This design comes from an exercise in tuning for small area and a short achievable clock period on the open sky130 flow, not from production work.
At most, simulation tests tie the RTL to the original design; equivalence was not proved.
The series may have gaps, and a smaller design here may also do less where the tests do not look.
The RTL of runs 8 to 10 and 15 was laid out without a check of its function.

==> run_1/gate_families.png <==
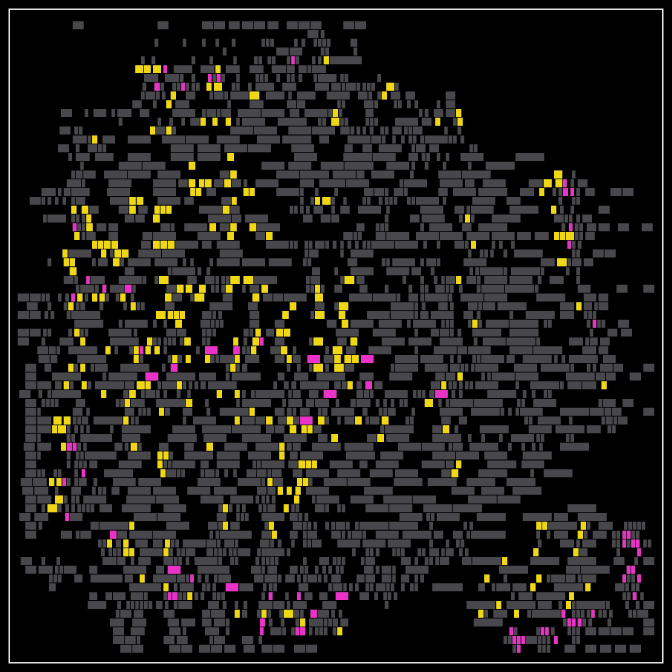
==> run_1/met3.png <==
Scale bar: 50 um.
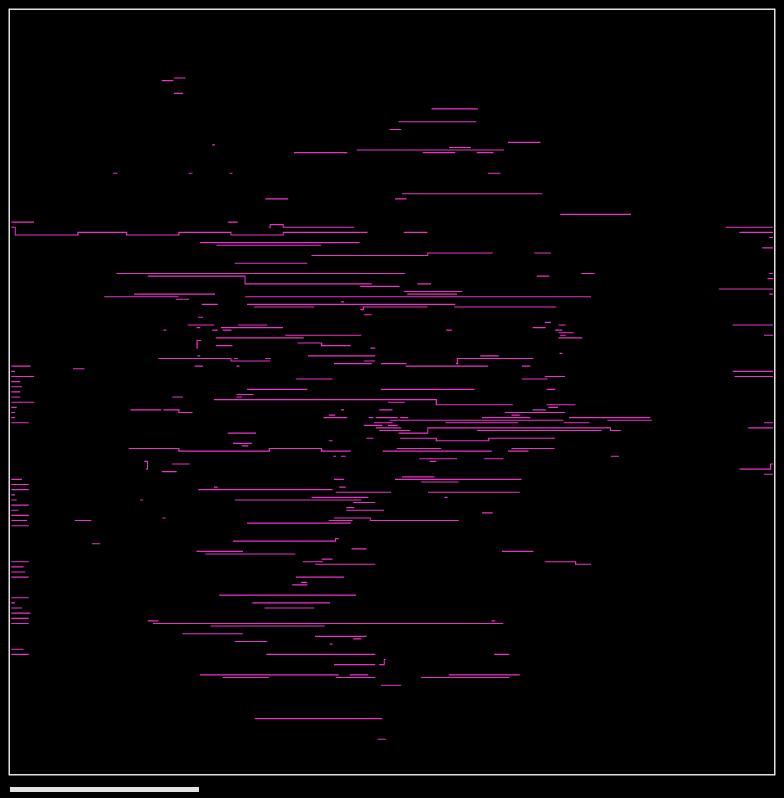
==> run_1/cell_classes.png <==
Scale bar: 50 um.
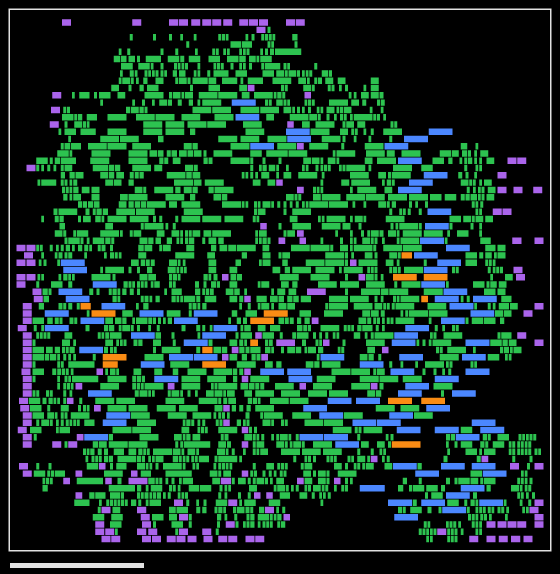
--- flow/design.v ---
`timescale 1ns / 1ps
module pid_controller(
    input  logic        clk,
    input  logic        rst_n,
    input  logic [15:0] setpoint,
    input  logic [15:0] feedback,
    input  logic [15:0] Kp,
    input  logic [15:0] Ki,
    input  logic [15:0] Kd,
    input  logic [15:0] clk_prescaler,
    output logic [15:0] control_signal
);
  logic [15:0] clk_divider;
  logic        smp;
  logic [15:0] prev;
  logic [15:0] I0, I1;    
  logic [15:0] C0, C1;    
  wire [16:0] inc_c;
  assign inc_c[0] = 1'b1;
  wire [15:0] cnt_inc;
  genvar g;
  generate for (g = 0; g < 16; g = g + 1) begin : g_inc
    assign cnt_inc[g] = clk_divider[g] ^ inc_c[g];
    assign inc_c[g+1] = clk_divider[g] & inc_c[g];
  end endgenerate
  always_ff @(posedge clk or negedge rst_n) begin
    if (!rst_n) begin
      clk_divider <= 16'h0000;
      smp <= 1'b0;
    end else if (clk_divider == clk_prescaler) begin
      clk_divider <= 16'h0000;
      smp <= 1'b1;
    end else begin
      clk_divider <= cnt_inc;
      smp <= 1'b0;
    end
  end
  wire [15:0] kig  = Ki & {16{smp}};
  wire [15:0] kpg  = Kp & {16{smp}};
  wire [15:0] kdg  = Kd & {16{smp}};
  wire [15:0] X0   = smp ? I0 : C0;
  wire [15:0] X1   = smp ? I1 : C1;
  wire e_p0, e_g0;
  pid_pg u_e_pg0 (.a(setpoint[0]), .b(~feedback[0]), .g(e_g0), .p(e_p0));
  wire e_p1, e_g1;
  pid_pg u_e_pg1 (.a(setpoint[1]), .b(~feedback[1]), .g(e_g1), .p(e_p1));
  wire e_p2, e_g2;
  pid_pg u_e_pg2 (.a(setpoint[2]), .b(~feedback[2]), .g(e_g2), .p(e_p2));
  wire e_p3, e_g3;
  pid_pg u_e_pg3 (.a(setpoint[3]), .b(~feedback[3]), .g(e_g3), .p(e_p3));
  wire e_p4, e_g4;
  pid_pg u_e_pg4 (.a(setpoint[4]), .b(~feedback[4]), .g(e_g4), .p(e_p4));
  wire e_p5, e_g5;
  pid_pg u_e_pg5 (.a(setpoint[5]), .b(~feedback[5]), .g(e_g5), .p(e_p5));
  wire e_p6, e_g6;
  pid_pg u_e_pg6 (.a(setpoint[6]), .b(~feedback[6]), .g(e_g6), .p(e_p6));
  wire e_p7, e_g7;
  pid_pg u_e_pg7 (.a(setpoint[7]), .b(~feedback[7]), .g(e_g7), .p(e_p7));
  wire e_p8, e_g8;
  pid_pg u_e_pg8 (.a(setpoint[8]), .b(~feedback[8]), .g(e_g8), .p(e_p8));
  wire e_p9, e_g9;
  pid_pg u_e_pg9 (.a(setpoint[9]), .b(~feedback[9]), .g(e_g9), .p(e_p9));
  wire e_p10, e_g10;
  pid_pg u_e_pg10 (.a(setpoint[10]), .b(~feedback[10]), .g(e_g10), .p(e_p10));
  wire e_p11, e_g11;
  pid_pg u_e_pg11 (.a(setpoint[11]), .b(~feedback[11]), .g(e_g11), .p(e_p11));
  wire e_p12, e_g12;
  pid_pg u_e_pg12 (.a(setpoint[12]), .b(~feedback[12]), .g(e_g12), .p(e_p12));
  wire e_p13, e_g13;
  pid_pg u_e_pg13 (.a(setpoint[13]), .b(~feedback[13]), .g(e_g13), .p(e_p13));
  wire e_p14, e_g14;
  pid_pg u_e_pg14 (.a(setpoint[14]), .b(~feedback[14]), .g(e_g14), .p(e_p14));
  wire e_p15, e_g15;
  pid_pg u_e_pg15 (.a(setpoint[15]), .b(~feedback[15]), .g(e_g15), .p(e_p15));
  wire [15:0] e_c;
  pid_carry16 u_e_cy (.g({e_g15, e_g14, e_g13, e_g12, e_g11, e_g10, e_g9, e_g8, e_g7, e_g6, e_g5, e_g4, e_g3, e_g2, e_g1, e_g0}), .p({e_p15, e_p14, e_p13, e_p12, e_p11, e_p10, e_p9, e_p8, e_p7, e_p6, e_p5, e_p4, e_p3, e_p2, e_p1, e_p0}), .ci(1'b1), .c(e_c));
  wire [15:0] e = {e_p15, e_p14, e_p13, e_p12, e_p11, e_p10, e_p9, e_p8, e_p7, e_p6, e_p5, e_p4, e_p3, e_p2, e_p1, e_p0} ^ e_c;
  wire ksum_p0, ksum_g0;
  pid_pg u_ksum_pg0 (.a(kpg[0]), .b(kdg[0]), .g(ksum_g0), .p(ksum_p0));
  wire ksum_p1, ksum_g1;
  pid_pg u_ksum_pg1 (.a(kpg[1]), .b(kdg[1]), .g(ksum_g1), .p(ksum_p1));
  wire ksum_p2, ksum_g2;
  pid_pg u_ksum_pg2 (.a(kpg[2]), .b(kdg[2]), .g(ksum_g2), .p(ksum_p2));
  wire ksum_p3, ksum_g3;
  pid_pg u_ksum_pg3 (.a(kpg[3]), .b(kdg[3]), .g(ksum_g3), .p(ksum_p3));
  wire ksum_p4, ksum_g4;
  pid_pg u_ksum_pg4 (.a(kpg[4]), .b(kdg[4]), .g(ksum_g4), .p(ksum_p4));
  wire ksum_p5, ksum_g5;
  pid_pg u_ksum_pg5 (.a(kpg[5]), .b(kdg[5]), .g(ksum_g5), .p(ksum_p5));
  wire ksum_p6, ksum_g6;
  pid_pg u_ksum_pg6 (.a(kpg[6]), .b(kdg[6]), .g(ksum_g6), .p(ksum_p6));
  wire ksum_p7, ksum_g7;
  pid_pg u_ksum_pg7 (.a(kpg[7]), .b(kdg[7]), .g(ksum_g7), .p(ksum_p7));
  wire ksum_p8, ksum_g8;
  pid_pg u_ksum_pg8 (.a(kpg[8]), .b(kdg[8]), .g(ksum_g8), .p(ksum_p8));
  wire ksum_p9, ksum_g9;
  pid_pg u_ksum_pg9 (.a(kpg[9]), .b(kdg[9]), .g(ksum_g9), .p(ksum_p9));
  wire ksum_p10, ksum_g10;
  pid_pg u_ksum_pg10 (.a(kpg[10]), .b(kdg[10]), .g(ksum_g10), .p(ksum_p10));
  wire ksum_p11, ksum_g11;
  pid_pg u_ksum_pg11 (.a(kpg[11]), .b(kdg[11]), .g(ksum_g11), .p(ksum_p11));
  wire ksum_p12, ksum_g12;
  pid_pg u_ksum_pg12 (.a(kpg[12]), .b(kdg[12]), .g(ksum_g12), .p(ksum_p12));
  wire ksum_p13, ksum_g13;
  pid_pg u_ksum_pg13 (.a(kpg[13]), .b(kdg[13]), .g(ksum_g13), .p(ksum_p13));
  wire ksum_p14, ksum_g14;
  pid_pg u_ksum_pg14 (.a(kpg[14]), .b(kdg[14]), .g(ksum_g14), .p(ksum_p14));
  wire ksum_p15, ksum_g15;
  pid_pg u_ksum_pg15 (.a(kpg[15]), .b(kdg[15]), .g(ksum_g15), .p(ksum_p15));
  wire [15:0] ksum_c;
  pid_carry16 u_ksum_cy (.g({ksum_g15, ksum_g14, ksum_g13, ksum_g12, ksum_g11, ksum_g10, ksum_g9, ksum_g8, ksum_g7, ksum_g6, ksum_g5, ksum_g4, ksum_g3, ksum_g2, ksum_g1, ksum_g0}), .p({ksum_p15, ksum_p14, ksum_p13, ksum_p12, ksum_p11, ksum_p10, ksum_p9, ksum_p8, ksum_p7, ksum_p6, ksum_p5, ksum_p4, ksum_p3, ksum_p2, ksum_p1, ksum_p0}), .ci(1'b0), .c(ksum_c));
  wire [15:0] ksum = {ksum_p15, ksum_p14, ksum_p13, ksum_p12, ksum_p11, ksum_p10, ksum_p9, ksum_p8, ksum_p7, ksum_p6, ksum_p5, ksum_p4, ksum_p3, ksum_p2, ksum_p1, ksum_p0} ^ ksum_c;
  wire ed_one0 = e[0] ^ 1'b0;
  wire ed_two0 = (e[1] & ~e[0] & ~1'b0) | (~e[1] & e[0] & 1'b0);
  wire ed_neg0 = e[1] & ~(e[0] & 1'b0);
  wire ed_one1 = e[2] ^ e[1];
  wire ed_two1 = (e[3] & ~e[2] & ~e[1]) | (~e[3] & e[2] & e[1]);
  wire ed_neg1 = e[3] & ~(e[2] & e[1]);
  wire ed_one2 = e[4] ^ e[3];
  wire ed_two2 = (e[5] & ~e[4] & ~e[3]) | (~e[5] & e[4] & e[3]);
  wire ed_neg2 = e[5] & ~(e[4] & e[3]);
  wire ed_one3 = e[6] ^ e[5];
  wire ed_two3 = (e[7] & ~e[6] & ~e[5]) | (~e[7] & e[6] & e[5]);
  wire ed_neg3 = e[7] & ~(e[6] & e[5]);
  wire ed_one4 = e[8] ^ e[7];
  wire ed_two4 = (e[9] & ~e[8] & ~e[7]) | (~e[9] & e[8] & e[7]);
  wire ed_neg4 = e[9] & ~(e[8] & e[7]);
  wire ed_one5 = e[10] ^ e[9];
  wire ed_two5 = (e[11] & ~e[10] & ~e[9]) | (~e[11] & e[10] & e[9]);
  wire ed_neg5 = e[11] & ~(e[10] & e[9]);
  wire ed_one6 = e[12] ^ e[11];
  wire ed_two6 = (e[13] & ~e[12] & ~e[11]) | (~e[13] & e[12] & e[11]);
  wire ed_neg6 = e[13] & ~(e[12] & e[11]);
  wire ed_one7 = e[14] ^ e[13];
  wire ed_two7 = (e[15] & ~e[14] & ~e[13]) | (~e[15] & e[14] & e[13]);
  wire ed_neg7 = e[15] & ~(e[14] & e[13]);
  wire pd_one0 = prev[0] ^ 1'b0;
  wire pd_two0 = (prev[1] & ~prev[0] & ~1'b0) | (~prev[1] & prev[0] & 1'b0);
  wire pd_neg0 = ~prev[1] & (prev[0] | 1'b0);
  wire pd_one1 = prev[2] ^ prev[1];
  wire pd_two1 = (prev[3] & ~prev[2] & ~prev[1]) | (~prev[3] & prev[2] & prev[1]);
  wire pd_neg1 = ~prev[3] & (prev[2] | prev[1]);
  wire pd_one2 = prev[4] ^ prev[3];
  wire pd_two2 = (prev[5] & ~prev[4] & ~prev[3]) | (~prev[5] & prev[4] & prev[3]);
  wire pd_neg2 = ~prev[5] & (prev[4] | prev[3]);
  wire pd_one3 = prev[6] ^ prev[5];
  wire pd_two3 = (prev[7] & ~prev[6] & ~prev[5]) | (~prev[7] & prev[6] & prev[5]);
  wire pd_neg3 = ~prev[7] & (prev[6] | prev[5]);
  wire pd_one4 = prev[8] ^ prev[7];
  wire pd_two4 = (prev[9] & ~prev[8] & ~prev[7]) | (~prev[9] & prev[8] & prev[7]);
  wire pd_neg4 = ~prev[9] & (prev[8] | prev[7]);
  wire pd_one5 = prev[10] ^ prev[9];
  wire pd_two5 = (prev[11] & ~prev[10] & ~prev[9]) | (~prev[11] & prev[10] & prev[9]);
  wire pd_neg5 = ~prev[11] & (prev[10] | prev[9]);
  wire pd_one6 = prev[12] ^ prev[11];
  wire pd_two6 = (prev[13] & ~prev[12] & ~prev[11]) | (~prev[13] & prev[12] & prev[11]);
  wire pd_neg6 = ~prev[13] & (prev[12] | prev[11]);
  wire pd_one7 = prev[14] ^ prev[13];
  wire pd_two7 = (prev[15] & ~prev[14] & ~prev[13]) | (~prev[15] & prev[14] & prev[13]);
  wire pd_neg7 = ~prev[15] & (prev[14] | prev[13]);
  wire kid_one0 = kig[0] ^ 1'b0;
  wire kid_two0 = (kig[1] & ~kig[0] & ~1'b0) | (~kig[1] & kig[0] & 1'b0);
  wire kid_neg0 = kig[1] & ~(kig[0] & 1'b0);
  wire kid_one1 = kig[2] ^ kig[1];
  wire kid_two1 = (kig[3] & ~kig[2] & ~kig[1]) | (~kig[3] & kig[2] & kig[1]);
  wire kid_neg1 = kig[3] & ~(kig[2] & kig[1]);
  wire kid_one2 = kig[4] ^ kig[3];
  wire kid_two2 = (kig[5] & ~kig[4] & ~kig[3]) | (~kig[5] & kig[4] & kig[3]);
  wire kid_neg2 = kig[5] & ~(kig[4] & kig[3]);
  wire kid_one3 = kig[6] ^ kig[5];
  wire kid_two3 = (kig[7] & ~kig[6] & ~kig[5]) | (~kig[7] & kig[6] & kig[5]);
  wire kid_neg3 = kig[7] & ~(kig[6] & kig[5]);
  wire kid_one4 = kig[8] ^ kig[7];
  wire kid_two4 = (kig[9] & ~kig[8] & ~kig[7]) | (~kig[9] & kig[8] & kig[7]);
  wire kid_neg4 = kig[9] & ~(kig[8] & kig[7]);
  wire kid_one5 = kig[10] ^ kig[9];
  wire kid_two5 = (kig[11] & ~kig[10] & ~kig[9]) | (~kig[11] & kig[10] & kig[9]);
  wire kid_neg5 = kig[11] & ~(kig[10] & kig[9]);
  wire kid_one6 = kig[12] ^ kig[11];
  wire kid_two6 = (kig[13] & ~kig[12] & ~kig[11]) | (~kig[13] & kig[12] & kig[11]);
  wire kid_neg6 = kig[13] & ~(kig[12] & kig[11]);
  wire kid_one7 = kig[14] ^ kig[13];
  wire kid_two7 = (kig[15] & ~kig[14] & ~kig[13]) | (~kig[15] & kig[14] & kig[13]);
  wire kid_neg7 = kig[15] & ~(kig[14] & kig[13]);
  wire [15:0] kie_x0 = e ^ {16{kid_neg0}};
  wire kie_p0_0 = (kid_one0 & kie_x0[0]) | (kid_two0 & kid_neg0);
  wire kie_p0_1 = (kid_one0 & kie_x0[1]) | (kid_two0 & kie_x0[0]);
  wire kie_p0_2 = (kid_one0 & kie_x0[2]) | (kid_two0 & kie_x0[1]);
  wire kie_p0_3 = (kid_one0 & kie_x0[3]) | (kid_two0 & kie_x0[2]);
  wire kie_p0_4 = (kid_one0 & kie_x0[4]) | (kid_two0 & kie_x0[3]);
  wire kie_p0_5 = (kid_one0 & kie_x0[5]) | (kid_two0 & kie_x0[4]);
  wire kie_p0_6 = (kid_one0 & kie_x0[6]) | (kid_two0 & kie_x0[5]);
  wire kie_p0_7 = (kid_one0 & kie_x0[7]) | (kid_two0 & kie_x0[6]);
  wire kie_p0_8 = (kid_one0 & kie_x0[8]) | (kid_two0 & kie_x0[7]);
  wire kie_p0_9 = (kid_one0 & kie_x0[9]) | (kid_two0 & kie_x0[8]);
  wire kie_p0_10 = (kid_one0 & kie_x0[10]) | (kid_two0 & kie_x0[9]);
  wire kie_p0_11 = (kid_one0 & kie_x0[11]) | (kid_two0 & kie_x0[10]);
  wire kie_p0_12 = (kid_one0 & kie_x0[12]) | (kid_two0 & kie_x0[11]);
  wire kie_p0_13 = (kid_one0 & kie_x0[13]) | (kid_two0 & kie_x0[12]);
  wire kie_p0_14 = (kid_one0 & kie_x0[14]) | (kid_two0 & kie_x0[13]);
  wire kie_p0_15 = (kid_one0 & kie_x0[15]) | (kid_two0 & kie_x0[14]);
  wire [15:0] kie_x1 = e ^ {16{kid_neg1}};
  wire kie_p1_0 = (kid_one1 & kie_x1[0]) | (kid_two1 & kid_neg1);
  wire kie_p1_1 = (kid_one1 & kie_x1[1]) | (kid_two1 & kie_x1[0]);
  wire kie_p1_2 = (kid_one1 & kie_x1[2]) | (kid_two1 & kie_x1[1]);
  wire kie_p1_3 = (kid_one1 & kie_x1[3]) | (kid_two1 & kie_x1[2]);
  wire kie_p1_4 = (kid_one1 & kie_x1[4]) | (kid_two1 & kie_x1[3]);
  wire kie_p1_5 = (kid_one1 & kie_x1[5]) | (kid_two1 & kie_x1[4]);
  wire kie_p1_6 = (kid_one1 & kie_x1[6]) | (kid_two1 & kie_x1[5]);
  wire kie_p1_7 = (kid_one1 & kie_x1[7]) | (kid_two1 & kie_x1[6]);
  wire kie_p1_8 = (kid_one1 & kie_x1[8]) | (kid_two1 & kie_x1[7]);
  wire kie_p1_9 = (kid_one1 & kie_x1[9]) | (kid_two1 & kie_x1[8]);
  wire kie_p1_10 = (kid_one1 & kie_x1[10]) | (kid_two1 & kie_x1[9]);
  wire kie_p1_11 = (kid_one1 & kie_x1[11]) | (kid_two1 & kie_x1[10]);
  wire kie_p1_12 = (kid_one1 & kie_x1[12]) | (kid_two1 & kie_x1[11]);
  wire kie_p1_13 = (kid_one1 & kie_x1[13]) | (kid_two1 & kie_x1[12]);
  wire [15:0] kie_x2 = e ^ {16{kid_neg2}};
  wire kie_p2_0 = (kid_one2 & kie_x2[0]) | (kid_two2 & kid_neg2);
  wire kie_p2_1 = (kid_one2 & kie_x2[1]) | (kid_two2 & kie_x2[0]);
  wire kie_p2_2 = (kid_one2 & kie_x2[2]) | (kid_two2 & kie_x2[1]);
  wire kie_p2_3 = (kid_one2 & kie_x2[3]) | (kid_two2 & kie_x2[2]);
  wire kie_p2_4 = (kid_one2 & kie_x2[4]) | (kid_two2 & kie_x2[3]);
  wire kie_p2_5 = (kid_one2 & kie_x2[5]) | (kid_two2 & kie_x2[4]);
  wire kie_p2_6 = (kid_one2 & kie_x2[6]) | (kid_two2 & kie_x2[5]);
  wire kie_p2_7 = (kid_one2 & kie_x2[7]) | (kid_two2 & kie_x2[6]);
  wire kie_p2_8 = (kid_one2 & kie_x2[8]) | (kid_two2 & kie_x2[7]);
  wire kie_p2_9 = (kid_one2 & kie_x2[9]) | (kid_two2 & kie_x2[8]);
  wire kie_p2_10 = (kid_one2 & kie_x2[10]) | (kid_two2 & kie_x2[9]);
  wire kie_p2_11 = (kid_one2 & kie_x2[11]) | (kid_two2 & kie_x2[10]);
  wire [15:0] kie_x3 = e ^ {16{kid_neg3}};
  wire kie_p3_0 = (kid_one3 & kie_x3[0]) | (kid_two3 & kid_neg3);
  wire kie_p3_1 = (kid_one3 & kie_x3[1]) | (kid_two3 & kie_x3[0]);
  wire kie_p3_2 = (kid_one3 & kie_x3[2]) | (kid_two3 & kie_x3[1]);
  wire kie_p3_3 = (kid_one3 & kie_x3[3]) | (kid_two3 & kie_x3[2]);
  wire kie_p3_4 = (kid_one3 & kie_x3[4]) | (kid_two3 & kie_x3[3]);
  wire kie_p3_5 = (kid_one3 & kie_x3[5]) | (kid_two3 & kie_x3[4]);
  wire kie_p3_6 = (kid_one3 & kie_x3[6]) | (kid_two3 & kie_x3[5]);
  wire kie_p3_7 = (kid_one3 & kie_x3[7]) | (kid_two3 & kie_x3[6]);
  wire kie_p3_8 = (kid_one3 & kie_x3[8]) | (kid_two3 & kie_x3[7]);
  wire kie_p3_9 = (kid_one3 & kie_x3[9]) | (kid_two3 & kie_x3[8]);
  wire [15:0] kie_x4 = e ^ {16{kid_neg4}};
  wire kie_p4_0 = (kid_one4 & kie_x4[0]) | (kid_two4 & kid_neg4);
  wire kie_p4_1 = (kid_one4 & kie_x4[1]) | (kid_two4 & kie_x4[0]);
  wire kie_p4_2 = (kid_one4 & kie_x4[2]) | (kid_two4 & kie_x4[1]);
  wire kie_p4_3 = (kid_one4 & kie_x4[3]) | (kid_two4 & kie_x4[2]);
  wire kie_p4_4 = (kid_one4 & kie_x4[4]) | (kid_two4 & kie_x4[3]);
  wire kie_p4_5 = (kid_one4 & kie_x4[5]) | (kid_two4 & kie_x4[4]);
  wire kie_p4_6 = (kid_one4 & kie_x4[6]) | (kid_two4 & kie_x4[5]);
  wire kie_p4_7 = (kid_one4 & kie_x4[7]) | (kid_two4 & kie_x4[6]);
  wire [15:0] kie_x5 = e ^ {16{kid_neg5}};
  wire kie_p5_0 = (kid_one5 & kie_x5[0]) | (kid_two5 & kid_neg5);
  wire kie_p5_1 = (kid_one5 & kie_x5[1]) | (kid_two5 & kie_x5[0]);
  wire kie_p5_2 = (kid_one5 & kie_x5[2]) | (kid_two5 & kie_x5[1]);
  wire kie_p5_3 = (kid_one5 & kie_x5[3]) | (kid_two5 & kie_x5[2]);
  wire kie_p5_4 = (kid_one5 & kie_x5[4]) | (kid_two5 & kie_x5[3]);
  wire kie_p5_5 = (kid_one5 & kie_x5[5]) | (kid_two5 & kie_x5[4]);
  wire [15:0] kie_x6 = e ^ {16{kid_neg6}};
  wire kie_p6_0 = (kid_one6 & kie_x6[0]) | (kid_two6 & kid_neg6);
  wire kie_p6_1 = (kid_one6 & kie_x6[1]) | (kid_two6 & kie_x6[0]);
  wire kie_p6_2 = (kid_one6 & kie_x6[2]) | (kid_two6 & kie_x6[1]);
  wire kie_p6_3 = (kid_one6 & kie_x6[3]) | (kid_two6 & kie_x6[2]);
  wire [15:0] kie_x7 = e ^ {16{kid_neg7}};
  wire kie_p7_0 = (kid_one7 & kie_x7[0]) | (kid_two7 & kid_neg7);
  wire kie_p7_1 = (kid_one7 & kie_x7[1]) | (kid_two7 & kie_x7[0]);
  wire [15:0] kse_x0 = ksum ^ {16{ed_neg0}};
  wire kse_p0_0 = (ed_one0 & kse_x0[0]) | (ed_two0 & ed_neg0);
  wire kse_p0_1 = (ed_one0 & kse_x0[1]) | (ed_two0 & kse_x0[0]);
  wire kse_p0_2 = (ed_one0 & kse_x0[2]) | (ed_two0 & kse_x0[1]);
  wire kse_p0_3 = (ed_one0 & kse_x0[3]) | (ed_two0 & kse_x0[2]);
  wire kse_p0_4 = (ed_one0 & kse_x0[4]) | (ed_two0 & kse_x0[3]);
  wire kse_p0_5 = (ed_one0 & kse_x0[5]) | (ed_two0 & kse_x0[4]);
  wire kse_p0_6 = (ed_one0 & kse_x0[6]) | (ed_two0 & kse_x0[5]);
  wire kse_p0_7 = (ed_one0 & kse_x0[7]) | (ed_two0 & kse_x0[6]);
  wire kse_p0_8 = (ed_one0 & kse_x0[8]) | (ed_two0 & kse_x0[7]);
  wire kse_p0_9 = (ed_one0 & kse_x0[9]) | (ed_two0 & kse_x0[8]);
  wire kse_p0_10 = (ed_one0 & kse_x0[10]) | (ed_two0 & kse_x0[9]);
  wire kse_p0_11 = (ed_one0 & kse_x0[11]) | (ed_two0 & kse_x0[10]);
  wire kse_p0_12 = (ed_one0 & kse_x0[12]) | (ed_two0 & kse_x0[11]);
  wire kse_p0_13 = (ed_one0 & kse_x0[13]) | (ed_two0 & kse_x0[12]);
  wire kse_p0_14 = (ed_one0 & kse_x0[14]) | (ed_two0 & kse_x0[13]);
  wire kse_p0_15 = (ed_one0 & kse_x0[15]) | (ed_two0 & kse_x0[14]);
  wire [15:0] kse_x1 = ksum ^ {16{ed_neg1}};
  wire kse_p1_0 = (ed_one1 & kse_x1[0]) | (ed_two1 & ed_neg1);
  wire kse_p1_1 = (ed_one1 & kse_x1[1]) | (ed_two1 & kse_x1[0]);
  wire kse_p1_2 = (ed_one1 & kse_x1[2]) | (ed_two1 & kse_x1[1]);
  wire kse_p1_3 = (ed_one1 & kse_x1[3]) | (ed_two1 & kse_x1[2]);
  wire kse_p1_4 = (ed_one1 & kse_x1[4]) | (ed_two1 & kse_x1[3]);
  wire kse_p1_5 = (ed_one1 & kse_x1[5]) | (ed_two1 & kse_x1[4]);
  wire kse_p1_6 = (ed_one1 & kse_x1[6]) | (ed_two1 & kse_x1[5]);
  wire kse_p1_7 = (ed_one1 & kse_x1[7]) | (ed_two1 & kse_x1[6]);
  wire kse_p1_8 = (ed_one1 & kse_x1[8]) | (ed_two1 & kse_x1[7]);
  wire kse_p1_9 = (ed_one1 & kse_x1[9]) | (ed_two1 & kse_x1[8]);
  wire kse_p1_10 = (ed_one1 & kse_x1[10]) | (ed_two1 & kse_x1[9]);
  wire kse_p1_11 = (ed_one1 & kse_x1[11]) | (ed_two1 & kse_x1[10]);
  wire kse_p1_12 = (ed_one1 & kse_x1[12]) | (ed_two1 & kse_x1[11]);
  wire kse_p1_13 = (ed_one1 & kse_x1[13]) | (ed_two1 & kse_x1[12]);
  wire [15:0] kse_x2 = ksum ^ {16{ed_neg2}};
  wire kse_p2_0 = (ed_one2 & kse_x2[0]) | (ed_two2 & ed_neg2);
  wire kse_p2_1 = (ed_one2 & kse_x2[1]) | (ed_two2 & kse_x2[0]);
  wire kse_p2_2 = (ed_one2 & kse_x2[2]) | (ed_two2 & kse_x2[1]);
  wire kse_p2_3 = (ed_one2 & kse_x2[3]) | (ed_two2 & kse_x2[2]);
  wire kse_p2_4 = (ed_one2 & kse_x2[4]) | (ed_two2 & kse_x2[3]);
  wire kse_p2_5 = (ed_one2 & kse_x2[5]) | (ed_two2 & kse_x2[4]);
  wire kse_p2_6 = (ed_one2 & kse_x2[6]) | (ed_two2 & kse_x2[5]);
  wire kse_p2_7 = (ed_one2 & kse_x2[7]) | (ed_two2 & kse_x2[6]);
  wire kse_p2_8 = (ed_one2 & kse_x2[8]) | (ed_two2 & kse_x2[7]);
  wire kse_p2_9 = (ed_one2 & kse_x2[9]) | (ed_two2 & kse_x2[8]);
  wire kse_p2_10 = (ed_one2 & kse_x2[10]) | (ed_two2 & kse_x2[9]);
  wire kse_p2_11 = (ed_one2 & kse_x2[11]) | (ed_two2 & kse_x2[10]);
  wire [15:0] kse_x3 = ksum ^ {16{ed_neg3}};
  wire kse_p3_0 = (ed_one3 & kse_x3[0]) | (ed_two3 & ed_neg3);
  wire kse_p3_1 = (ed_one3 & kse_x3[1]) | (ed_two3 & kse_x3[0]);
  wire kse_p3_2 = (ed_one3 & kse_x3[2]) | (ed_two3 & kse_x3[1]);
  wire kse_p3_3 = (ed_one3 & kse_x3[3]) | (ed_two3 & kse_x3[2]);
  wire kse_p3_4 = (ed_one3 & kse_x3[4]) | (ed_two3 & kse_x3[3]);
  wire kse_p3_5 = (ed_one3 & kse_x3[5]) | (ed_two3 & kse_x3[4]);
  wire kse_p3_6 = (ed_one3 & kse_x3[6]) | (ed_two3 & kse_x3[5]);
  wire kse_p3_7 = (ed_one3 & kse_x3[7]) | (ed_two3 & kse_x3[6]);
  wire kse_p3_8 = (ed_one3 & kse_x3[8]) | (ed_two3 & kse_x3[7]);
  wire kse_p3_9 = (ed_one3 & kse_x3[9]) | (ed_two3 & kse_x3[8]);
  wire [15:0] kse_x4 = ksum ^ {16{ed_neg4}};
  wire kse_p4_0 = (ed_one4 & kse_x4[0]) | (ed_two4 & ed_neg4);
  wire kse_p4_1 = (ed_one4 & kse_x4[1]) | (ed_two4 & kse_x4[0]);
  wire kse_p4_2 = (ed_one4 & kse_x4[2]) | (ed_two4 & kse_x4[1]);
  wire kse_p4_3 = (ed_one4 & kse_x4[3]) | (ed_two4 & kse_x4[2]);
  wire kse_p4_4 = (ed_one4 & kse_x4[4]) | (ed_two4 & kse_x4[3]);
  wire kse_p4_5 = (ed_one4 & kse_x4[5]) | (ed_two4 & kse_x4[4]);
  wire kse_p4_6 = (ed_one4 & kse_x4[6]) | (ed_two4 & kse_x4[5]);
  wire kse_p4_7 = (ed_one4 & kse_x4[7]) | (ed_two4 & kse_x4[6]);
  wire [15:0] kse_x5 = ksum ^ {16{ed_neg5}};
  wire kse_p5_0 = (ed_one5 & kse_x5[0]) | (ed_two5 & ed_neg5);
  wire kse_p5_1 = (ed_one5 & kse_x5[1]) | (ed_two5 & kse_x5[0]);
  wire kse_p5_2 = (ed_one5 & kse_x5[2]) | (ed_two5 & kse_x5[1]);
  wire kse_p5_3 = (ed_one5 & kse_x5[3]) | (ed_two5 & kse_x5[2]);
  wire kse_p5_4 = (ed_one5 & kse_x5[4]) | (ed_two5 & kse_x5[3]);
  wire kse_p5_5 = (ed_one5 & kse_x5[5]) | (ed_two5 & kse_x5[4]);
  wire [15:0] kse_x6 = ksum ^ {16{ed_neg6}};
  wire kse_p6_0 = (ed_one6 & kse_x6[0]) | (ed_two6 & ed_neg6);
  wire kse_p6_1 = (ed_one6 & kse_x6[1]) | (ed_two6 & kse_x6[0]);
  wire kse_p6_2 = (ed_one6 & kse_x6[2]) | (ed_two6 & kse_x6[1]);
  wire kse_p6_3 = (ed_one6 & kse_x6[3]) | (ed_two6 & kse_x6[2]);
  wire [15:0] kse_x7 = ksum ^ {16{ed_neg7}};
  wire kse_p7_0 = (ed_one7 & kse_x7[0]) | (ed_two7 & ed_neg7);
  wire kse_p7_1 = (ed_one7 & kse_x7[1]) | (ed_two7 & kse_x7[0]);
  wire [15:0] kdp_x0 = kdg ^ {16{pd_neg0}};
  wire kdp_p0_0 = (pd_one0 & kdp_x0[0]) | (pd_two0 & pd_neg0);
  wire kdp_p0_1 = (pd_one0 & kdp_x0[1]) | (pd_two0 & kdp_x0[0]);
  wire kdp_p0_2 = (pd_one0 & kdp_x0[2]) | (pd_two0 & kdp_x0[1]);
  wire kdp_p0_3 = (pd_one0 & kdp_x0[3]) | (pd_two0 & kdp_x0[2]);
  wire kdp_p0_4 = (pd_one0 & kdp_x0[4]) | (pd_two0 & kdp_x0[3]);
  wire kdp_p0_5 = (pd_one0 & kdp_x0[5]) | (pd_two0 & kdp_x0[4]);
  wire kdp_p0_6 = (pd_one0 & kdp_x0[6]) | (pd_two0 & kdp_x0[5]);
  wire kdp_p0_7 = (pd_one0 & kdp_x0[7]) | (pd_two0 & kdp_x0[6]);
  wire kdp_p0_8 = (pd_one0 & kdp_x0[8]) | (pd_two0 & kdp_x0[7]);
  wire kdp_p0_9 = (pd_one0 & kdp_x0[9]) | (pd_two0 & kdp_x0[8]);
  wire kdp_p0_10 = (pd_one0 & kdp_x0[10]) | (pd_two0 & kdp_x0[9]);
  wire kdp_p0_11 = (pd_one0 & kdp_x0[11]) | (pd_two0 & kdp_x0[10]);
  wire kdp_p0_12 = (pd_one0 & kdp_x0[12]) | (pd_two0 & kdp_x0[11]);
  wire kdp_p0_13 = (pd_one0 & kdp_x0[13]) | (pd_two0 & kdp_x0[12]);
  wire kdp_p0_14 = (pd_one0 & kdp_x0[14]) | (pd_two0 & kdp_x0[13]);
  wire kdp_p0_15 = (pd_one0 & kdp_x0[15]) | (pd_two0 & kdp_x0[14]);
  wire [15:0] kdp_x1 = kdg ^ {16{pd_neg1}};
  wire kdp_p1_0 = (pd_one1 & kdp_x1[0]) | (pd_two1 & pd_neg1);
  wire kdp_p1_1 = (pd_one1 & kdp_x1[1]) | (pd_two1 & kdp_x1[0]);
  wire kdp_p1_2 = (pd_one1 & kdp_x1[2]) | (pd_two1 & kdp_x1[1]);
  wire kdp_p1_3 = (pd_one1 & kdp_x1[3]) | (pd_two1 & kdp_x1[2]);
  wire kdp_p1_4 = (pd_one1 & kdp_x1[4]) | (pd_two1 & kdp_x1[3]);
  wire kdp_p1_5 = (pd_one1 & kdp_x1[5]) | (pd_two1 & kdp_x1[4]);
  wire kdp_p1_6 = (pd_one1 & kdp_x1[6]) | (pd_two1 & kdp_x1[5]);
  wire kdp_p1_7 = (pd_one1 & kdp_x1[7]) | (pd_two1 & kdp_x1[6]);
  wire kdp_p1_8 = (pd_one1 & kdp_x1[8]) | (pd_two1 & kdp_x1[7]);
  wire kdp_p1_9 = (pd_one1 & kdp_x1[9]) | (pd_two1 & kdp_x1[8]);
  wire kdp_p1_10 = (pd_one1 & kdp_x1[10]) | (pd_two1 & kdp_x1[9]);
  wire kdp_p1_11 = (pd_one1 & kdp_x1[11]) | (pd_two1 & kdp_x1[10]);
  wire kdp_p1_12 = (pd_one1 & kdp_x1[12]) | (pd_two1 & kdp_x1[11]);
  wire kdp_p1_13 = (pd_one1 & kdp_x1[13]) | (pd_two1 & kdp_x1[12]);
  wire [15:0] kdp_x2 = kdg ^ {16{pd_neg2}};
  wire kdp_p2_0 = (pd_one2 & kdp_x2[0]) | (pd_two2 & pd_neg2);
  wire kdp_p2_1 = (pd_one2 & kdp_x2[1]) | (pd_two2 & kdp_x2[0]);
  wire kdp_p2_2 = (pd_one2 & kdp_x2[2]) | (pd_two2 & kdp_x2[1]);
  wire kdp_p2_3 = (pd_one2 & kdp_x2[3]) | (pd_two2 & kdp_x2[2]);
  wire kdp_p2_4 = (pd_one2 & kdp_x2[4]) | (pd_two2 & kdp_x2[3]);
  wire kdp_p2_5 = (pd_one2 & kdp_x2[5]) | (pd_two2 & kdp_x2[4]);
  wire kdp_p2_6 = (pd_one2 & kdp_x2[6]) | (pd_two2 & kdp_x2[5]);
  wire kdp_p2_7 = (pd_one2 & kdp_x2[7]) | (pd_two2 & kdp_x2[6]);
  wire kdp_p2_8 = (pd_one2 & kdp_x2[8]) | (pd_two2 & kdp_x2[7]);
  wire kdp_p2_9 = (pd_one2 & kdp_x2[9]) | (pd_two2 & kdp_x2[8]);
  wire kdp_p2_10 = (pd_one2 & kdp_x2[10]) | (pd_two2 & kdp_x2[9]);
  wire kdp_p2_11 = (pd_one2 & kdp_x2[11]) | (pd_two2 & kdp_x2[10]);
  wire [15:0] kdp_x3 = kdg ^ {16{pd_neg3}};
  wire kdp_p3_0 = (pd_one3 & kdp_x3[0]) | (pd_two3 & pd_neg3);
  wire kdp_p3_1 = (pd_one3 & kdp_x3[1]) | (pd_two3 & kdp_x3[0]);
  wire kdp_p3_2 = (pd_one3 & kdp_x3[2]) | (pd_two3 & kdp_x3[1]);
  wire kdp_p3_3 = (pd_one3 & kdp_x3[3]) | (pd_two3 & kdp_x3[2]);
  wire kdp_p3_4 = (pd_one3 & kdp_x3[4]) | (pd_two3 & kdp_x3[3]);
  wire kdp_p3_5 = (pd_one3 & kdp_x3[5]) | (pd_two3 & kdp_x3[4]);
  wire kdp_p3_6 = (pd_one3 & kdp_x3[6]) | (pd_two3 & kdp_x3[5]);
  wire kdp_p3_7 = (pd_one3 & kdp_x3[7]) | (pd_two3 & kdp_x3[6]);
  wire kdp_p3_8 = (pd_one3 & kdp_x3[8]) | (pd_two3 & kdp_x3[7]);
  wire kdp_p3_9 = (pd_one3 & kdp_x3[9]) | (pd_two3 & kdp_x3[8]);
  wire [15:0] kdp_x4 = kdg ^ {16{pd_neg4}};
  wire kdp_p4_0 = (pd_one4 & kdp_x4[0]) | (pd_two4 & pd_neg4);
  wire kdp_p4_1 = (pd_one4 & kdp_x4[1]) | (pd_two4 & kdp_x4[0]);
  wire kdp_p4_2 = (pd_one4 & kdp_x4[2]) | (pd_two4 & kdp_x4[1]);
  wire kdp_p4_3 = (pd_one4 & kdp_x4[3]) | (pd_two4 & kdp_x4[2]);
  wire kdp_p4_4 = (pd_one4 & kdp_x4[4]) | (pd_two4 & kdp_x4[3]);
  wire kdp_p4_5 = (pd_one4 & kdp_x4[5]) | (pd_two4 & kdp_x4[4]);
  wire kdp_p4_6 = (pd_one4 & kdp_x4[6]) | (pd_two4 & kdp_x4[5]);
  wire kdp_p4_7 = (pd_one4 & kdp_x4[7]) | (pd_two4 & kdp_x4[6]);
  wire [15:0] kdp_x5 = kdg ^ {16{pd_neg5}};
  wire kdp_p5_0 = (pd_one5 & kdp_x5[0]) | (pd_two5 & pd_neg5);
  wire kdp_p5_1 = (pd_one5 & kdp_x5[1]) | (pd_two5 & kdp_x5[0]);
  wire kdp_p5_2 = (pd_one5 & kdp_x5[2]) | (pd_two5 & kdp_x5[1]);
  wire kdp_p5_3 = (pd_one5 & kdp_x5[3]) | (pd_two5 & kdp_x5[2]);
  wire kdp_p5_4 = (pd_one5 & kdp_x5[4]) | (pd_two5 & kdp_x5[3]);
  wire kdp_p5_5 = (pd_one5 & kdp_x5[5]) | (pd_two5 & kdp_x5[4]);
  wire [15:0] kdp_x6 = kdg ^ {16{pd_neg6}};
  wire kdp_p6_0 = (pd_one6 & kdp_x6[0]) | (pd_two6 & pd_neg6);
  wire kdp_p6_1 = (pd_one6 & kdp_x6[1]) | (pd_two6 & kdp_x6[0]);
  wire kdp_p6_2 = (pd_one6 & kdp_x6[2]) | (pd_two6 & kdp_x6[1]);
  wire kdp_p6_3 = (pd_one6 & kdp_x6[3]) | (pd_two6 & kdp_x6[2]);
  wire [15:0] kdp_x7 = kdg ^ {16{pd_neg7}};
  wire kdp_p7_0 = (pd_one7 & kdp_x7[0]) | (pd_two7 & pd_neg7);
  wire kdp_p7_1 = (pd_one7 & kdp_x7[1]) | (pd_two7 & kdp_x7[0]);
  wire it_1, it_2;
  pid_fa u_it_1 (.a(I0[0]), .b(I1[0]), .c(kid_neg0), .s(it_1), .co(it_2));
  wire it_3, it_4;
  pid_fa u_it_3 (.a(I0[1]), .b(I1[1]), .c(it_2), .s(it_3), .co(it_4));
  wire it_5, it_6;
  pid_fa u_it_5 (.a(I0[2]), .b(I1[2]), .c(kid_neg1), .s(it_5), .co(it_6));
  wire it_7, it_8;
  pid_fa u_it_7 (.a(it_5), .b(it_4), .c(kie_p0_2), .s(it_7), .co(it_8));
  wire it_9, it_10;
  pid_fa u_it_9 (.a(I0[3]), .b(I1[3]), .c(it_6), .s(it_9), .co(it_10));
  wire it_11, it_12;
  pid_fa u_it_11 (.a(it_9), .b(kie_p0_3), .c(kie_p1_1), .s(it_11), .co(it_12));
  wire it_13, it_14;
  pid_fa u_it_13 (.a(I0[4]), .b(I1[4]), .c(kid_neg2), .s(it_13), .co(it_14));
  wire it_15, it_16;
  pid_fa u_it_15 (.a(it_13), .b(it_10), .c(kie_p0_4), .s(it_15), .co(it_16));
  wire it_17, it_18;
  pid_fa u_it_17 (.a(kie_p1_2), .b(kie_p2_0), .c(it_12), .s(it_17), .co(it_18));
  wire it_19, it_20;
  pid_fa u_it_19 (.a(I0[5]), .b(I1[5]), .c(it_14), .s(it_19), .co(it_20));
  wire it_21, it_22;
  pid_fa u_it_21 (.a(it_19), .b(kie_p0_5), .c(kie_p1_3), .s(it_21), .co(it_22));
  wire it_23, it_24;
  pid_fa u_it_23 (.a(kie_p2_1), .b(it_16), .c(it_21), .s(it_23), .co(it_24));
  wire it_25, it_26;
  pid_fa u_it_25 (.a(I0[6]), .b(I1[6]), .c(kid_neg3), .s(it_25), .co(it_26));
  wire it_27, it_28;
  pid_fa u_it_27 (.a(it_25), .b(it_20), .c(kie_p0_6), .s(it_27), .co(it_28));
  wire it_29, it_30;
  pid_fa u_it_29 (.a(kie_p1_4), .b(kie_p2_2), .c(kie_p3_0), .s(it_29), .co(it_30));
  wire it_31, it_32;
  pid_fa u_it_31 (.a(it_22), .b(it_27), .c(it_29), .s(it_31), .co(it_32));
  wire it_33, it_34;
  pid_fa u_it_33 (.a(I0[7]), .b(I1[7]), .c(it_26), .s(it_33), .co(it_34));
  wire it_35, it_36;
  pid_fa u_it_35 (.a(it_33), .b(kie_p0_7), .c(kie_p1_5), .s(it_35), .co(it_36));
  wire it_37, it_38;
  pid_fa u_it_37 (.a(kie_p2_3), .b(kie_p3_1), .c(it_28), .s(it_37), .co(it_38));
  wire it_39, it_40;
  pid_fa u_it_39 (.a(it_30), .b(it_35), .c(it_32), .s(it_39), .co(it_40));
  wire it_41, it_42;
  pid_fa u_it_41 (.a(I0[8]), .b(I1[8]), .c(kid_neg4), .s(it_41), .co(it_42));
  wire it_43, it_44;
  pid_fa u_it_43 (.a(it_41), .b(it_34), .c(kie_p0_8), .s(it_43), .co(it_44));
  wire it_45, it_46;
  pid_fa u_it_45 (.a(kie_p1_6), .b(kie_p2_4), .c(kie_p3_2), .s(it_45), .co(it_46));
  wire it_47, it_48;
  pid_fa u_it_47 (.a(kie_p4_0), .b(it_36), .c(it_43), .s(it_47), .co(it_48));
  wire it_49, it_50;
  pid_fa u_it_49 (.a(it_45), .b(it_38), .c(it_47), .s(it_49), .co(it_50));
  wire it_51, it_52;
  pid_fa u_it_51 (.a(I0[9]), .b(I1[9]), .c(it_42), .s(it_51), .co(it_52));
  wire it_53, it_54;
  pid_fa u_it_53 (.a(it_51), .b(kie_p0_9), .c(kie_p1_7), .s(it_53), .co(it_54));
  wire it_55, it_56;
  pid_fa u_it_55 (.a(kie_p2_5), .b(kie_p3_3), .c(kie_p4_1), .s(it_55), .co(it_56));
  wire it_57, it_58;
  pid_fa u_it_57 (.a(it_44), .b(it_46), .c(it_53), .s(it_57), .co(it_58));
  wire it_59, it_60;
  pid_fa u_it_59 (.a(it_55), .b(it_48), .c(it_57), .s(it_59), .co(it_60));
  wire it_61, it_62;
  pid_fa u_it_61 (.a(I0[10]), .b(I1[10]), .c(kid_neg5), .s(it_61), .co(it_62));
  wire it_63, it_64;
  pid_fa u_it_63 (.a(it_61), .b(it_52), .c(kie_p0_10), .s(it_63), .co(it_64));
  wire it_65, it_66;
  pid_fa u_it_65 (.a(kie_p1_8), .b(kie_p2_6), .c(kie_p3_4), .s(it_65), .co(it_66));
  wire it_67, it_68;
  pid_fa u_it_67 (.a(kie_p4_2), .b(kie_p5_0), .c(it_54), .s(it_67), .co(it_68));
  wire it_69, it_70;
  pid_fa u_it_69 (.a(it_56), .b(it_63), .c(it_65), .s(it_69), .co(it_70));
  wire it_71, it_72;
  pid_fa u_it_71 (.a(it_58), .b(it_67), .c(it_69), .s(it_71), .co(it_72));
  wire it_73, it_74;
  pid_fa u_it_73 (.a(I0[11]), .b(I1[11]), .c(it_62), .s(it_73), .co(it_74));
  wire it_75, it_76;
  pid_fa u_it_75 (.a(it_73), .b(kie_p0_11), .c(kie_p1_9), .s(it_75), .co(it_76));
  wire it_77, it_78;
  pid_fa u_it_77 (.a(kie_p2_7), .b(kie_p3_5), .c(kie_p4_3), .s(it_77), .co(it_78));
  wire it_79, it_80;
  pid_fa u_it_79 (.a(kie_p5_1), .b(it_64), .c(it_66), .s(it_79), .co(it_80));
  wire it_81, it_82;
  pid_fa u_it_81 (.a(it_75), .b(it_77), .c(it_68), .s(it_81), .co(it_82));
  wire it_83, it_84;
  pid_fa u_it_83 (.a(it_70), .b(it_79), .c(it_81), .s(it_83), .co(it_84));
  wire it_85, it_86;
  pid_fa u_it_85 (.a(I0[12]), .b(I1[12]), .c(kid_neg6), .s(it_85), .co(it_86));
  wire it_87, it_88;
  pid_fa u_it_87 (.a(it_85), .b(it_74), .c(kie_p0_12), .s(it_87), .co(it_88));
  wire it_89, it_90;
  pid_fa u_it_89 (.a(kie_p1_10), .b(kie_p2_8), .c(kie_p3_6), .s(it_89), .co(it_90));
  wire it_91, it_92;
  pid_fa u_it_91 (.a(kie_p4_4), .b(kie_p5_2), .c(kie_p6_0), .s(it_91), .co(it_92));
  wire it_93, it_94;
  pid_fa u_it_93 (.a(it_76), .b(it_78), .c(it_87), .s(it_93), .co(it_94));
  wire it_95, it_96;
  pid_fa u_it_95 (.a(it_89), .b(it_91), .c(it_80), .s(it_95), .co(it_96));
  wire it_97, it_98;
  pid_fa u_it_97 (.a(it_93), .b(it_82), .c(it_95), .s(it_97), .co(it_98));
  wire it_99, it_100;
  pid_fa u_it_99 (.a(I0[13]), .b(I1[13]), .c(it_86), .s(it_99), .co(it_100));
  wire it_101, it_102;
  pid_fa u_it_101 (.a(it_99), .b(kie_p0_13), .c(kie_p1_11), .s(it_101), .co(it_102));
  wire it_103, it_104;
  pid_fa u_it_103 (.a(kie_p2_9), .b(kie_p3_7), .c(kie_p4_5), .s(it_103), .co(it_104));
  wire it_105, it_106;
  pid_fa u_it_105 (.a(kie_p5_3), .b(kie_p6_1), .c(it_88), .s(it_105), .co(it_106));
  wire it_107, it_108;
  pid_fa u_it_107 (.a(it_90), .b(it_92), .c(it_101), .s(it_107), .co(it_108));
  wire it_109, it_110;
  pid_fa u_it_109 (.a(it_103), .b(it_94), .c(it_105), .s(it_109), .co(it_110));
  wire it_111, it_112;
  pid_fa u_it_111 (.a(it_107), .b(it_96), .c(it_109), .s(it_111), .co(it_112));
  wire it_113, it_114;
  pid_fa u_it_113 (.a(I0[14]), .b(I1[14]), .c(kid_neg7), .s(it_113), .co(it_114));
  wire it_115, it_116;
  pid_fa u_it_115 (.a(it_113), .b(it_100), .c(kie_p0_14), .s(it_115), .co(it_116));
  wire it_117, it_118;
  pid_fa u_it_117 (.a(kie_p1_12), .b(kie_p2_10), .c(kie_p3_8), .s(it_117), .co(it_118));
  wire it_119, it_120;
  pid_fa u_it_119 (.a(kie_p4_6), .b(kie_p5_4), .c(kie_p6_2), .s(it_119), .co(it_120));
  wire it_121, it_122;
  pid_fa u_it_121 (.a(kie_p7_0), .b(it_102), .c(it_104), .s(it_121), .co(it_122));
  wire it_123, it_124;
  pid_fa u_it_123 (.a(it_115), .b(it_117), .c(it_119), .s(it_123), .co(it_124));
  wire it_125, it_126;
  pid_fa u_it_125 (.a(it_106), .b(it_108), .c(it_121), .s(it_125), .co(it_126));
  wire it_127, it_128;
  pid_fa u_it_127 (.a(it_123), .b(it_110), .c(it_125), .s(it_127), .co(it_128));
  wire it_129, it_130;
  pid_fa u_it_129 (.a(I0[15]), .b(I1[15]), .c(it_114), .s(it_129), .co(it_130));
  wire it_131, it_132;
  pid_fa u_it_131 (.a(it_129), .b(kie_p0_15), .c(kie_p1_13), .s(it_131), .co(it_132));
  wire it_133, it_134;
  pid_fa u_it_133 (.a(kie_p2_11), .b(kie_p3_9), .c(kie_p4_7), .s(it_133), .co(it_134));
  wire it_135, it_136;
  pid_fa u_it_135 (.a(kie_p5_5), .b(kie_p6_3), .c(kie_p7_1), .s(it_135), .co(it_136));
  wire it_137, it_138;
  pid_fa u_it_137 (.a(it_116), .b(it_118), .c(it_120), .s(it_137), .co(it_138));
  wire it_139, it_140;
  pid_fa u_it_139 (.a(it_131), .b(it_133), .c(it_135), .s(it_139), .co(it_140));
  wire it_141, it_142;
  pid_fa u_it_141 (.a(it_122), .b(it_124), .c(it_137), .s(it_141), .co(it_142));
  wire it_143, it_144;
  pid_fa u_it_143 (.a(it_139), .b(it_126), .c(it_141), .s(it_143), .co(it_144));
  wire ct_1, ct_2;
  pid_fa u_ct_1 (.a(pd_neg0), .b(X0[0]), .c(X1[0]), .s(ct_1), .co(ct_2));
  wire ct_3, ct_4;
  pid_fa u_ct_3 (.a(ct_1), .b(kdp_p0_0), .c(ed_neg0), .s(ct_3), .co(ct_4));
  wire ct_5, ct_6;
  pid_fa u_ct_5 (.a(X0[1]), .b(X1[1]), .c(ct_2), .s(ct_5), .co(ct_6));
  wire ct_7, ct_8;
  pid_fa u_ct_7 (.a(ct_5), .b(kdp_p0_1), .c(ct_4), .s(ct_7), .co(ct_8));
  wire ct_9, ct_10;
  pid_fa u_ct_9 (.a(pd_neg1), .b(X0[2]), .c(X1[2]), .s(ct_9), .co(ct_10));
  wire ct_11, ct_12;
  pid_fa u_ct_11 (.a(ct_9), .b(ct_6), .c(kdp_p0_2), .s(ct_11), .co(ct_12));
  wire ct_13, ct_14;
  pid_fa u_ct_13 (.a(kdp_p1_0), .b(ct_11), .c(ed_neg1), .s(ct_13), .co(ct_14));
  wire ct_15, ct_16;
  pid_fa u_ct_15 (.a(kse_p0_2), .b(kse_p1_0), .c(ct_13), .s(ct_15), .co(ct_16));
  wire ct_17, ct_18;
  pid_fa u_ct_17 (.a(X0[3]), .b(X1[3]), .c(ct_10), .s(ct_17), .co(ct_18));
  wire ct_19, ct_20;
  pid_fa u_ct_19 (.a(ct_17), .b(kdp_p0_3), .c(kdp_p1_1), .s(ct_19), .co(ct_20));
  wire ct_21, ct_22;
  pid_fa u_ct_21 (.a(ct_12), .b(ct_19), .c(ct_14), .s(ct_21), .co(ct_22));
  wire ct_23, ct_24;
  pid_fa u_ct_23 (.a(kse_p0_3), .b(kse_p1_1), .c(ct_16), .s(ct_23), .co(ct_24));
  wire ct_25, ct_26;
  pid_fa u_ct_25 (.a(pd_neg2), .b(X0[4]), .c(X1[4]), .s(ct_25), .co(ct_26));
  wire ct_27, ct_28;
  pid_fa u_ct_27 (.a(ct_25), .b(ct_18), .c(kdp_p0_4), .s(ct_27), .co(ct_28));
  wire ct_29, ct_30;
  pid_fa u_ct_29 (.a(kdp_p1_2), .b(kdp_p2_0), .c(ct_20), .s(ct_29), .co(ct_30));
  wire ct_31, ct_32;
  pid_fa u_ct_31 (.a(ct_27), .b(ed_neg2), .c(ct_29), .s(ct_31), .co(ct_32));
  wire ct_33, ct_34;
  pid_fa u_ct_33 (.a(kse_p0_4), .b(kse_p1_2), .c(kse_p2_0), .s(ct_33), .co(ct_34));
  wire ct_35, ct_36;
  pid_fa u_ct_35 (.a(ct_31), .b(ct_22), .c(ct_33), .s(ct_35), .co(ct_36));
  wire ct_37, ct_38;
  pid_fa u_ct_37 (.a(X0[5]), .b(X1[5]), .c(ct_26), .s(ct_37), .co(ct_38));
  wire ct_39, ct_40;
  pid_fa u_ct_39 (.a(ct_37), .b(kdp_p0_5), .c(kdp_p1_3), .s(ct_39), .co(ct_40));
  wire ct_41, ct_42;
  pid_fa u_ct_41 (.a(kdp_p2_1), .b(ct_28), .c(ct_39), .s(ct_41), .co(ct_42));
  wire ct_43, ct_44;
  pid_fa u_ct_43 (.a(ct_30), .b(ct_41), .c(kse_p0_5), .s(ct_43), .co(ct_44));
  wire ct_45, ct_46;
  pid_fa u_ct_45 (.a(kse_p1_3), .b(kse_p2_1), .c(ct_32), .s(ct_45), .co(ct_46));
  wire ct_47, ct_48;
  pid_fa u_ct_47 (.a(ct_34), .b(ct_43), .c(ct_45), .s(ct_47), .co(ct_48));
  wire ct_49, ct_50;
  pid_fa u_ct_49 (.a(pd_neg3), .b(X0[6]), .c(X1[6]), .s(ct_49), .co(ct_50));
  wire ct_51, ct_52;
  pid_fa u_ct_51 (.a(ct_49), .b(ct_38), .c(kdp_p0_6), .s(ct_51), .co(ct_52));
  wire ct_53, ct_54;
  pid_fa u_ct_53 (.a(kdp_p1_4), .b(kdp_p2_2), .c(kdp_p3_0), .s(ct_53), .co(ct_54));
  wire ct_55, ct_56;
  pid_fa u_ct_55 (.a(ct_40), .b(ct_51), .c(ct_53), .s(ct_55), .co(ct_56));
  wire ct_57, ct_58;
  pid_fa u_ct_57 (.a(ed_neg3), .b(ct_42), .c(ct_55), .s(ct_57), .co(ct_58));
  wire ct_59, ct_60;
  pid_fa u_ct_59 (.a(kse_p0_6), .b(kse_p1_4), .c(kse_p2_2), .s(ct_59), .co(ct_60));
  wire ct_61, ct_62;
  pid_fa u_ct_61 (.a(kse_p3_0), .b(ct_57), .c(ct_44), .s(ct_61), .co(ct_62));
  wire ct_63, ct_64;
  pid_fa u_ct_63 (.a(ct_59), .b(ct_46), .c(ct_61), .s(ct_63), .co(ct_64));
  wire ct_65, ct_66;
  pid_fa u_ct_65 (.a(X0[7]), .b(X1[7]), .c(ct_50), .s(ct_65), .co(ct_66));
  wire ct_67, ct_68;
  pid_fa u_ct_67 (.a(ct_65), .b(kdp_p0_7), .c(kdp_p1_5), .s(ct_67), .co(ct_68));
  wire ct_69, ct_70;
  pid_fa u_ct_69 (.a(kdp_p2_3), .b(kdp_p3_1), .c(ct_52), .s(ct_69), .co(ct_70));
  wire ct_71, ct_72;
  pid_fa u_ct_71 (.a(ct_54), .b(ct_67), .c(ct_56), .s(ct_71), .co(ct_72));
  wire ct_73, ct_74;
  pid_fa u_ct_73 (.a(ct_69), .b(kse_p0_7), .c(kse_p1_5), .s(ct_73), .co(ct_74));
  wire ct_75, ct_76;
  pid_fa u_ct_75 (.a(kse_p2_3), .b(kse_p3_1), .c(ct_71), .s(ct_75), .co(ct_76));
  wire ct_77, ct_78;
  pid_fa u_ct_77 (.a(ct_58), .b(ct_60), .c(ct_73), .s(ct_77), .co(ct_78));
  wire ct_79, ct_80;
  pid_fa u_ct_79 (.a(ct_75), .b(ct_62), .c(ct_77), .s(ct_79), .co(ct_80));
  wire ct_81, ct_82;
  pid_fa u_ct_81 (.a(pd_neg4), .b(X0[8]), .c(X1[8]), .s(ct_81), .co(ct_82));
  wire ct_83, ct_84;
  pid_fa u_ct_83 (.a(ct_81), .b(ct_66), .c(kdp_p0_8), .s(ct_83), .co(ct_84));
  wire ct_85, ct_86;
  pid_fa u_ct_85 (.a(kdp_p1_6), .b(kdp_p2_4), .c(kdp_p3_2), .s(ct_85), .co(ct_86));
  wire ct_87, ct_88;
  pid_fa u_ct_87 (.a(kdp_p4_0), .b(ct_68), .c(ct_83), .s(ct_87), .co(ct_88));
  wire ct_89, ct_90;
  pid_fa u_ct_89 (.a(ct_85), .b(ed_neg4), .c(ct_70), .s(ct_89), .co(ct_90));
  wire ct_91, ct_92;
  pid_fa u_ct_91 (.a(ct_87), .b(kse_p0_8), .c(kse_p1_6), .s(ct_91), .co(ct_92));
  wire ct_93, ct_94;
  pid_fa u_ct_93 (.a(kse_p2_4), .b(kse_p3_2), .c(kse_p4_0), .s(ct_93), .co(ct_94));
  wire ct_95, ct_96;
  pid_fa u_ct_95 (.a(ct_72), .b(ct_89), .c(ct_74), .s(ct_95), .co(ct_96));
  wire ct_97, ct_98;
  pid_fa u_ct_97 (.a(ct_91), .b(ct_93), .c(ct_76), .s(ct_97), .co(ct_98));
  wire ct_99, ct_100;
  pid_fa u_ct_99 (.a(ct_78), .b(ct_95), .c(ct_97), .s(ct_99), .co(ct_100));
  wire ct_101, ct_102;
  pid_fa u_ct_101 (.a(X0[9]), .b(X1[9]), .c(ct_82), .s(ct_101), .co(ct_102));
  wire ct_103, ct_104;
  pid_fa u_ct_103 (.a(ct_101), .b(kdp_p0_9), .c(kdp_p1_7), .s(ct_103), .co(ct_104));
  wire ct_105, ct_106;
  pid_fa u_ct_105 (.a(kdp_p2_5), .b(kdp_p3_3), .c(kdp_p4_1), .s(ct_105), .co(ct_106));
  wire ct_107, ct_108;
  pid_fa u_ct_107 (.a(ct_84), .b(ct_86), .c(ct_103), .s(ct_107), .co(ct_108));
  wire ct_109, ct_110;
  pid_fa u_ct_109 (.a(ct_105), .b(ct_88), .c(ct_107), .s(ct_109), .co(ct_110));
  wire ct_111, ct_112;
  pid_fa u_ct_111 (.a(kse_p0_9), .b(kse_p1_7), .c(kse_p2_5), .s(ct_111), .co(ct_112));
  wire ct_113, ct_114;
  pid_fa u_ct_113 (.a(kse_p3_3), .b(kse_p4_1), .c(ct_90), .s(ct_113), .co(ct_114));
  wire ct_115, ct_116;
  pid_fa u_ct_115 (.a(ct_109), .b(ct_92), .c(ct_94), .s(ct_115), .co(ct_116));
  wire ct_117, ct_118;
  pid_fa u_ct_117 (.a(ct_111), .b(ct_113), .c(ct_96), .s(ct_117), .co(ct_118));
  wire ct_119, ct_120;
  pid_fa u_ct_119 (.a(ct_115), .b(ct_98), .c(ct_117), .s(ct_119), .co(ct_120));
  wire ct_121, ct_122;
  pid_fa u_ct_121 (.a(pd_neg5), .b(X0[10]), .c(X1[10]), .s(ct_121), .co(ct_122));
  wire ct_123, ct_124;
  pid_fa u_ct_123 (.a(ct_121), .b(ct_102), .c(kdp_p0_10), .s(ct_123), .co(ct_124));
  wire ct_125, ct_126;
  pid_fa u_ct_125 (.a(kdp_p1_8), .b(kdp_p2_6), .c(kdp_p3_4), .s(ct_125), .co(ct_126));
  wire ct_127, ct_128;
  pid_fa u_ct_127 (.a(kdp_p4_2), .b(kdp_p5_0), .c(ct_104), .s(ct_127), .co(ct_128));
  wire ct_129, ct_130;
  pid_fa u_ct_129 (.a(ct_106), .b(ct_123), .c(ct_125), .s(ct_129), .co(ct_130));
  wire ct_131, ct_132;
  pid_fa u_ct_131 (.a(ed_neg5), .b(ct_108), .c(ct_127), .s(ct_131), .co(ct_132));
  wire ct_133, ct_134;
  pid_fa u_ct_133 (.a(ct_129), .b(kse_p0_10), .c(kse_p1_8), .s(ct_133), .co(ct_134));
  wire ct_135, ct_136;
  pid_fa u_ct_135 (.a(kse_p2_6), .b(kse_p3_4), .c(kse_p4_2), .s(ct_135), .co(ct_136));
  wire ct_137, ct_138;
  pid_fa u_ct_137 (.a(kse_p5_0), .b(ct_110), .c(ct_131), .s(ct_137), .co(ct_138));
  wire ct_139, ct_140;
  pid_fa u_ct_139 (.a(ct_112), .b(ct_133), .c(ct_135), .s(ct_139), .co(ct_140));
  wire ct_141, ct_142;
  pid_fa u_ct_141 (.a(ct_114), .b(ct_137), .c(ct_116), .s(ct_141), .co(ct_142));
  wire ct_143, ct_144;
  pid_fa u_ct_143 (.a(ct_139), .b(ct_118), .c(ct_141), .s(ct_143), .co(ct_144));
  wire ct_145, ct_146;
  pid_fa u_ct_145 (.a(X0[11]), .b(X1[11]), .c(ct_122), .s(ct_145), .co(ct_146));
  wire ct_147, ct_148;
  pid_fa u_ct_147 (.a(ct_145), .b(kdp_p0_11), .c(kdp_p1_9), .s(ct_147), .co(ct_148));
  wire ct_149, ct_150;
  pid_fa u_ct_149 (.a(kdp_p2_7), .b(kdp_p3_5), .c(kdp_p4_3), .s(ct_149), .co(ct_150));
  wire ct_151, ct_152;
  pid_fa u_ct_151 (.a(kdp_p5_1), .b(ct_124), .c(ct_126), .s(ct_151), .co(ct_152));
  wire ct_153, ct_154;
  pid_fa u_ct_153 (.a(ct_147), .b(ct_149), .c(ct_128), .s(ct_153), .co(ct_154));
  wire ct_155, ct_156;
  pid_fa u_ct_155 (.a(ct_130), .b(ct_151), .c(kse_p0_11), .s(ct_155), .co(ct_156));
  wire ct_157, ct_158;
  pid_fa u_ct_157 (.a(kse_p1_9), .b(kse_p2_7), .c(kse_p3_5), .s(ct_157), .co(ct_158));
  wire ct_159, ct_160;
  pid_fa u_ct_159 (.a(kse_p4_3), .b(kse_p5_1), .c(ct_153), .s(ct_159), .co(ct_160));
  wire ct_161, ct_162;
  pid_fa u_ct_161 (.a(ct_132), .b(ct_134), .c(ct_136), .s(ct_161), .co(ct_162));
  wire ct_163, ct_164;
  pid_fa u_ct_163 (.a(ct_155), .b(ct_157), .c(ct_138), .s(ct_163), .co(ct_164));
  wire ct_165, ct_166;
  pid_fa u_ct_165 (.a(ct_159), .b(ct_140), .c(ct_161), .s(ct_165), .co(ct_166));
  wire ct_167, ct_168;
  pid_fa u_ct_167 (.a(ct_163), .b(ct_142), .c(ct_165), .s(ct_167), .co(ct_168));
  wire ct_169, ct_170;
  pid_fa u_ct_169 (.a(pd_neg6), .b(X0[12]), .c(X1[12]), .s(ct_169), .co(ct_170));
  wire ct_171, ct_172;
  pid_fa u_ct_171 (.a(ct_169), .b(ct_146), .c(kdp_p0_12), .s(ct_171), .co(ct_172));
  wire ct_173, ct_174;
  pid_fa u_ct_173 (.a(kdp_p1_10), .b(kdp_p2_8), .c(kdp_p3_6), .s(ct_173), .co(ct_174));
  wire ct_175, ct_176;
  pid_fa u_ct_175 (.a(kdp_p4_4), .b(kdp_p5_2), .c(kdp_p6_0), .s(ct_175), .co(ct_176));
  wire ct_177, ct_178;
  pid_fa u_ct_177 (.a(ct_148), .b(ct_150), .c(ct_171), .s(ct_177), .co(ct_178));
  wire ct_179, ct_180;
  pid_fa u_ct_179 (.a(ct_173), .b(ct_175), .c(ed_neg6), .s(ct_179), .co(ct_180));
  wire ct_181, ct_182;
  pid_fa u_ct_181 (.a(ct_152), .b(ct_177), .c(kse_p0_12), .s(ct_181), .co(ct_182));
  wire ct_183, ct_184;
  pid_fa u_ct_183 (.a(kse_p1_10), .b(kse_p2_8), .c(kse_p3_6), .s(ct_183), .co(ct_184));
  wire ct_185, ct_186;
  pid_fa u_ct_185 (.a(kse_p4_4), .b(kse_p5_2), .c(kse_p6_0), .s(ct_185), .co(ct_186));
  wire ct_187, ct_188;
  pid_fa u_ct_187 (.a(ct_179), .b(ct_154), .c(ct_156), .s(ct_187), .co(ct_188));
  wire ct_189, ct_190;
  pid_fa u_ct_189 (.a(ct_158), .b(ct_181), .c(ct_183), .s(ct_189), .co(ct_190));
  wire ct_191, ct_192;
  pid_fa u_ct_191 (.a(ct_185), .b(ct_160), .c(ct_162), .s(ct_191), .co(ct_192));
  wire ct_193, ct_194;
  pid_fa u_ct_193 (.a(ct_187), .b(ct_189), .c(ct_164), .s(ct_193), .co(ct_194));
  wire ct_195, ct_196;
  pid_fa u_ct_195 (.a(ct_166), .b(ct_191), .c(ct_193), .s(ct_195), .co(ct_196));
  wire ct_197, ct_198;
  pid_fa u_ct_197 (.a(X0[13]), .b(X1[13]), .c(ct_170), .s(ct_197), .co(ct_198));
  wire ct_199, ct_200;
  pid_fa u_ct_199 (.a(ct_197), .b(kdp_p0_13), .c(kdp_p1_11), .s(ct_199), .co(ct_200));
  wire ct_201, ct_202;
  pid_fa u_ct_201 (.a(kdp_p2_9), .b(kdp_p3_7), .c(kdp_p4_5), .s(ct_201), .co(ct_202));
  wire ct_203, ct_204;
  pid_fa u_ct_203 (.a(kdp_p5_3), .b(kdp_p6_1), .c(ct_172), .s(ct_203), .co(ct_204));
  wire ct_205, ct_206;
  pid_fa u_ct_205 (.a(ct_174), .b(ct_176), .c(ct_199), .s(ct_205), .co(ct_206));
  wire ct_207, ct_208;
  pid_fa u_ct_207 (.a(ct_201), .b(ct_178), .c(ct_203), .s(ct_207), .co(ct_208));
  wire ct_209, ct_210;
  pid_fa u_ct_209 (.a(ct_205), .b(ct_180), .c(kse_p0_13), .s(ct_209), .co(ct_210));
  wire ct_211, ct_212;
  pid_fa u_ct_211 (.a(kse_p1_11), .b(kse_p2_9), .c(kse_p3_7), .s(ct_211), .co(ct_212));
  wire ct_213, ct_214;
  pid_fa u_ct_213 (.a(kse_p4_5), .b(kse_p5_3), .c(kse_p6_1), .s(ct_213), .co(ct_214));
  wire ct_215, ct_216;
  pid_fa u_ct_215 (.a(ct_207), .b(ct_182), .c(ct_184), .s(ct_215), .co(ct_216));
  wire ct_217, ct_218;
  pid_fa u_ct_217 (.a(ct_186), .b(ct_209), .c(ct_211), .s(ct_217), .co(ct_218));
  wire ct_219, ct_220;
  pid_fa u_ct_219 (.a(ct_213), .b(ct_188), .c(ct_190), .s(ct_219), .co(ct_220));
  wire ct_221, ct_222;
  pid_fa u_ct_221 (.a(ct_215), .b(ct_217), .c(ct_192), .s(ct_221), .co(ct_222));
  wire ct_223, ct_224;
  pid_fa u_ct_223 (.a(ct_219), .b(ct_194), .c(ct_221), .s(ct_223), .co(ct_224));
  wire ct_225, ct_226;
  pid_fa u_ct_225 (.a(pd_neg7), .b(X0[14]), .c(X1[14]), .s(ct_225), .co(ct_226));
  wire ct_227, ct_228;
  pid_fa u_ct_227 (.a(ct_225), .b(ct_198), .c(kdp_p0_14), .s(ct_227), .co(ct_228));
  wire ct_229, ct_230;
  pid_fa u_ct_229 (.a(kdp_p1_12), .b(kdp_p2_10), .c(kdp_p3_8), .s(ct_229), .co(ct_230));
  wire ct_231, ct_232;
  pid_fa u_ct_231 (.a(kdp_p4_6), .b(kdp_p5_4), .c(kdp_p6_2), .s(ct_231), .co(ct_232));
  wire ct_233, ct_234;
  pid_fa u_ct_233 (.a(kdp_p7_0), .b(ct_200), .c(ct_202), .s(ct_233), .co(ct_234));
  wire ct_235, ct_236;
  pid_fa u_ct_235 (.a(ct_227), .b(ct_229), .c(ct_231), .s(ct_235), .co(ct_236));
  wire ct_237, ct_238;
  pid_fa u_ct_237 (.a(ed_neg7), .b(ct_204), .c(ct_206), .s(ct_237), .co(ct_238));
  wire ct_239, ct_240;
  pid_fa u_ct_239 (.a(ct_233), .b(ct_235), .c(kse_p0_14), .s(ct_239), .co(ct_240));
  wire ct_241, ct_242;
  pid_fa u_ct_241 (.a(kse_p1_12), .b(kse_p2_10), .c(kse_p3_8), .s(ct_241), .co(ct_242));
  wire ct_243, ct_244;
  pid_fa u_ct_243 (.a(kse_p4_6), .b(kse_p5_4), .c(kse_p6_2), .s(ct_243), .co(ct_244));
  wire ct_245, ct_246;
  pid_fa u_ct_245 (.a(kse_p7_0), .b(ct_208), .c(ct_237), .s(ct_245), .co(ct_246));
  wire ct_247, ct_248;
  pid_fa u_ct_247 (.a(ct_210), .b(ct_212), .c(ct_214), .s(ct_247), .co(ct_248));
  wire ct_249, ct_250;
  pid_fa u_ct_249 (.a(ct_239), .b(ct_241), .c(ct_243), .s(ct_249), .co(ct_250));
  wire ct_251, ct_252;
  pid_fa u_ct_251 (.a(ct_245), .b(ct_216), .c(ct_218), .s(ct_251), .co(ct_252));
  wire ct_253, ct_254;
  pid_fa u_ct_253 (.a(ct_247), .b(ct_249), .c(ct_220), .s(ct_253), .co(ct_254));
  wire ct_255, ct_256;
  pid_fa u_ct_255 (.a(ct_251), .b(ct_222), .c(ct_253), .s(ct_255), .co(ct_256));
  wire ct_257, ct_258;
  pid_fa u_ct_257 (.a(X0[15]), .b(X1[15]), .c(ct_226), .s(ct_257), .co(ct_258));
  wire ct_259, ct_260;
  pid_fa u_ct_259 (.a(ct_257), .b(kdp_p0_15), .c(kdp_p1_13), .s(ct_259), .co(ct_260));
  wire ct_261, ct_262;
  pid_fa u_ct_261 (.a(kdp_p2_11), .b(kdp_p3_9), .c(kdp_p4_7), .s(ct_261), .co(ct_262));
  wire ct_263, ct_264;
  pid_fa u_ct_263 (.a(kdp_p5_5), .b(kdp_p6_3), .c(kdp_p7_1), .s(ct_263), .co(ct_264));
  wire ct_265, ct_266;
  pid_fa u_ct_265 (.a(ct_228), .b(ct_230), .c(ct_232), .s(ct_265), .co(ct_266));
  wire ct_267, ct_268;
  pid_fa u_ct_267 (.a(ct_259), .b(ct_261), .c(ct_263), .s(ct_267), .co(ct_268));
  wire ct_269, ct_270;
  pid_fa u_ct_269 (.a(ct_234), .b(ct_236), .c(ct_265), .s(ct_269), .co(ct_270));
  wire ct_271, ct_272;
  pid_fa u_ct_271 (.a(ct_267), .b(kse_p0_15), .c(kse_p1_13), .s(ct_271), .co(ct_272));
  wire ct_273, ct_274;
  pid_fa u_ct_273 (.a(kse_p2_11), .b(kse_p3_9), .c(kse_p4_7), .s(ct_273), .co(ct_274));
  wire ct_275, ct_276;
  pid_fa u_ct_275 (.a(kse_p5_5), .b(kse_p6_3), .c(kse_p7_1), .s(ct_275), .co(ct_276));
  wire ct_277, ct_278;
  pid_fa u_ct_277 (.a(ct_238), .b(ct_269), .c(ct_240), .s(ct_277), .co(ct_278));
  wire ct_279, ct_280;
  pid_fa u_ct_279 (.a(ct_242), .b(ct_244), .c(ct_271), .s(ct_279), .co(ct_280));
  wire ct_281, ct_282;
  pid_fa u_ct_281 (.a(ct_273), .b(ct_275), .c(ct_246), .s(ct_281), .co(ct_282));
  wire ct_283, ct_284;
  pid_fa u_ct_283 (.a(ct_248), .b(ct_250), .c(ct_277), .s(ct_283), .co(ct_284));
  wire ct_285, ct_286;
  pid_fa u_ct_285 (.a(ct_279), .b(ct_281), .c(ct_252), .s(ct_285), .co(ct_286));
  wire ct_287, ct_288;
  pid_fa u_ct_287 (.a(ct_283), .b(ct_254), .c(ct_285), .s(ct_287), .co(ct_288));
  always_ff @(posedge clk or negedge rst_n) begin
    if (!rst_n) begin
      prev <= 16'h0000;
      I0 <= 16'h0000;
      I1 <= 16'h0000;
      C0 <= 16'h0000;
      C1 <= 16'h0000;
    end else begin
      if (smp) prev <= e;
      I0 <= {it_128, it_112, it_98, it_84, it_72, it_60, it_50, it_40, it_37, it_24, it_18, it_15, it_8, kie_p1_0, it_3, it_1};
      I1 <= {it_143, it_127, it_111, it_97, it_83, it_71, it_59, it_49, it_39, it_31, it_23, it_17, it_11, it_7, kie_p0_1, kie_p0_0};
      C0 <= {ct_256, ct_224, ct_196, ct_168, ct_144, ct_120, ct_100, ct_80, ct_64, ct_48, ct_36, ct_24, ct_21, ct_8, kse_p0_1, kse_p0_0};
      C1 <= {ct_287, ct_255, ct_223, ct_195, ct_167, ct_143, ct_119, ct_99, ct_79, ct_63, ct_47, ct_35, ct_23, ct_15, ct_7, ct_3};
    end
  end
  wire csum_p0, csum_g0;
  pid_pg u_csum_pg0 (.a(C0[0]), .b(C1[0]), .g(csum_g0), .p(csum_p0));
  wire csum_p1, csum_g1;
  pid_pg u_csum_pg1 (.a(C0[1]), .b(C1[1]), .g(csum_g1), .p(csum_p1));
  wire csum_p2, csum_g2;
  pid_pg u_csum_pg2 (.a(C0[2]), .b(C1[2]), .g(csum_g2), .p(csum_p2));
  wire csum_p3, csum_g3;
  pid_pg u_csum_pg3 (.a(C0[3]), .b(C1[3]), .g(csum_g3), .p(csum_p3));
  wire csum_p4, csum_g4;
  pid_pg u_csum_pg4 (.a(C0[4]), .b(C1[4]), .g(csum_g4), .p(csum_p4));
  wire csum_p5, csum_g5;
  pid_pg u_csum_pg5 (.a(C0[5]), .b(C1[5]), .g(csum_g5), .p(csum_p5));
  wire csum_p6, csum_g6;
  pid_pg u_csum_pg6 (.a(C0[6]), .b(C1[6]), .g(csum_g6), .p(csum_p6));
  wire csum_p7, csum_g7;
  pid_pg u_csum_pg7 (.a(C0[7]), .b(C1[7]), .g(csum_g7), .p(csum_p7));
  wire csum_p8, csum_g8;
  pid_pg u_csum_pg8 (.a(C0[8]), .b(C1[8]), .g(csum_g8), .p(csum_p8));
  wire csum_p9, csum_g9;
  pid_pg u_csum_pg9 (.a(C0[9]), .b(C1[9]), .g(csum_g9), .p(csum_p9));
  wire csum_p10, csum_g10;
  pid_pg u_csum_pg10 (.a(C0[10]), .b(C1[10]), .g(csum_g10), .p(csum_p10));
  wire csum_p11, csum_g11;
  pid_pg u_csum_pg11 (.a(C0[11]), .b(C1[11]), .g(csum_g11), .p(csum_p11));
  wire csum_p12, csum_g12;
  pid_pg u_csum_pg12 (.a(C0[12]), .b(C1[12]), .g(csum_g12), .p(csum_p12));
  wire csum_p13, csum_g13;
  pid_pg u_csum_pg13 (.a(C0[13]), .b(C1[13]), .g(csum_g13), .p(csum_p13));
  wire csum_p14, csum_g14;
  pid_pg u_csum_pg14 (.a(C0[14]), .b(C1[14]), .g(csum_g14), .p(csum_p14));
  wire csum_p15, csum_g15;
  pid_pg u_csum_pg15 (.a(C0[15]), .b(C1[15]), .g(csum_g15), .p(csum_p15));
  wire [15:0] csum_c;
  pid_carry16 u_csum_cy (.g({csum_g15, csum_g14, csum_g13, csum_g12, csum_g11, csum_g10, csum_g9, csum_g8, csum_g7, csum_g6, csum_g5, csum_g4, csum_g3, csum_g2, csum_g1, csum_g0}), .p({csum_p15, csum_p14, csum_p13, csum_p12, csum_p11, csum_p10, csum_p9, csum_p8, csum_p7, csum_p6, csum_p5, csum_p4, csum_p3, csum_p2, csum_p1, csum_p0}), .ci(1'b0), .c(csum_c));
  wire [15:0] csum = {csum_p15, csum_p14, csum_p13, csum_p12, csum_p11, csum_p10, csum_p9, csum_p8, csum_p7, csum_p6, csum_p5, csum_p4, csum_p3, csum_p2, csum_p1, csum_p0} ^ csum_c;
  assign control_signal = csum;
endmodule
module pid_fa(input logic a, b, c, output logic s, co);
  assign s = a ^ b ^ c;
  assign co = (a & b) | (a & c) | (b & c);
endmodule
module pid_pg(input logic a, b, output logic g, p);
  assign g = a & b;
  assign p = a ^ b;
endmodule
module pid_carry16(input logic [15:0] g, input logic [15:0] p, input logic ci,
                   output logic [15:0] c);
  logic [15:0] G [0:4];
  logic [15:0] P [0:4];
  integer i, l;
  always_comb begin
    G[0] = g;
    P[0] = p;
    G[0][0] = g[0] | (p[0] & ci);
    for (l = 0; l < 4; l = l + 1) begin
      for (i = 0; i < 16; i = i + 1) begin
        if (((i >> l) & 1) == 1) begin
          G[l+1][i] = G[l][i] | (P[l][i] & G[l][((i >> l) << l) - 1]);
          P[l+1][i] = P[l][i] & P[l][((i >> l) << l) - 1];
        end else begin
          G[l+1][i] = G[l][i];
          P[l+1][i] = P[l][i];
        end
      end
    end
    c[0] = ci;
    for (i = 1; i < 16; i = i + 1) c[i] = G[4][i-1];
  end
endmodule
module pid_ha(input logic a, b, output logic s, co);
  assign s = a ^ b;
  assign co = a & b;
endmodule
`timescale 1ns/1ps
module top (
  input  logic        clk,
  input  logic        rst_n,
  input  logic [15:0] setpoint,
  input  logic [15:0] feedback,
  input  logic [15:0] Kp,
  input  logic [15:0] Ki,
  input  logic [15:0] Kd,
  input  logic [15:0] clk_prescaler,
  output logic [15:0] control_signal
);
  pid_controller u_dut (
    .clk(clk),
    .rst_n(rst_n),
    .setpoint(setpoint),
    .feedback(feedback),
    .Kp(Kp),
    .Ki(Ki),
    .Kd(Kd),
    .clk_prescaler(clk_prescaler),
    .control_signal(control_signal)
  );
endmodule
--- flow/run.sh ---
#!/bin/bash
# synth_recipe.tcl (not shown) runs the flow's synth.tcl, then flattens the netlist and writes it again
# the make line also repeats each setting of config.mk as NAME=value (left out here)
make -C /OpenROAD-flow-scripts/flow DESIGN_CONFIG=/design/flow/config.mk WORK_HOME=/design/flow/orfs CLKGATE_MAP_FILE= SYNTH_SCRIPT=/design/flow/synth_recipe.tcl finish
--- flow/config.mk ---
export PLATFORM = sky130hd
export DESIGN_NAME = top
export DESIGN_NICKNAME = top
export VERILOG_FILES = /design/flow/design.v
export SDC_FILE = /design/flow/constraint.sdc
export NUM_CORES = 4
export LEC_CHECK = 0
export ABC_AREA = 1
export CAP_MARGIN = 20
export CORE_MARGIN = 2
export CORE_UTILIZATION = 40
export SETUP_SLACK_MARGIN = 5
export SLEW_MARGIN = 20
export SYNTH_HIERARCHICAL = 1
export SYNTH_MINIMUM_KEEP_SIZE = 0
--- flow/constraint.sdc ---
create_clock -name core_clock -period 12.5 [get_ports {clk}]
set_input_delay 2.5000 -clock core_clock [delete_from_list [all_inputs] [get_ports {clk}]]
set_output_delay 2.5000 -clock core_clock [all_outputs]
set_load 0.01 [all_outputs]
==> results.txt, run 1 <==
design area between 0.015 and 0.02 mm^2; worst r2r dst u_dut.C1[14]; DIE AREA 0.0408 mm^2; Yosys reg bits 97; RSZ-0062 raised after global routing no; Synth top area share about 28%; DR WL/cell ~18 um; Worst Max-Slew Pin Slew ~1.1 ns; Die Wd ~200 um; most frequent cell after synthesis nand2_1; Post-synth ARST share 100%; vias in the first global route 13300; placed insts 2513; first-pass GRT wire length 74.6 mm; dpl ws 4.02 ns; CTS Buf Count 9; Final nets between 2000 and 2500; clock latency (worst-skew pair) around 0.37 ns; ranking of synthesized cells by area fa_1 (28%), dfrtp_1 (15%), nand2_1 (15%); max cap viols 0; clock transition at the registers of the reported paths 0.09 ns; Worst setup SP type input port; synthesized area per cell just over 8 um^2; Post-synth top cells nand2_1 (637), inv_1 (217), fa_1 (216), xnor2_1 (116); worst min-delay path class reg2reg; root buf cell clkbuf_16; Post-route DRC 0; Setup WS post-layout between 5 and 6 ns; crit path time final 7.29 ns; total grt overflow 0; Vias/cell 5.08; initial antenna violation count 1; Cell Area, Placed roughly 0.017 mm^2; main flop type after synthesis dfrtp_1; # clock sinks slightly below 100; period utilization roughly three fifths; ANT nets after route 0; Post-synth EDFFs 0; Synth area leader fa_1; class of the most critical setup path in2reg; Starting DRT DRC Count around 800; Hold Path Depth 1; Detail Placement HPWL 38.6 mm; Final setup viols 0; Fin. Hold Viols 0; run status no timing/DRC/antenna violations; max-slew violation count 0; routability-driven placement congestion ratio slightly below 1; synth warn 10; Crit Path Max Fanout 8; HP Start u_dut.clk_divider[0]; fraction of layout instances using a drive strength above 1 under 10%; Worst Skew between 0.015 and 0.02 ns; TritonCTS clock tree built; area growth from synthesis to layout 15.3%; CTS max path bufs 2; R2R cell count 17; Synth Instances a little under 2000; setup TNS 0 ns; global-route usage over all layers 23.7%; R2R setup slack approximately 6.5 ns; Max Fclk around 140 MHz
Back to the opening pictures, gate_families.png:
inverting AOI/OAI gates -> yellow  # cells 243, most used o21ai_0
NOR gates -> magenta  # cells 72, most used nor2_1, where spread over the die
fraction of area in multi-input gates: 67.9%
fin cells: 2568
commonest non-fill, non-tap cell in the layout: nand2_1

Back to the opening pictures, met3.png:
nets with wire on the layer = 203
wire length on this layer = 2830 um
met3 Track Usage GR: 3.97%
vias: 13000
final WL: 47.0 mm

Back to the opening pictures, cell_classes.png:
all other logic -> green  # cells 1771
other buffers and delay cells -> purple  # cells 165
clock drivers and dummy loads -> orange  # cells 16
flip-flops -> blue  # cells 97
area of the core: 0.0386 mm^2
Seq/total area: 13.4%
num rows: 72

==> run 1: cell usage in the layout (no fill, tap or decap), types with 10 or more instances in the layout <==
cell type and instances:
xor2_1 97, fa_1 215, ha_1 82, inv_1 215, nor2_4 10, dfrtp_1 96, o22ai_1 63, o221ai_1 12
a21oi_1 49, nor2_1 50, nand2_2 14, buf_4 49, clkdlybuf4s50_1 112, nand2_1 632, o21ai_0 91, nand3_1 23
xnor2_1 109, nand2_4 19
==> run 1: worst max-delay path: stages <==
cell	delay, ns
clkdlybuf4s50_1	0.45
inv_1	0.04
ha_1	0.43
nand2_2	0.11
nand2_4	0.11
nand2_4	0.06
nand2_4	0.11
nand2_4	0.08
nand2_8	0.10
nand2_1	0.06
nand2_1	0.10
inv_1	0.05
nand2_1	0.10
nand2_4	0.14
inv_4	0.14
ha_2	0.22
nor2_4	0.07
fa_1	0.40
fa_1	0.53
fa_1	0.42
fa_1	0.39
fa_1	0.51
fa_1	0.40
==> run 1: registers in the layout, indices dropped and copies added, names as in the netlist <==
name and cells:
u_dut.C0 16, u_dut.C1 16, u_dut.I0 16, u_dut.I1 16, u_dut.clk_divider 16, u_dut.prev 16
u_dut.smp 1
==> run 1: cell type report <==
| class | instances | area [um^2] |
|---|---|---|
| Fill cell | 3814 | 20600 |
| Clock inverter | 7 | 96.3 |
| Clock buffer | 9 | 225 |
| Multi-Input combinational cell | 1548 | 12300 |
| Tap cell | 518 | 648 |
| Inverter | 223 | 843 |
| Sequential cell | 97 | 2430 |
| Antenna cell | 1 | 2.50 |
| Timing Repair Buffer | 165 | 1560 |
==> run 1: per-stage QoR <==
step	utilization, %	hold slack [ns]
3_5_place_dp	44.6	0.489
5_1_grt	46.7	0.516
2_1_floorplan	-	0.449
3_3_place_gp	44.6	0.481
4_1_cts	45.8	0.499
6_report	46.7	0.493
==> run 1: layer usage <==
layer  global-route usage [%]  wire length [um]  share of wire (%)
met4                     5.62              1060                2.2
met1                     32.2             20900                 44
met3                     3.97              2830                6.0
met5                        0                 0                  0
met2                     39.6             22200                 47
==> run 1: worst max-delay path by stage <==
stage / to / from / slack [ns]
2_1_floorplan: u_dut.C1[15] / feedback[0] / 5.31
3_3_place_gp: u_dut.C1[15] / feedback[0] / 4.11
3_5_place_dp: u_dut.C1[15] / feedback[0] / 4.02
4_1_cts: u_dut.C1[15] / feedback[0] / 5.00
5_1_grt: u_dut.C1[13] / feedback[1] / 4.99
6_report: u_dut.C1[15] / feedback[1] / 5.21
==> run 1: per-module statistics from Yosys (local to each module, per instance), excerpt <==
module | flops+latches | cell area (um^2)
pid_carry16 | 0 | 350
pid_controller | 97 | 9690
pid_fa | 0 | 20.0
pid_pg | 0 | 12.5
==> run 1: kinds of logic (layout without fill, tap and decap cells) <==
| logic type | count (synthesis) | in the layout | synth area share (%) |
|---|---|---|---|
| and+or+nand+nor | 764 | 764 | 19.9 |
| adders and majority gates | 299 | 299 | 34.2 |
| buffers and inverters | 282 | 404 | 7.52 |
| AOI/OAI and AO/OA | 255 | 255 | 9.54 |
| xor gates and xnor gates | 224 | 224 | 13.3 |
| DFF | 97 | 97 | 15.5 |
| other | 2 | 7 | 0.0479 |
==> run 1: timing repair <==
action	4_1_cts	5_1_grt
pin swaps	3	9
gates resized for setup	14	20
buffers inserted	8	28
hold buffers	0	0
setup endpoints to repair	12	6
==> run_1/density.png <==
The die is cut into 20 by 20 equal tiles; dark purple is low, yellow is high, 0 to 100% covered.
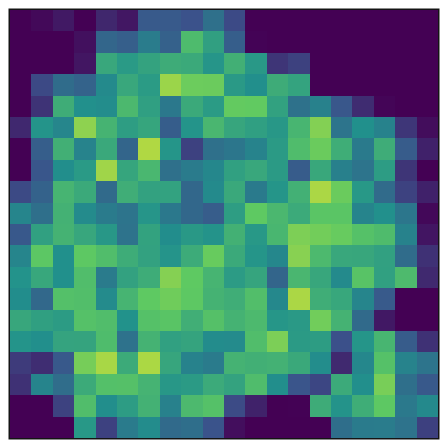

==> run 2, diff against run 1 <==
==> flow/flow/run.sh (new file) <==
#!/bin/bash
# The standard layout, with the port buffers made of plain buf_2 cells
# instead of the delay buffers buffer_ports picks on its own.
set -euo pipefail
export BUFFER_PORTS_ARGS="-buffer_cell sky130_fd_sc_hd__buf_2"
bash standard.sh finish > standard.log 2>&1
==> flow/standard.sh (new file) <==
#!/bin/bash
# synth_recipe.tcl (not shown) runs the flow's synth.tcl, then flattens the netlist and writes it again
# the make line also repeats each setting of config.mk as NAME=value (left out here)
make -C /OpenROAD-flow-scripts/flow DESIGN_CONFIG=/design/flow/config.mk WORK_HOME=/design/flow/orfs CLKGATE_MAP_FILE= SYNTH_SCRIPT=/design/flow/synth_recipe.tcl "${@:-finish}"
removed: flow/run.sh
==> run_2/density.png <==
The die is cut into 20 by 20 equal tiles; dark purple is low, yellow is high, 0 to 100% covered.
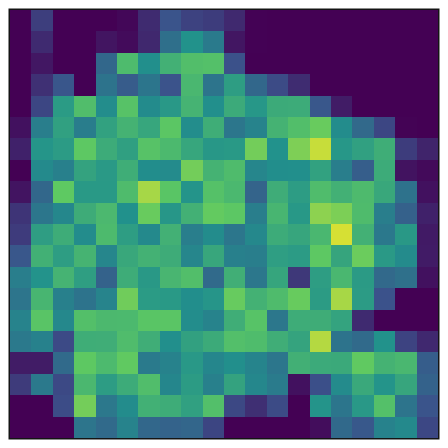
nearly empty tiles = 17%
densest ninth of the die = middle
mean over tiles = 40%
fullest tile = 94%
emptiest ninth of the die = top right
tiles over 75% full = 5.0%
Final Util: 44.3%
initial core utilization: 40.5%

==> run_2/gate_families.png <==
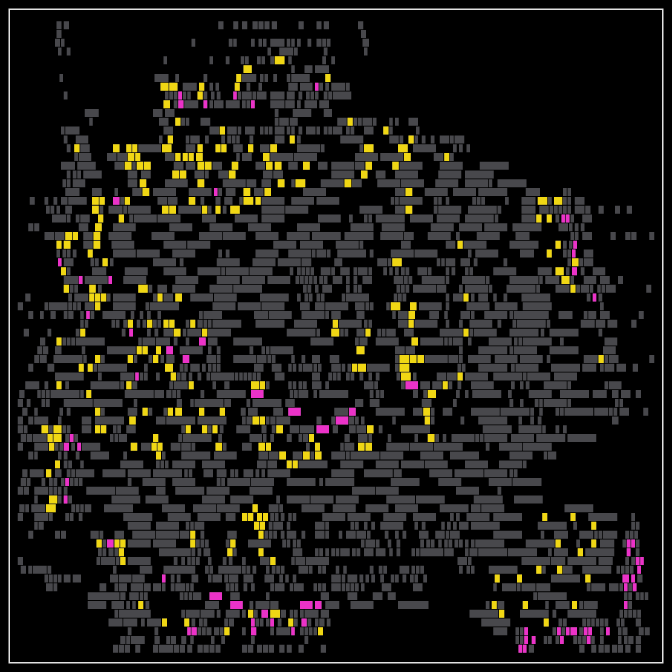
fin cells: 2537
fraction of area in multi-input gates: 71.0%

==> results.txt, run 2 <==
Fin. Hold Viols 0 (unchanged); global-route usage over all layers 24.0% (was 23.7%); Synth top area share 27.6% (unchanged); Worst Skew 0.00941 ns (was 0.0200 ns); CTS max path bufs 2 (unchanged); DIE AREA 0.0408 mm^2 (unchanged); commonest cells after routing, fill and taps aside nand2_1 (635), inv_1 (217), fa_1 (216), xnor2_1 (112), buf_2 (112) (was nand2_1 (632), inv_1 (215), fa_1 (215), clkdlybuf4s50_1 (112), xnor2_1 (109)); Worst Max-Slew Pin Slew 1.19 ns (was 1.09 ns); routability-driven placement congestion ratio 0.964 (was 0.981); worst min-delay path class reg2reg (unchanged); max-slew violation count 0 (unchanged); root buf cell clkbuf_16 (unchanged); Worst R2R Start u_dut.smp (unchanged); Vias/cell 5.13 (was 5.08); max cap viols 0 (unchanged); period utilization 58.6% (was 58.3%); PortBufs 113 (unchanged); Hold WS 0.485 ns (was 0.493 ns); largest net degree at the start of global routing 69 (was 67); Die Wd 202 um (unchanged); design area 0.0171 mm^2 (was 0.0181 mm^2); TritonCTS clock tree built (unchanged); fraction of layout instances using a drive strength above 1 11.4% (was 7.66%); Yosys reg bits 97 (unchanged); clock transition at the registers of the reported paths 0.07 ns (was 0.09 ns); H-tree Lvls 3 (unchanged); Die H 202 um (unchanged); class of the most critical setup path in2reg (unchanged); main flop type after synthesis dfrtp_1 (unchanged); Final setup viols 0 (unchanged); Worst setup SP type input port (unchanged); I/O Pins 114 (unchanged); commonest non-fill, non-tap cell in the layout nand2_1 (unchanged); Synth cell types 43 (unchanged); Final nets 2411 (was 2441); Slew HR 20.7% (was 27.5%); clock latency (worst-skew pair) 0.36 ns (was 0.37 ns); initial antenna violation count 0 (was 1); Post-synth EDFFs 0 (unchanged); Fillers 3874 (was 3814); first-pass GRT wire length 74.4 mm (was 74.6 mm); most frequent cell after synthesis nand2_1 (unchanged); Netlist Area Pre-Place 0.0157 mm^2 (unchanged); area growth from synthesis to layout 9.24% (was 15.3%); Crit Path Max Fanout 12 (was 8); synth warn 10 (unchanged); RSZ-0062 raised after global routing no (unchanged); Post-synth top cells nand2_1 (637), inv_1 (217), fa_1 (216), xnor2_1 (116) (unchanged); Initial DRT Pass Iterations 7 (unchanged); Synth area leader fa_1 (unchanged); Post-route DRC 0 (unchanged); # clock sinks 97 (unchanged); num rows 72 (unchanged); Starting DRT DRC Count 1184 (was 802); vias 13000 (about the same); Cell Area, Placed 0.0167 mm^2 (was 0.0172 mm^2); Max Fclk 137 MHz (about the same); diodes inserted 0 (was 1); Req. time, crit path 12.73 ns (was 12.75 ns); setup TNS 0 ns (unchanged); Setup crit end kind flip-flop (unchanged); Synth Instances 1923 (unchanged); area of the core 0.0386 mm^2 (unchanged); Detail Placement HPWL 38.6 mm (about the same); synthesized area per cell 8.15 um^2 (unchanged); ANT nets after route 0 (unchanged); Post-synth ARST share 100% (unchanged); CTS Buf Count 9 (unchanged); WP data arrival 7.55 ns (was 7.54 ns); HP Start u_dut.clk_divider[0] (unchanged); run status no timing/DRC/antenna violations (unchanged); ranking of synthesized cells by area fa_1 (28%), dfrtp_1 (15%), nand2_1 (15%) (unchanged); crit path from Kd[1] (was feedback[1]); Post-CTS Hold Buffers 0 (unchanged); vias in the first global route 13000 (was 13300); total grt overflow 0 (unchanged); post-synthesis sequential area ratio 15.5% (unchanged); DR WL/cell 18.8 um (was 18.3 um); final WL 47.7 mm (was 47.0 mm); crit path time final 7.32 ns (was 7.29 ns)
run 2: per-stage QoR:
stage          worst slack (ns)  instances
2_1_floorplan              5.31       1927
3_3_place_gp               4.62       2515
3_5_place_dp               4.49       2515
4_1_cts                    5.01       2531
5_1_grt                    5.00       2537
6_report                   5.18       2537
run 2: repair_timing:
item                                    4_1_cts  5_1_grt
setup buffers                                 0        6
endpoints found under the setup margin        2        5
pin swaps                                     0        2
gates resized for setup                       3        8
run 2: logic make-up (layout without fill, tap and decap cells):
logic type                 count (synthesis)  count (layout)  share of synthesized area [%]
buffers and inverters                    282             374                           7.52
xor gates and xnor gates                 224             224                           13.3
other                                      2               6                         0.0479
and+or+nand+nor                          764             764                           19.9
DFF                                       97              97                           15.5
adders and majority gates                299             299                           34.2
AOI/OAI and AO/OA                        255             255                           9.54
run 2: modules after synthesis, one instance, submodules excluded, a selection:
| module | cells | copies in the design | flip-flops and latches |
|---|---|---|---|
| pid_carry16 | 69 | 3 | 0 |
| pid_controller | 1452 | 1 | 97 |
| pid_fa | 1 | 216 | 0 |
| pid_pg | 1 | 48 | 0 |
run 2: final timing paths:
kind | endpoint | slack, ns | cells after the start
min reg2reg | u_dut.clk_divider[0] | 0.48 | 1
max in group asynchronous | u_dut.smp | 9.14 | 2
min | u_dut.clk_divider[0] | 0.48 | 1
min in group asynchronous | u_dut.I0[15] | 2.09 | 1
max reg2reg | u_dut.C1[15] | 6.31 | 21
max | u_dut.C1[15] | 5.18 | 21
run 2: worst max-delay path, stage by stage:
cell and delay [ns]:
buf_2 0.10, nand2_1 0.60, inv_1 0.10, ha_1 0.36, nand2_2 0.11, nand2_4 0.07
nand2_4 0.06, nand2_4 0.09, nand2_4 0.09, nand2_4 0.08, nand2_1 0.06, nand2_1 0.05
xnor2_1 0.62, xnor2_1 0.19, nand2_1 0.09, nand2_1 0.11, fa_1 0.51, fa_1 0.39
fa_1 0.40, fa_1 0.53, fa_1 0.42
run 2: layout make-up:
type,count,area (um^2),share of cell area [%]
clock buffers,9,225,1.32
well taps,518,648,3.79
repair buffers,135,733,4.28
inverters,223,837,4.89
multi-input cells,1548,12100,71.0
clock inverters,7,95.1,0.556
flip-flops and latches,97,2430,14.2
run 2: layer usage:
metal | global-route usage (%) | part of all wire, %
met5 | 0 | 0
met4 | 6.22 | 2.8
met3 | 4.84 | 7.5
met2 | 38.5 | 46
met1 | 33.1 | 44
==> run_2/cell_classes.png <==
Scale bar: 50 um.
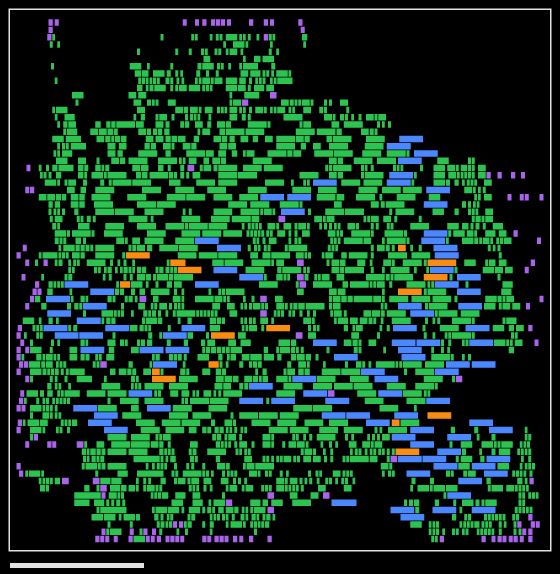

==> run 3, diff against run 2 <==
==> flow/flow/run.sh (replaced) <==
#!/bin/bash
# The standard layout, with the port buffers made of plain buf_1 cells
# instead of the delay buffers buffer_ports picks on its own, and power
# recovery (downsizing of cells off the critical paths) after global routing.
set -euo pipefail
export BUFFER_PORTS_ARGS="-buffer_cell sky130_fd_sc_hd__buf_1"
export RECOVER_POWER=100
bash standard.sh finish > standard.log 2>&1
==> run_3/cell_classes.png <==
Scale bar: 50 um.
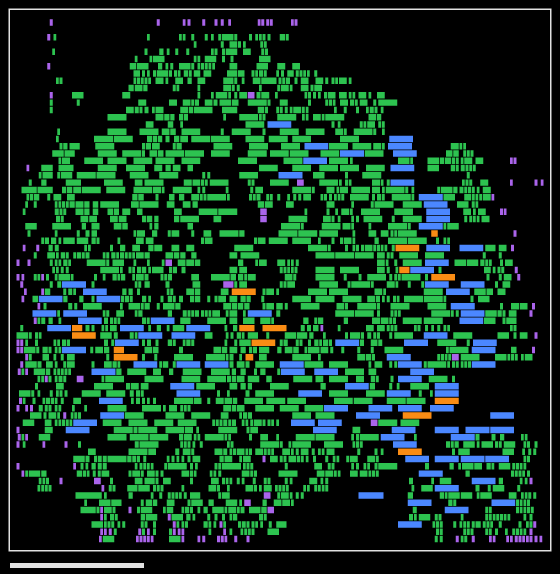
Seq/total area: 14.5%
Final Util: 43.4%

==> results.txt, run 3 <==
Req. time, crit path 12.75 ns (was 12.73 ns); global-route usage over all layers 23.5% (was 24.0%); Post-synth top cells nand2_1 (637), inv_1 (217), fa_1 (216), xnor2_1 (116) (unchanged); WP data arrival 8.98 ns (was 7.55 ns); fraction of layout instances using a drive strength above 1 4.22% (was 11.4%); CTS max path bufs 2 (unchanged); slowest stage delay, CP 1.41 ns (was 0.62 ns); Final setup viols 0 (unchanged); main flop type after synthesis dfrtp_1 (unchanged); CTS Buf Count 9 (unchanged); class of the most critical setup path in2reg (unchanged); crit path time final 8.73 ns (was 7.32 ns); synthesized area per cell 8.15 um^2 (unchanged); total grt overflow 0 (unchanged); Compound-Gate Fraction of Synth Area 9.54% (unchanged); Post-synth EDFFs 0 (unchanged); ranking of synthesized cells by area fa_1 (28%), dfrtp_1 (15%), nand2_1 (15%) (unchanged); most frequent cell after synthesis nand2_1 (unchanged); synth warn 10 (unchanged); Worst Skew 0.0152 ns (was 0.00941 ns); Max Fclk 115 MHz (was 137 MHz); TritonCTS clock tree built (unchanged); Initial DRT Pass Iterations 6 (was 7); setup TNS 0 ns (unchanged); H-tree Lvls 3 (unchanged); max-slew violation count 164 (was 0); Die Wd 202 um (unchanged); post-synthesis sequential area ratio 15.5% (unchanged); Synth top area share 27.6% (unchanged); xor/xnor cell area share of the yosys netlist 13.3% (unchanged); DIE AREA 0.0408 mm^2 (unchanged); Crit Path Max Fanout 16 (was 12); area growth from synthesis to layout 7.10% (was 9.24%); CP max stage cell xnor2_1 (unchanged); DR WL/cell 18.3 um (was 18.8 um); Yosys reg bits 97 (unchanged); run status failed layout checks (was no timing/DRC/antenna violations); vias in the first global route 13200 (was 13000); period utilization 69.8% (was 58.6%); num rows 72 (unchanged); most frequent CP cell nand2_1; initial core utilization 40.5% (unchanged); Synth Area in Adders 34.2% (unchanged); Vias/cell 5.09 (was 5.13); mux cell area share after synthesis 0% (unchanged); Synth Instances 1923 (unchanged); diodes inserted 0 (unchanged); Final nets 2408 (was 2411); Worst setup SP type input port (unchanged); max cap viols 6 (was 0); final WL 46.4 mm (was 47.7 mm); worst min-delay path class reg2reg (unchanged); Post-synth ARST share 100% (unchanged); crit-path leading delay family adder cells (unchanged); Synth area leader fa_1 (unchanged); Synth Area in Simple Gates 19.9% (unchanged); Post-CTS Hold Buffers 0 (unchanged); Slew HR -160% (was 20.7%); ANT nets after route 0 (unchanged); worst path cell trace buf_1 > inv_1 > ha_1 > nand2_1 > nand2_1 > nand2_1 > nand2_1 > xnor2_1 > inv_1 > ha_1 > nor2_2 > clkbuf_1 > xnor2_1 > nand2_1 > nand2_1 > fa_1 > fa_1 > fa_1 > fa_1 > fa_1 (was buf_2 > nand2_1 > inv_1 > ha_1 > nand2_2 > nand2_4 > nand2_4 > nand2_4 > nand2_4 > nand2_4 > nand2_1 > nand2_1 > xnor2_1 > xnor2_1 > nand2_1 > nand2_1 > fa_1 > fa_1 > fa_1 > fa_1 > fa_1); root buf cell clkbuf_16 (unchanged); first-pass GRT wire length 73.2 mm (was 74.4 mm); Die H 202 um (unchanged); largest family of logic cells by synthesized area adder cells (unchanged); # clock sinks 97 (unchanged); I/O Pins 114 (unchanged); vias 12900 (was 13000); initial antenna violation count 2 (was 0); clock latency (worst-skew pair) 0.37 ns (was 0.36 ns); RSZ-0062 raised after global routing yes (was no); Starting DRT DRC Count 1028 (was 1184); Netlist Area Pre-Place 0.0157 mm^2 (unchanged); SO Viols capacitance limit, slew limit; Fin. Hold Viols 0 (unchanged); Worst Max-Slew Pin Slew 3.90 ns (was 1.19 ns); Post-route DRC 0 (unchanged); PortBufs 113 (unchanged); commonest cells after routing, fill and taps aside nand2_1 (650), inv_1 (218), fa_1 (216), xnor2_1 (119), buf_1 (112) (was nand2_1 (635), inv_1 (217), fa_1 (216), xnor2_1 (112), buf_2 (112)); WP buf/inv 4 (was 2); Detail Placement HPWL 38.2 mm (was 38.6 mm); area of the core 0.0386 mm^2 (unchanged); Synth cell types 43 (unchanged); routability-driven placement congestion ratio 0.945 (was 0.964); Setup crit end kind flip-flop (unchanged); clock transition at the registers of the reported paths 0.08 ns (was 0.07 ns); largest net degree at the start of global routing 72 (was 69); commonest non-fill, non-tap cell in the layout nand2_1 (unchanged)
==> run_3/gate_families.png <==
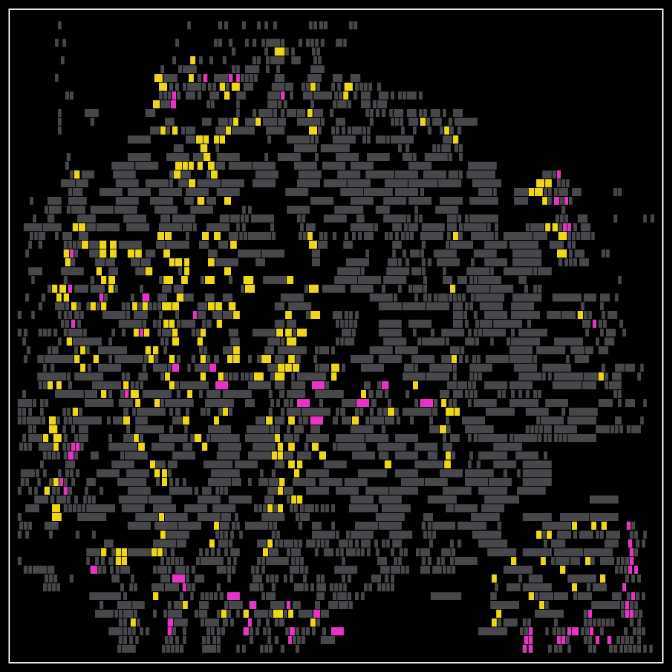
fraction of area in multi-input gates: 71.5%
fin cells: 2534

## run 3: cell counts after synthesis
Identical to the previous run, type by type.
## run 3: through the flow
stage               cell area (um^2)  hold WS (ns)  cells  setup WS [ns]
CTS                            16900         0.495   2530           5.06
global route                   16800         0.512   2534           3.49
detailed placement             16500         0.480   2514           4.40
finish                         16800         0.491   2534           3.77
floorplan                      15700         0.449   1927           5.31
global placement               16500         0.469   2514           4.50
## run 3: cell type report
type | instances | area, um^2
clock buffers | 9 | 225
clock inverters | 7 | 96.3
multi-input cells | 1548 | 12000
flip-flops and latches | 97 | 2430
inverters | 223 | 837
repair buffers | 132 | 548
fillers | 3929 | 21900
well taps | 518 | 648
## run 3: final timing paths
check                                           from                    to  slack, ns  cells after the start
min in group asynchronous                      rst_n          u_dut.I0[15]       2.53                      1
worst min register to register  u_dut.clk_divider[0]  u_dut.clk_divider[0]       0.49                      1
worst max register to register             u_dut.smp          u_dut.C1[15]       6.08                     16
worst min-delay path            u_dut.clk_divider[0]  u_dut.clk_divider[0]       0.49                      1
worst max-delay path                     feedback[0]          u_dut.C1[15]       3.77                     20
max in group asynchronous                      rst_n             u_dut.smp       5.26                      2
## run 3: Yosys stat by module (local to each module, per instance), a selection
module          flip-flops and latches  cell area, um^2  cells  times used
pid_carry16                          0              350     69           3
pid_fa                               0             20.0      1         216
pid_controller                      97             9690   1452           1
pid_pg                               0             12.5      1          48
## run 3: routing by layer
layer,vias to the layer above,track usage [%],wire length [um]
met3,84,5.26,3630
met1,6208,32.0,20300
met4,4,7.64,1480
met2,467,37.2,21000
met5,-,0,23
li1,6124,-,-
## run 3: timing repair
action,in CTS,in global routing
setup endpoints to repair,3,3
pin swaps,0,1
setup buffers,0,3
resized for setup,2,7
## run 3: kinds of logic (layout without fill, tap and decap cells)
group	count (synthesis)	count (layout)
other cells	2	6
simple gates	764	764
fa+ha+maj	299	299
flops	97	97
xor+xnor	224	224
compound gates	255	255
buf+inv	282	371
==> run_3/met3.png <==
Scale bar: 50 um.
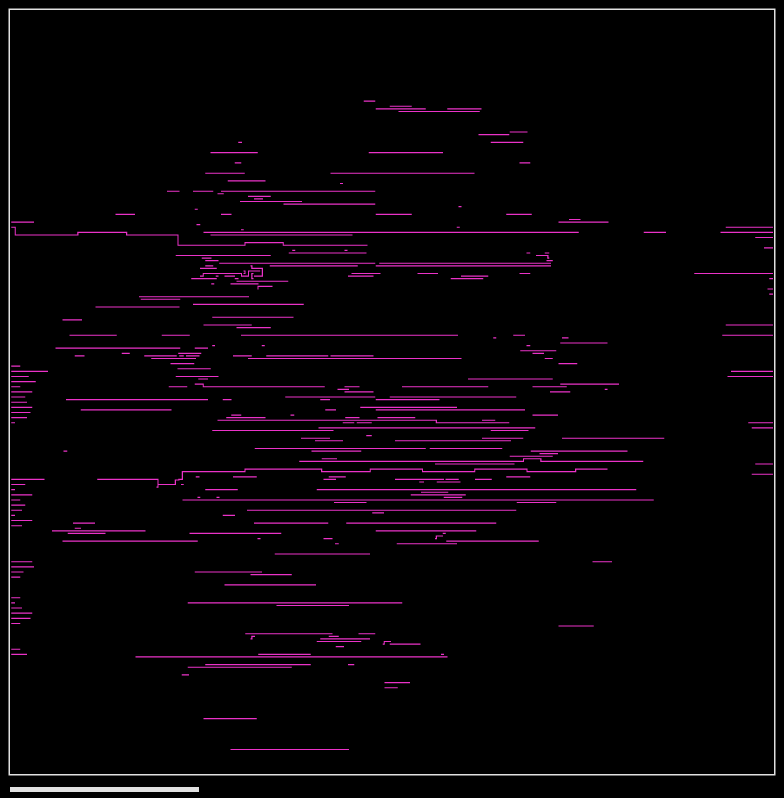

==> run 4, diff against run 3 <==
==> flow/flow/run.sh (replaced) <==
#!/bin/bash
# The standard layout, with the port buffers made of plain buf_1 cells
# instead of the delay buffers buffer_ports picks on its own, and a larger
# setup margin for timing repair.
set -euo pipefail
export BUFFER_PORTS_ARGS="-buffer_cell sky130_fd_sc_hd__buf_1"
bash standard.sh SETUP_SLACK_MARGIN=6.5 finish > standard.log 2>&1
--- a/flow/config.mk
+++ b/flow/config.mk
@@ -10,3 +10,3 @@
 export CORE_MARGIN = 2
-export CORE_UTILIZATION = 40
+export CORE_UTILIZATION = 55
 export SETUP_SLACK_MARGIN = 5
==> run_4/met3.png <==
Scale bar: 50 um.
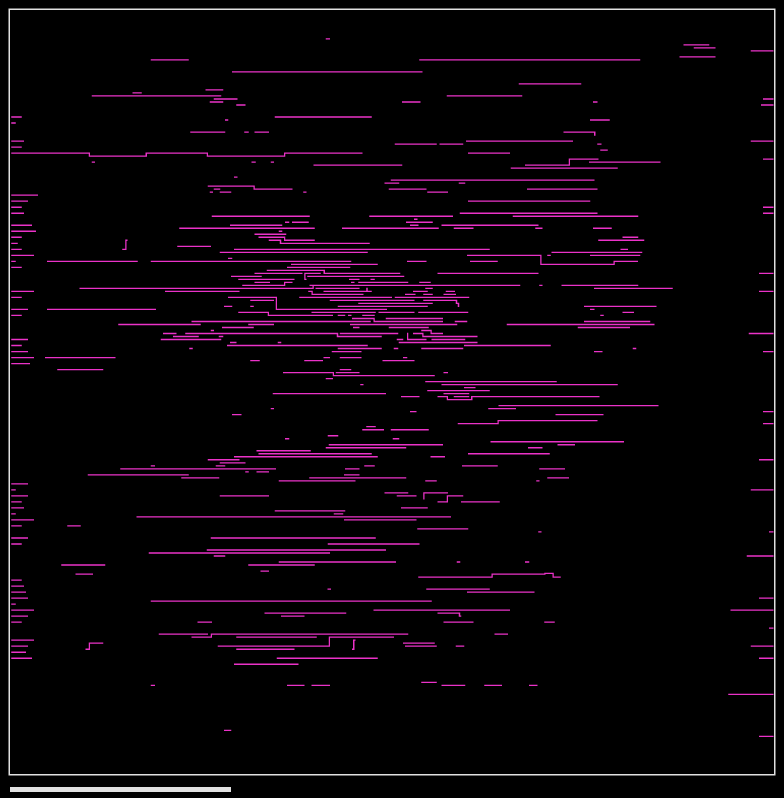
share of all routed wire = 7.8%
nets with wire on the layer = 263
met3 Track Usage GR: 6.24%
vias: 13600
final WL: 48.8 mm

==> run_4/density.png <==
The die is cut into 17 by 17 equal tiles; dark purple is low, yellow is high, 0 to 100% covered.
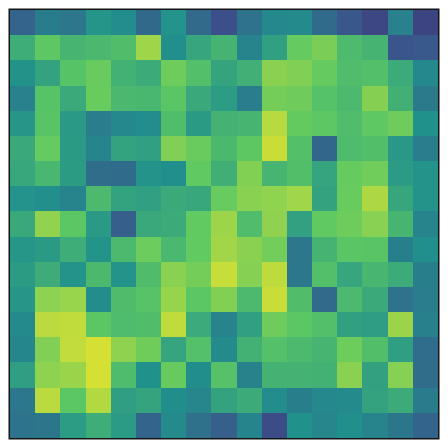
initial core utilization: 56.1%
area of the core: 0.0279 mm^2
Final Util: 67.5%

==> results.txt, run 4 <==
Post-route DRC 0 (unchanged); met3 routed WL 3.81 mm (was 3.63 mm); setup TNS 0 ns (unchanged); Fillers 2343 (was 3929); I/O Pins 114 (unchanged); Post-CTS Hold Buffers 0 (unchanged); fraction of layout instances using a drive strength above 1 19.1% (was 4.22%); clock transition at the registers of the reported paths 0.08 ns (about the same); Die H 173 um (was 202 um); largest net degree at the start of global routing 68 (was 72); ANT nets after route 0 (unchanged); max cap viols 0 (was 6); Crit Path Max Fanout 8 (was 16); WL met1 20.8 mm (was 20.3 mm); clock latency (worst-skew pair) 0.37 ns (about the same); met2 WL post-DR 22.3 mm (was 21.0 mm); Detail Placement HPWL 36.8 mm (was 38.2 mm); DR top layer met4 (was met5); ranking of synthesized cells by area fa_1 (28%), dfrtp_1 (15%), nand2_1 (15%) (unchanged); commonest cells after routing, fill and taps aside nand2_1 (585), inv_1 (197), fa_1 (165), buf_1 (110), dfrtp_1 (96) (was nand2_1 (650), inv_1 (218), fa_1 (216), xnor2_1 (119), buf_1 (112)); Fin. Hold Viols 0 (unchanged); CTS Buf Count 9 (unchanged); most frequent CP cell nand2_4 (was nand2_1); synth warn 10 (unchanged); Final nets 2494 (was 2408); diodes inserted 0 (unchanged); Worst Max-Slew Pin Slew 1.12 ns (was 3.90 ns); initial antenna violation count 0 (was 2); Die Wd 173 um (was 202 um); Setup crit end kind flip-flop (unchanged); routability-driven placement congestion ratio 0.985 (was 0.945); Initial DRT Pass Iterations 7 (was 6); vias in the first global route 13700 (was 13200); Post-synth top cells nand2_1 (637), inv_1 (217), fa_1 (216), xnor2_1 (116) (unchanged); Worst Skew 0.0183 ns (was 0.0152 ns); num rows 61 (was 72); Yosys reg bits 97 (unchanged); max-slew violation count 0 (was 164); Worst setup SP type input port (unchanged); most frequent cell after synthesis nand2_1 (unchanged); Max Fclk 156 MHz (was 115 MHz); post-synthesis sequential area ratio 15.5% (unchanged); HP Start u_dut.clk_divider[0] (unchanged); Req. time, crit path 12.75 ns (about the same); Slew HR 24.9% (was -160%); Post-synth ARST share 100% (unchanged); period utilization 51.2% (was 69.8%); commonest non-fill, non-tap cell in the layout nand2_1 (unchanged); dpl ws 5.11 ns (was 4.40 ns); Vias/cell 5.49 (was 5.09); Synth Instances 1923 (unchanged); Worst R2R Start u_dut.smp (unchanged); CP max stage cell fa_1 (was xnor2_1); Synth top area share 27.6% (unchanged); first-pass GRT wire length 76.7 mm (was 73.2 mm); WP data arrival 6.65 ns (was 8.98 ns); # clock sinks 97 (unchanged); CTS max path bufs 2 (unchanged); Netlist Area Pre-Place 0.0157 mm^2 (unchanged); Synth cell types 43 (unchanged); Starting DRT DRC Count 1309 (was 1028); total grt overflow 0 (unchanged); Final setup viols 0 (unchanged); PortBufs 113 (unchanged); main flop type after synthesis dfrtp_1 (unchanged); crit path time final 6.40 ns (was 8.73 ns); slowest stage delay, CP 0.58 ns (was 1.41 ns); area growth from synthesis to layout 20.3% (was 7.10%); Synth area leader fa_1 (unchanged); Post-synth EDFFs 0 (unchanged); run status no timing/DRC/antenna violations (was failed layout checks); worst min-delay path class reg2reg (unchanged); H-tree Lvls 3 (unchanged); TritonCTS clock tree built (unchanged); Hold WS 0.495 ns (was 0.491 ns); crit path from feedback[0] (unchanged); RSZ-0062 raised after global routing yes (unchanged); DIE AREA 0.0299 mm^2 (was 0.0408 mm^2); class of the most critical setup path in2reg (unchanged); Setup WS post-layout 6.10 ns (was 3.77 ns); global-route usage over all layers 33.3% (was 23.5%); DR WL/cell 19.7 um (was 18.3 um); root buf cell clkbuf_16 (unchanged); synthesized area per cell 8.15 um^2 (unchanged)
-- run 4: cell counts after synthesis --
Identical to the previous run, type by type.
-- run 4: critical path: cells and delay by family --
kind	cells	cell delay (ns)
xor+xnor	2	0.28
fa+ha+maj	6	2.36
buf+inv	4	0.37
simple gates	13	1.14
-- run 4: cell type report --
class	instances	area (um^2)	share of cell area (%)
Multi-Input combinational cell	1550	13400	71.1
Sequential cell	97	2430	12.9
Timing Repair Buffer	216	1370	7.25
Inverter	223	877	4.65
Tap cell	378	473	2.51
Clock buffer	9	225	1.19
Clock inverter	7	85.1	0.451
-- run 4: cells by family (layout without fill, tap and decap cells) --
logic type / after synthesis / after routing / share of synthesized area [%]
simple gates: 764 / 766 / 19.9
fa+ha+maj: 299 / 299 / 34.2
buf+inv: 282 / 455 / 7.52
compound gates: 255 / 255 / 9.54
xor+xnor: 224 / 224 / 13.3
flops: 97 / 97 / 15.5
other cells: 2 / 6 / 0.0479
-- run 4: metrics by stage --
step	std cells	cell area (um^2)	utilization, %
final	2480	18900	67.5
after global routing	2480	18900	67.5
after CTS	2461	18400	65.7
after detailed placement	2368	16800	60.2
after global placement	2368	16800	60.2
after floorplan	1927	16200	-
-- run 4: path summary, 6_finish.rpt --
kind	end	cells past startpoint	slack (ns)
worst max-delay path	u_dut.C1[14]	25	6.10
worst min-delay path	u_dut.clk_divider[0]	1	0.50
worst max register to register	u_dut.C1[15]	12	6.57
worst min register to register	u_dut.clk_divider[0]	1	0.50
max in group asynchronous	u_dut.smp	2	9.06
min in group asynchronous	u_dut.I1[15]	1	2.12
-- run 4: modules after synthesis, one instance, submodules excluded, a selection --
| module | cells | flops+latches | copies in the design |
|---|---|---|---|
| pid_pg | 1 | 0 | 48 |
| pid_controller | 1452 | 97 | 1 |
| pid_fa | 1 | 0 | 216 |
| pid_carry16 | 69 | 0 | 3 |
-- run 4: routing by layer --
layer,vias to the layer above,track usage (%)
met5,-,0
met4,0,10.3
met3,124,6.24
met2,573,54.0
met1,6587,45.8
li1,6320,-
-- run 4: repair_timing --
| action | CTS | global route |
|---|---|---|
| setup endpoints to repair | 26 | 24 |
| buffers inserted | 76 | 18 |
| gates cloned | 1 | 1 |
| resized for setup | 140 | 86 |
| pin swaps | 67 | 53 |
==> run_4/gate_families.png <==
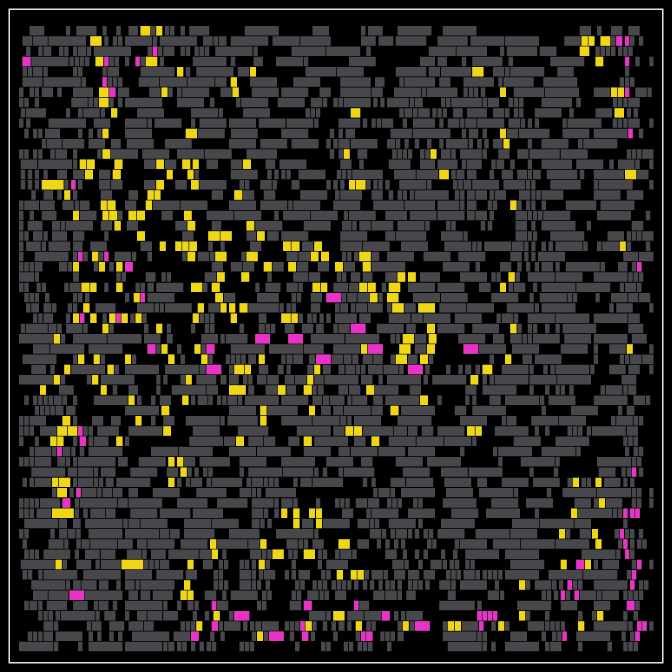

==> run 5, diff against run 4 <==
--- a/flow/config.mk
+++ b/flow/config.mk
@@ -10,3 +10,3 @@
 export CORE_MARGIN = 2
-export CORE_UTILIZATION = 55
+export CORE_UTILIZATION = 40
 export SETUP_SLACK_MARGIN = 5
==> run_5/gate_families.png <==
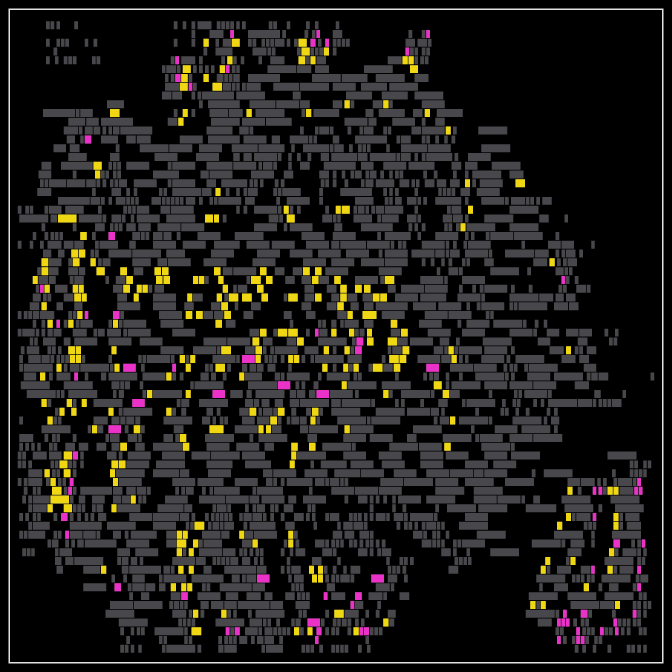
fin cells: 2598
fraction of area in multi-input gates: 70.6%

==> results.txt, run 5 <==
ANT nets after route 0 (unchanged); R2R setup slack 6.62 ns (was 6.57 ns); RSZ-0062 raised after global routing yes (unchanged); WP buf/inv 2 (was 4); area of the core 0.0386 mm^2 (was 0.0279 mm^2); global-route usage over all layers 24.5% (was 33.3%); Req. time, crit path 12.74 ns (was 12.75 ns); clock latency (worst-skew pair) 0.38 ns (was 0.37 ns); Die H 202 um (was 173 um); most frequent cell after synthesis nand2_1 (unchanged); fraction of layout instances using a drive strength above 1 16.5% (was 19.1%); worst r2r dst u_dut.C1[15] (unchanged); Post-route DRC 0 (unchanged); R2R cell count 12 (unchanged); I/O Pins 114 (unchanged); Final Util 48.2% (was 67.5%); Cell Area, Placed 0.0170 mm^2 (was 0.0168 mm^2); synth warn 10 (unchanged); main flop type after synthesis dfrtp_1 (unchanged); Final nets 2472 (was 2494); Initial DRT Pass Iterations 5 (was 7); GR Util met2 40.0% (was 54.0%); Worst setup SP type input port (unchanged); Worst Skew 0.0108 ns (was 0.0183 ns); root buf cell clkbuf_16 (unchanged); Post-synth ARST share 100% (unchanged); M1 GR Usage 32.1% (was 45.8%); clock transition at the registers of the reported paths 0.08 ns (about the same); crit path time final 6.41 ns (was 6.40 ns); initial core utilization 40.5% (was 56.1%); Starting DRT DRC Count 1042 (was 1309); Slew HR 26.4% (was 24.9%); CTS Buf Count 9 (unchanged); crit-path leading delay family adder cells (unchanged); H-tree Lvls 3 (unchanged); Setup WS post-layout 6.09 ns (was 6.10 ns); worst path cell trace buf_1 > nand2_4 > buf_4 > xor2_1 > o22ai_1 > fa_1 > fa_1 > fa_1 > fa_1 > fa_1 > fa_1 > fa_1; commonest non-fill, non-tap cell in the layout nand2_1 (unchanged); num rows 72 (was 61); Max Fclk 156 MHz (about the same); WP data arrival 6.65 ns (about the same); first-pass GRT wire length 76.3 mm (was 76.7 mm); Worst R2R Start u_dut.smp (unchanged); Synth cell types 43 (unchanged); most frequent CP cell fa_1 (was nand2_4); ranking of synthesized cells by area fa_1 (28%), dfrtp_1 (15%), nand2_1 (15%) (unchanged); CP max stage cell fa_1 (unchanged); Synth area leader fa_1 (unchanged); commonest cells after routing, fill and taps aside nand2_1 (595), inv_1 (193), fa_1 (175), buf_1 (109), dfrtp_1 (96) (was nand2_1 (585), inv_1 (197), fa_1 (165), buf_1 (110), dfrtp_1 (96)); TritonCTS clock tree built (unchanged); run status no timing/DRC/antenna violations (unchanged); diodes inserted 0 (unchanged); CTS max path bufs 2 (unchanged); period utilization 51.3% (was 51.2%); # clock sinks 97 (unchanged); vias in the first global route 13800 (was 13700); class of the most critical setup path in2reg (unchanged); PortBufs 113 (unchanged); dpl ws 5.15 ns (was 5.11 ns); max-slew violation count 0 (unchanged); Setup crit end kind flip-flop (unchanged); Final setup viols 0 (unchanged); total grt overflow 0 (unchanged); Crit path depth 12 (was 25); Detail Placement HPWL 38.4 mm (was 36.8 mm); setup TNS 0 ns (unchanged); crit path from Kd[7] (was feedback[0]); Post-synth EDFFs 0 (unchanged); Post-synth top cells nand2_1 (637), inv_1 (217), fa_1 (216), xnor2_1 (116) (unchanged); worst min-delay path class reg2reg (unchanged); global route hottest layer met2 (unchanged); Worst setup endpoint u_dut.C1[15] (was u_dut.C1[14]); Yosys reg bits 97 (unchanged); area growth from synthesis to layout 18.8% (was 20.3%); largest net degree at the start of global routing 82 (was 68); max cap viols 0 (unchanged); slowest stage delay, CP 0.60 ns (was 0.58 ns); Crit Path Max Fanout 5 (was 8); Fin. Hold Viols 0 (unchanged); Synth Instances 1923 (unchanged); Worst Max-Slew Pin Slew 1.10 ns (was 1.12 ns); DR WL/cell 18.6 um (was 19.7 um); Die Wd 202 um (was 173 um); Netlist Area Pre-Place 0.0157 mm^2 (unchanged); Synth top area share 27.6% (unchanged); Vias/cell 5.13 (was 5.49); synthesized area per cell 8.15 um^2 (unchanged); initial antenna violation count 0 (unchanged); design area 0.0186 mm^2 (was 0.0189 mm^2); post-synthesis sequential area ratio 15.5% (unchanged); routability-driven placement congestion ratio 0.986 (was 0.985); DIE AREA 0.0408 mm^2 (was 0.0299 mm^2)
==> run_5/met3.png <==
Scale bar: 50 um.
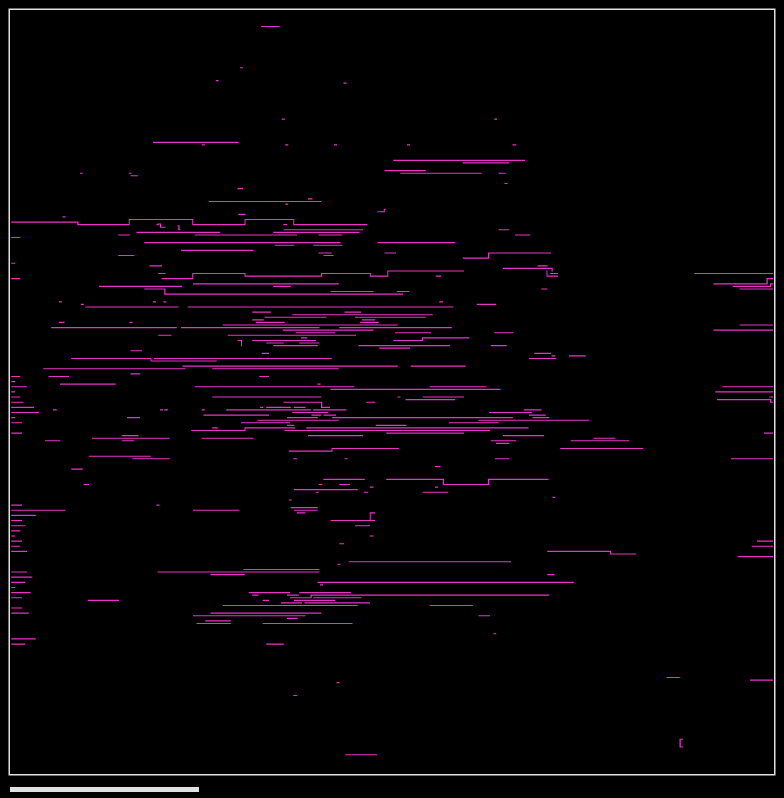
nets with wire on the layer = 208
share of all routed wire = 6.7%
vias: 13300
met3 Track Usage GR: 5.03%
final WL: 48.3 mm

==> run 5: cell types whose count changed in the layout (fill, tap and decap cells not counted), moves of 8 or more <==
cell     change
buf_4       -15
nand2_4      -9
fa_2        -10
nand2_1     +10
xnor2_2      -8
fa_1        +10
==> run 5: what timing repair did <==
| action | 4_1_cts | 5_1_grt |
|---|---|---|
| gates cloned | 2 | 1 |
| gates resized for setup | 96 | 69 |
| setup endpoints to repair | 21 | 24 |
| setup buffers | 55 | 16 |
| endpoints found under the hold margin | 0 | 0 |
| hold buffers | 0 | 0 |
| pin swaps | 53 | 52 |
==> run 5: layout make-up <==
cell class | count | area [um^2]
inverter | 223 | 880
multi-input combinational | 1549 | 13100
fill | 3713 | 20000
timing repair buffer | 195 | 1200
sequential | 97 | 2430
clock buffer | 9 | 225
tap | 518 | 648
clock inverter | 7 | 81.3
==> run 5: cells by family after synthesis <==
group	Yosys count	synth area share, %
other	2	0.0479
adder cells (fa/ha/maj)	299	34.2
buffers and inverters	282	7.52
AO/OA/AOI/OAI	255	9.54
AND/OR/NAND/NOR	764	19.9
flip-flops	97	15.5
XOR/XNOR	224	13.3
==> run 5: worst min path at each step <==
stage / start / cells after the start / end
2_1_floorplan: u_dut.clk_divider[0] / 1 / u_dut.clk_divider[0]
3_3_place_gp: u_dut.clk_divider[0] / 1 / u_dut.clk_divider[0]
3_5_place_dp: u_dut.clk_divider[0] / 1 / u_dut.clk_divider[0]
4_1_cts: u_dut.clk_divider[0] / 1 / u_dut.clk_divider[0]
5_1_grt: u_dut.clk_divider[0] / 1 / u_dut.clk_divider[0]
6_report: u_dut.clk_divider[0] / 1 / u_dut.clk_divider[0]
==> run 5: worst reg2reg max path, cell delays in order, from the launching register on <==
cell and delay [ns]:
dfrtp_2 0.76, buf_4 0.67, nand2_1 0.22, nand2_1 0.15, fa_1 0.19, fa_1 0.47, fa_1 0.47, fa_1 0.46
fa_1 0.43, fa_1 0.44, fa_1 0.60, fa_1 0.45, fa_1 0.46
==> run 5: layer usage <==
layer | vias up | part of all wire (%)
li1 | 6261 | -
met1 | 6517 | 42
met2 | 454 | 47
met3 | 107 | 6.7
met4 | 0 | 4.1
met5 | - | 0
==> run 5: through the flow <==
step / hold WS (ns) / instances
2_1_floorplan: 0.449 / 1927
3_3_place_gp: 0.475 / 2508
3_5_place_dp: 0.488 / 2508
4_1_cts: 0.498 / 2581
5_1_grt: 0.510 / 2598
6_report: 0.491 / 2598
==> run 5: modules after synthesis, one instance, submodules excluded, a selection <==
module	area, um^2	copies in the design	flops+latches	cells
pid_fa	20.0	216	0	1
pid_controller	9690	1	97	1452
pid_carry16	350	3	0	69
pid_pg	12.5	48	0	1
==> run_5/cell_classes.png <==
Scale bar: 50 um.
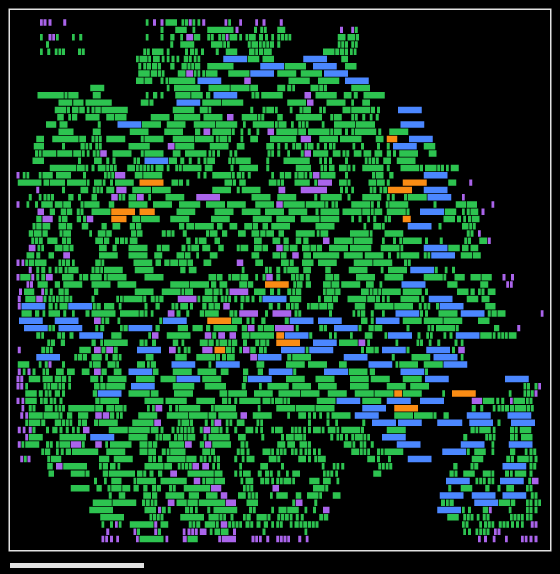

==> run 6, diff against run 5 <==
--- a/flow/flow/run.sh
+++ b/flow/flow/run.sh
@@ -6,2 +6,2 @@
 export BUFFER_PORTS_ARGS="-buffer_cell sky130_fd_sc_hd__buf_1"
-bash standard.sh SETUP_SLACK_MARGIN=6.5 finish > standard.log 2>&1
+bash standard.sh SETUP_SLACK_MARGIN=8 finish > standard.log 2>&1
==> run_6/cell_classes.png <==
Scale bar: 50 um.
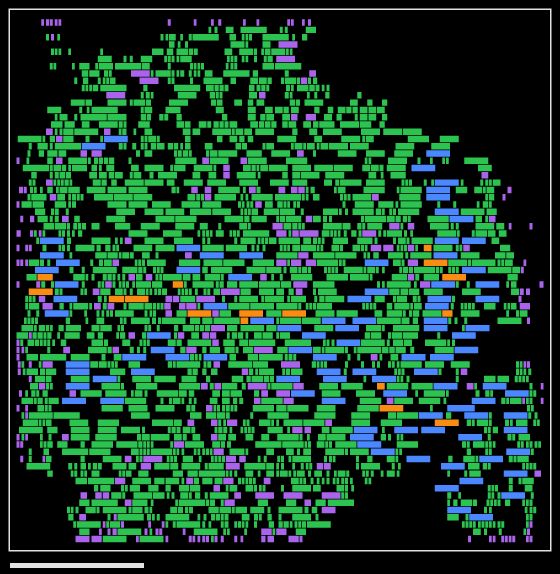
all other logic -> green  # cells 1772
flip-flops -> blue  # cells 97
clock drivers and dummy loads -> orange  # cells 16
other buffers and delay cells -> purple  # cells 253
Final Util: 52.8%
area of the core: 0.0386 mm^2

==> run_6/met3.png <==
Scale bar: 50 um.
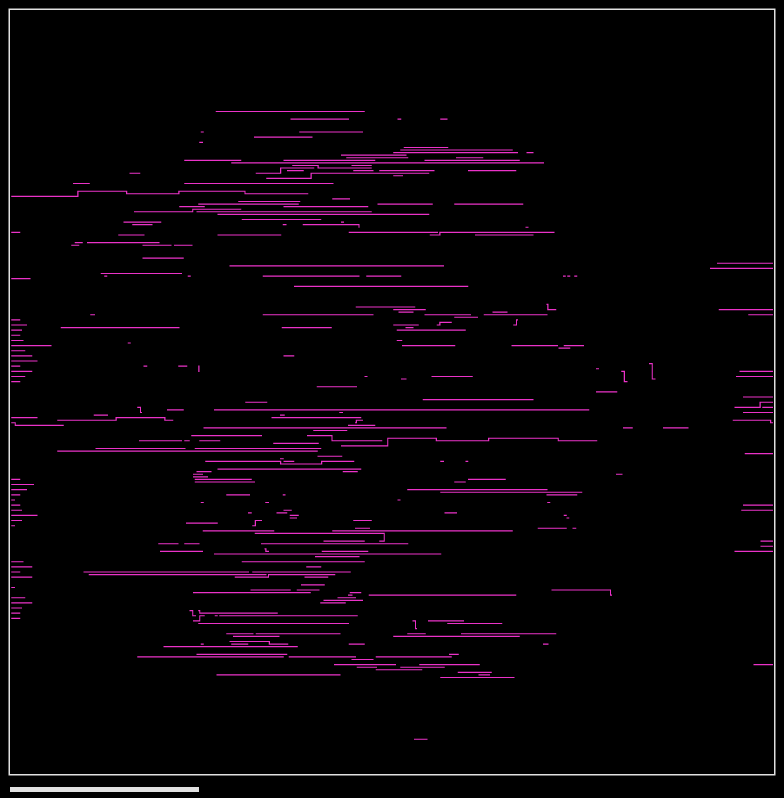
longest straight run = 98.9 um
nets with wire on the layer = 211
wire length on this layer = 3680 um
vias: 13600
met3 Track Usage GR: 4.53%
final WL: 50.3 mm

==> results.txt, run 6 <==
Post-route DRC 0 (unchanged); ranking of synthesized cells by area fa_1 (28%), dfrtp_1 (15%), nand2_1 (15%) (unchanged); Starting DRT DRC Count 981 (was 1042); crit path time final 6.40 ns (was 6.41 ns); class of the most critical setup path in2reg (unchanged); DR WL/cell 19.0 um (was 18.6 um); CTS max path bufs 2 (unchanged); area growth from synthesis to layout 30.3% (was 18.8%); DIE AREA 0.0408 mm^2 (unchanged); initial core utilization 40.5% (unchanged); period utilization 51.2% (was 51.3%); Req. time, crit path 12.75 ns (was 12.74 ns); Die H 202 um (unchanged); global-route usage over all layers 25.0% (was 24.5%); I/O Pins 114 (unchanged); WP buf/inv 6 (was 2); setup TNS 0 ns (unchanged); Vias/cell 5.13 (about the same); routability-driven placement congestion ratio 0.917 (was 0.986); ANT nets after route 0 (unchanged); most frequent cell after synthesis nand2_1 (unchanged); largest net degree at the start of global routing 75 (was 82); Slew HR 19.4% (was 26.4%); Worst Skew 0.0163 ns (was 0.0108 ns); Post-synth top cells nand2_1 (637), inv_1 (217), fa_1 (216), xnor2_1 (116) (unchanged); post-synthesis sequential area ratio 15.5% (unchanged); # clock sinks 97 (unchanged); most frequent CP cell nand2_4 (was fa_1); Detail Placement HPWL 38.6 mm (was 38.4 mm); WP data arrival 6.65 ns (about the same); RSZ-0062 raised after global routing yes (unchanged); PortBufs 113 (unchanged); main flop type after synthesis dfrtp_1 (unchanged); vias in the first global route 14000 (was 13800); diodes inserted 0 (unchanged); Post-synth EDFFs 0 (unchanged); Die Wd 202 um (unchanged); synth warn 10 (unchanged); Final setup viols 0 (unchanged); Synth Area in Simple Gates 19.9% (unchanged); total grt overflow 0 (unchanged); commonest non-fill, non-tap cell in the layout nand2_1 (unchanged); worst min-delay path class reg2reg (unchanged); max-slew violation count 0 (unchanged); TritonCTS clock tree built (unchanged); max cap viols 0 (unchanged); Netlist Area Pre-Place 0.0157 mm^2 (unchanged); Fin. Hold Viols 0 (unchanged); fraction of layout instances using a drive strength above 1 27.6% (was 16.5%); Max Fclk 156 MHz (about the same); largest family of logic cells by synthesized area adder cells (unchanged); run status no timing/DRC/antenna violations (unchanged); mux cell area share after synthesis 0% (unchanged); num rows 72 (unchanged); H-tree Lvls 3 (unchanged); commonest cells after routing, fill and taps aside nand2_1 (554), inv_1 (185), fa_1 (137), dfrtp_1 (96), buf_1 (94) (was nand2_1 (595), inv_1 (193), fa_1 (175), buf_1 (109), dfrtp_1 (96)); Synth Area in Adders 34.2% (unchanged); Synth top area share 27.6% (unchanged); Worst setup SP type input port (unchanged); Yosys reg bits 97 (unchanged); Setup crit end kind flip-flop (unchanged); initial antenna violation count 1 (was 0); xor/xnor cell area share of the yosys netlist 13.3% (unchanged); CTS Buf Count 9 (unchanged); synthesized area per cell 8.15 um^2 (unchanged); Worst Max-Slew Pin Slew 1.21 ns (was 1.10 ns); crit-path leading delay family adder cells (unchanged); placed insts 2507 (was 2508); clock transition at the registers of the reported paths 0.08 ns (about the same); CP max stage cell fa_1 (unchanged); Synth cell types 43 (unchanged); root buf cell clkbuf_16 (unchanged); Compound-Gate Fraction of Synth Area 9.54% (unchanged); Fillers 3493 (was 3713); clock latency (worst-skew pair) 0.37 ns (was 0.38 ns); Post-synth ARST share 100% (unchanged); slowest stage delay, CP 0.55 ns (was 0.60 ns); Hold WS 0.498 ns (was 0.491 ns); Crit Path Max Fanout 7 (was 5); R2R setup slack 6.53 ns (was 6.62 ns); Initial DRT Pass Iterations 5 (unchanged); Synth area leader fa_1 (unchanged); Synth Instances 1923 (unchanged); fin cells 2656 (was 2598); first-pass GRT wire length 78.6 mm (was 76.3 mm); Final nets 2530 (was 2472)
-- run 6: cell counts after synthesis --
Identical to the previous run, type by type.
-- run 6: path summary, 6_finish.rpt --
kind	depth (start not counted)	end	startpoint
min in group asynchronous	1	u_dut.clk_divider[14]	rst_n
max in group asynchronous	2	u_dut.prev[15]	rst_n
hold reg to reg	1	u_dut.clk_divider[0]	u_dut.clk_divider[0]
hold / removal	1	u_dut.clk_divider[0]	u_dut.clk_divider[0]
setup / recovery	28	u_dut.C1[14]	feedback[0]
setup reg to reg	12	u_dut.C1[14]	u_dut.prev[9]
-- run 6: cell families (layout without fill, tap and decap cells) --
kind of cell,Yosys count,in the layout
fa+ha+maj,299,299
compound gates,255,255
simple gates,764,765
xor+xnor,224,224
buf+inv,282,492
flops,97,97
other cells,2,6
-- run 6: layout make-up --
type	count	area [um^2]	area share, %
sequential	97	2430	11.9
clock buffer	9	225	1.10
clock inverter	7	81.3	0.398
inverter	223	900	4.41
tap	518	648	3.17
timing repair buffer	253	1890	9.24
multi-input combinational	1549	14200	69.8
-- run 6: per-stage QoR --
step,util [%],setup WS (ns),instance area [um^2]
finish,52.8,6.10,20400
global route,52.8,5.95,20400
CTS,50.5,6.17,19500
detailed placement,44.9,5.06,17400
global placement,44.9,5.15,17400
floorplan,-,5.99,16600
-- run 6: per-module statistics from Yosys, one instance, submodules excluded, a selection --
module,times used,flops+latches
pid_controller,1,97
pid_carry16,3,0
pid_fa,216,0
pid_pg,48,0
-- run 6: repair_timing --
| item | 4_1_cts | 5_1_grt |
|---|---|---|
| cloned | 1 | 0 |
| endpoints found under the setup margin | 63 | 62 |
| hold buffers | 0 | 0 |
| gates resized for setup | 221 | 133 |
| buffers inserted | 101 | 31 |
| hold endpoints to repair | 0 | 0 |
| pin swaps | 88 | 93 |
-- run 6: layer usage --
layer | vias to the layer above | share of wire [%] | GRT usage, %
met5 | - | 0.020 | 0
met4 | 2 | 3.2 | 7.96
met3 | 79 | 7.3 | 4.53
met2 | 489 | 49 | 41.9
met1 | 6690 | 41 | 33.0
li1 | 6369 | - | -
==> run_6/gate_families.png <==
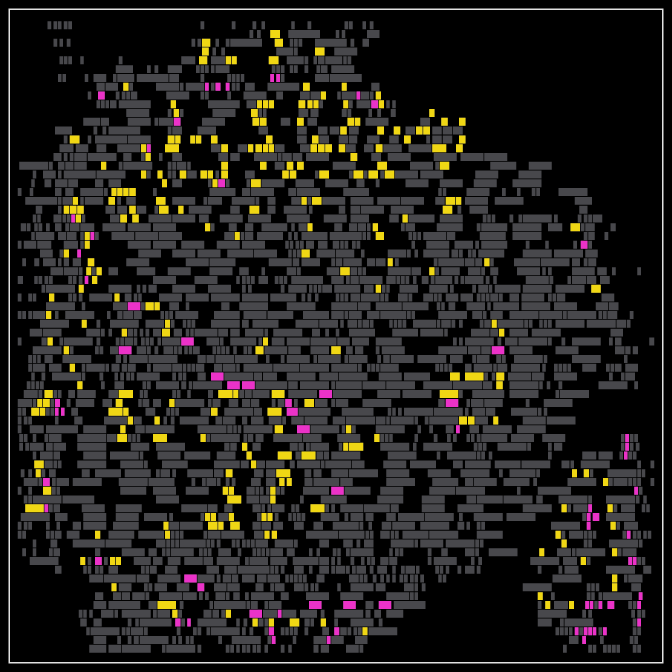

==> run 7, diff against run 6 <==
--- a/flow/flow/run.sh
+++ b/flow/flow/run.sh
@@ -6,2 +6,2 @@
 export BUFFER_PORTS_ARGS="-buffer_cell sky130_fd_sc_hd__buf_1"
-bash standard.sh SETUP_SLACK_MARGIN=8 finish > standard.log 2>&1
+bash standard.sh SETUP_SLACK_MARGIN=7.2 finish > standard.log 2>&1
==> run_7/gate_families.png <==
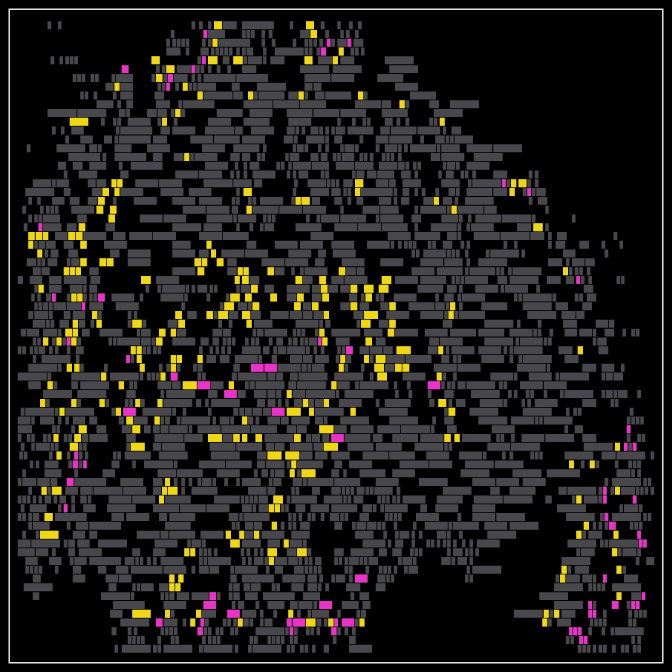
NOR gates -> magenta  # cells 72, most used nor2_1, where spread over the die
inverting AOI/OAI gates -> yellow  # cells 243, most used o21ai_0
fraction of area in multi-input gates: 69.3%
fin cells: 2646

==> run_7/cell_classes.png <==
Scale bar: 50 um.
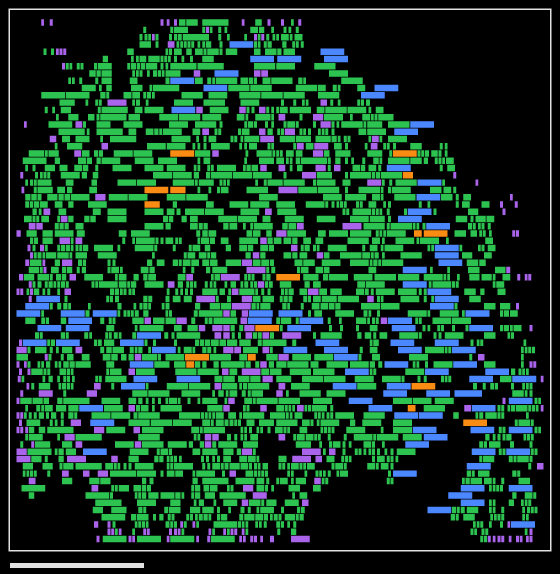
design area: 0.0196 mm^2
Seq/total area: 12.4%
Final Util: 50.8%

==> results.txt, run 7 <==
synth warn 10 (unchanged); Die H 202 um (unchanged); Synth Area in Simple Gates 19.9% (unchanged); TritonCTS clock tree built (unchanged); max cap viols 0 (unchanged); Fin. Hold Viols 0 (unchanged); CTS max path bufs 2 (unchanged); initial core utilization 40.5% (unchanged); ranking of synthesized cells by area fa_1 (28%), dfrtp_1 (15%), nand2_1 (15%) (unchanged); RSZ-0062 raised after global routing yes (unchanged); initial antenna violation count 0 (was 1); I/O Pins 114 (unchanged); Worst Max-Slew Pin Slew 1.24 ns (was 1.21 ns); R2R setup slack 6.77 ns (was 6.53 ns); Netlist Area Pre-Place 0.0157 mm^2 (unchanged); WP data arrival 6.64 ns (was 6.65 ns); Synth area leader fa_1 (unchanged); most frequent CP cell nand2_4 (unchanged); Detail Placement HPWL 38.8 mm (was 38.6 mm); # clock sinks 97 (unchanged); crit path time final 6.40 ns (about the same); dpl ws 5.07 ns (was 5.06 ns); Final setup viols 0 (unchanged); vias 13600 (about the same); area of the core 0.0386 mm^2 (unchanged); PortBufs 113 (unchanged); clock transition at the registers of the reported paths 0.08 ns (about the same); Post-synth EDFFs 0 (unchanged); Die Wd 202 um (unchanged); DIE AREA 0.0408 mm^2 (unchanged); global route hottest layer met2 (unchanged); period utilization 51.2% (about the same); GR Util met2 43.1% (was 41.9%); Crit Path Max Fanout 8 (was 7); Synth Area in Adders 34.2% (unchanged); setup TNS 0 ns (unchanged); Vias/cell 5.16 (was 5.13); Worst Skew 0.00999 ns (was 0.0163 ns); Post-CTS Hold Buffers 0 (unchanged); fraction of layout instances using a drive strength above 1 23.4% (was 27.6%); class of the most critical setup path in2reg (unchanged); clock latency (worst-skew pair) 0.38 ns (was 0.37 ns); post-synthesis sequential area ratio 15.5% (unchanged); Setup WS post-layout 6.10 ns (about the same); commonest cells after routing, fill and taps aside nand2_1 (579), inv_1 (187), fa_1 (141), buf_1 (102), dfrtp_1 (96) (was nand2_1 (554), inv_1 (185), fa_1 (137), dfrtp_1 (96), buf_1 (94)); xor/xnor cell area share of the yosys netlist 13.3% (unchanged); Yosys reg bits 97 (unchanged); total grt overflow 0 (unchanged); Final nets 2520 (was 2530); diodes inserted 0 (unchanged); Post-synth ARST share 100% (unchanged); largest family of logic cells by synthesized area adder cells (unchanged); main flop type after synthesis dfrtp_1 (unchanged); largest net degree at the start of global routing 74 (was 75); run status no timing/DRC/antenna violations (unchanged); worst min-delay path class reg2reg (unchanged); met3 Track Usage GR 2.64% (was 4.53%); Worst setup SP type input port (unchanged); root buf cell clkbuf_16 (unchanged); ANT nets after route 0 (unchanged); Synth cell types 43 (unchanged); Synth Instances 1923 (unchanged); area growth from synthesis to layout 25.3% (was 30.3%); CTS Buf Count 9 (unchanged); mux cell area share after synthesis 0% (unchanged); H-tree Lvls 3 (unchanged); Initial DRT Pass Iterations 5 (unchanged); final WL 50.4 mm (was 50.3 mm); synthesized area per cell 8.15 um^2 (unchanged); Starting DRT DRC Count 1089 (was 981); Hold WS 0.494 ns (was 0.498 ns); num rows 72 (unchanged); max-slew violation count 0 (unchanged); Compound-Gate Fraction of Synth Area 9.54% (unchanged); Post-route DRC 0 (unchanged); Setup crit end kind flip-flop (unchanged); global-route usage over all layers 25.3% (was 25.0%); DR WL/cell 19.0 um (about the same); commonest non-fill, non-tap cell in the layout nand2_1 (unchanged); vias in the first global route 13700 (was 14000); slowest stage delay, CP 0.50 ns (was 0.55 ns); most frequent cell after synthesis nand2_1 (unchanged); Cell Area, Placed 0.0172 mm^2 (was 0.0174 mm^2); Req. time, crit path 12.75 ns (about the same); Max Fclk 156 MHz (about the same); Synth top area share 27.6% (unchanged); routability-driven placement congestion ratio 0.974 (was 0.917); M1 GR Usage 34.2% (was 33.0%); CP max stage cell fa_1 (unchanged); Slew HR 16.9% (was 19.4%); Post-synth top cells nand2_1 (637), inv_1 (217), fa_1 (216), xnor2_1 (116) (unchanged); first-pass GRT wire length 78.3 mm (was 78.6 mm)
## run 7: what timing repair did
action                                  in CTS  in global routing
setup buffers                               81                 42
gates resized for setup                    151                 99
pin swaps                                   68                 43
endpoints found under the setup margin      43                 43
## run 7: final timing paths
kind | start | endpoint | depth (start not counted)
min in group asynchronous | rst_n | u_dut.clk_divider[14] | 1
hold reg to reg | u_dut.clk_divider[0] | u_dut.clk_divider[0] | 1
max in group asynchronous | rst_n | u_dut.prev[10] | 2
hold / removal | u_dut.clk_divider[0] | u_dut.clk_divider[0] | 1
setup reg to reg | u_dut.smp | u_dut.C1[15] | 12
setup / recovery | setpoint[0] | u_dut.C1[13] | 25
## run 7: through the flow
stage / cells / utilization (%)
floorplan: 1927 / -
global placement: 2507 / 44.6
detailed placement: 2507 / 44.6
CTS: 2604 / 48.9
global route: 2646 / 50.8
finish: 2646 / 50.8
## run 7: critical path: cells and delay by family
kind          cells  cell delay (ns)
fa+ha+maj         7             2.38
simple gates     11             0.84
buf+inv           5             0.61
xor+xnor          2             0.31
## run 7: per-module statistics from Yosys, one instance, submodules excluded, a selection
module | cell area [um^2] | copies in the design | flip-flops and latches | cells
pid_pg | 12.5 | 48 | 0 | 1
pid_fa | 20.0 | 216 | 0 | 1
pid_carry16 | 350 | 3 | 0 | 69
pid_controller | 9690 | 1 | 97 | 1452
## run 7: logic make-up (layout without fill, tap and decap cells)
group | Yosys count | count (layout)
other cells | 2 | 6
simple gates | 764 | 764
flops | 97 | 97
fa+ha+maj | 299 | 299
buf+inv | 282 | 483
xor+xnor | 224 | 224
compound gates | 255 | 255
## run 7: cell type report
type | count | area [um^2]
Fill cell | 3608 | 19000
Sequential cell | 97 | 2430
Inverter | 223 | 888
Clock buffer | 9 | 225
Clock inverter | 7 | 78.8
Timing Repair Buffer | 244 | 1750
Tap cell | 518 | 648
Multi-Input combinational cell | 1548 | 13600
## run 7: metal layers
layer	vias up	share of wire [%]	wire length, um
met5	-	0	0
met2	485	49	24600
li1	6364	-	-
met4	0	2.7	1340
met3	87	5.5	2780
met1	6710	43	21700
==> run_7/density.png <==
The die is cut into 20 by 20 equal tiles; dark purple is low, yellow is high, 0 to 100% covered.
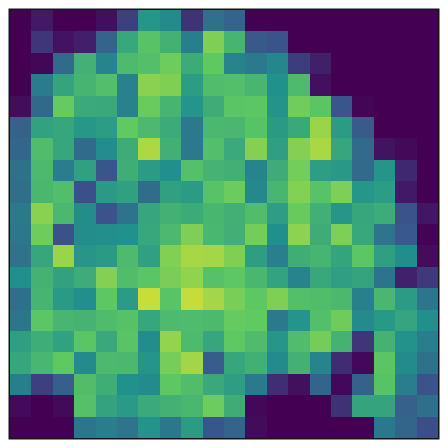

==> run 8, diff against run 7 <==
--- a/flow/design.v
+++ b/flow/design.v
@@ -15,4 +15,7 @@
   logic [15:0] prev;
-  logic [15:0] I0, I1;    
-  logic [15:0] C0, C1;    
+  logic [15:0] I0;
+  logic [15:0] I1;
+  logic [15:0] C0;
+  logic [15:0] C1;
+  logic [15:0] C2;
   wire [16:0] inc_c;
@@ -40,4 +43,53 @@
   wire [15:0] kdg  = Kd & {16{smp}};
-  wire [15:0] X0   = smp ? I0 : C0;
-  wire [15:0] X1   = smp ? I1 : C1;
+  wire [15:0] X0;
+  assign X0[0] = smp ? I0[0] : C0[0];
+  assign X0[1] = smp ? I0[1] : C0[1];
+  assign X0[2] = smp ? I0[2] : C0[2];
+  assign X0[3] = smp ? I0[3] : C0[3];
+  assign X0[4] = smp ? I0[4] : C0[4];
+  assign X0[5] = smp ? I0[5] : C0[5];
+  assign X0[6] = smp ? I0[6] : C0[6];
+  assign X0[7] = smp ? I0[7] : C0[7];
+  assign X0[8] = smp ? I0[8] : C0[8];
+  assign X0[9] = smp ? I0[9] : C0[9];
+  assign X0[10] = smp ? I0[10] : C0[10];
+  assign X0[11] = smp ? I0[11] : C0[11];
+  assign X0[12] = smp ? I0[12] : C0[12];
+  assign X0[13] = smp ? I0[13] : C0[13];
+  assign X0[14] = smp ? I0[14] : C0[14];
+  assign X0[15] = smp ? I0[15] : C0[15];
+  wire [15:0] X1;
+  assign X1[0] = smp ? I1[0] : C1[0];
+  assign X1[1] = smp ? I1[1] : C1[1];
+  assign X1[2] = smp ? I1[2] : C1[2];
+  assign X1[3] = smp ? I1[3] : C1[3];
+  assign X1[4] = smp ? I1[4] : C1[4];
+  assign X1[5] = smp ? I1[5] : C1[5];
+  assign X1[6] = smp ? I1[6] : C1[6];
+  assign X1[7] = smp ? I1[7] : C1[7];
+  assign X1[8] = smp ? I1[8] : C1[8];
+  assign X1[9] = smp ? I1[9] : C1[9];
+  assign X1[10] = smp ? I1[10] : C1[10];
+  assign X1[11] = smp ? I1[11] : C1[11];
+  assign X1[12] = smp ? I1[12] : C1[12];
+  assign X1[13] = smp ? I1[13] : C1[13];
+  assign X1[14] = smp ? I1[14] : C1[14];
+  assign X1[15] = smp ? I1[15] : C1[15];
+  wire [15:0] X2;
+  assign X2[0] = 1'b0;
+  assign X2[1] = 1'b0;
+  assign X2[2] = 1'b0;
+  assign X2[3] = 1'b0;
+  assign X2[4] = 1'b0;
+  assign X2[5] = 1'b0;
+  assign X2[6] = 1'b0;
+  assign X2[7] = 1'b0;
+  assign X2[8] = 1'b0;
+  assign X2[9] = 1'b0;
+  assign X2[10] = 1'b0;
+  assign X2[11] = 1'b0;
+  assign X2[12] = ~smp & C2[12];
+  assign X2[13] = ~smp & C2[13];
+  assign X2[14] = ~smp & C2[14];
+  assign X2[15] = ~smp & C2[15];
   wire e_p0, e_g0;
@@ -739,55 +791,55 @@
   wire ct_171, ct_172;
-  pid_fa u_ct_171 (.a(ct_169), .b(ct_146), .c(kdp_p0_12), .s(ct_171), .co(ct_172));
+  pid_fa u_ct_171 (.a(X2[12]), .b(ct_169), .c(ct_146), .s(ct_171), .co(ct_172));
   wire ct_173, ct_174;
-  pid_fa u_ct_173 (.a(kdp_p1_10), .b(kdp_p2_8), .c(kdp_p3_6), .s(ct_173), .co(ct_174));
+  pid_fa u_ct_173 (.a(ct_171), .b(kdp_p0_12), .c(kdp_p1_10), .s(ct_173), .co(ct_174));
   wire ct_175, ct_176;
-  pid_fa u_ct_175 (.a(kdp_p4_4), .b(kdp_p5_2), .c(kdp_p6_0), .s(ct_175), .co(ct_176));
+  pid_fa u_ct_175 (.a(kdp_p2_8), .b(kdp_p3_6), .c(kdp_p4_4), .s(ct_175), .co(ct_176));
   wire ct_177, ct_178;
-  pid_fa u_ct_177 (.a(ct_148), .b(ct_150), .c(ct_171), .s(ct_177), .co(ct_178));
+  pid_fa u_ct_177 (.a(kdp_p5_2), .b(kdp_p6_0), .c(ct_148), .s(ct_177), .co(ct_178));
   wire ct_179, ct_180;
-  pid_fa u_ct_179 (.a(ct_173), .b(ct_175), .c(ed_neg6), .s(ct_179), .co(ct_180));
+  pid_fa u_ct_179 (.a(ct_150), .b(ct_173), .c(ct_175), .s(ct_179), .co(ct_180));
   wire ct_181, ct_182;
-  pid_fa u_ct_181 (.a(ct_152), .b(ct_177), .c(kse_p0_12), .s(ct_181), .co(ct_182));
+  pid_fa u_ct_181 (.a(ed_neg6), .b(ct_152), .c(ct_177), .s(ct_181), .co(ct_182));
   wire ct_183, ct_184;
-  pid_fa u_ct_183 (.a(kse_p1_10), .b(kse_p2_8), .c(kse_p3_6), .s(ct_183), .co(ct_184));
+  pid_fa u_ct_183 (.a(ct_179), .b(kse_p0_12), .c(kse_p1_10), .s(ct_183), .co(ct_184));
   wire ct_185, ct_186;
-  pid_fa u_ct_185 (.a(kse_p4_4), .b(kse_p5_2), .c(kse_p6_0), .s(ct_185), .co(ct_186));
+  pid_fa u_ct_185 (.a(kse_p2_8), .b(kse_p3_6), .c(kse_p4_4), .s(ct_185), .co(ct_186));
   wire ct_187, ct_188;
-  pid_fa u_ct_187 (.a(ct_179), .b(ct_154), .c(ct_156), .s(ct_187), .co(ct_188));
+  pid_fa u_ct_187 (.a(kse_p5_2), .b(kse_p6_0), .c(ct_154), .s(ct_187), .co(ct_188));
   wire ct_189, ct_190;
-  pid_fa u_ct_189 (.a(ct_158), .b(ct_181), .c(ct_183), .s(ct_189), .co(ct_190));
+  pid_fa u_ct_189 (.a(ct_181), .b(ct_156), .c(ct_158), .s(ct_189), .co(ct_190));
   wire ct_191, ct_192;
-  pid_fa u_ct_191 (.a(ct_185), .b(ct_160), .c(ct_162), .s(ct_191), .co(ct_192));
+  pid_fa u_ct_191 (.a(ct_183), .b(ct_185), .c(ct_160), .s(ct_191), .co(ct_192));
   wire ct_193, ct_194;
-  pid_fa u_ct_193 (.a(ct_187), .b(ct_189), .c(ct_164), .s(ct_193), .co(ct_194));
+  pid_fa u_ct_193 (.a(ct_187), .b(ct_162), .c(ct_189), .s(ct_193), .co(ct_194));
   wire ct_195, ct_196;
-  pid_fa u_ct_195 (.a(ct_166), .b(ct_191), .c(ct_193), .s(ct_195), .co(ct_196));
+  pid_fa u_ct_195 (.a(ct_164), .b(ct_191), .c(ct_166), .s(ct_195), .co(ct_196));
   wire ct_197, ct_198;
-  pid_fa u_ct_197 (.a(X0[13]), .b(X1[13]), .c(ct_170), .s(ct_197), .co(ct_198));
+  pid_fa u_ct_197 (.a(X0[13]), .b(X1[13]), .c(X2[13]), .s(ct_197), .co(ct_198));
   wire ct_199, ct_200;
-  pid_fa u_ct_199 (.a(ct_197), .b(kdp_p0_13), .c(kdp_p1_11), .s(ct_199), .co(ct_200));
+  pid_fa u_ct_199 (.a(ct_170), .b(ct_197), .c(ct_172), .s(ct_199), .co(ct_200));
   wire ct_201, ct_202;
-  pid_fa u_ct_201 (.a(kdp_p2_9), .b(kdp_p3_7), .c(kdp_p4_5), .s(ct_201), .co(ct_202));
+  pid_fa u_ct_201 (.a(ct_199), .b(kdp_p0_13), .c(kdp_p1_11), .s(ct_201), .co(ct_202));
   wire ct_203, ct_204;
-  pid_fa u_ct_203 (.a(kdp_p5_3), .b(kdp_p6_1), .c(ct_172), .s(ct_203), .co(ct_204));
+  pid_fa u_ct_203 (.a(kdp_p2_9), .b(kdp_p3_7), .c(kdp_p4_5), .s(ct_203), .co(ct_204));
   wire ct_205, ct_206;
-  pid_fa u_ct_205 (.a(ct_174), .b(ct_176), .c(ct_199), .s(ct_205), .co(ct_206));
+  pid_fa u_ct_205 (.a(kdp_p5_3), .b(kdp_p6_1), .c(ct_174), .s(ct_205), .co(ct_206));
   wire ct_207, ct_208;
-  pid_fa u_ct_207 (.a(ct_201), .b(ct_178), .c(ct_203), .s(ct_207), .co(ct_208));
+  pid_fa u_ct_207 (.a(ct_176), .b(ct_201), .c(ct_203), .s(ct_207), .co(ct_208));
   wire ct_209, ct_210;
-  pid_fa u_ct_209 (.a(ct_205), .b(ct_180), .c(kse_p0_13), .s(ct_209), .co(ct_210));
+  pid_fa u_ct_209 (.a(ct_178), .b(ct_180), .c(ct_205), .s(ct_209), .co(ct_210));
   wire ct_211, ct_212;
-  pid_fa u_ct_211 (.a(kse_p1_11), .b(kse_p2_9), .c(kse_p3_7), .s(ct_211), .co(ct_212));
+  pid_fa u_ct_211 (.a(ct_207), .b(kse_p0_13), .c(kse_p1_11), .s(ct_211), .co(ct_212));
   wire ct_213, ct_214;
-  pid_fa u_ct_213 (.a(kse_p4_5), .b(kse_p5_3), .c(kse_p6_1), .s(ct_213), .co(ct_214));
+  pid_fa u_ct_213 (.a(kse_p2_9), .b(kse_p3_7), .c(kse_p4_5), .s(ct_213), .co(ct_214));
   wire ct_215, ct_216;
-  pid_fa u_ct_215 (.a(ct_207), .b(ct_182), .c(ct_184), .s(ct_215), .co(ct_216));
+  pid_fa u_ct_215 (.a(kse_p5_3), .b(kse_p6_1), .c(ct_182), .s(ct_215), .co(ct_216));
   wire ct_217, ct_218;
-  pid_fa u_ct_217 (.a(ct_186), .b(ct_209), .c(ct_211), .s(ct_217), .co(ct_218));
+  pid_fa u_ct_217 (.a(ct_209), .b(ct_184), .c(ct_186), .s(ct_217), .co(ct_218));
   wire ct_219, ct_220;
-  pid_fa u_ct_219 (.a(ct_213), .b(ct_188), .c(ct_190), .s(ct_219), .co(ct_220));
+  pid_fa u_ct_219 (.a(ct_211), .b(ct_213), .c(ct_188), .s(ct_219), .co(ct_220));
   wire ct_221, ct_222;
-  pid_fa u_ct_221 (.a(ct_215), .b(ct_217), .c(ct_192), .s(ct_221), .co(ct_222));
+  pid_fa u_ct_221 (.a(ct_215), .b(ct_190), .c(ct_217), .s(ct_221), .co(ct_222));
   wire ct_223, ct_224;
-  pid_fa u_ct_223 (.a(ct_219), .b(ct_194), .c(ct_221), .s(ct_223), .co(ct_224));
+  pid_fa u_ct_223 (.a(ct_192), .b(ct_219), .c(ct_194), .s(ct_223), .co(ct_224));
   wire ct_225, ct_226;
@@ -795,63 +847,63 @@
   wire ct_227, ct_228;
-  pid_fa u_ct_227 (.a(ct_225), .b(ct_198), .c(kdp_p0_14), .s(ct_227), .co(ct_228));
+  pid_fa u_ct_227 (.a(X2[14]), .b(ct_198), .c(ct_225), .s(ct_227), .co(ct_228));
   wire ct_229, ct_230;
-  pid_fa u_ct_229 (.a(kdp_p1_12), .b(kdp_p2_10), .c(kdp_p3_8), .s(ct_229), .co(ct_230));
+  pid_fa u_ct_229 (.a(ct_227), .b(ct_200), .c(kdp_p0_14), .s(ct_229), .co(ct_230));
   wire ct_231, ct_232;
-  pid_fa u_ct_231 (.a(kdp_p4_6), .b(kdp_p5_4), .c(kdp_p6_2), .s(ct_231), .co(ct_232));
+  pid_fa u_ct_231 (.a(kdp_p1_12), .b(kdp_p2_10), .c(kdp_p3_8), .s(ct_231), .co(ct_232));
   wire ct_233, ct_234;
-  pid_fa u_ct_233 (.a(kdp_p7_0), .b(ct_200), .c(ct_202), .s(ct_233), .co(ct_234));
+  pid_fa u_ct_233 (.a(kdp_p4_6), .b(kdp_p5_4), .c(kdp_p6_2), .s(ct_233), .co(ct_234));
   wire ct_235, ct_236;
-  pid_fa u_ct_235 (.a(ct_227), .b(ct_229), .c(ct_231), .s(ct_235), .co(ct_236));
+  pid_fa u_ct_235 (.a(kdp_p7_0), .b(ct_202), .c(ct_204), .s(ct_235), .co(ct_236));
   wire ct_237, ct_238;
-  pid_fa u_ct_237 (.a(ed_neg7), .b(ct_204), .c(ct_206), .s(ct_237), .co(ct_238));
+  pid_fa u_ct_237 (.a(ct_229), .b(ct_231), .c(ct_233), .s(ct_237), .co(ct_238));
   wire ct_239, ct_240;
-  pid_fa u_ct_239 (.a(ct_233), .b(ct_235), .c(kse_p0_14), .s(ct_239), .co(ct_240));
+  pid_fa u_ct_239 (.a(ed_neg7), .b(ct_206), .c(ct_208), .s(ct_239), .co(ct_240));
   wire ct_241, ct_242;
-  pid_fa u_ct_241 (.a(kse_p1_12), .b(kse_p2_10), .c(kse_p3_8), .s(ct_241), .co(ct_242));
+  pid_fa u_ct_241 (.a(ct_235), .b(ct_237), .c(kse_p0_14), .s(ct_241), .co(ct_242));
   wire ct_243, ct_244;
-  pid_fa u_ct_243 (.a(kse_p4_6), .b(kse_p5_4), .c(kse_p6_2), .s(ct_243), .co(ct_244));
+  pid_fa u_ct_243 (.a(kse_p1_12), .b(kse_p2_10), .c(kse_p3_8), .s(ct_243), .co(ct_244));
   wire ct_245, ct_246;
-  pid_fa u_ct_245 (.a(kse_p7_0), .b(ct_208), .c(ct_237), .s(ct_245), .co(ct_246));
+  pid_fa u_ct_245 (.a(kse_p4_6), .b(kse_p5_4), .c(kse_p6_2), .s(ct_245), .co(ct_246));
   wire ct_247, ct_248;
-  pid_fa u_ct_247 (.a(ct_210), .b(ct_212), .c(ct_214), .s(ct_247), .co(ct_248));
+  pid_fa u_ct_247 (.a(kse_p7_0), .b(ct_210), .c(ct_239), .s(ct_247), .co(ct_248));
   wire ct_249, ct_250;
-  pid_fa u_ct_249 (.a(ct_239), .b(ct_241), .c(ct_243), .s(ct_249), .co(ct_250));
+  pid_fa u_ct_249 (.a(ct_212), .b(ct_214), .c(ct_241), .s(ct_249), .co(ct_250));
   wire ct_251, ct_252;
-  pid_fa u_ct_251 (.a(ct_245), .b(ct_216), .c(ct_218), .s(ct_251), .co(ct_252));
+  pid_fa u_ct_251 (.a(ct_243), .b(ct_245), .c(ct_216), .s(ct_251), .co(ct_252));
   wire ct_253, ct_254;
-  pid_fa u_ct_253 (.a(ct_247), .b(ct_249), .c(ct_220), .s(ct_253), .co(ct_254));
+  pid_fa u_ct_253 (.a(ct_247), .b(ct_218), .c(ct_220), .s(ct_253), .co(ct_254));
   wire ct_255, ct_256;
-  pid_fa u_ct_255 (.a(ct_251), .b(ct_222), .c(ct_253), .s(ct_255), .co(ct_256));
+  pid_fa u_ct_255 (.a(ct_249), .b(ct_251), .c(ct_222), .s(ct_255), .co(ct_256));
   wire ct_257, ct_258;
-  pid_fa u_ct_257 (.a(X0[15]), .b(X1[15]), .c(ct_226), .s(ct_257), .co(ct_258));
+  pid_fa u_ct_257 (.a(X0[15]), .b(X1[15]), .c(X2[15]), .s(ct_257), .co(ct_258));
   wire ct_259, ct_260;
-  pid_fa u_ct_259 (.a(ct_257), .b(kdp_p0_15), .c(kdp_p1_13), .s(ct_259), .co(ct_260));
+  pid_fa u_ct_259 (.a(ct_226), .b(ct_257), .c(ct_228), .s(ct_259), .co(ct_260));
   wire ct_261, ct_262;
-  pid_fa u_ct_261 (.a(kdp_p2_11), .b(kdp_p3_9), .c(kdp_p4_7), .s(ct_261), .co(ct_262));
+  pid_fa u_ct_261 (.a(ct_259), .b(kdp_p0_15), .c(kdp_p1_13), .s(ct_261), .co(ct_262));
   wire ct_263, ct_264;
-  pid_fa u_ct_263 (.a(kdp_p5_5), .b(kdp_p6_3), .c(kdp_p7_1), .s(ct_263), .co(ct_264));
+  pid_fa u_ct_263 (.a(kdp_p2_11), .b(kdp_p3_9), .c(kdp_p4_7), .s(ct_263), .co(ct_264));
   wire ct_265, ct_266;
-  pid_fa u_ct_265 (.a(ct_228), .b(ct_230), .c(ct_232), .s(ct_265), .co(ct_266));
+  pid_fa u_ct_265 (.a(kdp_p5_5), .b(kdp_p6_3), .c(kdp_p7_1), .s(ct_265), .co(ct_266));
   wire ct_267, ct_268;
-  pid_fa u_ct_267 (.a(ct_259), .b(ct_261), .c(ct_263), .s(ct_267), .co(ct_268));
+  pid_fa u_ct_267 (.a(ct_230), .b(ct_232), .c(ct_234), .s(ct_267), .co(ct_268));
   wire ct_269, ct_270;
-  pid_fa u_ct_269 (.a(ct_234), .b(ct_236), .c(ct_265), .s(ct_269), .co(ct_270));
+  pid_fa u_ct_269 (.a(ct_261), .b(ct_263), .c(ct_265), .s(ct_269), .co(ct_270));
   wire ct_271, ct_272;
-  pid_fa u_ct_271 (.a(ct_267), .b(kse_p0_15), .c(kse_p1_13), .s(ct_271), .co(ct_272));
+  pid_fa u_ct_271 (.a(ct_236), .b(ct_238), .c(ct_267), .s(ct_271), .co(ct_272));
   wire ct_273, ct_274;
-  pid_fa u_ct_273 (.a(kse_p2_11), .b(kse_p3_9), .c(kse_p4_7), .s(ct_273), .co(ct_274));
+  pid_fa u_ct_273 (.a(ct_269), .b(kse_p0_15), .c(kse_p1_13), .s(ct_273), .co(ct_274));
   wire ct_275, ct_276;
-  pid_fa u_ct_275 (.a(kse_p5_5), .b(kse_p6_3), .c(kse_p7_1), .s(ct_275), .co(ct_276));
+  pid_fa u_ct_275 (.a(kse_p2_11), .b(kse_p3_9), .c(kse_p4_7), .s(ct_275), .co(ct_276));
   wire ct_277, ct_278;
-  pid_fa u_ct_277 (.a(ct_238), .b(ct_269), .c(ct_240), .s(ct_277), .co(ct_278));
+  pid_fa u_ct_277 (.a(kse_p5_5), .b(kse_p6_3), .c(kse_p7_1), .s(ct_277), .co(ct_278));
   wire ct_279, ct_280;
-  pid_fa u_ct_279 (.a(ct_242), .b(ct_244), .c(ct_271), .s(ct_279), .co(ct_280));
+  pid_fa u_ct_279 (.a(ct_240), .b(ct_271), .c(ct_242), .s(ct_279), .co(ct_280));
   wire ct_281, ct_282;
-  pid_fa u_ct_281 (.a(ct_273), .b(ct_275), .c(ct_246), .s(ct_281), .co(ct_282));
+  pid_fa u_ct_281 (.a(ct_244), .b(ct_246), .c(ct_273), .s(ct_281), .co(ct_282));
   wire ct_283, ct_284;
-  pid_fa u_ct_283 (.a(ct_248), .b(ct_250), .c(ct_277), .s(ct_283), .co(ct_284));
+  pid_fa u_ct_283 (.a(ct_275), .b(ct_277), .c(ct_248), .s(ct_283), .co(ct_284));
   wire ct_285, ct_286;
-  pid_fa u_ct_285 (.a(ct_279), .b(ct_281), .c(ct_252), .s(ct_285), .co(ct_286));
+  pid_fa u_ct_285 (.a(ct_250), .b(ct_279), .c(ct_281), .s(ct_285), .co(ct_286));
   wire ct_287, ct_288;
-  pid_fa u_ct_287 (.a(ct_283), .b(ct_254), .c(ct_285), .s(ct_287), .co(ct_288));
+  pid_fa u_ct_287 (.a(ct_252), .b(ct_283), .c(ct_254), .s(ct_287), .co(ct_288));
   always_ff @(posedge clk or negedge rst_n) begin
@@ -863,2 +915,3 @@
       C1 <= 16'h0000;
+      C2 <= 16'h0000;
     end else begin
@@ -867,6 +920,15 @@
       I1 <= {it_143, it_127, it_111, it_97, it_83, it_71, it_59, it_49, it_39, it_31, it_23, it_17, it_11, it_7, kie_p0_1, kie_p0_0};
-      C0 <= {ct_256, ct_224, ct_196, ct_168, ct_144, ct_120, ct_100, ct_80, ct_64, ct_48, ct_36, ct_24, ct_21, ct_8, kse_p0_1, kse_p0_0};
-      C1 <= {ct_287, ct_255, ct_223, ct_195, ct_167, ct_143, ct_119, ct_99, ct_79, ct_63, ct_47, ct_35, ct_23, ct_15, ct_7, ct_3};
+      C0 <= {ct_285, ct_253, ct_221, ct_193, ct_144, ct_120, ct_100, ct_80, ct_64, ct_48, ct_36, ct_24, ct_21, ct_8, kse_p0_1, kse_p0_0};
+      C1 <= {ct_256, ct_224, ct_196, ct_168, ct_167, ct_143, ct_119, ct_99, ct_79, ct_63, ct_47, ct_35, ct_23, ct_15, ct_7, ct_3};
+      C2 <= {ct_287, ct_255, ct_223, ct_195, 1'b0, 1'b0, 1'b0, 1'b0, 1'b0, 1'b0, 1'b0, 1'b0, 1'b0, 1'b0, 1'b0, 1'b0};
     end
   end
+  wire ot_1, ot_2;
+  pid_ha u_ot_1 (.a(C0[12]), .b(C1[12]), .s(ot_1), .co(ot_2));
+  wire ot_3, ot_4;
+  pid_fa u_ot_3 (.a(C0[13]), .b(C1[13]), .c(C2[13]), .s(ot_3), .co(ot_4));
+  wire ot_5, ot_6;
+  pid_fa u_ot_5 (.a(C0[14]), .b(C1[14]), .c(C2[14]), .s(ot_5), .co(ot_6));
+  wire ot_7, ot_8;
+  pid_fa u_ot_7 (.a(C0[15]), .b(C1[15]), .c(C2[15]), .s(ot_7), .co(ot_8));
   wire csum_p0, csum_g0;
@@ -896,9 +958,9 @@
   wire csum_p12, csum_g12;
-  pid_pg u_csum_pg12 (.a(C0[12]), .b(C1[12]), .g(csum_g12), .p(csum_p12));
+  pid_pg u_csum_pg12 (.a(C2[12]), .b(ot_1), .g(csum_g12), .p(csum_p12));
   wire csum_p13, csum_g13;
-  pid_pg u_csum_pg13 (.a(C0[13]), .b(C1[13]), .g(csum_g13), .p(csum_p13));
+  pid_pg u_csum_pg13 (.a(ot_2), .b(ot_3), .g(csum_g13), .p(csum_p13));
   wire csum_p14, csum_g14;
-  pid_pg u_csum_pg14 (.a(C0[14]), .b(C1[14]), .g(csum_g14), .p(csum_p14));
+  pid_pg u_csum_pg14 (.a(ot_4), .b(ot_5), .g(csum_g14), .p(csum_p14));
   wire csum_p15, csum_g15;
-  pid_pg u_csum_pg15 (.a(C0[15]), .b(C1[15]), .g(csum_g15), .p(csum_p15));
+  pid_pg u_csum_pg15 (.a(ot_6), .b(ot_7), .g(csum_g15), .p(csum_p15));
   wire [15:0] csum_c;
--- a/flow/flow/run.sh
+++ b/flow/flow/run.sh
@@ -6,2 +6,2 @@
 export BUFFER_PORTS_ARGS="-buffer_cell sky130_fd_sc_hd__buf_1"
-bash standard.sh SETUP_SLACK_MARGIN=7.2 finish > standard.log 2>&1
+bash standard.sh SETUP_SLACK_MARGIN=6.5 finish > standard.log 2>&1
==> run_8/density.png <==
The die is cut into 20 by 20 equal tiles; dark purple is low, yellow is high, 0 to 100% covered.
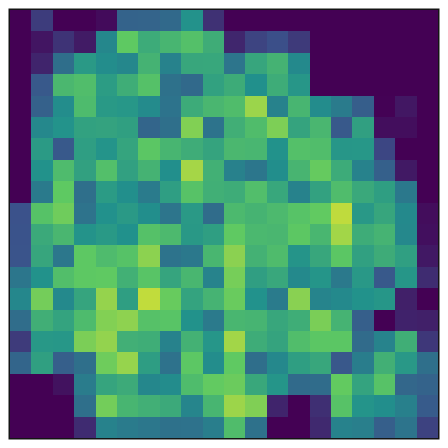
fullest tile = 91%
densest ninth of the die = middle
emptiest ninth of the die = top right
tiles over 75% full = 8.7%
nearly empty tiles = 15%
Final Util: 48.6%
initial core utilization: 40.3%
area of the core: 0.0395 mm^2

==> run_8/cell_classes.png <==
Scale bar: 50 um.
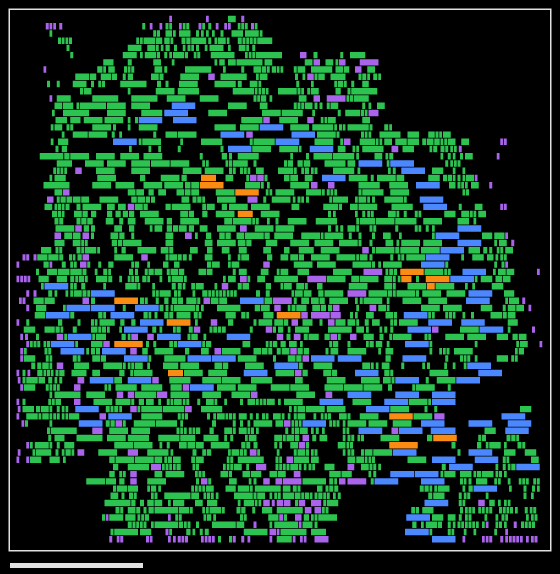
Seq/total area: 13.2%
design area: 0.0192 mm^2
num rows: 73

==> results.txt, run 8 <==
max cap viols 0 (unchanged); synthesized area per cell 8.20 um^2 (was 8.15 um^2); Synth area leader fa_1 (unchanged); fraction of layout instances using a drive strength above 1 17.9% (was 23.4%); post-synthesis sequential area ratio 15.9% (was 15.5%); Post-route DRC 0 (unchanged); vias 13600 (about the same); clock transition at the registers of the reported paths 0.08 ns (about the same); Vias/cell 5.12 (was 5.16); I/O Pins 114 (unchanged); Die H 203 um (was 202 um); vias in the first global route 13800 (was 13700); Worst Skew 0.0124 ns (was 0.00999 ns); Setup crit end kind flip-flop (unchanged); RSZ-0062 raised after global routing yes (unchanged); Post-synth ARST share 100% (unchanged); dpl ws 5.00 ns (was 5.07 ns); CTS max path bufs 2 (unchanged); Final setup viols 0 (unchanged); TritonCTS clock tree built (unchanged); initial antenna violation count 0 (unchanged); Die Wd 203 um (was 202 um); Req. time, crit path 12.81 ns (was 12.75 ns); ranking of synthesized cells by area fa_1 (28%), dfrtp_1 (16%), nand2_1 (15%) (was fa_1 (28%), dfrtp_1 (15%), nand2_1 (15%)); largest net degree at the start of global routing 85 (was 74); Synth top area share 27.6% (about the same); Netlist Area Pre-Place 0.0159 mm^2 (was 0.0157 mm^2); Post-synth EDFFs 0 (unchanged); Setup WS post-layout 6.37 ns (was 6.10 ns); Post-synth top cells nand2_1 (631), inv_1 (222), fa_1 (219), xnor2_1 (117), dfrtp_1 (101) (was nand2_1 (637), inv_1 (217), fa_1 (216), xnor2_1 (116)); Initial DRT Pass Iterations 7 (was 5); WP data arrival 6.44 ns (was 6.64 ns); Yosys reg bits 101 (was 97); H-tree Lvls 3 (unchanged); root buf cell clkbuf_16 (unchanged); first-pass GRT wire length 78.7 mm (was 78.3 mm); synth warn 10 (unchanged); area growth from synthesis to layout 20.6% (was 25.3%); # clock sinks 101 (was 97); Post-CTS Hold Buffers 0 (unchanged); final WL 49.8 mm (was 50.4 mm); Worst setup SP type input port (unchanged); commonest non-fill, non-tap cell in the layout nand2_1 (unchanged); run status no timing/DRC/antenna violations (unchanged); Fillers 3816 (was 3608); total grt overflow 0 (unchanged); period utilization 49.1% (was 51.2%); most frequent cell after synthesis nand2_1 (unchanged); global-route usage over all layers 25.1% (was 25.3%); Fin. Hold Viols 0 (unchanged); Max Fclk 163 MHz (was 156 MHz); PortBufs 113 (unchanged); Worst Max-Slew Pin Slew 1.13 ns (was 1.24 ns); Synth cell types 45 (was 43); diodes inserted 0 (unchanged); Starting DRT DRC Count 1124 (was 1089); ANT nets after route 0 (unchanged); Slew HR 24.5% (was 16.9%); crit path time final 6.13 ns (was 6.40 ns); clock latency (worst-skew pair) 0.37 ns (was 0.38 ns); Crit Path Max Fanout 7 (was 8); class of the most critical setup path in2reg (unchanged); DIE AREA 0.0413 mm^2 (was 0.0408 mm^2); Final nets 2521 (was 2520); CTS Buf Count 9 (unchanged); setup TNS 0 ns (unchanged); routability-driven placement congestion ratio 0.968 (was 0.974); Synth Instances 1939 (was 1923); worst min-delay path class reg2reg (unchanged); Cell Area, Placed 0.0172 mm^2 (about the same); main flop type after synthesis dfrtp_1 (unchanged); Detail Placement HPWL 39.2 mm (was 38.8 mm); max-slew violation count 0 (unchanged); DR WL/cell 18.8 um (was 19.0 um)
## run 8: cell count changes in the layout (fill, tap and decap cells not counted), sizes merged, moves of 2 or more
| cell | delta |
|---|---|
| inv | +2 |
| bufinv | +2 |
| nand2 | -2 |
| buf | -17 |
| clkbuf | -2 |
| o22ai | +2 |
| nor2 | +4 |
| dfrtp | +4 |
| fa | +3 |
## run 8: cell type report
| class | count | area, um^2 | area share [%] |
|---|---|---|---|
| timing repair buffer | 225 | 1440 | 7.49 |
| clock inverter | 7 | 129 | 0.673 |
| multi-input combinational | 1555 | 13300 | 69.3 |
| sequential | 101 | 2530 | 13.2 |
| clock buffer | 9 | 225 | 1.18 |
| inverter | 228 | 903 | 4.71 |
| tap | 525 | 657 | 3.43 |
## run 8: metrics by stage
step / hold slack (ns) / cells
CTS: 0.502 / 2625
global placement: 0.476 / 2530
finish: 0.503 / 2650
detailed placement: 0.482 / 2530
global route: 0.539 / 2650
floorplan: 0.449 / 1943
## run 8: cell families (layout without fill, tap and decap cells)
| logic type | Yosys count | in the layout | share of synthesized area, % |
|---|---|---|---|
| and+or+nand+nor | 767 | 767 | 19.8 |
| xor gates and xnor gates | 225 | 225 | 13.2 |
| adders and majority gates | 303 | 303 | 34.2 |
| other | 2 | 6 | 0.0473 |
| DFF | 101 | 101 | 15.9 |
| buffers and inverters | 287 | 469 | 7.44 |
| AOI/OAI and AO/OA | 254 | 254 | 9.36 |
## run 8: final timing paths
path	startpoint	endpoint	slack [ns]	cells past startpoint
setup / recovery	feedback[0]	u_dut.C1[10]	6.37	23
hold / removal	u_dut.prev[14]	u_dut.prev[14]	0.50	2
setup reg to reg	u_dut.smp	u_dut.C2[15]	6.67	13
hold reg to reg	u_dut.prev[14]	u_dut.prev[14]	0.50	2
max in group asynchronous	rst_n	u_dut.smp	9.03	2
min in group asynchronous	rst_n	u_dut.I1[15]	2.15	1
## run 8: worst max-delay path: stages
cell and delay (ns):
buf_8 0.09, inv_12 0.03, ha_4 0.27, nand2_4 0.06, nand2_8 0.07, nand2_4 0.05, nand2_4 0.06, nand2_4 0.06
nand2_8 0.10, nand2_4 0.07, nand2_8 0.11, nand2_1 0.06, nand2_1 0.07, nand2_1 0.08, nand2_4 0.15, inv_4 0.08
ha_4 0.17, nor2_4 0.16, buf_4 0.15, fa_1 0.42, fa_1 0.54, fa_1 0.47, fa_2 0.58
## run 8: per-layer routing
layer | global-route usage [%] | wire length (um) | up-vias
li1 | - | - | 6369
met1 | 34.4 | 21800 | 6637
met2 | 40.6 | 22900 | 479
met3 | 4.31 | 3420 | 89
met4 | 7.92 | 1730 | 0
met5 | 0 | 0 | -
## run 8: modules after synthesis, one instance, submodules excluded, a selection
module          flops+latches  copies in the design
pid_fa                      0                   219
pid_carry16                 0                     3
pid_controller            101                     1
pid_ha                      0                     1
pid_pg                      0                    48
## run 8: timing repair
item / CTS / global route
gates resized for setup: 79 / 90
buffers inserted: 79 / 24
endpoints found under the setup margin: 36 / 26
pin swaps: 56 / 50
==> run_8/gate_families.png <==
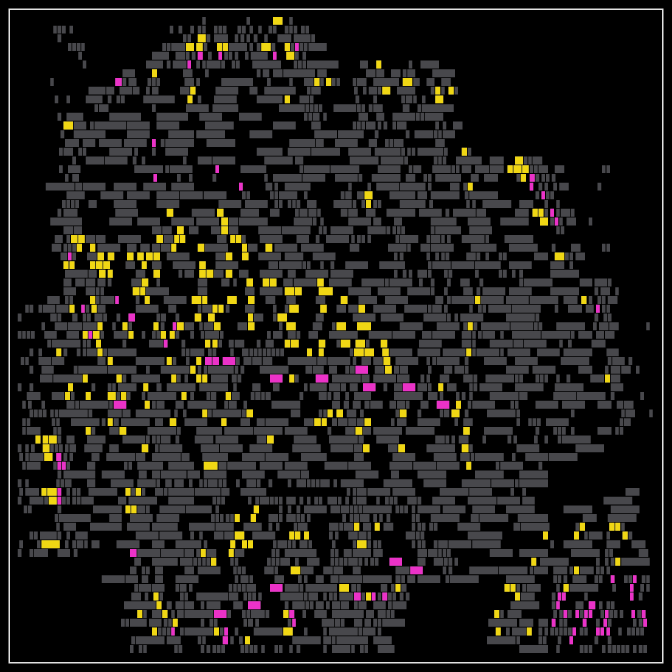

==> run 9: too many edits to list; what changed since run 8 <==
flow/design.v: 1030 -> 968 lines; modules unchanged: 5
  pid_controller: edited, 969 -> 907 lines
--- a/flow/config.mk
+++ b/flow/config.mk
@@ -6,5 +6,4 @@
 export NUM_CORES = 4
 export LEC_CHECK = 0
-export ABC_AREA = 1
 export CAP_MARGIN = 20
 export CORE_MARGIN = 2
==> run_9/gate_families.png <==
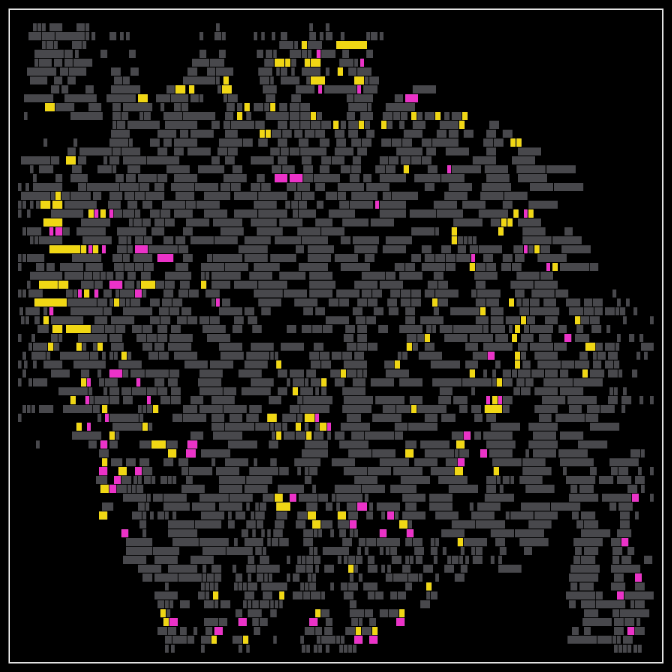
commonest non-fill, non-tap cell in the layout: xnor2_1
fin cells: 2192
fraction of area in multi-input gates: 72.7%

==> run_9/density.png <==
The die is cut into 20 by 20 equal tiles; dark purple is low, yellow is high, 0 to 100% covered.
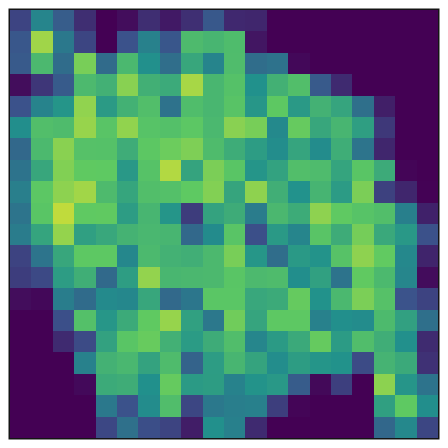
tiles over 75% full = 11%
nearly empty tiles = 16%
mean over tiles = 45%
emptiest ninth of the die = top right
fullest tile = 90%
area of the core: 0.0377 mm^2
initial core utilization: 40.7%
Final Util: 48.8%

==> results.txt, run 9 <==
Synth Instances 1532 (was 1939); Detail Placement HPWL 35.7 mm (was 39.2 mm); Initial DRT Pass Iterations 5 (was 7); Post-route DRC 0 (unchanged); DR WL/cell 20.4 um (was 18.8 um); Synth top area share 28.2% (was 27.6%); setup TNS 0 ns (unchanged); Crit Path Max Fanout 4 (was 7); crit path time final 6.88 ns (was 6.13 ns); total grt overflow 0 (unchanged); Cell Area, Placed 0.0166 mm^2 (was 0.0172 mm^2); synth warn 10 (unchanged); routability-driven placement congestion ratio 0.914 (was 0.968); post-synthesis sequential area ratio 15.8% (was 15.9%); Post-synth EDFFs 0 (unchanged); placed insts 2103 (was 2530); R2R cell count 17 (was 13); DIE AREA 0.0399 mm^2 (was 0.0413 mm^2); worst r2r dst u_dut.C1[15] (was u_dut.C2[15]); vias 11700 (was 13600); area growth from synthesis to layout 19.9% (was 20.6%); vias in the first global route 11900 (was 13800); Yosys reg bits 97 (was 101); Setup crit end kind flip-flop (unchanged); Slew HR 27.8% (was 24.5%); class of the most critical setup path in2reg (unchanged); slowest stage delay, CP 0.57 ns (was 0.58 ns); Final setup viols 0 (unchanged); design area 0.0184 mm^2 (was 0.0192 mm^2); R2R setup slack 6.65 ns (was 6.67 ns); H-tree Lvls 3 (unchanged); Fillers 3542 (was 3816); most frequent CP cell fa_1 (was nand2_4); RSZ-0062 raised after global routing yes (unchanged); Final nets 2073 (was 2521); initial antenna violation count 1 (was 0); CP max stage cell fa_1 (was fa_2); max-slew violation count 0 (unchanged); run status no timing/DRC/antenna violations (unchanged); multi-input logic area 0.0134 mm^2 (was 0.0133 mm^2); Worst R2R Start u_dut.smp (unchanged); Worst Skew 0.0113 ns (was 0.0124 ns); Netlist Area Pre-Place 0.0153 mm^2 (was 0.0159 mm^2); Post-CTS Hold Buffers 0 (unchanged); worst path cell trace buf_8 > inv_8 > ha_4 > a21o_4 > nand4_1 > a21oi_2 > o2111ai_4 > buf_12 > a31oi_4 > xor2_4 > ha_2 > nor2_4 > xnor2_1 > a22o_1 > fa_1 > fa_1 > fa_2 > fa_1 > fa_1 (was buf_8 > inv_12 > ha_4 > nand2_4 > nand2_8 > nand2_4 > nand2_4 > nand2_4 > nand2_8 > nand2_4 > nand2_8 > nand2_1 > nand2_1 > nand2_1 > nand2_4 > inv_4 > ha_4 > nor2_4 > buf_4 > fa_1 > fa_1 > fa_1 > fa_2); period utilization 55.0% (was 49.1%); largest net degree at the start of global routing 78 (was 85); WP data arrival 7.11 ns (was 6.44 ns); Worst setup SP type input port (unchanged); Req. time, crit path 12.73 ns (was 12.81 ns); Starting DRT DRC Count 864 (was 1124); first-pass GRT wire length 68.9 mm (was 78.7 mm); WHS Endpoint u_dut.clk_divider[0] (was u_dut.prev[14]); fraction of layout instances using a drive strength above 1 19.9% (was 17.9%); Post-synth ARST share 100% (unchanged); Fin. Hold Viols 0 (unchanged); Post-synth top cells fa_1 (216), xnor2_1 (211), nand2_1 (150), a22o_1 (123), dfrtp_1 (97) (was nand2_1 (631), inv_1 (222), fa_1 (219), xnor2_1 (117), dfrtp_1 (101)); HP Start u_dut.clk_divider[0] (was u_dut.prev[14]); I/O Pins 114 (unchanged); diodes inserted 0 (unchanged); worst min-delay path class reg2reg (unchanged); PortBufs 113 (unchanged); num rows 71 (was 73); final WL 44.7 mm (was 49.8 mm); clock latency (worst-skew pair) 0.37 ns (about the same); CTS max path bufs 2 (unchanged); ANT nets after route 0 (unchanged); commonest cells after routing, fill and taps aside xnor2_1 (178), fa_1 (168), nand2_1 (135), a22o_1 (123), buf_1 (103) (was nand2_1 (594), inv_1 (203), fa_1 (179), buf_1 (109), dfrtp_1 (100)); WP buf/inv 3 (was 4); main flop type after synthesis dfrtp_1 (unchanged); most frequent cell after synthesis fa_1 (was nand2_1); TritonCTS clock tree built (unchanged); # clock sinks 97 (was 101); Worst Max-Slew Pin Slew 1.08 ns (was 1.13 ns); Die H 200 um (was 203 um); ranking of synthesized cells by area fa_1 (28%), dfrtp_1 (16%), xnor2_1 (12%) (was fa_1 (28%), dfrtp_1 (16%), nand2_1 (15%)); clock transition at the registers of the reported paths 0.08 ns (about the same); Synth cell types 51 (was 45); synthesized area per cell 10.0 um^2 (was 8.20 um^2); crit-path leading delay family adder cells (unchanged); Max Fclk 145 MHz (was 163 MHz); max cap viols 0 (unchanged); Vias/cell 5.35 (was 5.12); Synth area leader fa_1 (unchanged); global-route usage over all layers 23.2% (was 25.1%); CTS Buf Count 9 (unchanged); root buf cell clkbuf_16 (unchanged); Sequential cell area 0.00243 mm^2 (was 0.00253 mm^2); Hold Path Depth 1 (was 2); Die Wd 200 um (was 203 um)
-- run 9: cell types whose count changed after synthesis, moves of 24 or more --
| cell | delta |
|---|---|
| o22ai_1 | -64 |
| xor2_1 | -59 |
| o21ai_0 | -32 |
| nor2_1 | -24 |
| a21o_1 | +25 |
| and2_1 | +46 |
| xnor2_1 | +94 |
| a22o_1 | +123 |
| nand2_1 | -481 |
| mux2_2 | +33 |
| nand2b_1 | +51 |
| inv_1 | -152 |
-- run 9: kinds of logic after synthesis --
group,count (synthesis),share of synthesized area [%]
AO/OA/AOI/OAI,294,14.1
XOR/XNOR,253,14.7
adder cells (fa/ha/maj),299,35.0
buffers and inverters,151,4.11
flip-flops,97,15.8
multiplexers,47,3.34
other,2,0.0490
AND/OR/NAND/NOR,389,12.8
-- run 9: area by class of cell --
| cell class | instances | share of cell area [%] |
|---|---|---|
| multi-input combinational | 1288 | 72.7 |
| tap | 511 | 3.48 |
| clock buffer | 9 | 1.23 |
| timing repair buffer | 205 | 7.22 |
| clock inverter | 7 | 0.443 |
| sequential | 97 | 13.2 |
| inverter | 75 | 1.71 |
-- run 9: through the flow --
stage	setup WS [ns]	hold WS, ns	util, %
after floorplan	5.42	0.449	-
after global placement	4.20	0.483	44.2
after detailed placement	4.13	0.487	44.2
after CTS	5.61	0.498	48.0
after global routing	5.50	0.520	48.8
final	5.62	0.491	48.8
-- run 9: how the worst max path moves through the flow --
stage / to / cells after the start / start
floorplan: u_dut.C1[14] / 17 / setpoint[2]
global placement: u_dut.C1[15] / 17 / feedback[0]
detailed placement: u_dut.C1[15] / 17 / feedback[0]
CTS: u_dut.C1[15] / 16 / Kd[6]
global route: u_dut.C1[15] / 20 / feedback[2]
finish: u_dut.C1[15] / 19 / feedback[0]
-- run 9: repair_timing --
action                                 CTS  global route
setup endpoints to repair               39            33
endpoints found under the hold margin    0             0
resized for setup                      140            41
pin swaps                               80            19
gates cloned                             0             0
setup buffers                           58            15
-- run 9: worst register-to-register path: stages, from the launching register on --
cell and delay, ns:
dfrtp_4 0.65, buf_4 0.60, nand2_4 0.29, inv_1 0.14, ha_2 0.33, a21oi_1 0.22
o21ai_2 0.13, nor2_1 0.14, a21oi_2 0.10, a21o_1 0.24, xnor2_4 0.24, xnor2_1 0.13
a22o_1 0.23, fa_1 0.58, fa_1 0.44, fa_2 0.35, fa_1 0.50, fa_1 0.41
-- run 9: metal layers --
| metal | track usage, % | share of wire, % | up-vias |
|---|---|---|---|
| met1 | 31.5 | 43 | 5827 |
| met2 | 37.7 | 47 | 382 |
| met3 | 4.60 | 6.9 | 59 |
| met4 | 6.80 | 2.9 | 2 |
| met5 | 0 | 0.029 | - |
| li1 | - | - | 5453 |
-- run 9: per-module statistics from Yosys, one instance, submodules excluded, excerpt --
module          copies in the design  flip-flops and latches  cells inside
pid_carry16                        3                       0            44
pid_controller                     1                      97          1136
pid_fa                           216                       0             1
pid_pg                            48                       0             1
==> run_9/met3.png <==
Scale bar: 50 um.
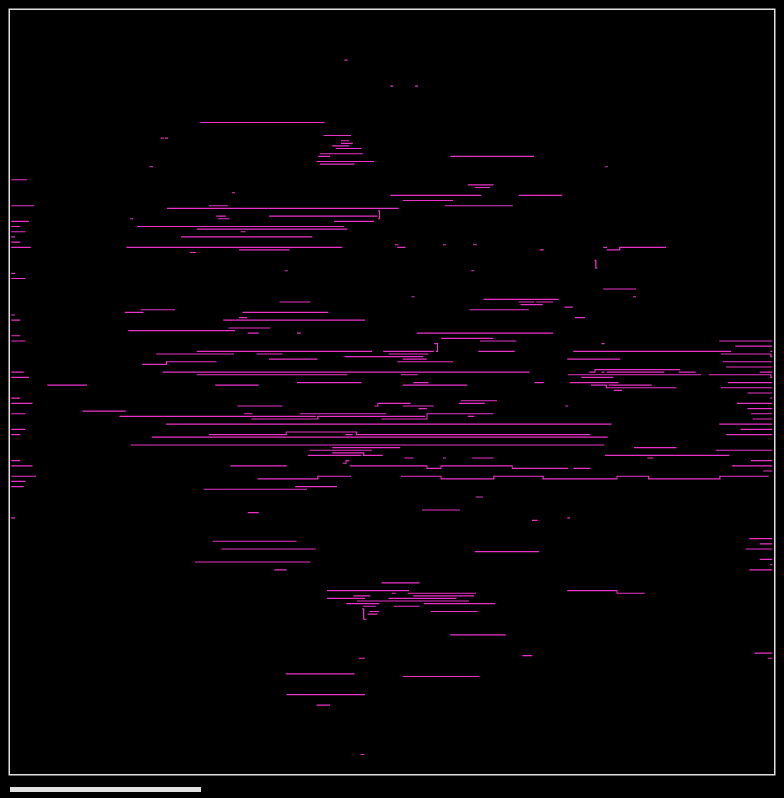

==> run 10, diff against run 9 <==
--- a/flow/config.mk
+++ b/flow/config.mk
@@ -7,2 +7,3 @@
 export LEC_CHECK = 0
+export ABC_AREA = 1
 export CAP_MARGIN = 20
==> run_10/met3.png <==
Scale bar: 50 um.
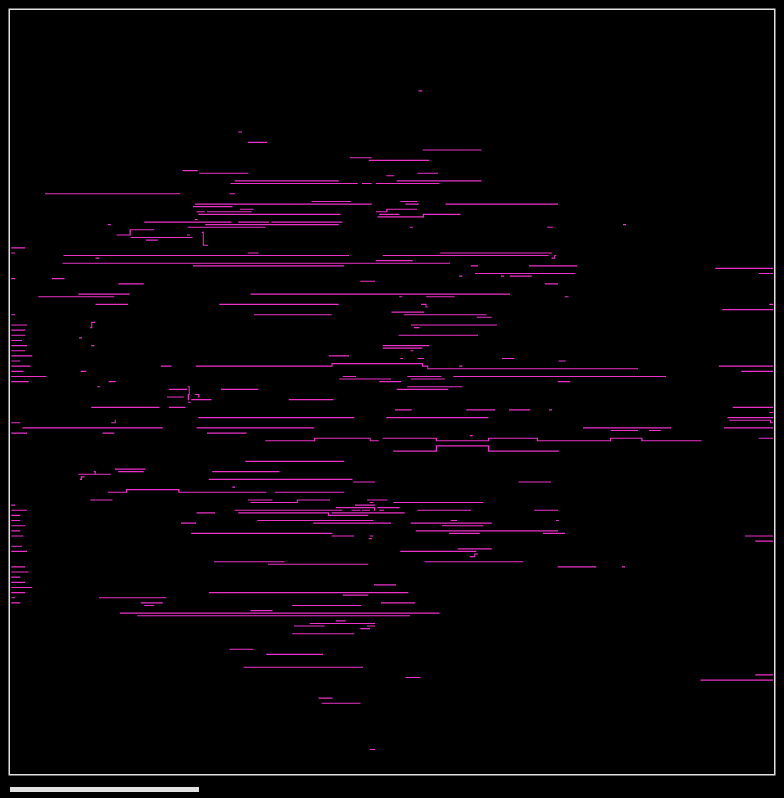
final WL: 49.3 mm
met3 Track Usage GR: 3.85%
vias: 13400

==> run_10/cell_classes.png <==
Scale bar: 50 um.
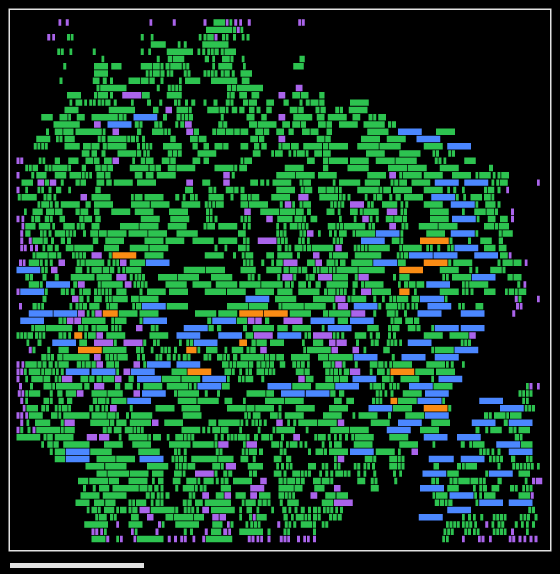
clock drivers and dummy loads -> orange  # cells 16
all other logic -> green  # cells 1772
flip-flops -> blue  # cells 97
other buffers and delay cells -> purple  # cells 218
Final Util: 49.3%
design area: 0.0191 mm^2
num rows: 72

==> results.txt, run 10 <==
I/O Pins 114 (unchanged); first-pass GRT wire length 77.2 mm (was 68.9 mm); Fillers 3667 (was 3542); ranking of synthesized cells by area fa_1 (28%), dfrtp_1 (15%), nand2_1 (15%) (was fa_1 (28%), dfrtp_1 (16%), xnor2_1 (12%)); Worst Max-Slew Pin Slew 1.22 ns (was 1.08 ns); Worst R2R Start u_dut.smp (unchanged); Post-synth top cells nand2_1 (637), inv_1 (217), fa_1 (216), xnor2_1 (116) (was fa_1 (216), xnor2_1 (211), nand2_1 (150), a22o_1 (123), dfrtp_1 (97)); initial antenna violation count 0 (was 1); WP data arrival 6.80 ns (was 7.11 ns); Sequential cell area 0.00243 mm^2 (about the same); class of the most critical setup path in2reg (unchanged); Fin. Hold Viols 0 (unchanged); max-slew violation count 0 (unchanged); crit path from Kd[0] (was feedback[0]); Post-synth EDFFs 0 (unchanged); Die Wd 202 um (was 200 um); synth warn 10 (unchanged); RSZ-0062 raised after global routing yes (unchanged); Yosys reg bits 97 (unchanged); DR WL/cell 18.8 um (was 20.4 um); post-synthesis sequential area ratio 15.5% (was 15.8%); area growth from synthesis to layout 21.7% (was 19.9%); Initial DRT Pass Iterations 5 (unchanged); area of the core 0.0386 mm^2 (was 0.0377 mm^2); Post-CTS Hold Buffers 0 (unchanged); # clock sinks 97 (unchanged); Die H 202 um (was 200 um); Final setup viols 0 (unchanged); R2R cell count 16 (was 17); run status no timing/DRC/antenna violations (unchanged); Netlist Area Pre-Place 0.0157 mm^2 (was 0.0153 mm^2); fraction of layout instances using a drive strength above 1 18.7% (was 19.9%); Vias/cell 5.10 (was 5.35); Max Fclk 152 MHz (was 145 MHz); CTS max path bufs 2 (unchanged); period utilization 52.5% (was 55.0%); routability-driven placement congestion ratio 0.966 (was 0.914); worst r2r dst u_dut.C1[15] (unchanged); Synth top area share 27.6% (was 28.2%); total grt overflow 0 (unchanged); Detail Placement HPWL 38.6 mm (was 35.7 mm); commonest non-fill, non-tap cell in the layout nand2_1 (was xnor2_1); Synth Instances 1923 (was 1532); Hold WS 0.500 ns (was 0.491 ns); setup TNS 0 ns (unchanged); PortBufs 113 (unchanged); clock transition at the registers of the reported paths 0.08 ns (about the same); initial core utilization 40.5% (was 40.7%); TritonCTS clock tree built (unchanged); clock latency (worst-skew pair) 0.37 ns (about the same); Starting DRT DRC Count 1052 (was 864); Hold Path Depth 1 (unchanged); Worst Skew 0.0122 ns (was 0.0113 ns); global-route usage over all layers 24.8% (was 23.2%)
## run 10: cell count changes after synthesis, moves of 25 or more
cell and change:
nand2_1 +487, xnor2_1 -95, a22o_1 -123, o22ai_1 +62
xor2_1 +59, and2_1 -46, nand2b_1 -51, a21o_1 -25
inv_1 +147, o21ai_0 +34, mux2_2 -33
## run 10: worst min path at each step
stage	end	from	slack, ns
detailed placement	u_dut.prev[14]	u_dut.prev[14]	0.49
global route	u_dut.clk_divider[0]	u_dut.clk_divider[0]	0.53
CTS	u_dut.prev[14]	u_dut.prev[14]	0.50
global placement	u_dut.clk_divider[0]	u_dut.clk_divider[0]	0.48
floorplan	u_dut.clk_divider[0]	u_dut.clk_divider[0]	0.45
finish	u_dut.clk_divider[0]	u_dut.clk_divider[0]	0.50
## run 10: through the flow
step / area [um^2] / instances
after floorplan: 16200 / 1927
after global placement: 17000 / 2508
after detailed placement: 17000 / 2508
after CTS: 18400 / 2588
after global routing: 19100 / 2621
final: 19100 / 2621
## run 10: Yosys stat by module, one instance, submodules excluded, a selection
module,times used,cell area [um^2],cells inside,flops+latches
pid_carry16,3,350,69,0
pid_controller,1,9690,1452,97
pid_fa,216,20.0,1,0
pid_pg,48,12.5,1,0
## run 10: per-layer routing
layer	routed length, um	track usage, %	vias to the layer above	share of wire (%)
li1	-	-	6305	-
met1	21200	33.5	6567	43
met2	23600	41.7	428	48
met3	3180	3.85	72	6.5
met4	1310	6.09	0	2.7
met5	0	0	-	0
## run 10: what timing repair did
action | CTS | global route
gates cloned | 1 | 0
endpoints found under the setup margin | 28 | 25
buffers inserted | 63 | 33
gates resized for setup | 109 | 109
pin swaps | 47 | 38
## run 10: cell type report
type	count	share of cell area (%)
Timing Repair Buffer	218	7.57
Multi-Input combinational cell	1549	70.1
Clock buffer	9	1.18
Sequential cell	97	12.7
Clock inverter	7	0.492
Inverter	223	4.56
Tap cell	518	3.40
## run 10: cell families after synthesis
| family | after synthesis | synth area share (%) |
|---|---|---|
| compound gates | 255 | 9.54 |
| xor+xnor | 224 | 13.3 |
| fa+ha+maj | 299 | 34.2 |
| buf+inv | 282 | 7.52 |
| flops | 97 | 15.5 |
| other cells | 2 | 0.0479 |
| simple gates | 764 | 19.9 |
## run 10: worst max-delay path, stage by stage
cell	delay [ns]
buf_1	0.10
nand2_4	0.08
inv_2	0.07
ha_1	0.18
inv_2	0.05
nand2_2	0.07
xnor2_2	0.95
inv_1	0.40
a21boi_0	0.28
o21ai_0	0.11
nand2_1	0.09
fa_1	0.46
fa_1	0.48
fa_1	0.57
fa_1	0.41
==> run_10/density.png <==
The die is cut into 20 by 20 equal tiles; dark purple is low, yellow is high, 0 to 100% covered.
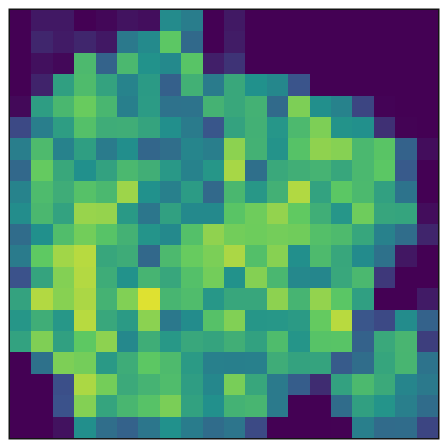

## Run 11: large edit since run 10, in outline
flow/design.v: 968 -> 1069 lines; modules unchanged: 5
  pid_controller: edited, 907 -> 1008 lines
--- a/flow/flow/run.sh
+++ b/flow/flow/run.sh
@@ -5,3 +5,3 @@
 set -euo pipefail
 export BUFFER_PORTS_ARGS="-buffer_cell sky130_fd_sc_hd__buf_1"
-bash standard.sh SETUP_SLACK_MARGIN=6.5 finish > standard.log 2>&1
+bash standard.sh SETUP_SLACK_MARGIN=7.5 finish > standard.log 2>&1
==> run_11/density.png <==
The die is cut into 21 by 21 equal tiles; dark purple is low, yellow is high, 0 to 100% covered.
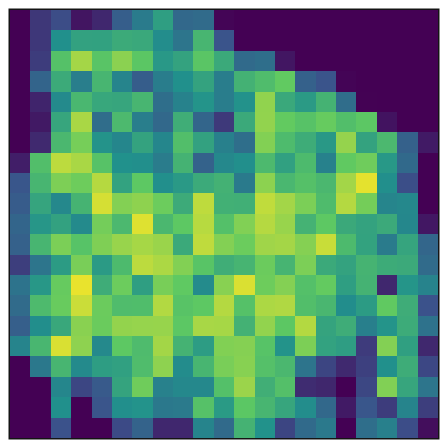
tiles over 75% full = 22%
mean over tiles = 50%
emptiest ninth of the die = top right
fullest tile = 97%
Final Util: 53.8%
initial core utilization: 40.5%
area of the core: 0.0407 mm^2

==> results.txt, run 11 <==
first-pass GRT wire length 85.0 mm (was 77.2 mm); Setup crit end kind flip-flop (unchanged); CTS max path bufs 2 (unchanged); Worst Skew 0.0103 ns (was 0.0122 ns); Cell Area, Placed 0.0182 mm^2 (was 0.0170 mm^2); Synth Area in Simple Gates 19.5% (was 19.9%); Fin. Hold Viols 0 (unchanged); Post-synth EDFFs 0 (unchanged); crit path time final 5.59 ns (was 6.57 ns); Netlist Area Pre-Place 0.0165 mm^2 (was 0.0157 mm^2); design area 0.0219 mm^2 (was 0.0191 mm^2); max cap viols 0 (unchanged); Die Wd 207 um (was 202 um); root buf cell clkbuf_16 (unchanged); Worst Max-Slew Pin Slew 1.23 ns (was 1.22 ns); diodes inserted 0 (unchanged); clock latency (worst-skew pair) 0.44 ns (was 0.37 ns); CTS Buf Count 17 (was 9); Final nets 2647 (was 2495); Req. time, crit path 12.87 ns (was 12.73 ns); Yosys reg bits 115 (was 97); RSZ-0062 raised after global routing yes (unchanged); DR WL/cell 19.6 um (was 18.8 um); class of the most critical setup path reg2reg (was in2reg); Post-route DRC 0 (unchanged); TritonCTS clock tree built (unchanged); Final setup viols 0 (unchanged); PortBufs 113 (unchanged); commonest cells after routing, fill and taps aside nand2_1 (576), inv_1 (201), fa_1 (136), dfrtp_1 (112), buf_4 (109) (was nand2_1 (590), inv_1 (199), fa_1 (166), buf_1 (111), dfrtp_1 (96)); WP data arrival 5.96 ns (was 6.80 ns); routability-driven placement congestion ratio 0.953 (was 0.966); Post-CTS Hold Buffers 0 (unchanged); main flop type after synthesis dfrtp_1 (unchanged); mux cell area share after synthesis 0% (unchanged); Synth area leader fa_1 (unchanged); initial antenna violation count 1 (was 0); synth warn 10 (unchanged); max-slew violation count 0 (unchanged); Starting DRT DRC Count 1039 (was 1052); ANT nets after route 0 (unchanged); synthesized area per cell 8.31 um^2 (was 8.15 um^2); DIE AREA 0.0429 mm^2 (was 0.0408 mm^2); placed insts 2586 (was 2508); Initial DRT Pass Iterations 6 (was 5); most frequent cell after synthesis nand2_1 (unchanged); total grt overflow 0 (unchanged); Max Fclk 179 MHz (was 152 MHz); largest net degree at the start of global routing 64 (was 65); Vias/cell 5.20 (was 5.10); Synth top area share 27.4% (was 27.6%); Synth Area in Adders 33.9% (was 34.2%); Die H 207 um (was 202 um); vias in the first global route 15000 (was 13700); global-route usage over all layers 25.8% (was 24.8%); Post-synth ARST share 100% (unchanged); setup TNS 0 ns (unchanged); area growth from synthesis to layout 32.9% (was 21.7%); num rows 74 (was 72); Synth cell types 43 (unchanged); run status no timing/DRC/antenna violations (unchanged); Crit Path Max Fanout 6 (was 9); largest family of logic cells by synthesized area adder cells (unchanged); commonest non-fill, non-tap cell in the layout nand2_1 (unchanged); Slew HR 17.7% (was 18.0%); Worst setup SP type flip-flop (was input port); H-tree Lvls 4 (was 3); fraction of layout instances using a drive strength above 1 28.1% (was 18.7%); # clock sinks 115 (was 97); Compound-Gate Fraction of Synth Area 8.93% (was 9.54%); period utilization 44.7% (was 52.5%); ranking of synthesized cells by area fa_1 (27%), dfrtp_1 (17%), nand2_1 (15%) (was fa_1 (28%), dfrtp_1 (15%), nand2_1 (15%)); Detail Placement HPWL 40.8 mm (was 38.6 mm); clock transition at the registers of the reported paths 0.06 ns (was 0.08 ns); worst min-delay path class reg2reg (unchanged); I/O Pins 114 (unchanged); Post-synth top cells nand2_1 (652), fa_1 (226), inv_1 (224), xnor2_1 (116), dfrtp_1 (115) (was nand2_1 (637), inv_1 (217), fa_1 (216), xnor2_1 (116)); Synth Instances 1985 (was 1923); xor/xnor cell area share of the yosys netlist 12.8% (was 13.3%); fin cells 2783 (was 2621); post-synthesis sequential area ratio 17.5% (was 15.5%)
==> run_11/met3.png <==
Scale bar: 50 um.
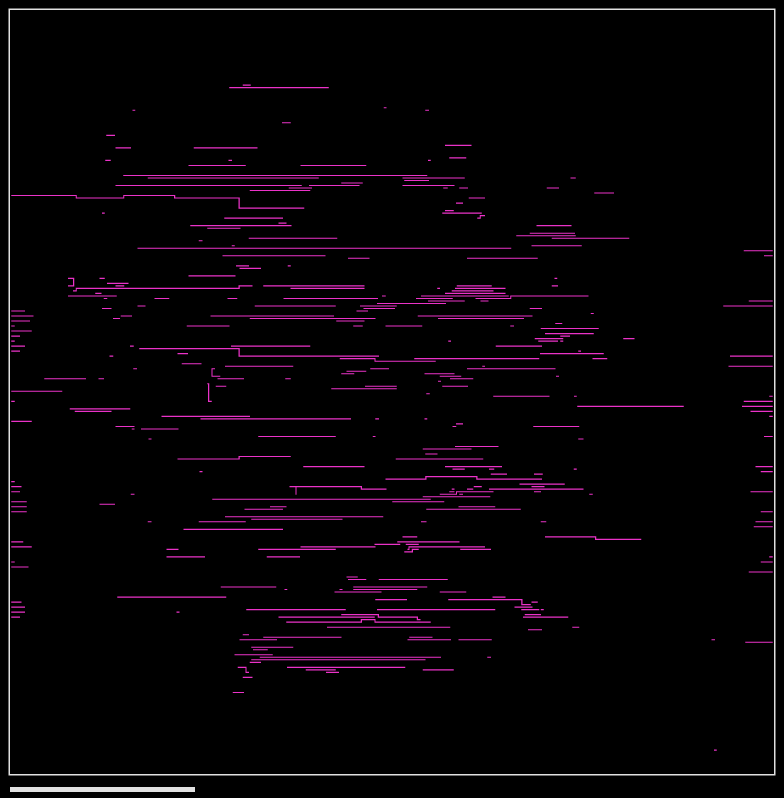
longest straight run = 101 um
main direction = horizontal
nets with wire on the layer = 221
wire length on this layer = 3360 um
share of all routed wire = 6.2%
vias: 14500
met3 Track Usage GR: 4.61%
final WL: 54.6 mm

run 11: changes by cell type in the layout (fill, tap and decap cells not counted), moves of 13 or more:
cell     before  now
o21ai_0      82   69
fa_1        166  136
buf_4        71  109
buf_6        20   34
fa_2         50   90
dfrtp_1      96  112
nand2_2      32   56
nand2_1     590  576
run 11: metal layers:
| layer | track usage (%) | routed length, um |
|---|---|---|
| met1 | 34.4 | 23200 |
| met3 | 4.61 | 3360 |
| met2 | 42.1 | 25900 |
| met4 | 9.88 | 2010 |
| met5 | 0 | 13 |
run 11: worst max-delay path, cell delays in order, from the launching register on:
cell	delay, ns
dfrtp_4	0.56
clkinv_8	0.13
buf_12	0.17
nand2_4	0.06
nand2_2	0.06
fa_1	0.47
fa_2	0.35
fa_2	0.36
fa_2	0.35
fa_2	0.59
fa_2	0.46
fa_2	0.60
fa_2	0.47
fa_2	0.36
fa_2	0.52
run 11: worst paths after layout:
kind	cells after the start	slack, ns	to	from
worst max-delay path	14	6.91	u_dut.C3[14]	u_dut.smp
worst min-delay path	1	0.49	u_dut.clk_divider[0]	u_dut.clk_divider[0]
worst max register to register	14	6.91	u_dut.C3[14]	u_dut.smp
worst min register to register	1	0.49	u_dut.clk_divider[0]	u_dut.clk_divider[0]
min in group asynchronous	1	2.22	u_dut.clk_divider[7]	rst_n
max in group asynchronous	2	8.95	u_dut.C0[10]	rst_n
run 11: cell families (layout without fill, tap and decap cells):
group / after synthesis / count (layout)
AOI/OAI and AO/OA: 251 / 251
xor gates and xnor gates: 225 / 225
adders and majority gates: 311 / 311
buffers and inverters: 291 / 552
DFF: 115 / 115
other: 2 / 6
and+or+nand+nor: 790 / 791
run 11: through the flow:
stage	util (%)	setup slack [ns]	hold WS, ns
after global placement	44.6	5.72	0.470
after global routing	53.8	6.80	0.524
after detailed placement	44.6	5.65	0.488
final	53.8	6.91	0.494
after floorplan	-	6.74	0.449
after CTS	51.6	6.86	0.497
run 11: layout make-up:
class | instances | area [um^2]
sequential | 115 | 2880
tap | 532 | 666
inverter | 231 | 937
clock inverter | 15 | 146
timing repair buffer | 289 | 2390
fill | 3704 | 18800
clock buffer | 17 | 425
multi-input combinational | 1584 | 14500
run 11: Yosys stat by module, one instance, submodules excluded, a selection:
module	flops+latches	cells inside	area, um^2	times used
pid_controller	115	1502	10300	1
pid_carry16	0	69	350	3
pid_fa	0	1	20.0	226
pid_ha	0	1	12.5	2
pid_pg	0	1	12.5	48
run 11: what timing repair did:
item                       4_1_cts  5_1_grt
setup endpoints to repair       69       70
gates resized for setup        252      112
setup buffers                  117       38
gates cloned                     7        2
pin swaps                      141      106
==> run_11/gate_families.png <==
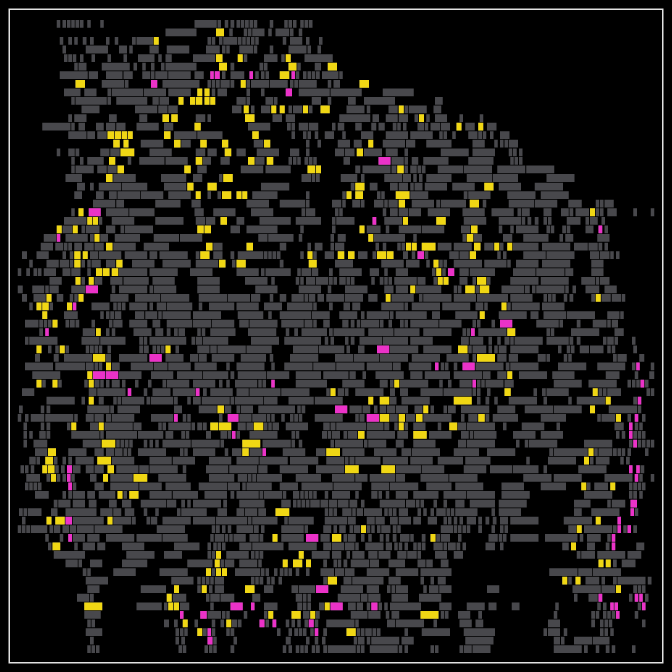

==> run 12, diff against run 11 <==
--- a/flow/flow/run.sh
+++ b/flow/flow/run.sh
@@ -6,2 +6,2 @@
 export BUFFER_PORTS_ARGS="-buffer_cell sky130_fd_sc_hd__buf_1"
-bash standard.sh SETUP_SLACK_MARGIN=7.5 finish > standard.log 2>&1
+bash standard.sh SETUP_SLACK_MARGIN=5.5 finish > standard.log 2>&1
==> run_12/gate_families.png <==
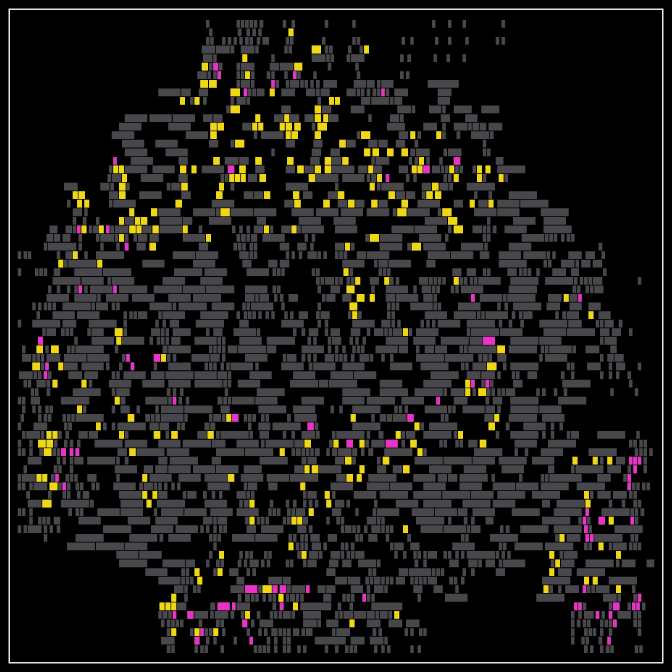
inverting AOI/OAI gates -> yellow  # cells 239, most used o21ai_0
NOR gates -> magenta  # cells 77, most used nor2_1, where spread over the die
fin cells: 2621
commonest non-fill, non-tap cell in the layout: nand2_1
fraction of area in multi-input gates: 69.2%

==> results.txt, run 12 <==
Synth Area in Simple Gates 19.5% (unchanged); met3 Track Usage GR 3.37% (was 4.61%); Worst Max-Slew Pin Slew 1.13 ns (was 1.23 ns); Final setup viols 0 (unchanged); Worst setup SP type input port (was flip-flop); global-route usage over all layers 23.4% (was 25.8%); Fin. Hold Viols 0 (unchanged); H-tree Lvls 4 (unchanged); Synth Instances 1985 (unchanged); xor/xnor cell area share of the yosys netlist 12.8% (unchanged); worst min-delay path class reg2reg (unchanged); CTS resizes 0 (was 252); Die H 207 um (unchanged); area of the core 0.0407 mm^2 (unchanged); Hold Path Depth 1 (unchanged); vias 13400 (was 14500); Crit Path Max Fanout 8 (was 6); vias in the first global route 13500 (was 15000); CTS max path bufs 2 (unchanged); I/O Pins 114 (unchanged); Req. time, crit path 12.80 ns (was 12.87 ns); synth warn 10 (unchanged); Post-synth ARST share 100% (unchanged); R2R cell count 13 (was 14); setup TNS 0 ns (unchanged); Max Fclk 150 MHz (was 179 MHz); # clock sinks 115 (unchanged); main flop type after synthesis dfrtp_1 (unchanged); total grt overflow 0 (unchanged); Final nets 2484 (was 2647); Post-synth top cells nand2_1 (652), fa_1 (226), inv_1 (224), xnor2_1 (116), dfrtp_1 (115) (unchanged); ranking of synthesized cells by area fa_1 (27%), dfrtp_1 (17%), nand2_1 (15%) (unchanged); Fillers 4093 (was 3704); Yosys reg bits 115 (unchanged); TritonCTS clock tree built (unchanged); commonest cells after routing, fill and taps aside nand2_1 (652), fa_1 (226), inv_1 (224), xnor2_1 (116), dfrtp_1 (114) (was nand2_1 (576), inv_1 (201), fa_1 (136), dfrtp_1 (112), buf_4 (109)); first-pass GRT wire length 77.4 mm (was 85.0 mm); Netlist Area Pre-Place 0.0165 mm^2 (unchanged); ANT nets after route 0 (unchanged); clock transition at the registers of the reported paths 0.06 ns (about the same); crit path time final 6.67 ns (was 5.59 ns); Initial DRT Pass Iterations 5 (was 6); DIE AREA 0.0429 mm^2 (unchanged); class of the most critical setup path in2reg (was reg2reg); Synth top area share 27.4% (unchanged); Synth Area in Adders 33.9% (unchanged); area growth from synthesis to layout 8.89% (was 32.9%); most frequent cell after synthesis nand2_1 (unchanged); Setup crit end kind flip-flop (unchanged); Worst Skew 0.0105 ns (was 0.0103 ns); M1 GR Usage 32.1% (was 34.4%); CTS Buf Count 17 (unchanged); Compound-Gate Fraction of Synth Area 8.93% (unchanged); clock latency (worst-skew pair) 0.43 ns (was 0.44 ns); max-slew violation count 0 (unchanged); num rows 74 (unchanged); Vias/cell 5.11 (was 5.20); synthesized area per cell 8.31 um^2 (unchanged); max cap viols 0 (unchanged); Sequential cell area 0.00288 mm^2 (about the same); Post-CTS Hold Buffers 0 (unchanged); period utilization 53.3% (was 44.7%); DR WL/cell 18.7 um (was 19.6 um); largest family of logic cells by synthesized area adder cells (unchanged); post-synthesis sequential area ratio 17.5% (unchanged); placed insts 2588 (was 2586); run status no timing/DRC/antenna violations (unchanged); Starting DRT DRC Count 1068 (was 1039); Post-synth EDFFs 0 (unchanged); initial antenna violation count 0 (was 1); final WL 49.0 mm (was 54.6 mm); Synth cell types 43 (unchanged); routability-driven placement congestion ratio 0.920 (was 0.953); PortBufs 113 (unchanged); global route hottest layer met2 (unchanged); GR Util met2 39.3% (was 42.1%); fraction of layout instances using a drive strength above 1 5.84% (was 28.1%); RSZ-0062 raised after global routing no (was yes); Slew HR 23.9% (was 17.7%); Die Wd 207 um (unchanged); mux cell area share after synthesis 0% (unchanged); Detail Placement HPWL 40.1 mm (was 40.8 mm); WP data arrival 6.97 ns (was 5.96 ns); Post-route DRC 0 (unchanged); multi-input logic area 0.0124 mm^2 (was 0.0145 mm^2); largest net degree at the start of global routing 71 (was 64); Synth area leader fa_1 (unchanged); Post-CTS Setup Bufs 0 (was 117); root buf cell clkbuf_16 (unchanged); initial core utilization 40.5% (unchanged)
==> run_12/density.png <==
The die is cut into 21 by 21 equal tiles; dark purple is low, yellow is high, 0 to 100% covered.
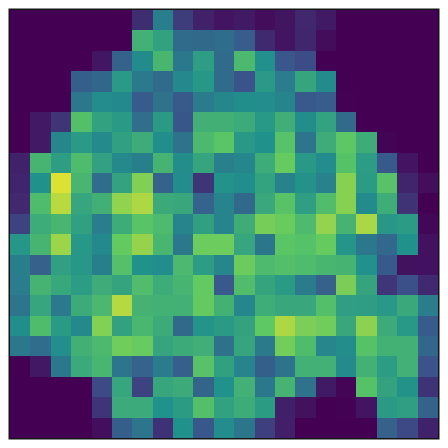
nearly empty tiles = 18%
mean over tiles = 40%
tiles over 75% full = 7.0%
emptiest ninth of the die = top right
Final Util: 44.1%

run 12: final timing paths:
path | from | slack [ns] | end
max | feedback[0] | 5.83 | u_dut.C3[15]
min | u_dut.clk_divider[0] | 0.48 | u_dut.clk_divider[0]
max reg2reg | u_dut.prev[9] | 5.95 | u_dut.C3[14]
min reg2reg | u_dut.clk_divider[0] | 0.48 | u_dut.clk_divider[0]
max in group asynchronous | rst_n | 9.01 | u_dut.C3[15]
min in group asynchronous | rst_n | 2.18 | u_dut.clk_divider[8]
run 12: through the flow:
step / hold WS (ns) / utilization, % / setup slack (ns) / instance area (um^2)
global route: 0.502 / 44.1 / 5.59 / 17900
CTS: 0.490 / 44.0 / 5.67 / 17900
finish: 0.483 / 44.1 / 5.83 / 18000
floorplan: 0.449 / - / 6.11 / 16500
global placement: 0.477 / 42.6 / 5.40 / 17400
detailed placement: 0.481 / 42.6 / 5.26 / 17400
run 12: logic make-up after synthesis:
group           count (synthesis)
simple gates                  790
fa+ha+maj                     311
buf+inv                       291
other cells                     2
xor+xnor                      225
flops                         115
compound gates                251
run 12: metal layers:
metal | up-vias | share of wire, %
met1 | 6562 | 44
met5 | - | 0
met3 | 53 | 5.6
met4 | 0 | 1.8
met2 | 456 | 48
li1 | 6333 | -
run 12: per-module statistics from Yosys, one instance, submodules excluded, a selection:
module	cells	area, um^2	times used
pid_carry16	69	350	3
pid_pg	1	12.5	48
pid_ha	1	12.5	2
pid_fa	1	20.0	226
pid_controller	1502	10300	1
run 12: critical path: stages:
cell	delay, ns
buf_1	0.06
inv_1	0.04
ha_1	0.29
nand2_1	0.09
nand2_2	0.12
nand2_2	0.11
nand2_4	0.09
nand2_4	0.07
nand2_4	0.08
nand2_4	0.08
nand2_4	0.10
nand2_1	0.08
nand2_1	0.06
xnor2_1	0.66
inv_1	0.18
ha_1	0.25
nor2_2	0.41
xnor2_1	0.15
nand2_1	0.09
nand2_1	0.07
fa_1	0.43
fa_1	0.53
fa_1	0.41
run 12: final cells by class:
class | count | area share, %
Antenna cell | 1 | 0.0139
Clock buffer | 17 | 2.37
Clock inverter | 15 | 0.892
Inverter | 231 | 4.83
Multi-Input combinational cell | 1583 | 69.2
Sequential cell | 115 | 16.1
Tap cell | 532 | 3.71
Timing Repair Buffer | 127 | 2.97
==> run_12/registers.png <==
Scale bar: 50 um.
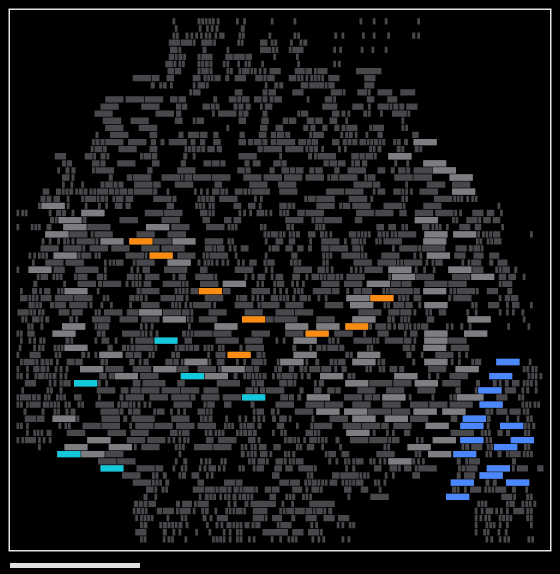

==> run 13, diff against run 12 <==
--- a/flow/flow/run.sh
+++ b/flow/flow/run.sh
@@ -6,2 +6,2 @@
 export BUFFER_PORTS_ARGS="-buffer_cell sky130_fd_sc_hd__buf_1"
-bash standard.sh SETUP_SLACK_MARGIN=5.5 finish > standard.log 2>&1
+bash standard.sh SETUP_SLACK_MARGIN=6.0 finish > standard.log 2>&1
==> run_13/registers.png <==
Scale bar: 50 um.
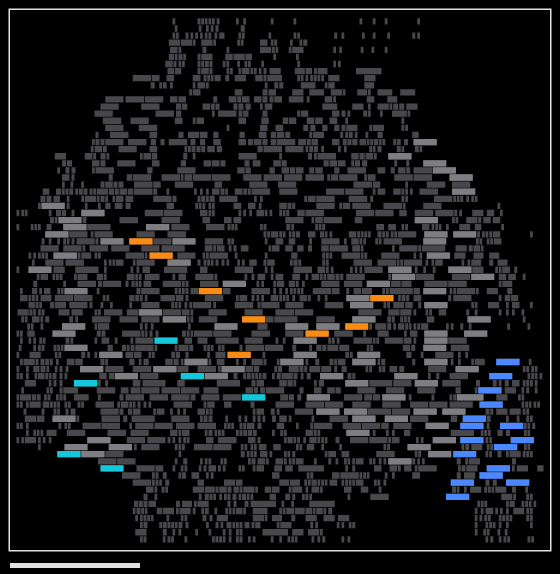
u_dut.clk_divider -> blue  # sequential cells 16, where bottom right
u_dut.I2 -> cyan  # sequential cells 6
u_dut.C2 -> orange  # sequential cells 8
not coloured = 85
Final Util: 44.3%
Sequential cell area: 0.00288 mm^2
Seq/total area: 16.0%

==> results.txt, run 13 <==
Setup WS post-layout 6.14 ns (was 5.83 ns); Post-synth top cells nand2_1 (652), fa_1 (226), inv_1 (224), xnor2_1 (116), dfrtp_1 (115) (unchanged); TritonCTS clock tree built (unchanged); vias 13400 (about the same); largest net degree at the start of global routing 71 (unchanged); I/O Pins 114 (unchanged); Yosys reg bits 115 (unchanged); run status no timing/DRC/antenna violations (unchanged); total grt overflow 0 (unchanged); Starting DRT DRC Count 1095 (was 1068); num rows 74 (unchanged); routability-driven placement congestion ratio 0.920 (unchanged); Synth area leader fa_1 (unchanged); Detail Placement HPWL 40.1 mm (unchanged); Synth cell types 43 (unchanged); area growth from synthesis to layout 9.56% (was 8.89%); Post-synth EDFFs 0 (unchanged); clock transition at the registers of the reported paths 0.07 ns (was 0.06 ns); most frequent CP cell nand2_1; global-route usage over all layers 23.4% (about the same); period utilization 50.9% (was 53.3%); Fillers 4087 (was 4093); # clock sinks 115 (unchanged); Vias/cell 5.11 (about the same); Worst setup endpoint u_dut.C3[15] (unchanged); R2R cell count 13 (unchanged); Post-CTS Hold Buffers 0 (unchanged); multi-input logic area 0.0125 mm^2 (was 0.0124 mm^2); Post-synth ARST share 100% (unchanged); CTS max path bufs 2 (unchanged); synth warn 10 (unchanged); first-pass GRT wire length 77.5 mm (was 77.4 mm); H-tree Lvls 4 (unchanged); vias in the first global route 13600 (was 13500); ANT nets after route 0 (unchanged); class of the most critical setup path in2reg (unchanged); Fin. Hold Viols 0 (unchanged); RSZ-0062 raised after global routing yes (was no); final WL 49.1 mm (was 49.0 mm); post-synthesis sequential area ratio 17.5% (unchanged); PortBufs 113 (unchanged); crit path time final 6.36 ns (was 6.67 ns); Synth top area share 27.4% (unchanged); root buf cell clkbuf_16 (unchanged); diodes inserted 0 (was 1); commonest cells after routing, fill and taps aside nand2_1 (651), fa_1 (226), inv_1 (224), dfrtp_1 (114), buf_1 (112) (was nand2_1 (652), fa_1 (226), inv_1 (224), xnor2_1 (116), dfrtp_1 (114)); initial core utilization 40.5% (unchanged); slowest stage delay, CP 0.53 ns (was 0.66 ns); max cap viols 0 (unchanged); DR WL/cell 18.7 um (about the same); initial antenna violation count 0 (unchanged); Hold WS 0.483 ns (about the same); worst path cell trace buf_1 > inv_1 > ha_1 > nand2_1 > nand2_2 > nand2_2 > nand2_4 > nand2_4 > nand2_4 > nand2_4 > nand2_4 > nand2_1 > nand2_1 > nand2_1 > nand2_2 > inv_1 > ha_1 > nor2_2 > xnor2_1 > nand2_1 > nand2_1 > fa_1 > fa_1 > fa_1 (was buf_1 > inv_1 > ha_1 > nand2_1 > nand2_2 > nand2_2 > nand2_4 > nand2_4 > nand2_4 > nand2_4 > nand2_4 > nand2_1 > nand2_1 > xnor2_1 > inv_1 > ha_1 > nor2_2 > xnor2_1 > nand2_1 > nand2_1 > fa_1 > fa_1 > fa_1); ranking of synthesized cells by area fa_1 (27%), dfrtp_1 (17%), nand2_1 (15%) (unchanged); CTS Buf Count 17 (unchanged); worst min-delay path class reg2reg (unchanged); Setup crit end kind flip-flop (unchanged); Slew HR 24.0% (was 23.9%); Initial DRT Pass Iterations 6 (was 5); WP buf/inv 3 (unchanged); CP max stage cell fa_1 (was xnor2_1); Req. time, crit path 12.81 ns (was 12.80 ns); WP data arrival 6.67 ns (was 6.97 ns); Cell Area, Placed 0.0174 mm^2 (unchanged); DIE AREA 0.0429 mm^2 (unchanged); main flop type after synthesis dfrtp_1 (unchanged); Synth Instances 1985 (unchanged); Worst setup SP type input port (unchanged); R2R setup slack 6.22 ns (was 5.95 ns); worst r2r dst u_dut.C3[15] (was u_dut.C3[14]); crit path from feedback[0] (unchanged); max-slew violation count 0 (unchanged); Worst R2R Start u_dut.prev[9] (unchanged); design area 0.0181 mm^2 (was 0.0180 mm^2); Post-route DRC 0 (unchanged); Worst Max-Slew Pin Slew 1.13 ns (about the same); synthesized area per cell 8.31 um^2 (unchanged); commonest non-fill, non-tap cell in the layout nand2_1 (unchanged); Netlist Area Pre-Place 0.0165 mm^2 (unchanged)
==> run_13/gate_families.png <==
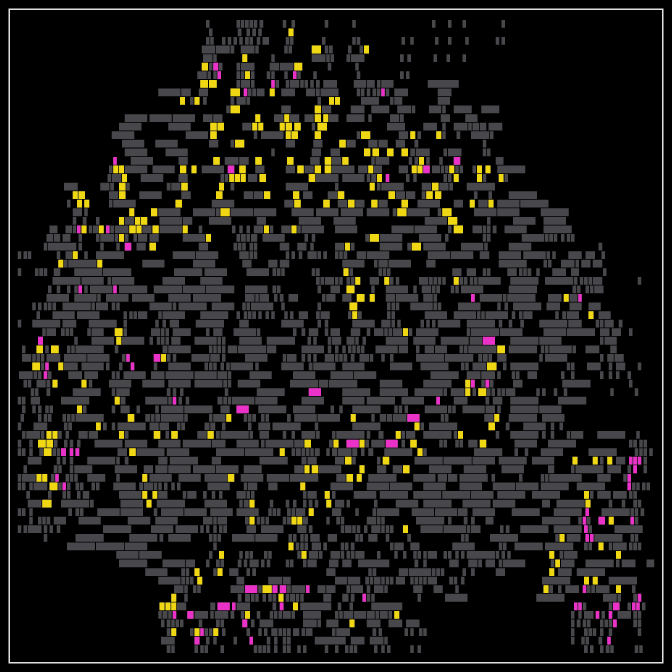
inverting AOI/OAI gates -> yellow  # cells 239, most used o21ai_0
NOR gates -> magenta  # cells 77, most used nor2_1, where spread over the die
fin cells: 2622
fraction of area in multi-input gates: 69.2%

-- run 13: cell count changes in the layout (fill, tap and decap cells not counted) --
cell	delta
buf_12	+1
buf_4	-1
buf_6	+2
diode_2	-1
nand2_1	-1
nand2_4	+1
nor2_1	-1
nor2_2	-3
nor2_4	+4
xnor2_1	-5
xnor2_2	+4
xnor2_4	+1
-- run 13: logic make-up after synthesis --
family | count (synthesis) | share of synthesized area, %
flops | 115 | 17.5
compound gates | 251 | 8.93
buf+inv | 291 | 7.40
xor+xnor | 225 | 12.8
fa+ha+maj | 311 | 33.9
simple gates | 790 | 19.5
other cells | 2 | 0.0456
-- run 13: worst min-delay path by stage --
stage	startpoint	to	slack, ns	cells past startpoint
after floorplan	u_dut.clk_divider[0]	u_dut.clk_divider[0]	0.45	1
after global routing	u_dut.clk_divider[0]	u_dut.clk_divider[0]	0.50	1
after global placement	u_dut.clk_divider[0]	u_dut.clk_divider[0]	0.48	1
after CTS	u_dut.clk_divider[0]	u_dut.clk_divider[0]	0.49	1
final	u_dut.clk_divider[0]	u_dut.clk_divider[0]	0.48	1
after detailed placement	u_dut.clk_divider[0]	u_dut.clk_divider[0]	0.48	1
-- run 13: what timing repair did --
| action | 4_1_cts | 5_1_grt |
|---|---|---|
| resized for setup | 7 | 10 |
| buffers inserted | 0 | 2 |
| pin swaps | 0 | 3 |
| setup endpoints to repair | 18 | 18 |
-- run 13: stage by stage --
step / instances / utilization (%)
5_1_grt: 2622 / 44.3
3_3_place_gp: 2588 / 42.6
4_1_cts: 2620 / 44.1
3_5_place_dp: 2588 / 42.6
2_1_floorplan: 1989 / -
6_report: 2622 / 44.3
-- run 13: cell type report --
class	count	share of cell area (%)
well taps	532	3.68
repair buffers	129	3.14
clock inverters	15	0.887
flip-flops and latches	115	16.0
clock buffers	17	2.36
multi-input cells	1583	69.2
inverters	231	4.80
-- run 13: modules after synthesis (local to each module, per instance), a selection --
module	area (um^2)	cells inside	times used
pid_carry16	350	69	3
pid_fa	20.0	1	226
pid_pg	12.5	1	48
pid_ha	12.5	1	2
pid_controller	10300	1502	1
-- run 13: metal layers --
layer / routed length (um) / vias up / global-route usage (%)
met5: 0 / - / 0
met4: 996 / 0 / 5.44
met3: 2650 / 55 / 3.37
met2: 23700 / 418 / 39.3
met1: 21800 / 6598 / 32.1
li1: - / 6332 / -
==> run_13/density.png <==
The die is cut into 21 by 21 equal tiles; dark purple is low, yellow is high, 0 to 100% covered.
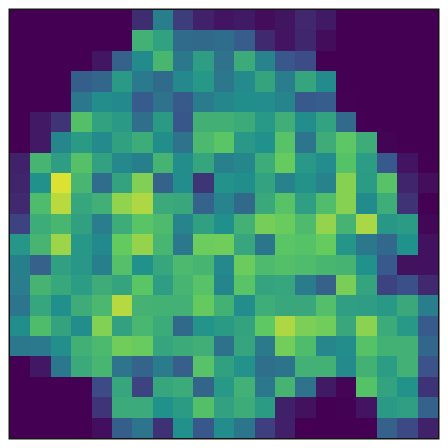

==> run 14, diff against run 13 <==
--- a/flow/flow/run.sh
+++ b/flow/flow/run.sh
@@ -6,2 +6,2 @@
 export BUFFER_PORTS_ARGS="-buffer_cell sky130_fd_sc_hd__buf_1"
-bash standard.sh SETUP_SLACK_MARGIN=6.0 finish > standard.log 2>&1
+bash standard.sh SETUP_SLACK_MARGIN=6.5 finish > standard.log 2>&1
==> run_14/density.png <==
The die is cut into 21 by 21 equal tiles; dark purple is low, yellow is high, 0 to 100% covered.
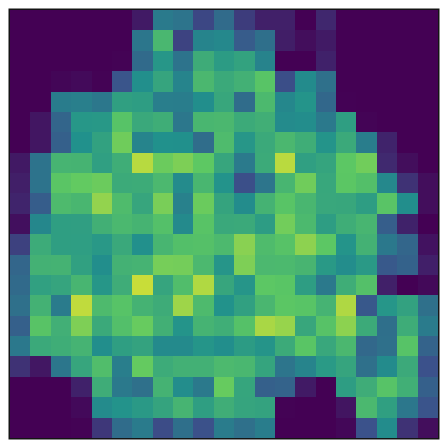
nearly empty tiles = 18%
tiles over 75% full = 6.8%
emptiest ninth of the die = top right
densest ninth of the die = middle
mean over tiles = 42%
fullest tile = 92%
Final Util: 45.9%

==> results.txt, run 14 <==
run status no timing/DRC/antenna violations (unchanged); WHS Endpoint u_dut.clk_divider[0] (unchanged); clock latency (worst-skew pair) 0.44 ns (about the same); ranking of synthesized cells by area fa_1 (27%), dfrtp_1 (17%), nand2_1 (15%) (unchanged); Synth cell types 43 (unchanged); Die Wd 207 um (unchanged); Post-synth ARST share 100% (unchanged); crit path time final 5.91 ns (was 6.36 ns); routability-driven placement congestion ratio 0.903 (was 0.920); synth warn 10 (unchanged); area growth from synthesis to layout 13.5% (was 9.56%); vias in the first global route 13500 (was 13600); ANT nets after route 0 (unchanged); commonest non-fill, non-tap cell in the layout nand2_1 (unchanged); Fillers 3979 (was 4087); Post-synth EDFFs 0 (unchanged); Synth area leader fa_1 (unchanged); first-pass GRT wire length 76.2 mm (was 77.5 mm); Final nets 2528 (was 2486); RSZ-0062 raised after global routing yes (unchanged); DR WL/cell 18.5 um (was 18.7 um); fraction of layout instances using a drive strength above 1 9.33% (was 6.27%); worst min-delay path class reg2reg (unchanged); CTS Buf Count 17 (unchanged); vias 13600 (was 13400); Worst R2R Start u_dut.prev[9] (unchanged); Die H 207 um (unchanged); Yosys reg bits 115 (unchanged); largest net degree at the start of global routing 64 (was 71); initial antenna violation count 2 (was 0); Worst Max-Slew Pin Slew 1.14 ns (was 1.13 ns); H-tree Lvls 4 (unchanged); HP Start u_dut.clk_divider[0] (unchanged); Initial DRT Pass Iterations 7 (was 6); Synth Area in Simple Gates 19.5% (unchanged); Fin. Hold Viols 0 (unchanged); Vias/cell 5.09 (was 5.11); class of the most critical setup path in2reg (unchanged); global-route usage over all layers 23.1% (was 23.4%); most frequent cell after synthesis nand2_1 (unchanged); xor/xnor cell area share of the yosys netlist 12.8% (unchanged); setup TNS 0 ns (unchanged); commonest cells after routing, fill and taps aside nand2_1 (642), fa_1 (223), inv_1 (221), dfrtp_1 (114), buf_1 (112) (was nand2_1 (651), fa_1 (226), inv_1 (224), dfrtp_1 (114), buf_1 (112)); Synth Area in Adders 33.9% (unchanged); Worst Skew 0.0140 ns (was 0.0134 ns); final WL 49.3 mm (was 49.1 mm); root buf cell clkbuf_16 (unchanged); R2R setup slack 6.62 ns (was 6.22 ns); fin cells 2664 (was 2622); Post-route DRC 0 (unchanged); PortBufs 113 (unchanged); mux cell area share after synthesis 0% (unchanged); max-slew violation count 0 (unchanged); # clock sinks 115 (unchanged); main flop type after synthesis dfrtp_1 (unchanged); clock transition at the registers of the reported paths 0.07 ns (about the same); post-synthesis sequential area ratio 17.5% (unchanged); Post-CTS Hold Buffers 0 (unchanged); area of the core 0.0407 mm^2 (unchanged); Post-synth top cells nand2_1 (652), fa_1 (226), inv_1 (224), xnor2_1 (116), dfrtp_1 (115) (unchanged); I/O Pins 114 (unchanged); dpl ws 5.65 ns (was 5.26 ns); worst r2r dst u_dut.C3[15] (unchanged); Synth top area share 27.4% (unchanged); R2R cell count 13 (unchanged); WP data arrival 6.21 ns (was 6.67 ns); Crit Path Max Fanout 10 (was 9); Slew HR 23.3% (was 24.0%); Detail Placement HPWL 39.3 mm (was 40.1 mm); Worst setup SP type input port (unchanged); placed insts 2586 (was 2588); diodes inserted 0 (unchanged); Setup crit end kind flip-flop (unchanged); Compound-Gate Fraction of Synth Area 8.93% (unchanged); largest family of logic cells by synthesized area adder cells (unchanged); period utilization 47.2% (was 50.9%); CTS max path bufs 2 (unchanged); DIE AREA 0.0429 mm^2 (unchanged); total grt overflow 0 (unchanged); Hold Path Depth 1 (unchanged); TritonCTS clock tree built (unchanged); initial core utilization 40.5% (unchanged); Req. time, crit path 12.80 ns (was 12.81 ns); synthesized area per cell 8.31 um^2 (unchanged); Netlist Area Pre-Place 0.0165 mm^2 (unchanged); Setup WS post-layout 6.59 ns (was 6.14 ns); Final setup viols 0 (unchanged); Synth Instances 1985 (unchanged); Starting DRT DRC Count 1024 (was 1095); max cap viols 0 (unchanged); Max Fclk 169 MHz (was 157 MHz); num rows 74 (unchanged)
==> run_14/registers.png <==
Scale bar: 50 um.
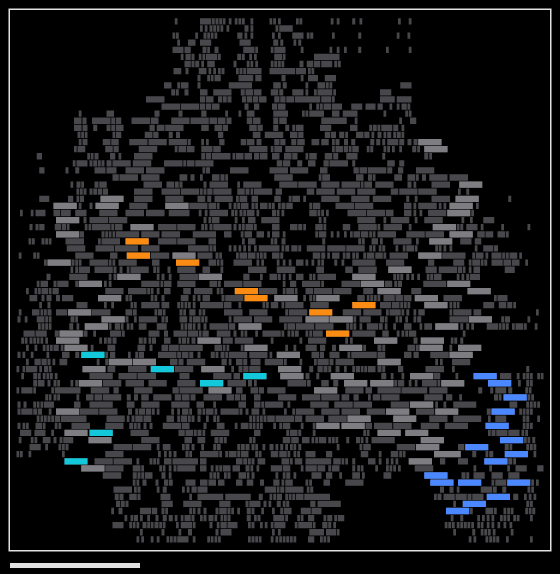
u_dut.I2 -> cyan  # sequential cells 6
u_dut.clk_divider -> blue  # sequential cells 16, where bottom right
u_dut.C2 -> orange  # sequential cells 8
Seq/total area: 15.4%

[run 14: layer usage]
layer  share of wire [%]  wire length [um]  GRT usage [%]
met5               0.051                25              0
met4                 3.8              1880           7.93
met3                 7.1              3480           4.99
met2                  46             22900           36.8
met1                  43             21000           31.2
[run 14: how the worst max path moves through the flow]
stage,startpoint,end,cells after the start
2_1_floorplan,feedback[0],u_dut.C3[15],24
5_1_grt,feedback[5],u_dut.C3[15],19
3_3_place_gp,feedback[1],u_dut.C3[15],19
3_5_place_dp,feedback[1],u_dut.C3[15],18
4_1_cts,Kd[3],u_dut.C3[15],17
6_report,Kd[5],u_dut.C3[15],17
[run 14: modules after synthesis (local to each module, per instance), excerpt]
| module | cell area, um^2 | flip-flops and latches |
|---|---|---|
| pid_carry16 | 350 | 0 |
| pid_controller | 10300 | 115 |
| pid_fa | 20.0 | 0 |
| pid_ha | 12.5 | 0 |
| pid_pg | 12.5 | 0 |
[run 14: kinds of logic after synthesis]
kind of cell | count (synthesis)
simple gates | 790
fa+ha+maj | 311
buf+inv | 291
compound gates | 251
xor+xnor | 225
flops | 115
other cells | 2
[run 14: through the flow]
step	hold slack [ns]	cell area, um^2
after floorplan	0.449	16600
after global placement	0.479	17400
after detailed placement	0.489	17400
after CTS	0.499	18300
after global routing	0.509	18700
final	0.496	18700
[run 14: cell type report]
| class | instances | area [um^2] | share of cell area (%) |
|---|---|---|---|
| Multi-Input combinational cell | 1583 | 12700 | 67.9 |
| Sequential cell | 115 | 2880 | 15.4 |
| Clock buffer | 17 | 425 | 2.27 |
| Timing Repair Buffer | 170 | 967 | 5.17 |
| Tap cell | 532 | 666 | 3.56 |
| Clock inverter | 15 | 165 | 0.883 |
| Inverter | 231 | 886 | 4.73 |
| Timing Repair inverter | 1 | 8.76 | 0.0468 |
[run 14: what timing repair did]
action,in CTS,in global routing
gates resized for setup,26,27
setup endpoints to repair,22,19
buffers inserted,15,29
pin swaps,5,12
gates cloned,0,2
[run 14: worst max-delay path, stage by stage]
cell and delay [ns]:
buf_1 0.11, nand2_4 0.19, inv_1 0.07, ha_1 0.37, a21o_1 0.21, inv_1 0.07, o21a_1 0.15, nand2_4 0.11
nand2_1 0.07, nand2_1 0.06, xnor2_1 0.47, xnor2_1 0.17, nand2_1 0.10, nand2_1 0.09, fa_1 0.46, fa_1 0.59
fa_1 0.41
==> run_14/gate_families.png <==
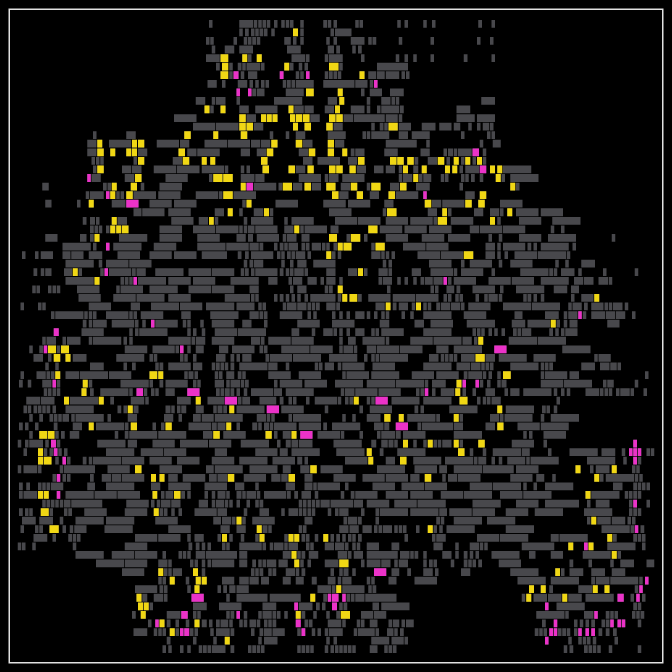

## Run 15: large edit since run 14, in outline
flow/design.v: 1069 -> 1077 lines; modules unchanged: 5
  pid_controller: edited, 1008 -> 1016 lines
--- a/flow/flow/run.sh
+++ b/flow/flow/run.sh
@@ -5,3 +5,3 @@
 set -euo pipefail
 export BUFFER_PORTS_ARGS="-buffer_cell sky130_fd_sc_hd__buf_1"
-bash standard.sh SETUP_SLACK_MARGIN=6.5 finish > standard.log 2>&1
+bash standard.sh SETUP_SLACK_MARGIN=7.5 finish > standard.log 2>&1
==> run_15/gate_families.png <==
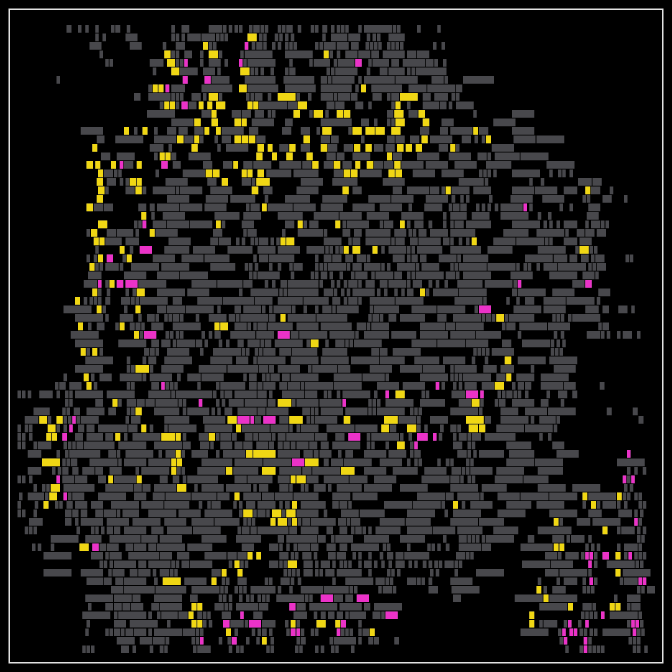
inverting AOI/OAI gates -> yellow  # cells 242, most used o21ai_0
NOR gates -> magenta  # cells 80, most used nor2_1, where spread over the die
fraction of area in multi-input gates: 66.3%
fin cells: 2794

==> results.txt, run 15 <==
run status no timing/DRC/antenna violations (unchanged); # clock sinks 121 (was 115); Yosys reg bits 121 (was 115); Synth Instances 2006 (was 1985); Final setup viols 0 (unchanged); routability-driven placement congestion ratio 0.923 (was 0.903); area growth from synthesis to layout 32.0% (was 13.5%); crit path time final 5.63 ns (was 5.91 ns); Setup crit end kind flip-flop (unchanged); ANT nets after route 0 (unchanged); Slew HR 24.2% (was 23.3%); TritonCTS clock tree built (unchanged); max-slew violation count 0 (unchanged); Post-synth ARST share 100% (unchanged); CTS max path bufs 2 (unchanged); final WL 54.0 mm (was 49.3 mm); dpl ws 5.60 ns (was 5.65 ns); slowest stage delay, CP 0.49 ns (was 0.59 ns); DIE AREA 0.0435 mm^2 (was 0.0429 mm^2); Worst Max-Slew Pin Slew 1.13 ns (was 1.14 ns); main flop type after synthesis dfrtp_1 (unchanged); CTS Buf Count 17 (unchanged); most frequent CP cell nand2_4 (was nand2_1); initial core utilization 40.8% (was 40.5%); max cap viols 0 (unchanged); Vias/cell 5.15 (was 5.09); synth warn 10 (unchanged); synthesized area per cell 8.35 um^2 (was 8.31 um^2); RSZ-0062 raised after global routing yes (unchanged); total grt overflow 0 (unchanged); GR Util met2 41.8% (was 36.8%); DR WL/cell 19.3 um (was 18.5 um); I/O Pins 114 (unchanged); most frequent cell after synthesis nand2_1 (unchanged); Worst setup SP type input port (unchanged); period utilization 45.0% (was 47.2%); diodes inserted 0 (unchanged); Final nets 2662 (was 2528); Crit Path Max Fanout 7 (was 10); Initial DRT Pass Iterations 5 (was 7); Worst Skew 0.00909 ns (was 0.0140 ns); WP data arrival 5.95 ns (was 6.21 ns); Fin. Hold Viols 0 (unchanged); Hold WS 0.478 ns (was 0.496 ns); Max Fclk 178 MHz (was 169 MHz); ranking of synthesized cells by area fa_1 (27%), dfrtp_1 (18%), nand2_1 (15%) (was fa_1 (27%), dfrtp_1 (17%), nand2_1 (15%)); HP Start u_dut.clk_divider[0] (unchanged); placed insts 2606 (was 2586); largest net degree at the start of global routing 70 (was 64); CP max stage cell fa_1 (unchanged); Req. time, crit path 12.82 ns (was 12.80 ns); M1 GR Usage 32.4% (was 31.2%); clock transition at the registers of the reported paths 0.07 ns (about the same); Starting DRT DRC Count 975 (was 1024); area of the core 0.0411 mm^2 (was 0.0407 mm^2); global route hottest layer met2 (unchanged); setup TNS 0 ns (unchanged); Netlist Area Pre-Place 0.0168 mm^2 (was 0.0165 mm^2); WHS Endpoint u_dut.clk_divider[0] (unchanged); fraction of layout instances using a drive strength above 1 28.6% (was 9.33%); worst min-delay path class reg2reg (unchanged); PortBufs 113 (unchanged); Worst R2R Start u_dut.prev[7] (was u_dut.prev[9]); clock latency (worst-skew pair) 0.45 ns (was 0.44 ns); class of the most critical setup path in2reg (unchanged); R2R cell count 13 (unchanged); Die Wd 209 um (was 207 um); Post-CTS Hold Buffers 0 (unchanged); Die H 209 um (was 207 um); initial antenna violation count 0 (was 2); vias 14400 (was 13600); root buf cell clkbuf_16 (unchanged); Synth area leader fa_1 (unchanged); Detail Placement HPWL 40.3 mm (was 39.3 mm); met3 Track Usage GR 5.82% (was 4.99%); global-route usage over all layers 25.3% (was 23.1%); commonest cells after routing, fill and taps aside nand2_1 (578), inv_1 (193), fa_1 (134), dfrtp_1 (119), buf_4 (103) (was nand2_1 (642), fa_1 (223), inv_1 (221), dfrtp_1 (114), buf_1 (112)); first-pass GRT wire length 83.6 mm (was 76.2 mm); post-synthesis sequential area ratio 18.1% (was 17.5%); H-tree Lvls 4 (unchanged); Setup WS post-layout 6.87 ns (was 6.59 ns); commonest non-fill, non-tap cell in the layout nand2_1 (unchanged); Post-route DRC 0 (unchanged); vias in the first global route 14900 (was 13500); worst r2r dst u_dut.C3[14] (was u_dut.C3[15]); Post-synth EDFFs 0 (unchanged); Post-synth top cells nand2_1 (657), fa_1 (230), inv_1 (224), dfrtp_1 (121), xnor2_1 (116) (was nand2_1 (652), fa_1 (226), inv_1 (224), xnor2_1 (116), dfrtp_1 (115)); R2R setup slack 7.10 ns (was 6.62 ns); num rows 74 (unchanged); Synth cell types 44 (was 43); Synth top area share 27.5% (was 27.4%); Hold Path Depth 1 (unchanged)
==> run_15/registers.png <==
Scale bar: 50 um.
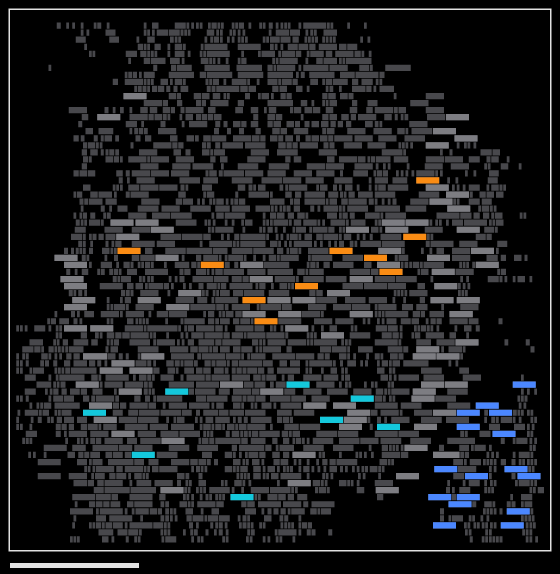
u_dut.I2 -> cyan  # sequential cells 8
u_dut.C2 -> orange  # sequential cells 10
u_dut.clk_divider -> blue  # sequential cells 16, where bottom right
not coloured = 87
Sequential cell area: 0.00303 mm^2
Final Util: 53.8%

-- run 15: changes by cell type in the layout (fill, tap and decap cells not counted), moves of 35 or more --
cell,before,now
xnor2_1,108,72
buf_6,1,36
nand2_2,18,60
nand2_1,642,578
fa_1,223,134
fa_2,3,96
buf_4,49,103
-- run 15: repair_timing --
item / in CTS / in global routing
endpoints found under the setup margin: 77 / 73
resized for setup: 294 / 112
gates cloned: 4 / 0
buffers inserted: 123 / 29
pin swaps: 135 / 88
-- run 15: worst max-delay path by stage --
stage	from	end
6_report	feedback[0]	u_dut.C3[15]
5_1_grt	feedback[0]	u_dut.C3[15]
4_1_cts	u_dut.C2[11]	control_signal[15]
3_5_place_dp	feedback[0]	u_dut.C3[14]
3_3_place_gp	feedback[0]	u_dut.C3[14]
2_1_floorplan	feedback[0]	u_dut.C3[12]
-- run 15: stage by stage --
stage,cell area [um^2]
finish,22100
global route,22100
CTS,21500
detailed placement,18400
global placement,18400
floorplan,17600
-- run 15: routing by layer --
metal	up-vias	wire (um)
li1	6698	-
met1	7111	22600
met2	476	26100
met3	112	3320
met4	0	2060
met5	-	0
-- run 15: critical path, delay by kind of cell --
family                   cells  cell delay [ns]
buffers and inverters        5             0.47
XOR/XNOR                     2             0.34
adder cells (fa/ha/maj)      5             1.67
AND/OR/NAND/NOR             13             0.95
-- run 15: cell families after synthesis --
group | share of synthesized area (%)
AO/OA/AOI/OAI | 8.87
XOR/XNOR | 12.6
adder cells (fa/ha/maj) | 33.8
buffers and inverters | 7.26
flip-flops | 18.1
other | 0.0448
AND/OR/NAND/NOR | 19.4
-- run 15: per-module statistics from Yosys (local to each module, per instance), excerpt --
| module | copies in the design | cell area [um^2] |
|---|---|---|
| pid_controller | 1 | 10500 |
| pid_ha | 2 | 12.5 |
| pid_pg | 48 | 12.5 |
| pid_fa | 230 | 20.0 |
| pid_carry16 | 3 | 350 |
-- run 15: final cells by class --
| type | instances | area, um^2 |
|---|---|---|
| Clock buffer | 17 | 425 |
| Clock inverter | 15 | 155 |
| Sequential cell | 121 | 3030 |
| Tap cell | 532 | 666 |
| Fill cell | 3662 | 19000 |
| Multi-Input combinational cell | 1596 | 14700 |
| Inverter | 232 | 942 |
| Timing Repair Buffer | 281 | 2240 |
==> run_15/met3.png <==
Scale bar: 50 um.
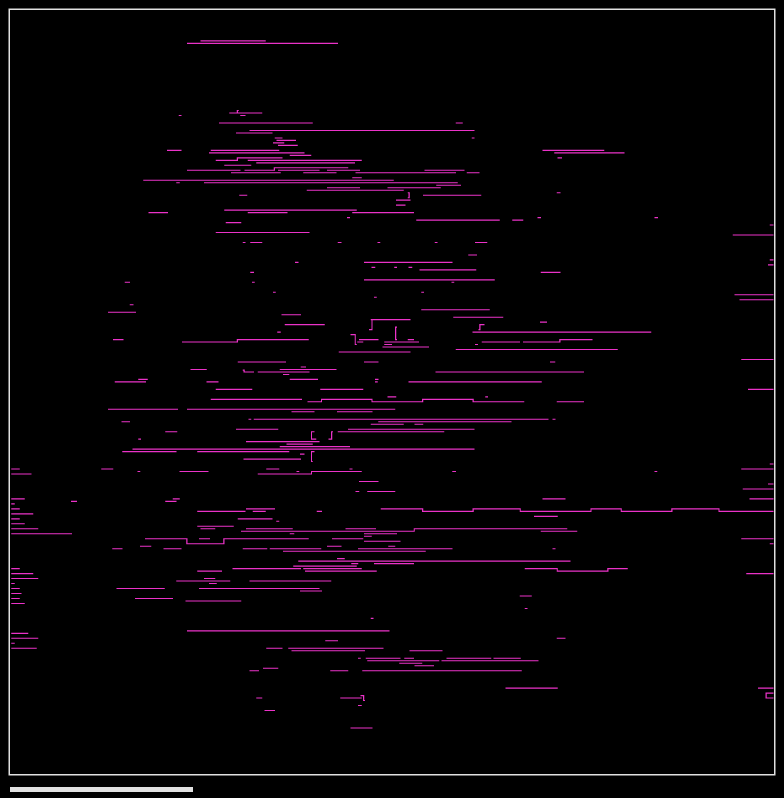

--- run 16: outline of the changes from run 15 ---
flow/design.v: 1077 -> 1264 lines; modules unchanged: 5
  pid_controller: edited, 1016 -> 1200 lines
  pid_bpp: new, 3 lines
==> module pid_bpp as of run 16 <==
module pid_bpp(input logic one, two, a, b, output logic p);
  assign p = (one & a) | (two & b);
endmodule
--- a/flow/flow/run.sh
+++ b/flow/flow/run.sh
@@ -5,3 +5,3 @@
 set -euo pipefail
 export BUFFER_PORTS_ARGS="-buffer_cell sky130_fd_sc_hd__buf_1"
-bash standard.sh SETUP_SLACK_MARGIN=7.5 finish > standard.log 2>&1
+bash standard.sh SETUP_SLACK_MARGIN=6.5 finish > standard.log 2>&1
--- a/flow/config.mk
+++ b/flow/config.mk
@@ -6,5 +6,4 @@
 export NUM_CORES = 4
 export LEC_CHECK = 0
-export ABC_AREA = 1
 export CAP_MARGIN = 20
 export CORE_MARGIN = 2
==> run_16/met3.png <==
Scale bar: 50 um.
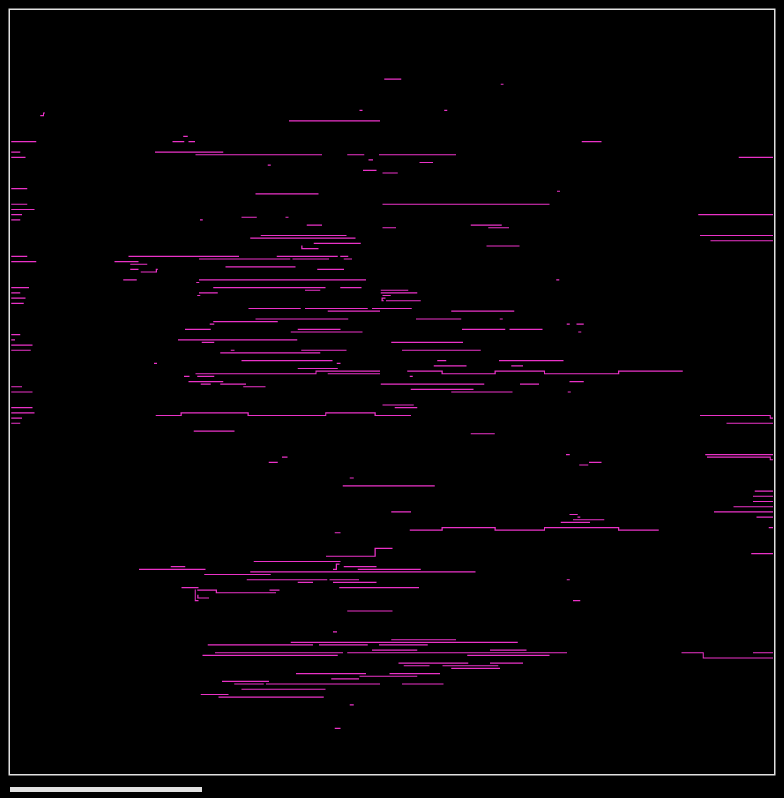
wire length on this layer = 2430 um
share of all routed wire = 5.6%
nets with wire on the layer = 155
main direction = horizontal
final WL: 43.6 mm
vias: 11200
met3 Track Usage GR: 3.14%

==> results.txt, run 16 <==
run status no timing/DRC/antenna violations (unchanged); synthesized area per cell 11.3 um^2 (was 8.35 um^2); Sequential cell area 0.00288 mm^2 (was 0.00303 mm^2); global-route usage over all layers 22.8% (was 25.3%); max-slew violation count 0 (unchanged); area growth from synthesis to layout 20.3% (was 32.0%); WHS Endpoint u_dut.clk_divider[0] (unchanged); Hold Path Depth 1 (unchanged); worst r2r dst u_dut.C3[14] (unchanged); total grt overflow 0 (unchanged); Synth top area share 29.7% (was 27.5%); Post-CTS Hold Buffers 0 (unchanged); main flop type after synthesis dfrtp_1 (unchanged); ANT nets after route 0 (unchanged); diodes inserted 0 (unchanged); vias in the first global route 11500 (was 14900); Synth area leader fa_1 (unchanged); dpl ws 5.31 ns (was 5.60 ns); setup TNS 0 ns (unchanged); WP data arrival 6.39 ns (was 5.95 ns); Setup crit end kind flip-flop (unchanged); Fillers 3441 (was 3662); class of the most critical setup path in2reg (unchanged); R2R cell count 11 (was 13)
==> run_16/density.png <==
The die is cut into 20 by 20 equal tiles; dark purple is low, yellow is high, 0 to 100% covered.
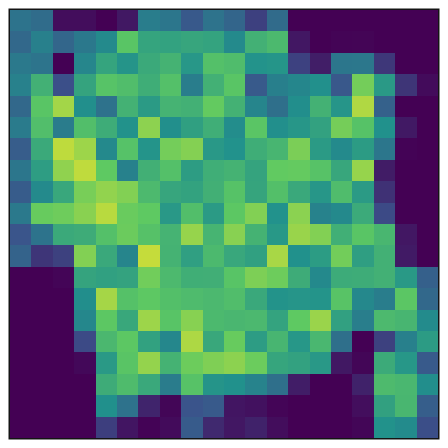
nearly empty tiles = 18%
tiles over 75% full = 12%
fullest tile = 91%
initial core utilization: 40.6%
area of the core: 0.0376 mm^2
Final Util: 48.8%

## run 16: cell types whose count changed in the layout (fill, tap and decap cells not counted), sizes merged, moves of 32 or more
cell / change
buf: -88
o21ai: -77
inv: -164
and2: +32
xor2: -62
nand2: -635
mux2: +39
o22ai: -64
a22o: +216
xnor2: +118
## run 16: routing by layer
| layer | track usage (%) | routed length (um) | vias to the layer above |
|---|---|---|---|
| met5 | 0 | 0 | - |
| met4 | 6.05 | 1030 | 0 |
| met3 | 3.14 | 2430 | 51 |
| met2 | 38.5 | 21600 | 389 |
| met1 | 30.7 | 18500 | 5716 |
| li1 | - | - | 5050 |
## run 16: cells by family (layout without fill, tap and decap cells)
group           count (synthesis)  in the layout  synth area share [%]
simple gates                  177            178                  5.81
mux                            39             39                  2.88
xor+xnor                      281            281                  16.2
fa+ha+maj                     304            304                  36.1
compound gates                320            320                  17.0
flops                         115            115                  18.9
buf+inv                       106            294                  3.12
other cells                     2              6                0.0493
## run 16: area by class of cell
cell class | instances | share of cell area (%)
Clock inverter | 14 | 0.696
Clock buffer | 18 | 2.39
Timing Repair Buffer | 192 | 7.15
Multi-Input combinational cell | 1128 | 69.1
Sequential cell | 115 | 15.7
Inverter | 70 | 1.45
Tap cell | 511 | 3.49

-- separate check: timing with driven ports --
The results above use ideal ports. As a check the final layouts listed here were re-extracted and re-timed, cells and wires unchanged.
Step 1: set_driving_cell puts a clkbuf_16 on clk and a buf_2 on each other input, an assumption about the parent block.
Step 2 adds t to the input delays and takes it off the output delays; t is the mean of the earliest and latest rising clock arrival at the registers after step 1. Input paths then give back, and output paths get back, about the clock's delay inside the block.
Slacks: ideal / step 1 / step 2; pairs: ideal / step 1.
run | t, ns | setup slack, ns | cell pins on the clock port's net
run 1 | 0.410 | 5.214 / 5.234 / 4.824 | 1
run 2 | 0.410 | 5.181 / 5.214 / 4.804 | 1
run 3 | 0.415 | 3.770 / 3.798 / 3.382 | 1
run 4 | 0.410 | 6.099 / 6.083 / 5.673 | 1
run 5 | 0.422 | 6.085 / 6.093 / 5.671 | 1
run 6 | 0.413 | 6.096 / 6.096 / 5.683 | 1
run 7 | 0.423 | 6.101 / 6.116 / 5.693 | 1
run 8 | 0.417 | 6.368 / 6.367 / 5.950 | 1
run 9 | 0.407 | 5.620 / 5.605 / 5.198 | 1
run 10 | 0.412 | 5.932 / 5.961 / 5.549 | 1
run 11 | 0.484 | 6.907 / 6.907 / 6.426 | 1
run 12 | 0.481 | 5.834 / 5.863 / 5.381 | 1
run 13 | 0.482 | 6.135 / 6.163 / 5.681 | 1
run 14 | 0.484 | 6.594 / 6.569 / 6.140 | 1
run 15 | 0.491 | 6.872 / 6.837 / 6.381 | 1
run 16 | 0.485 | 6.486 / 6.505 / 6.020 | 1
The setup slack of run 15, which loses most, moves by -0.035 ns with the drivers and by -0.491 ns with both steps.
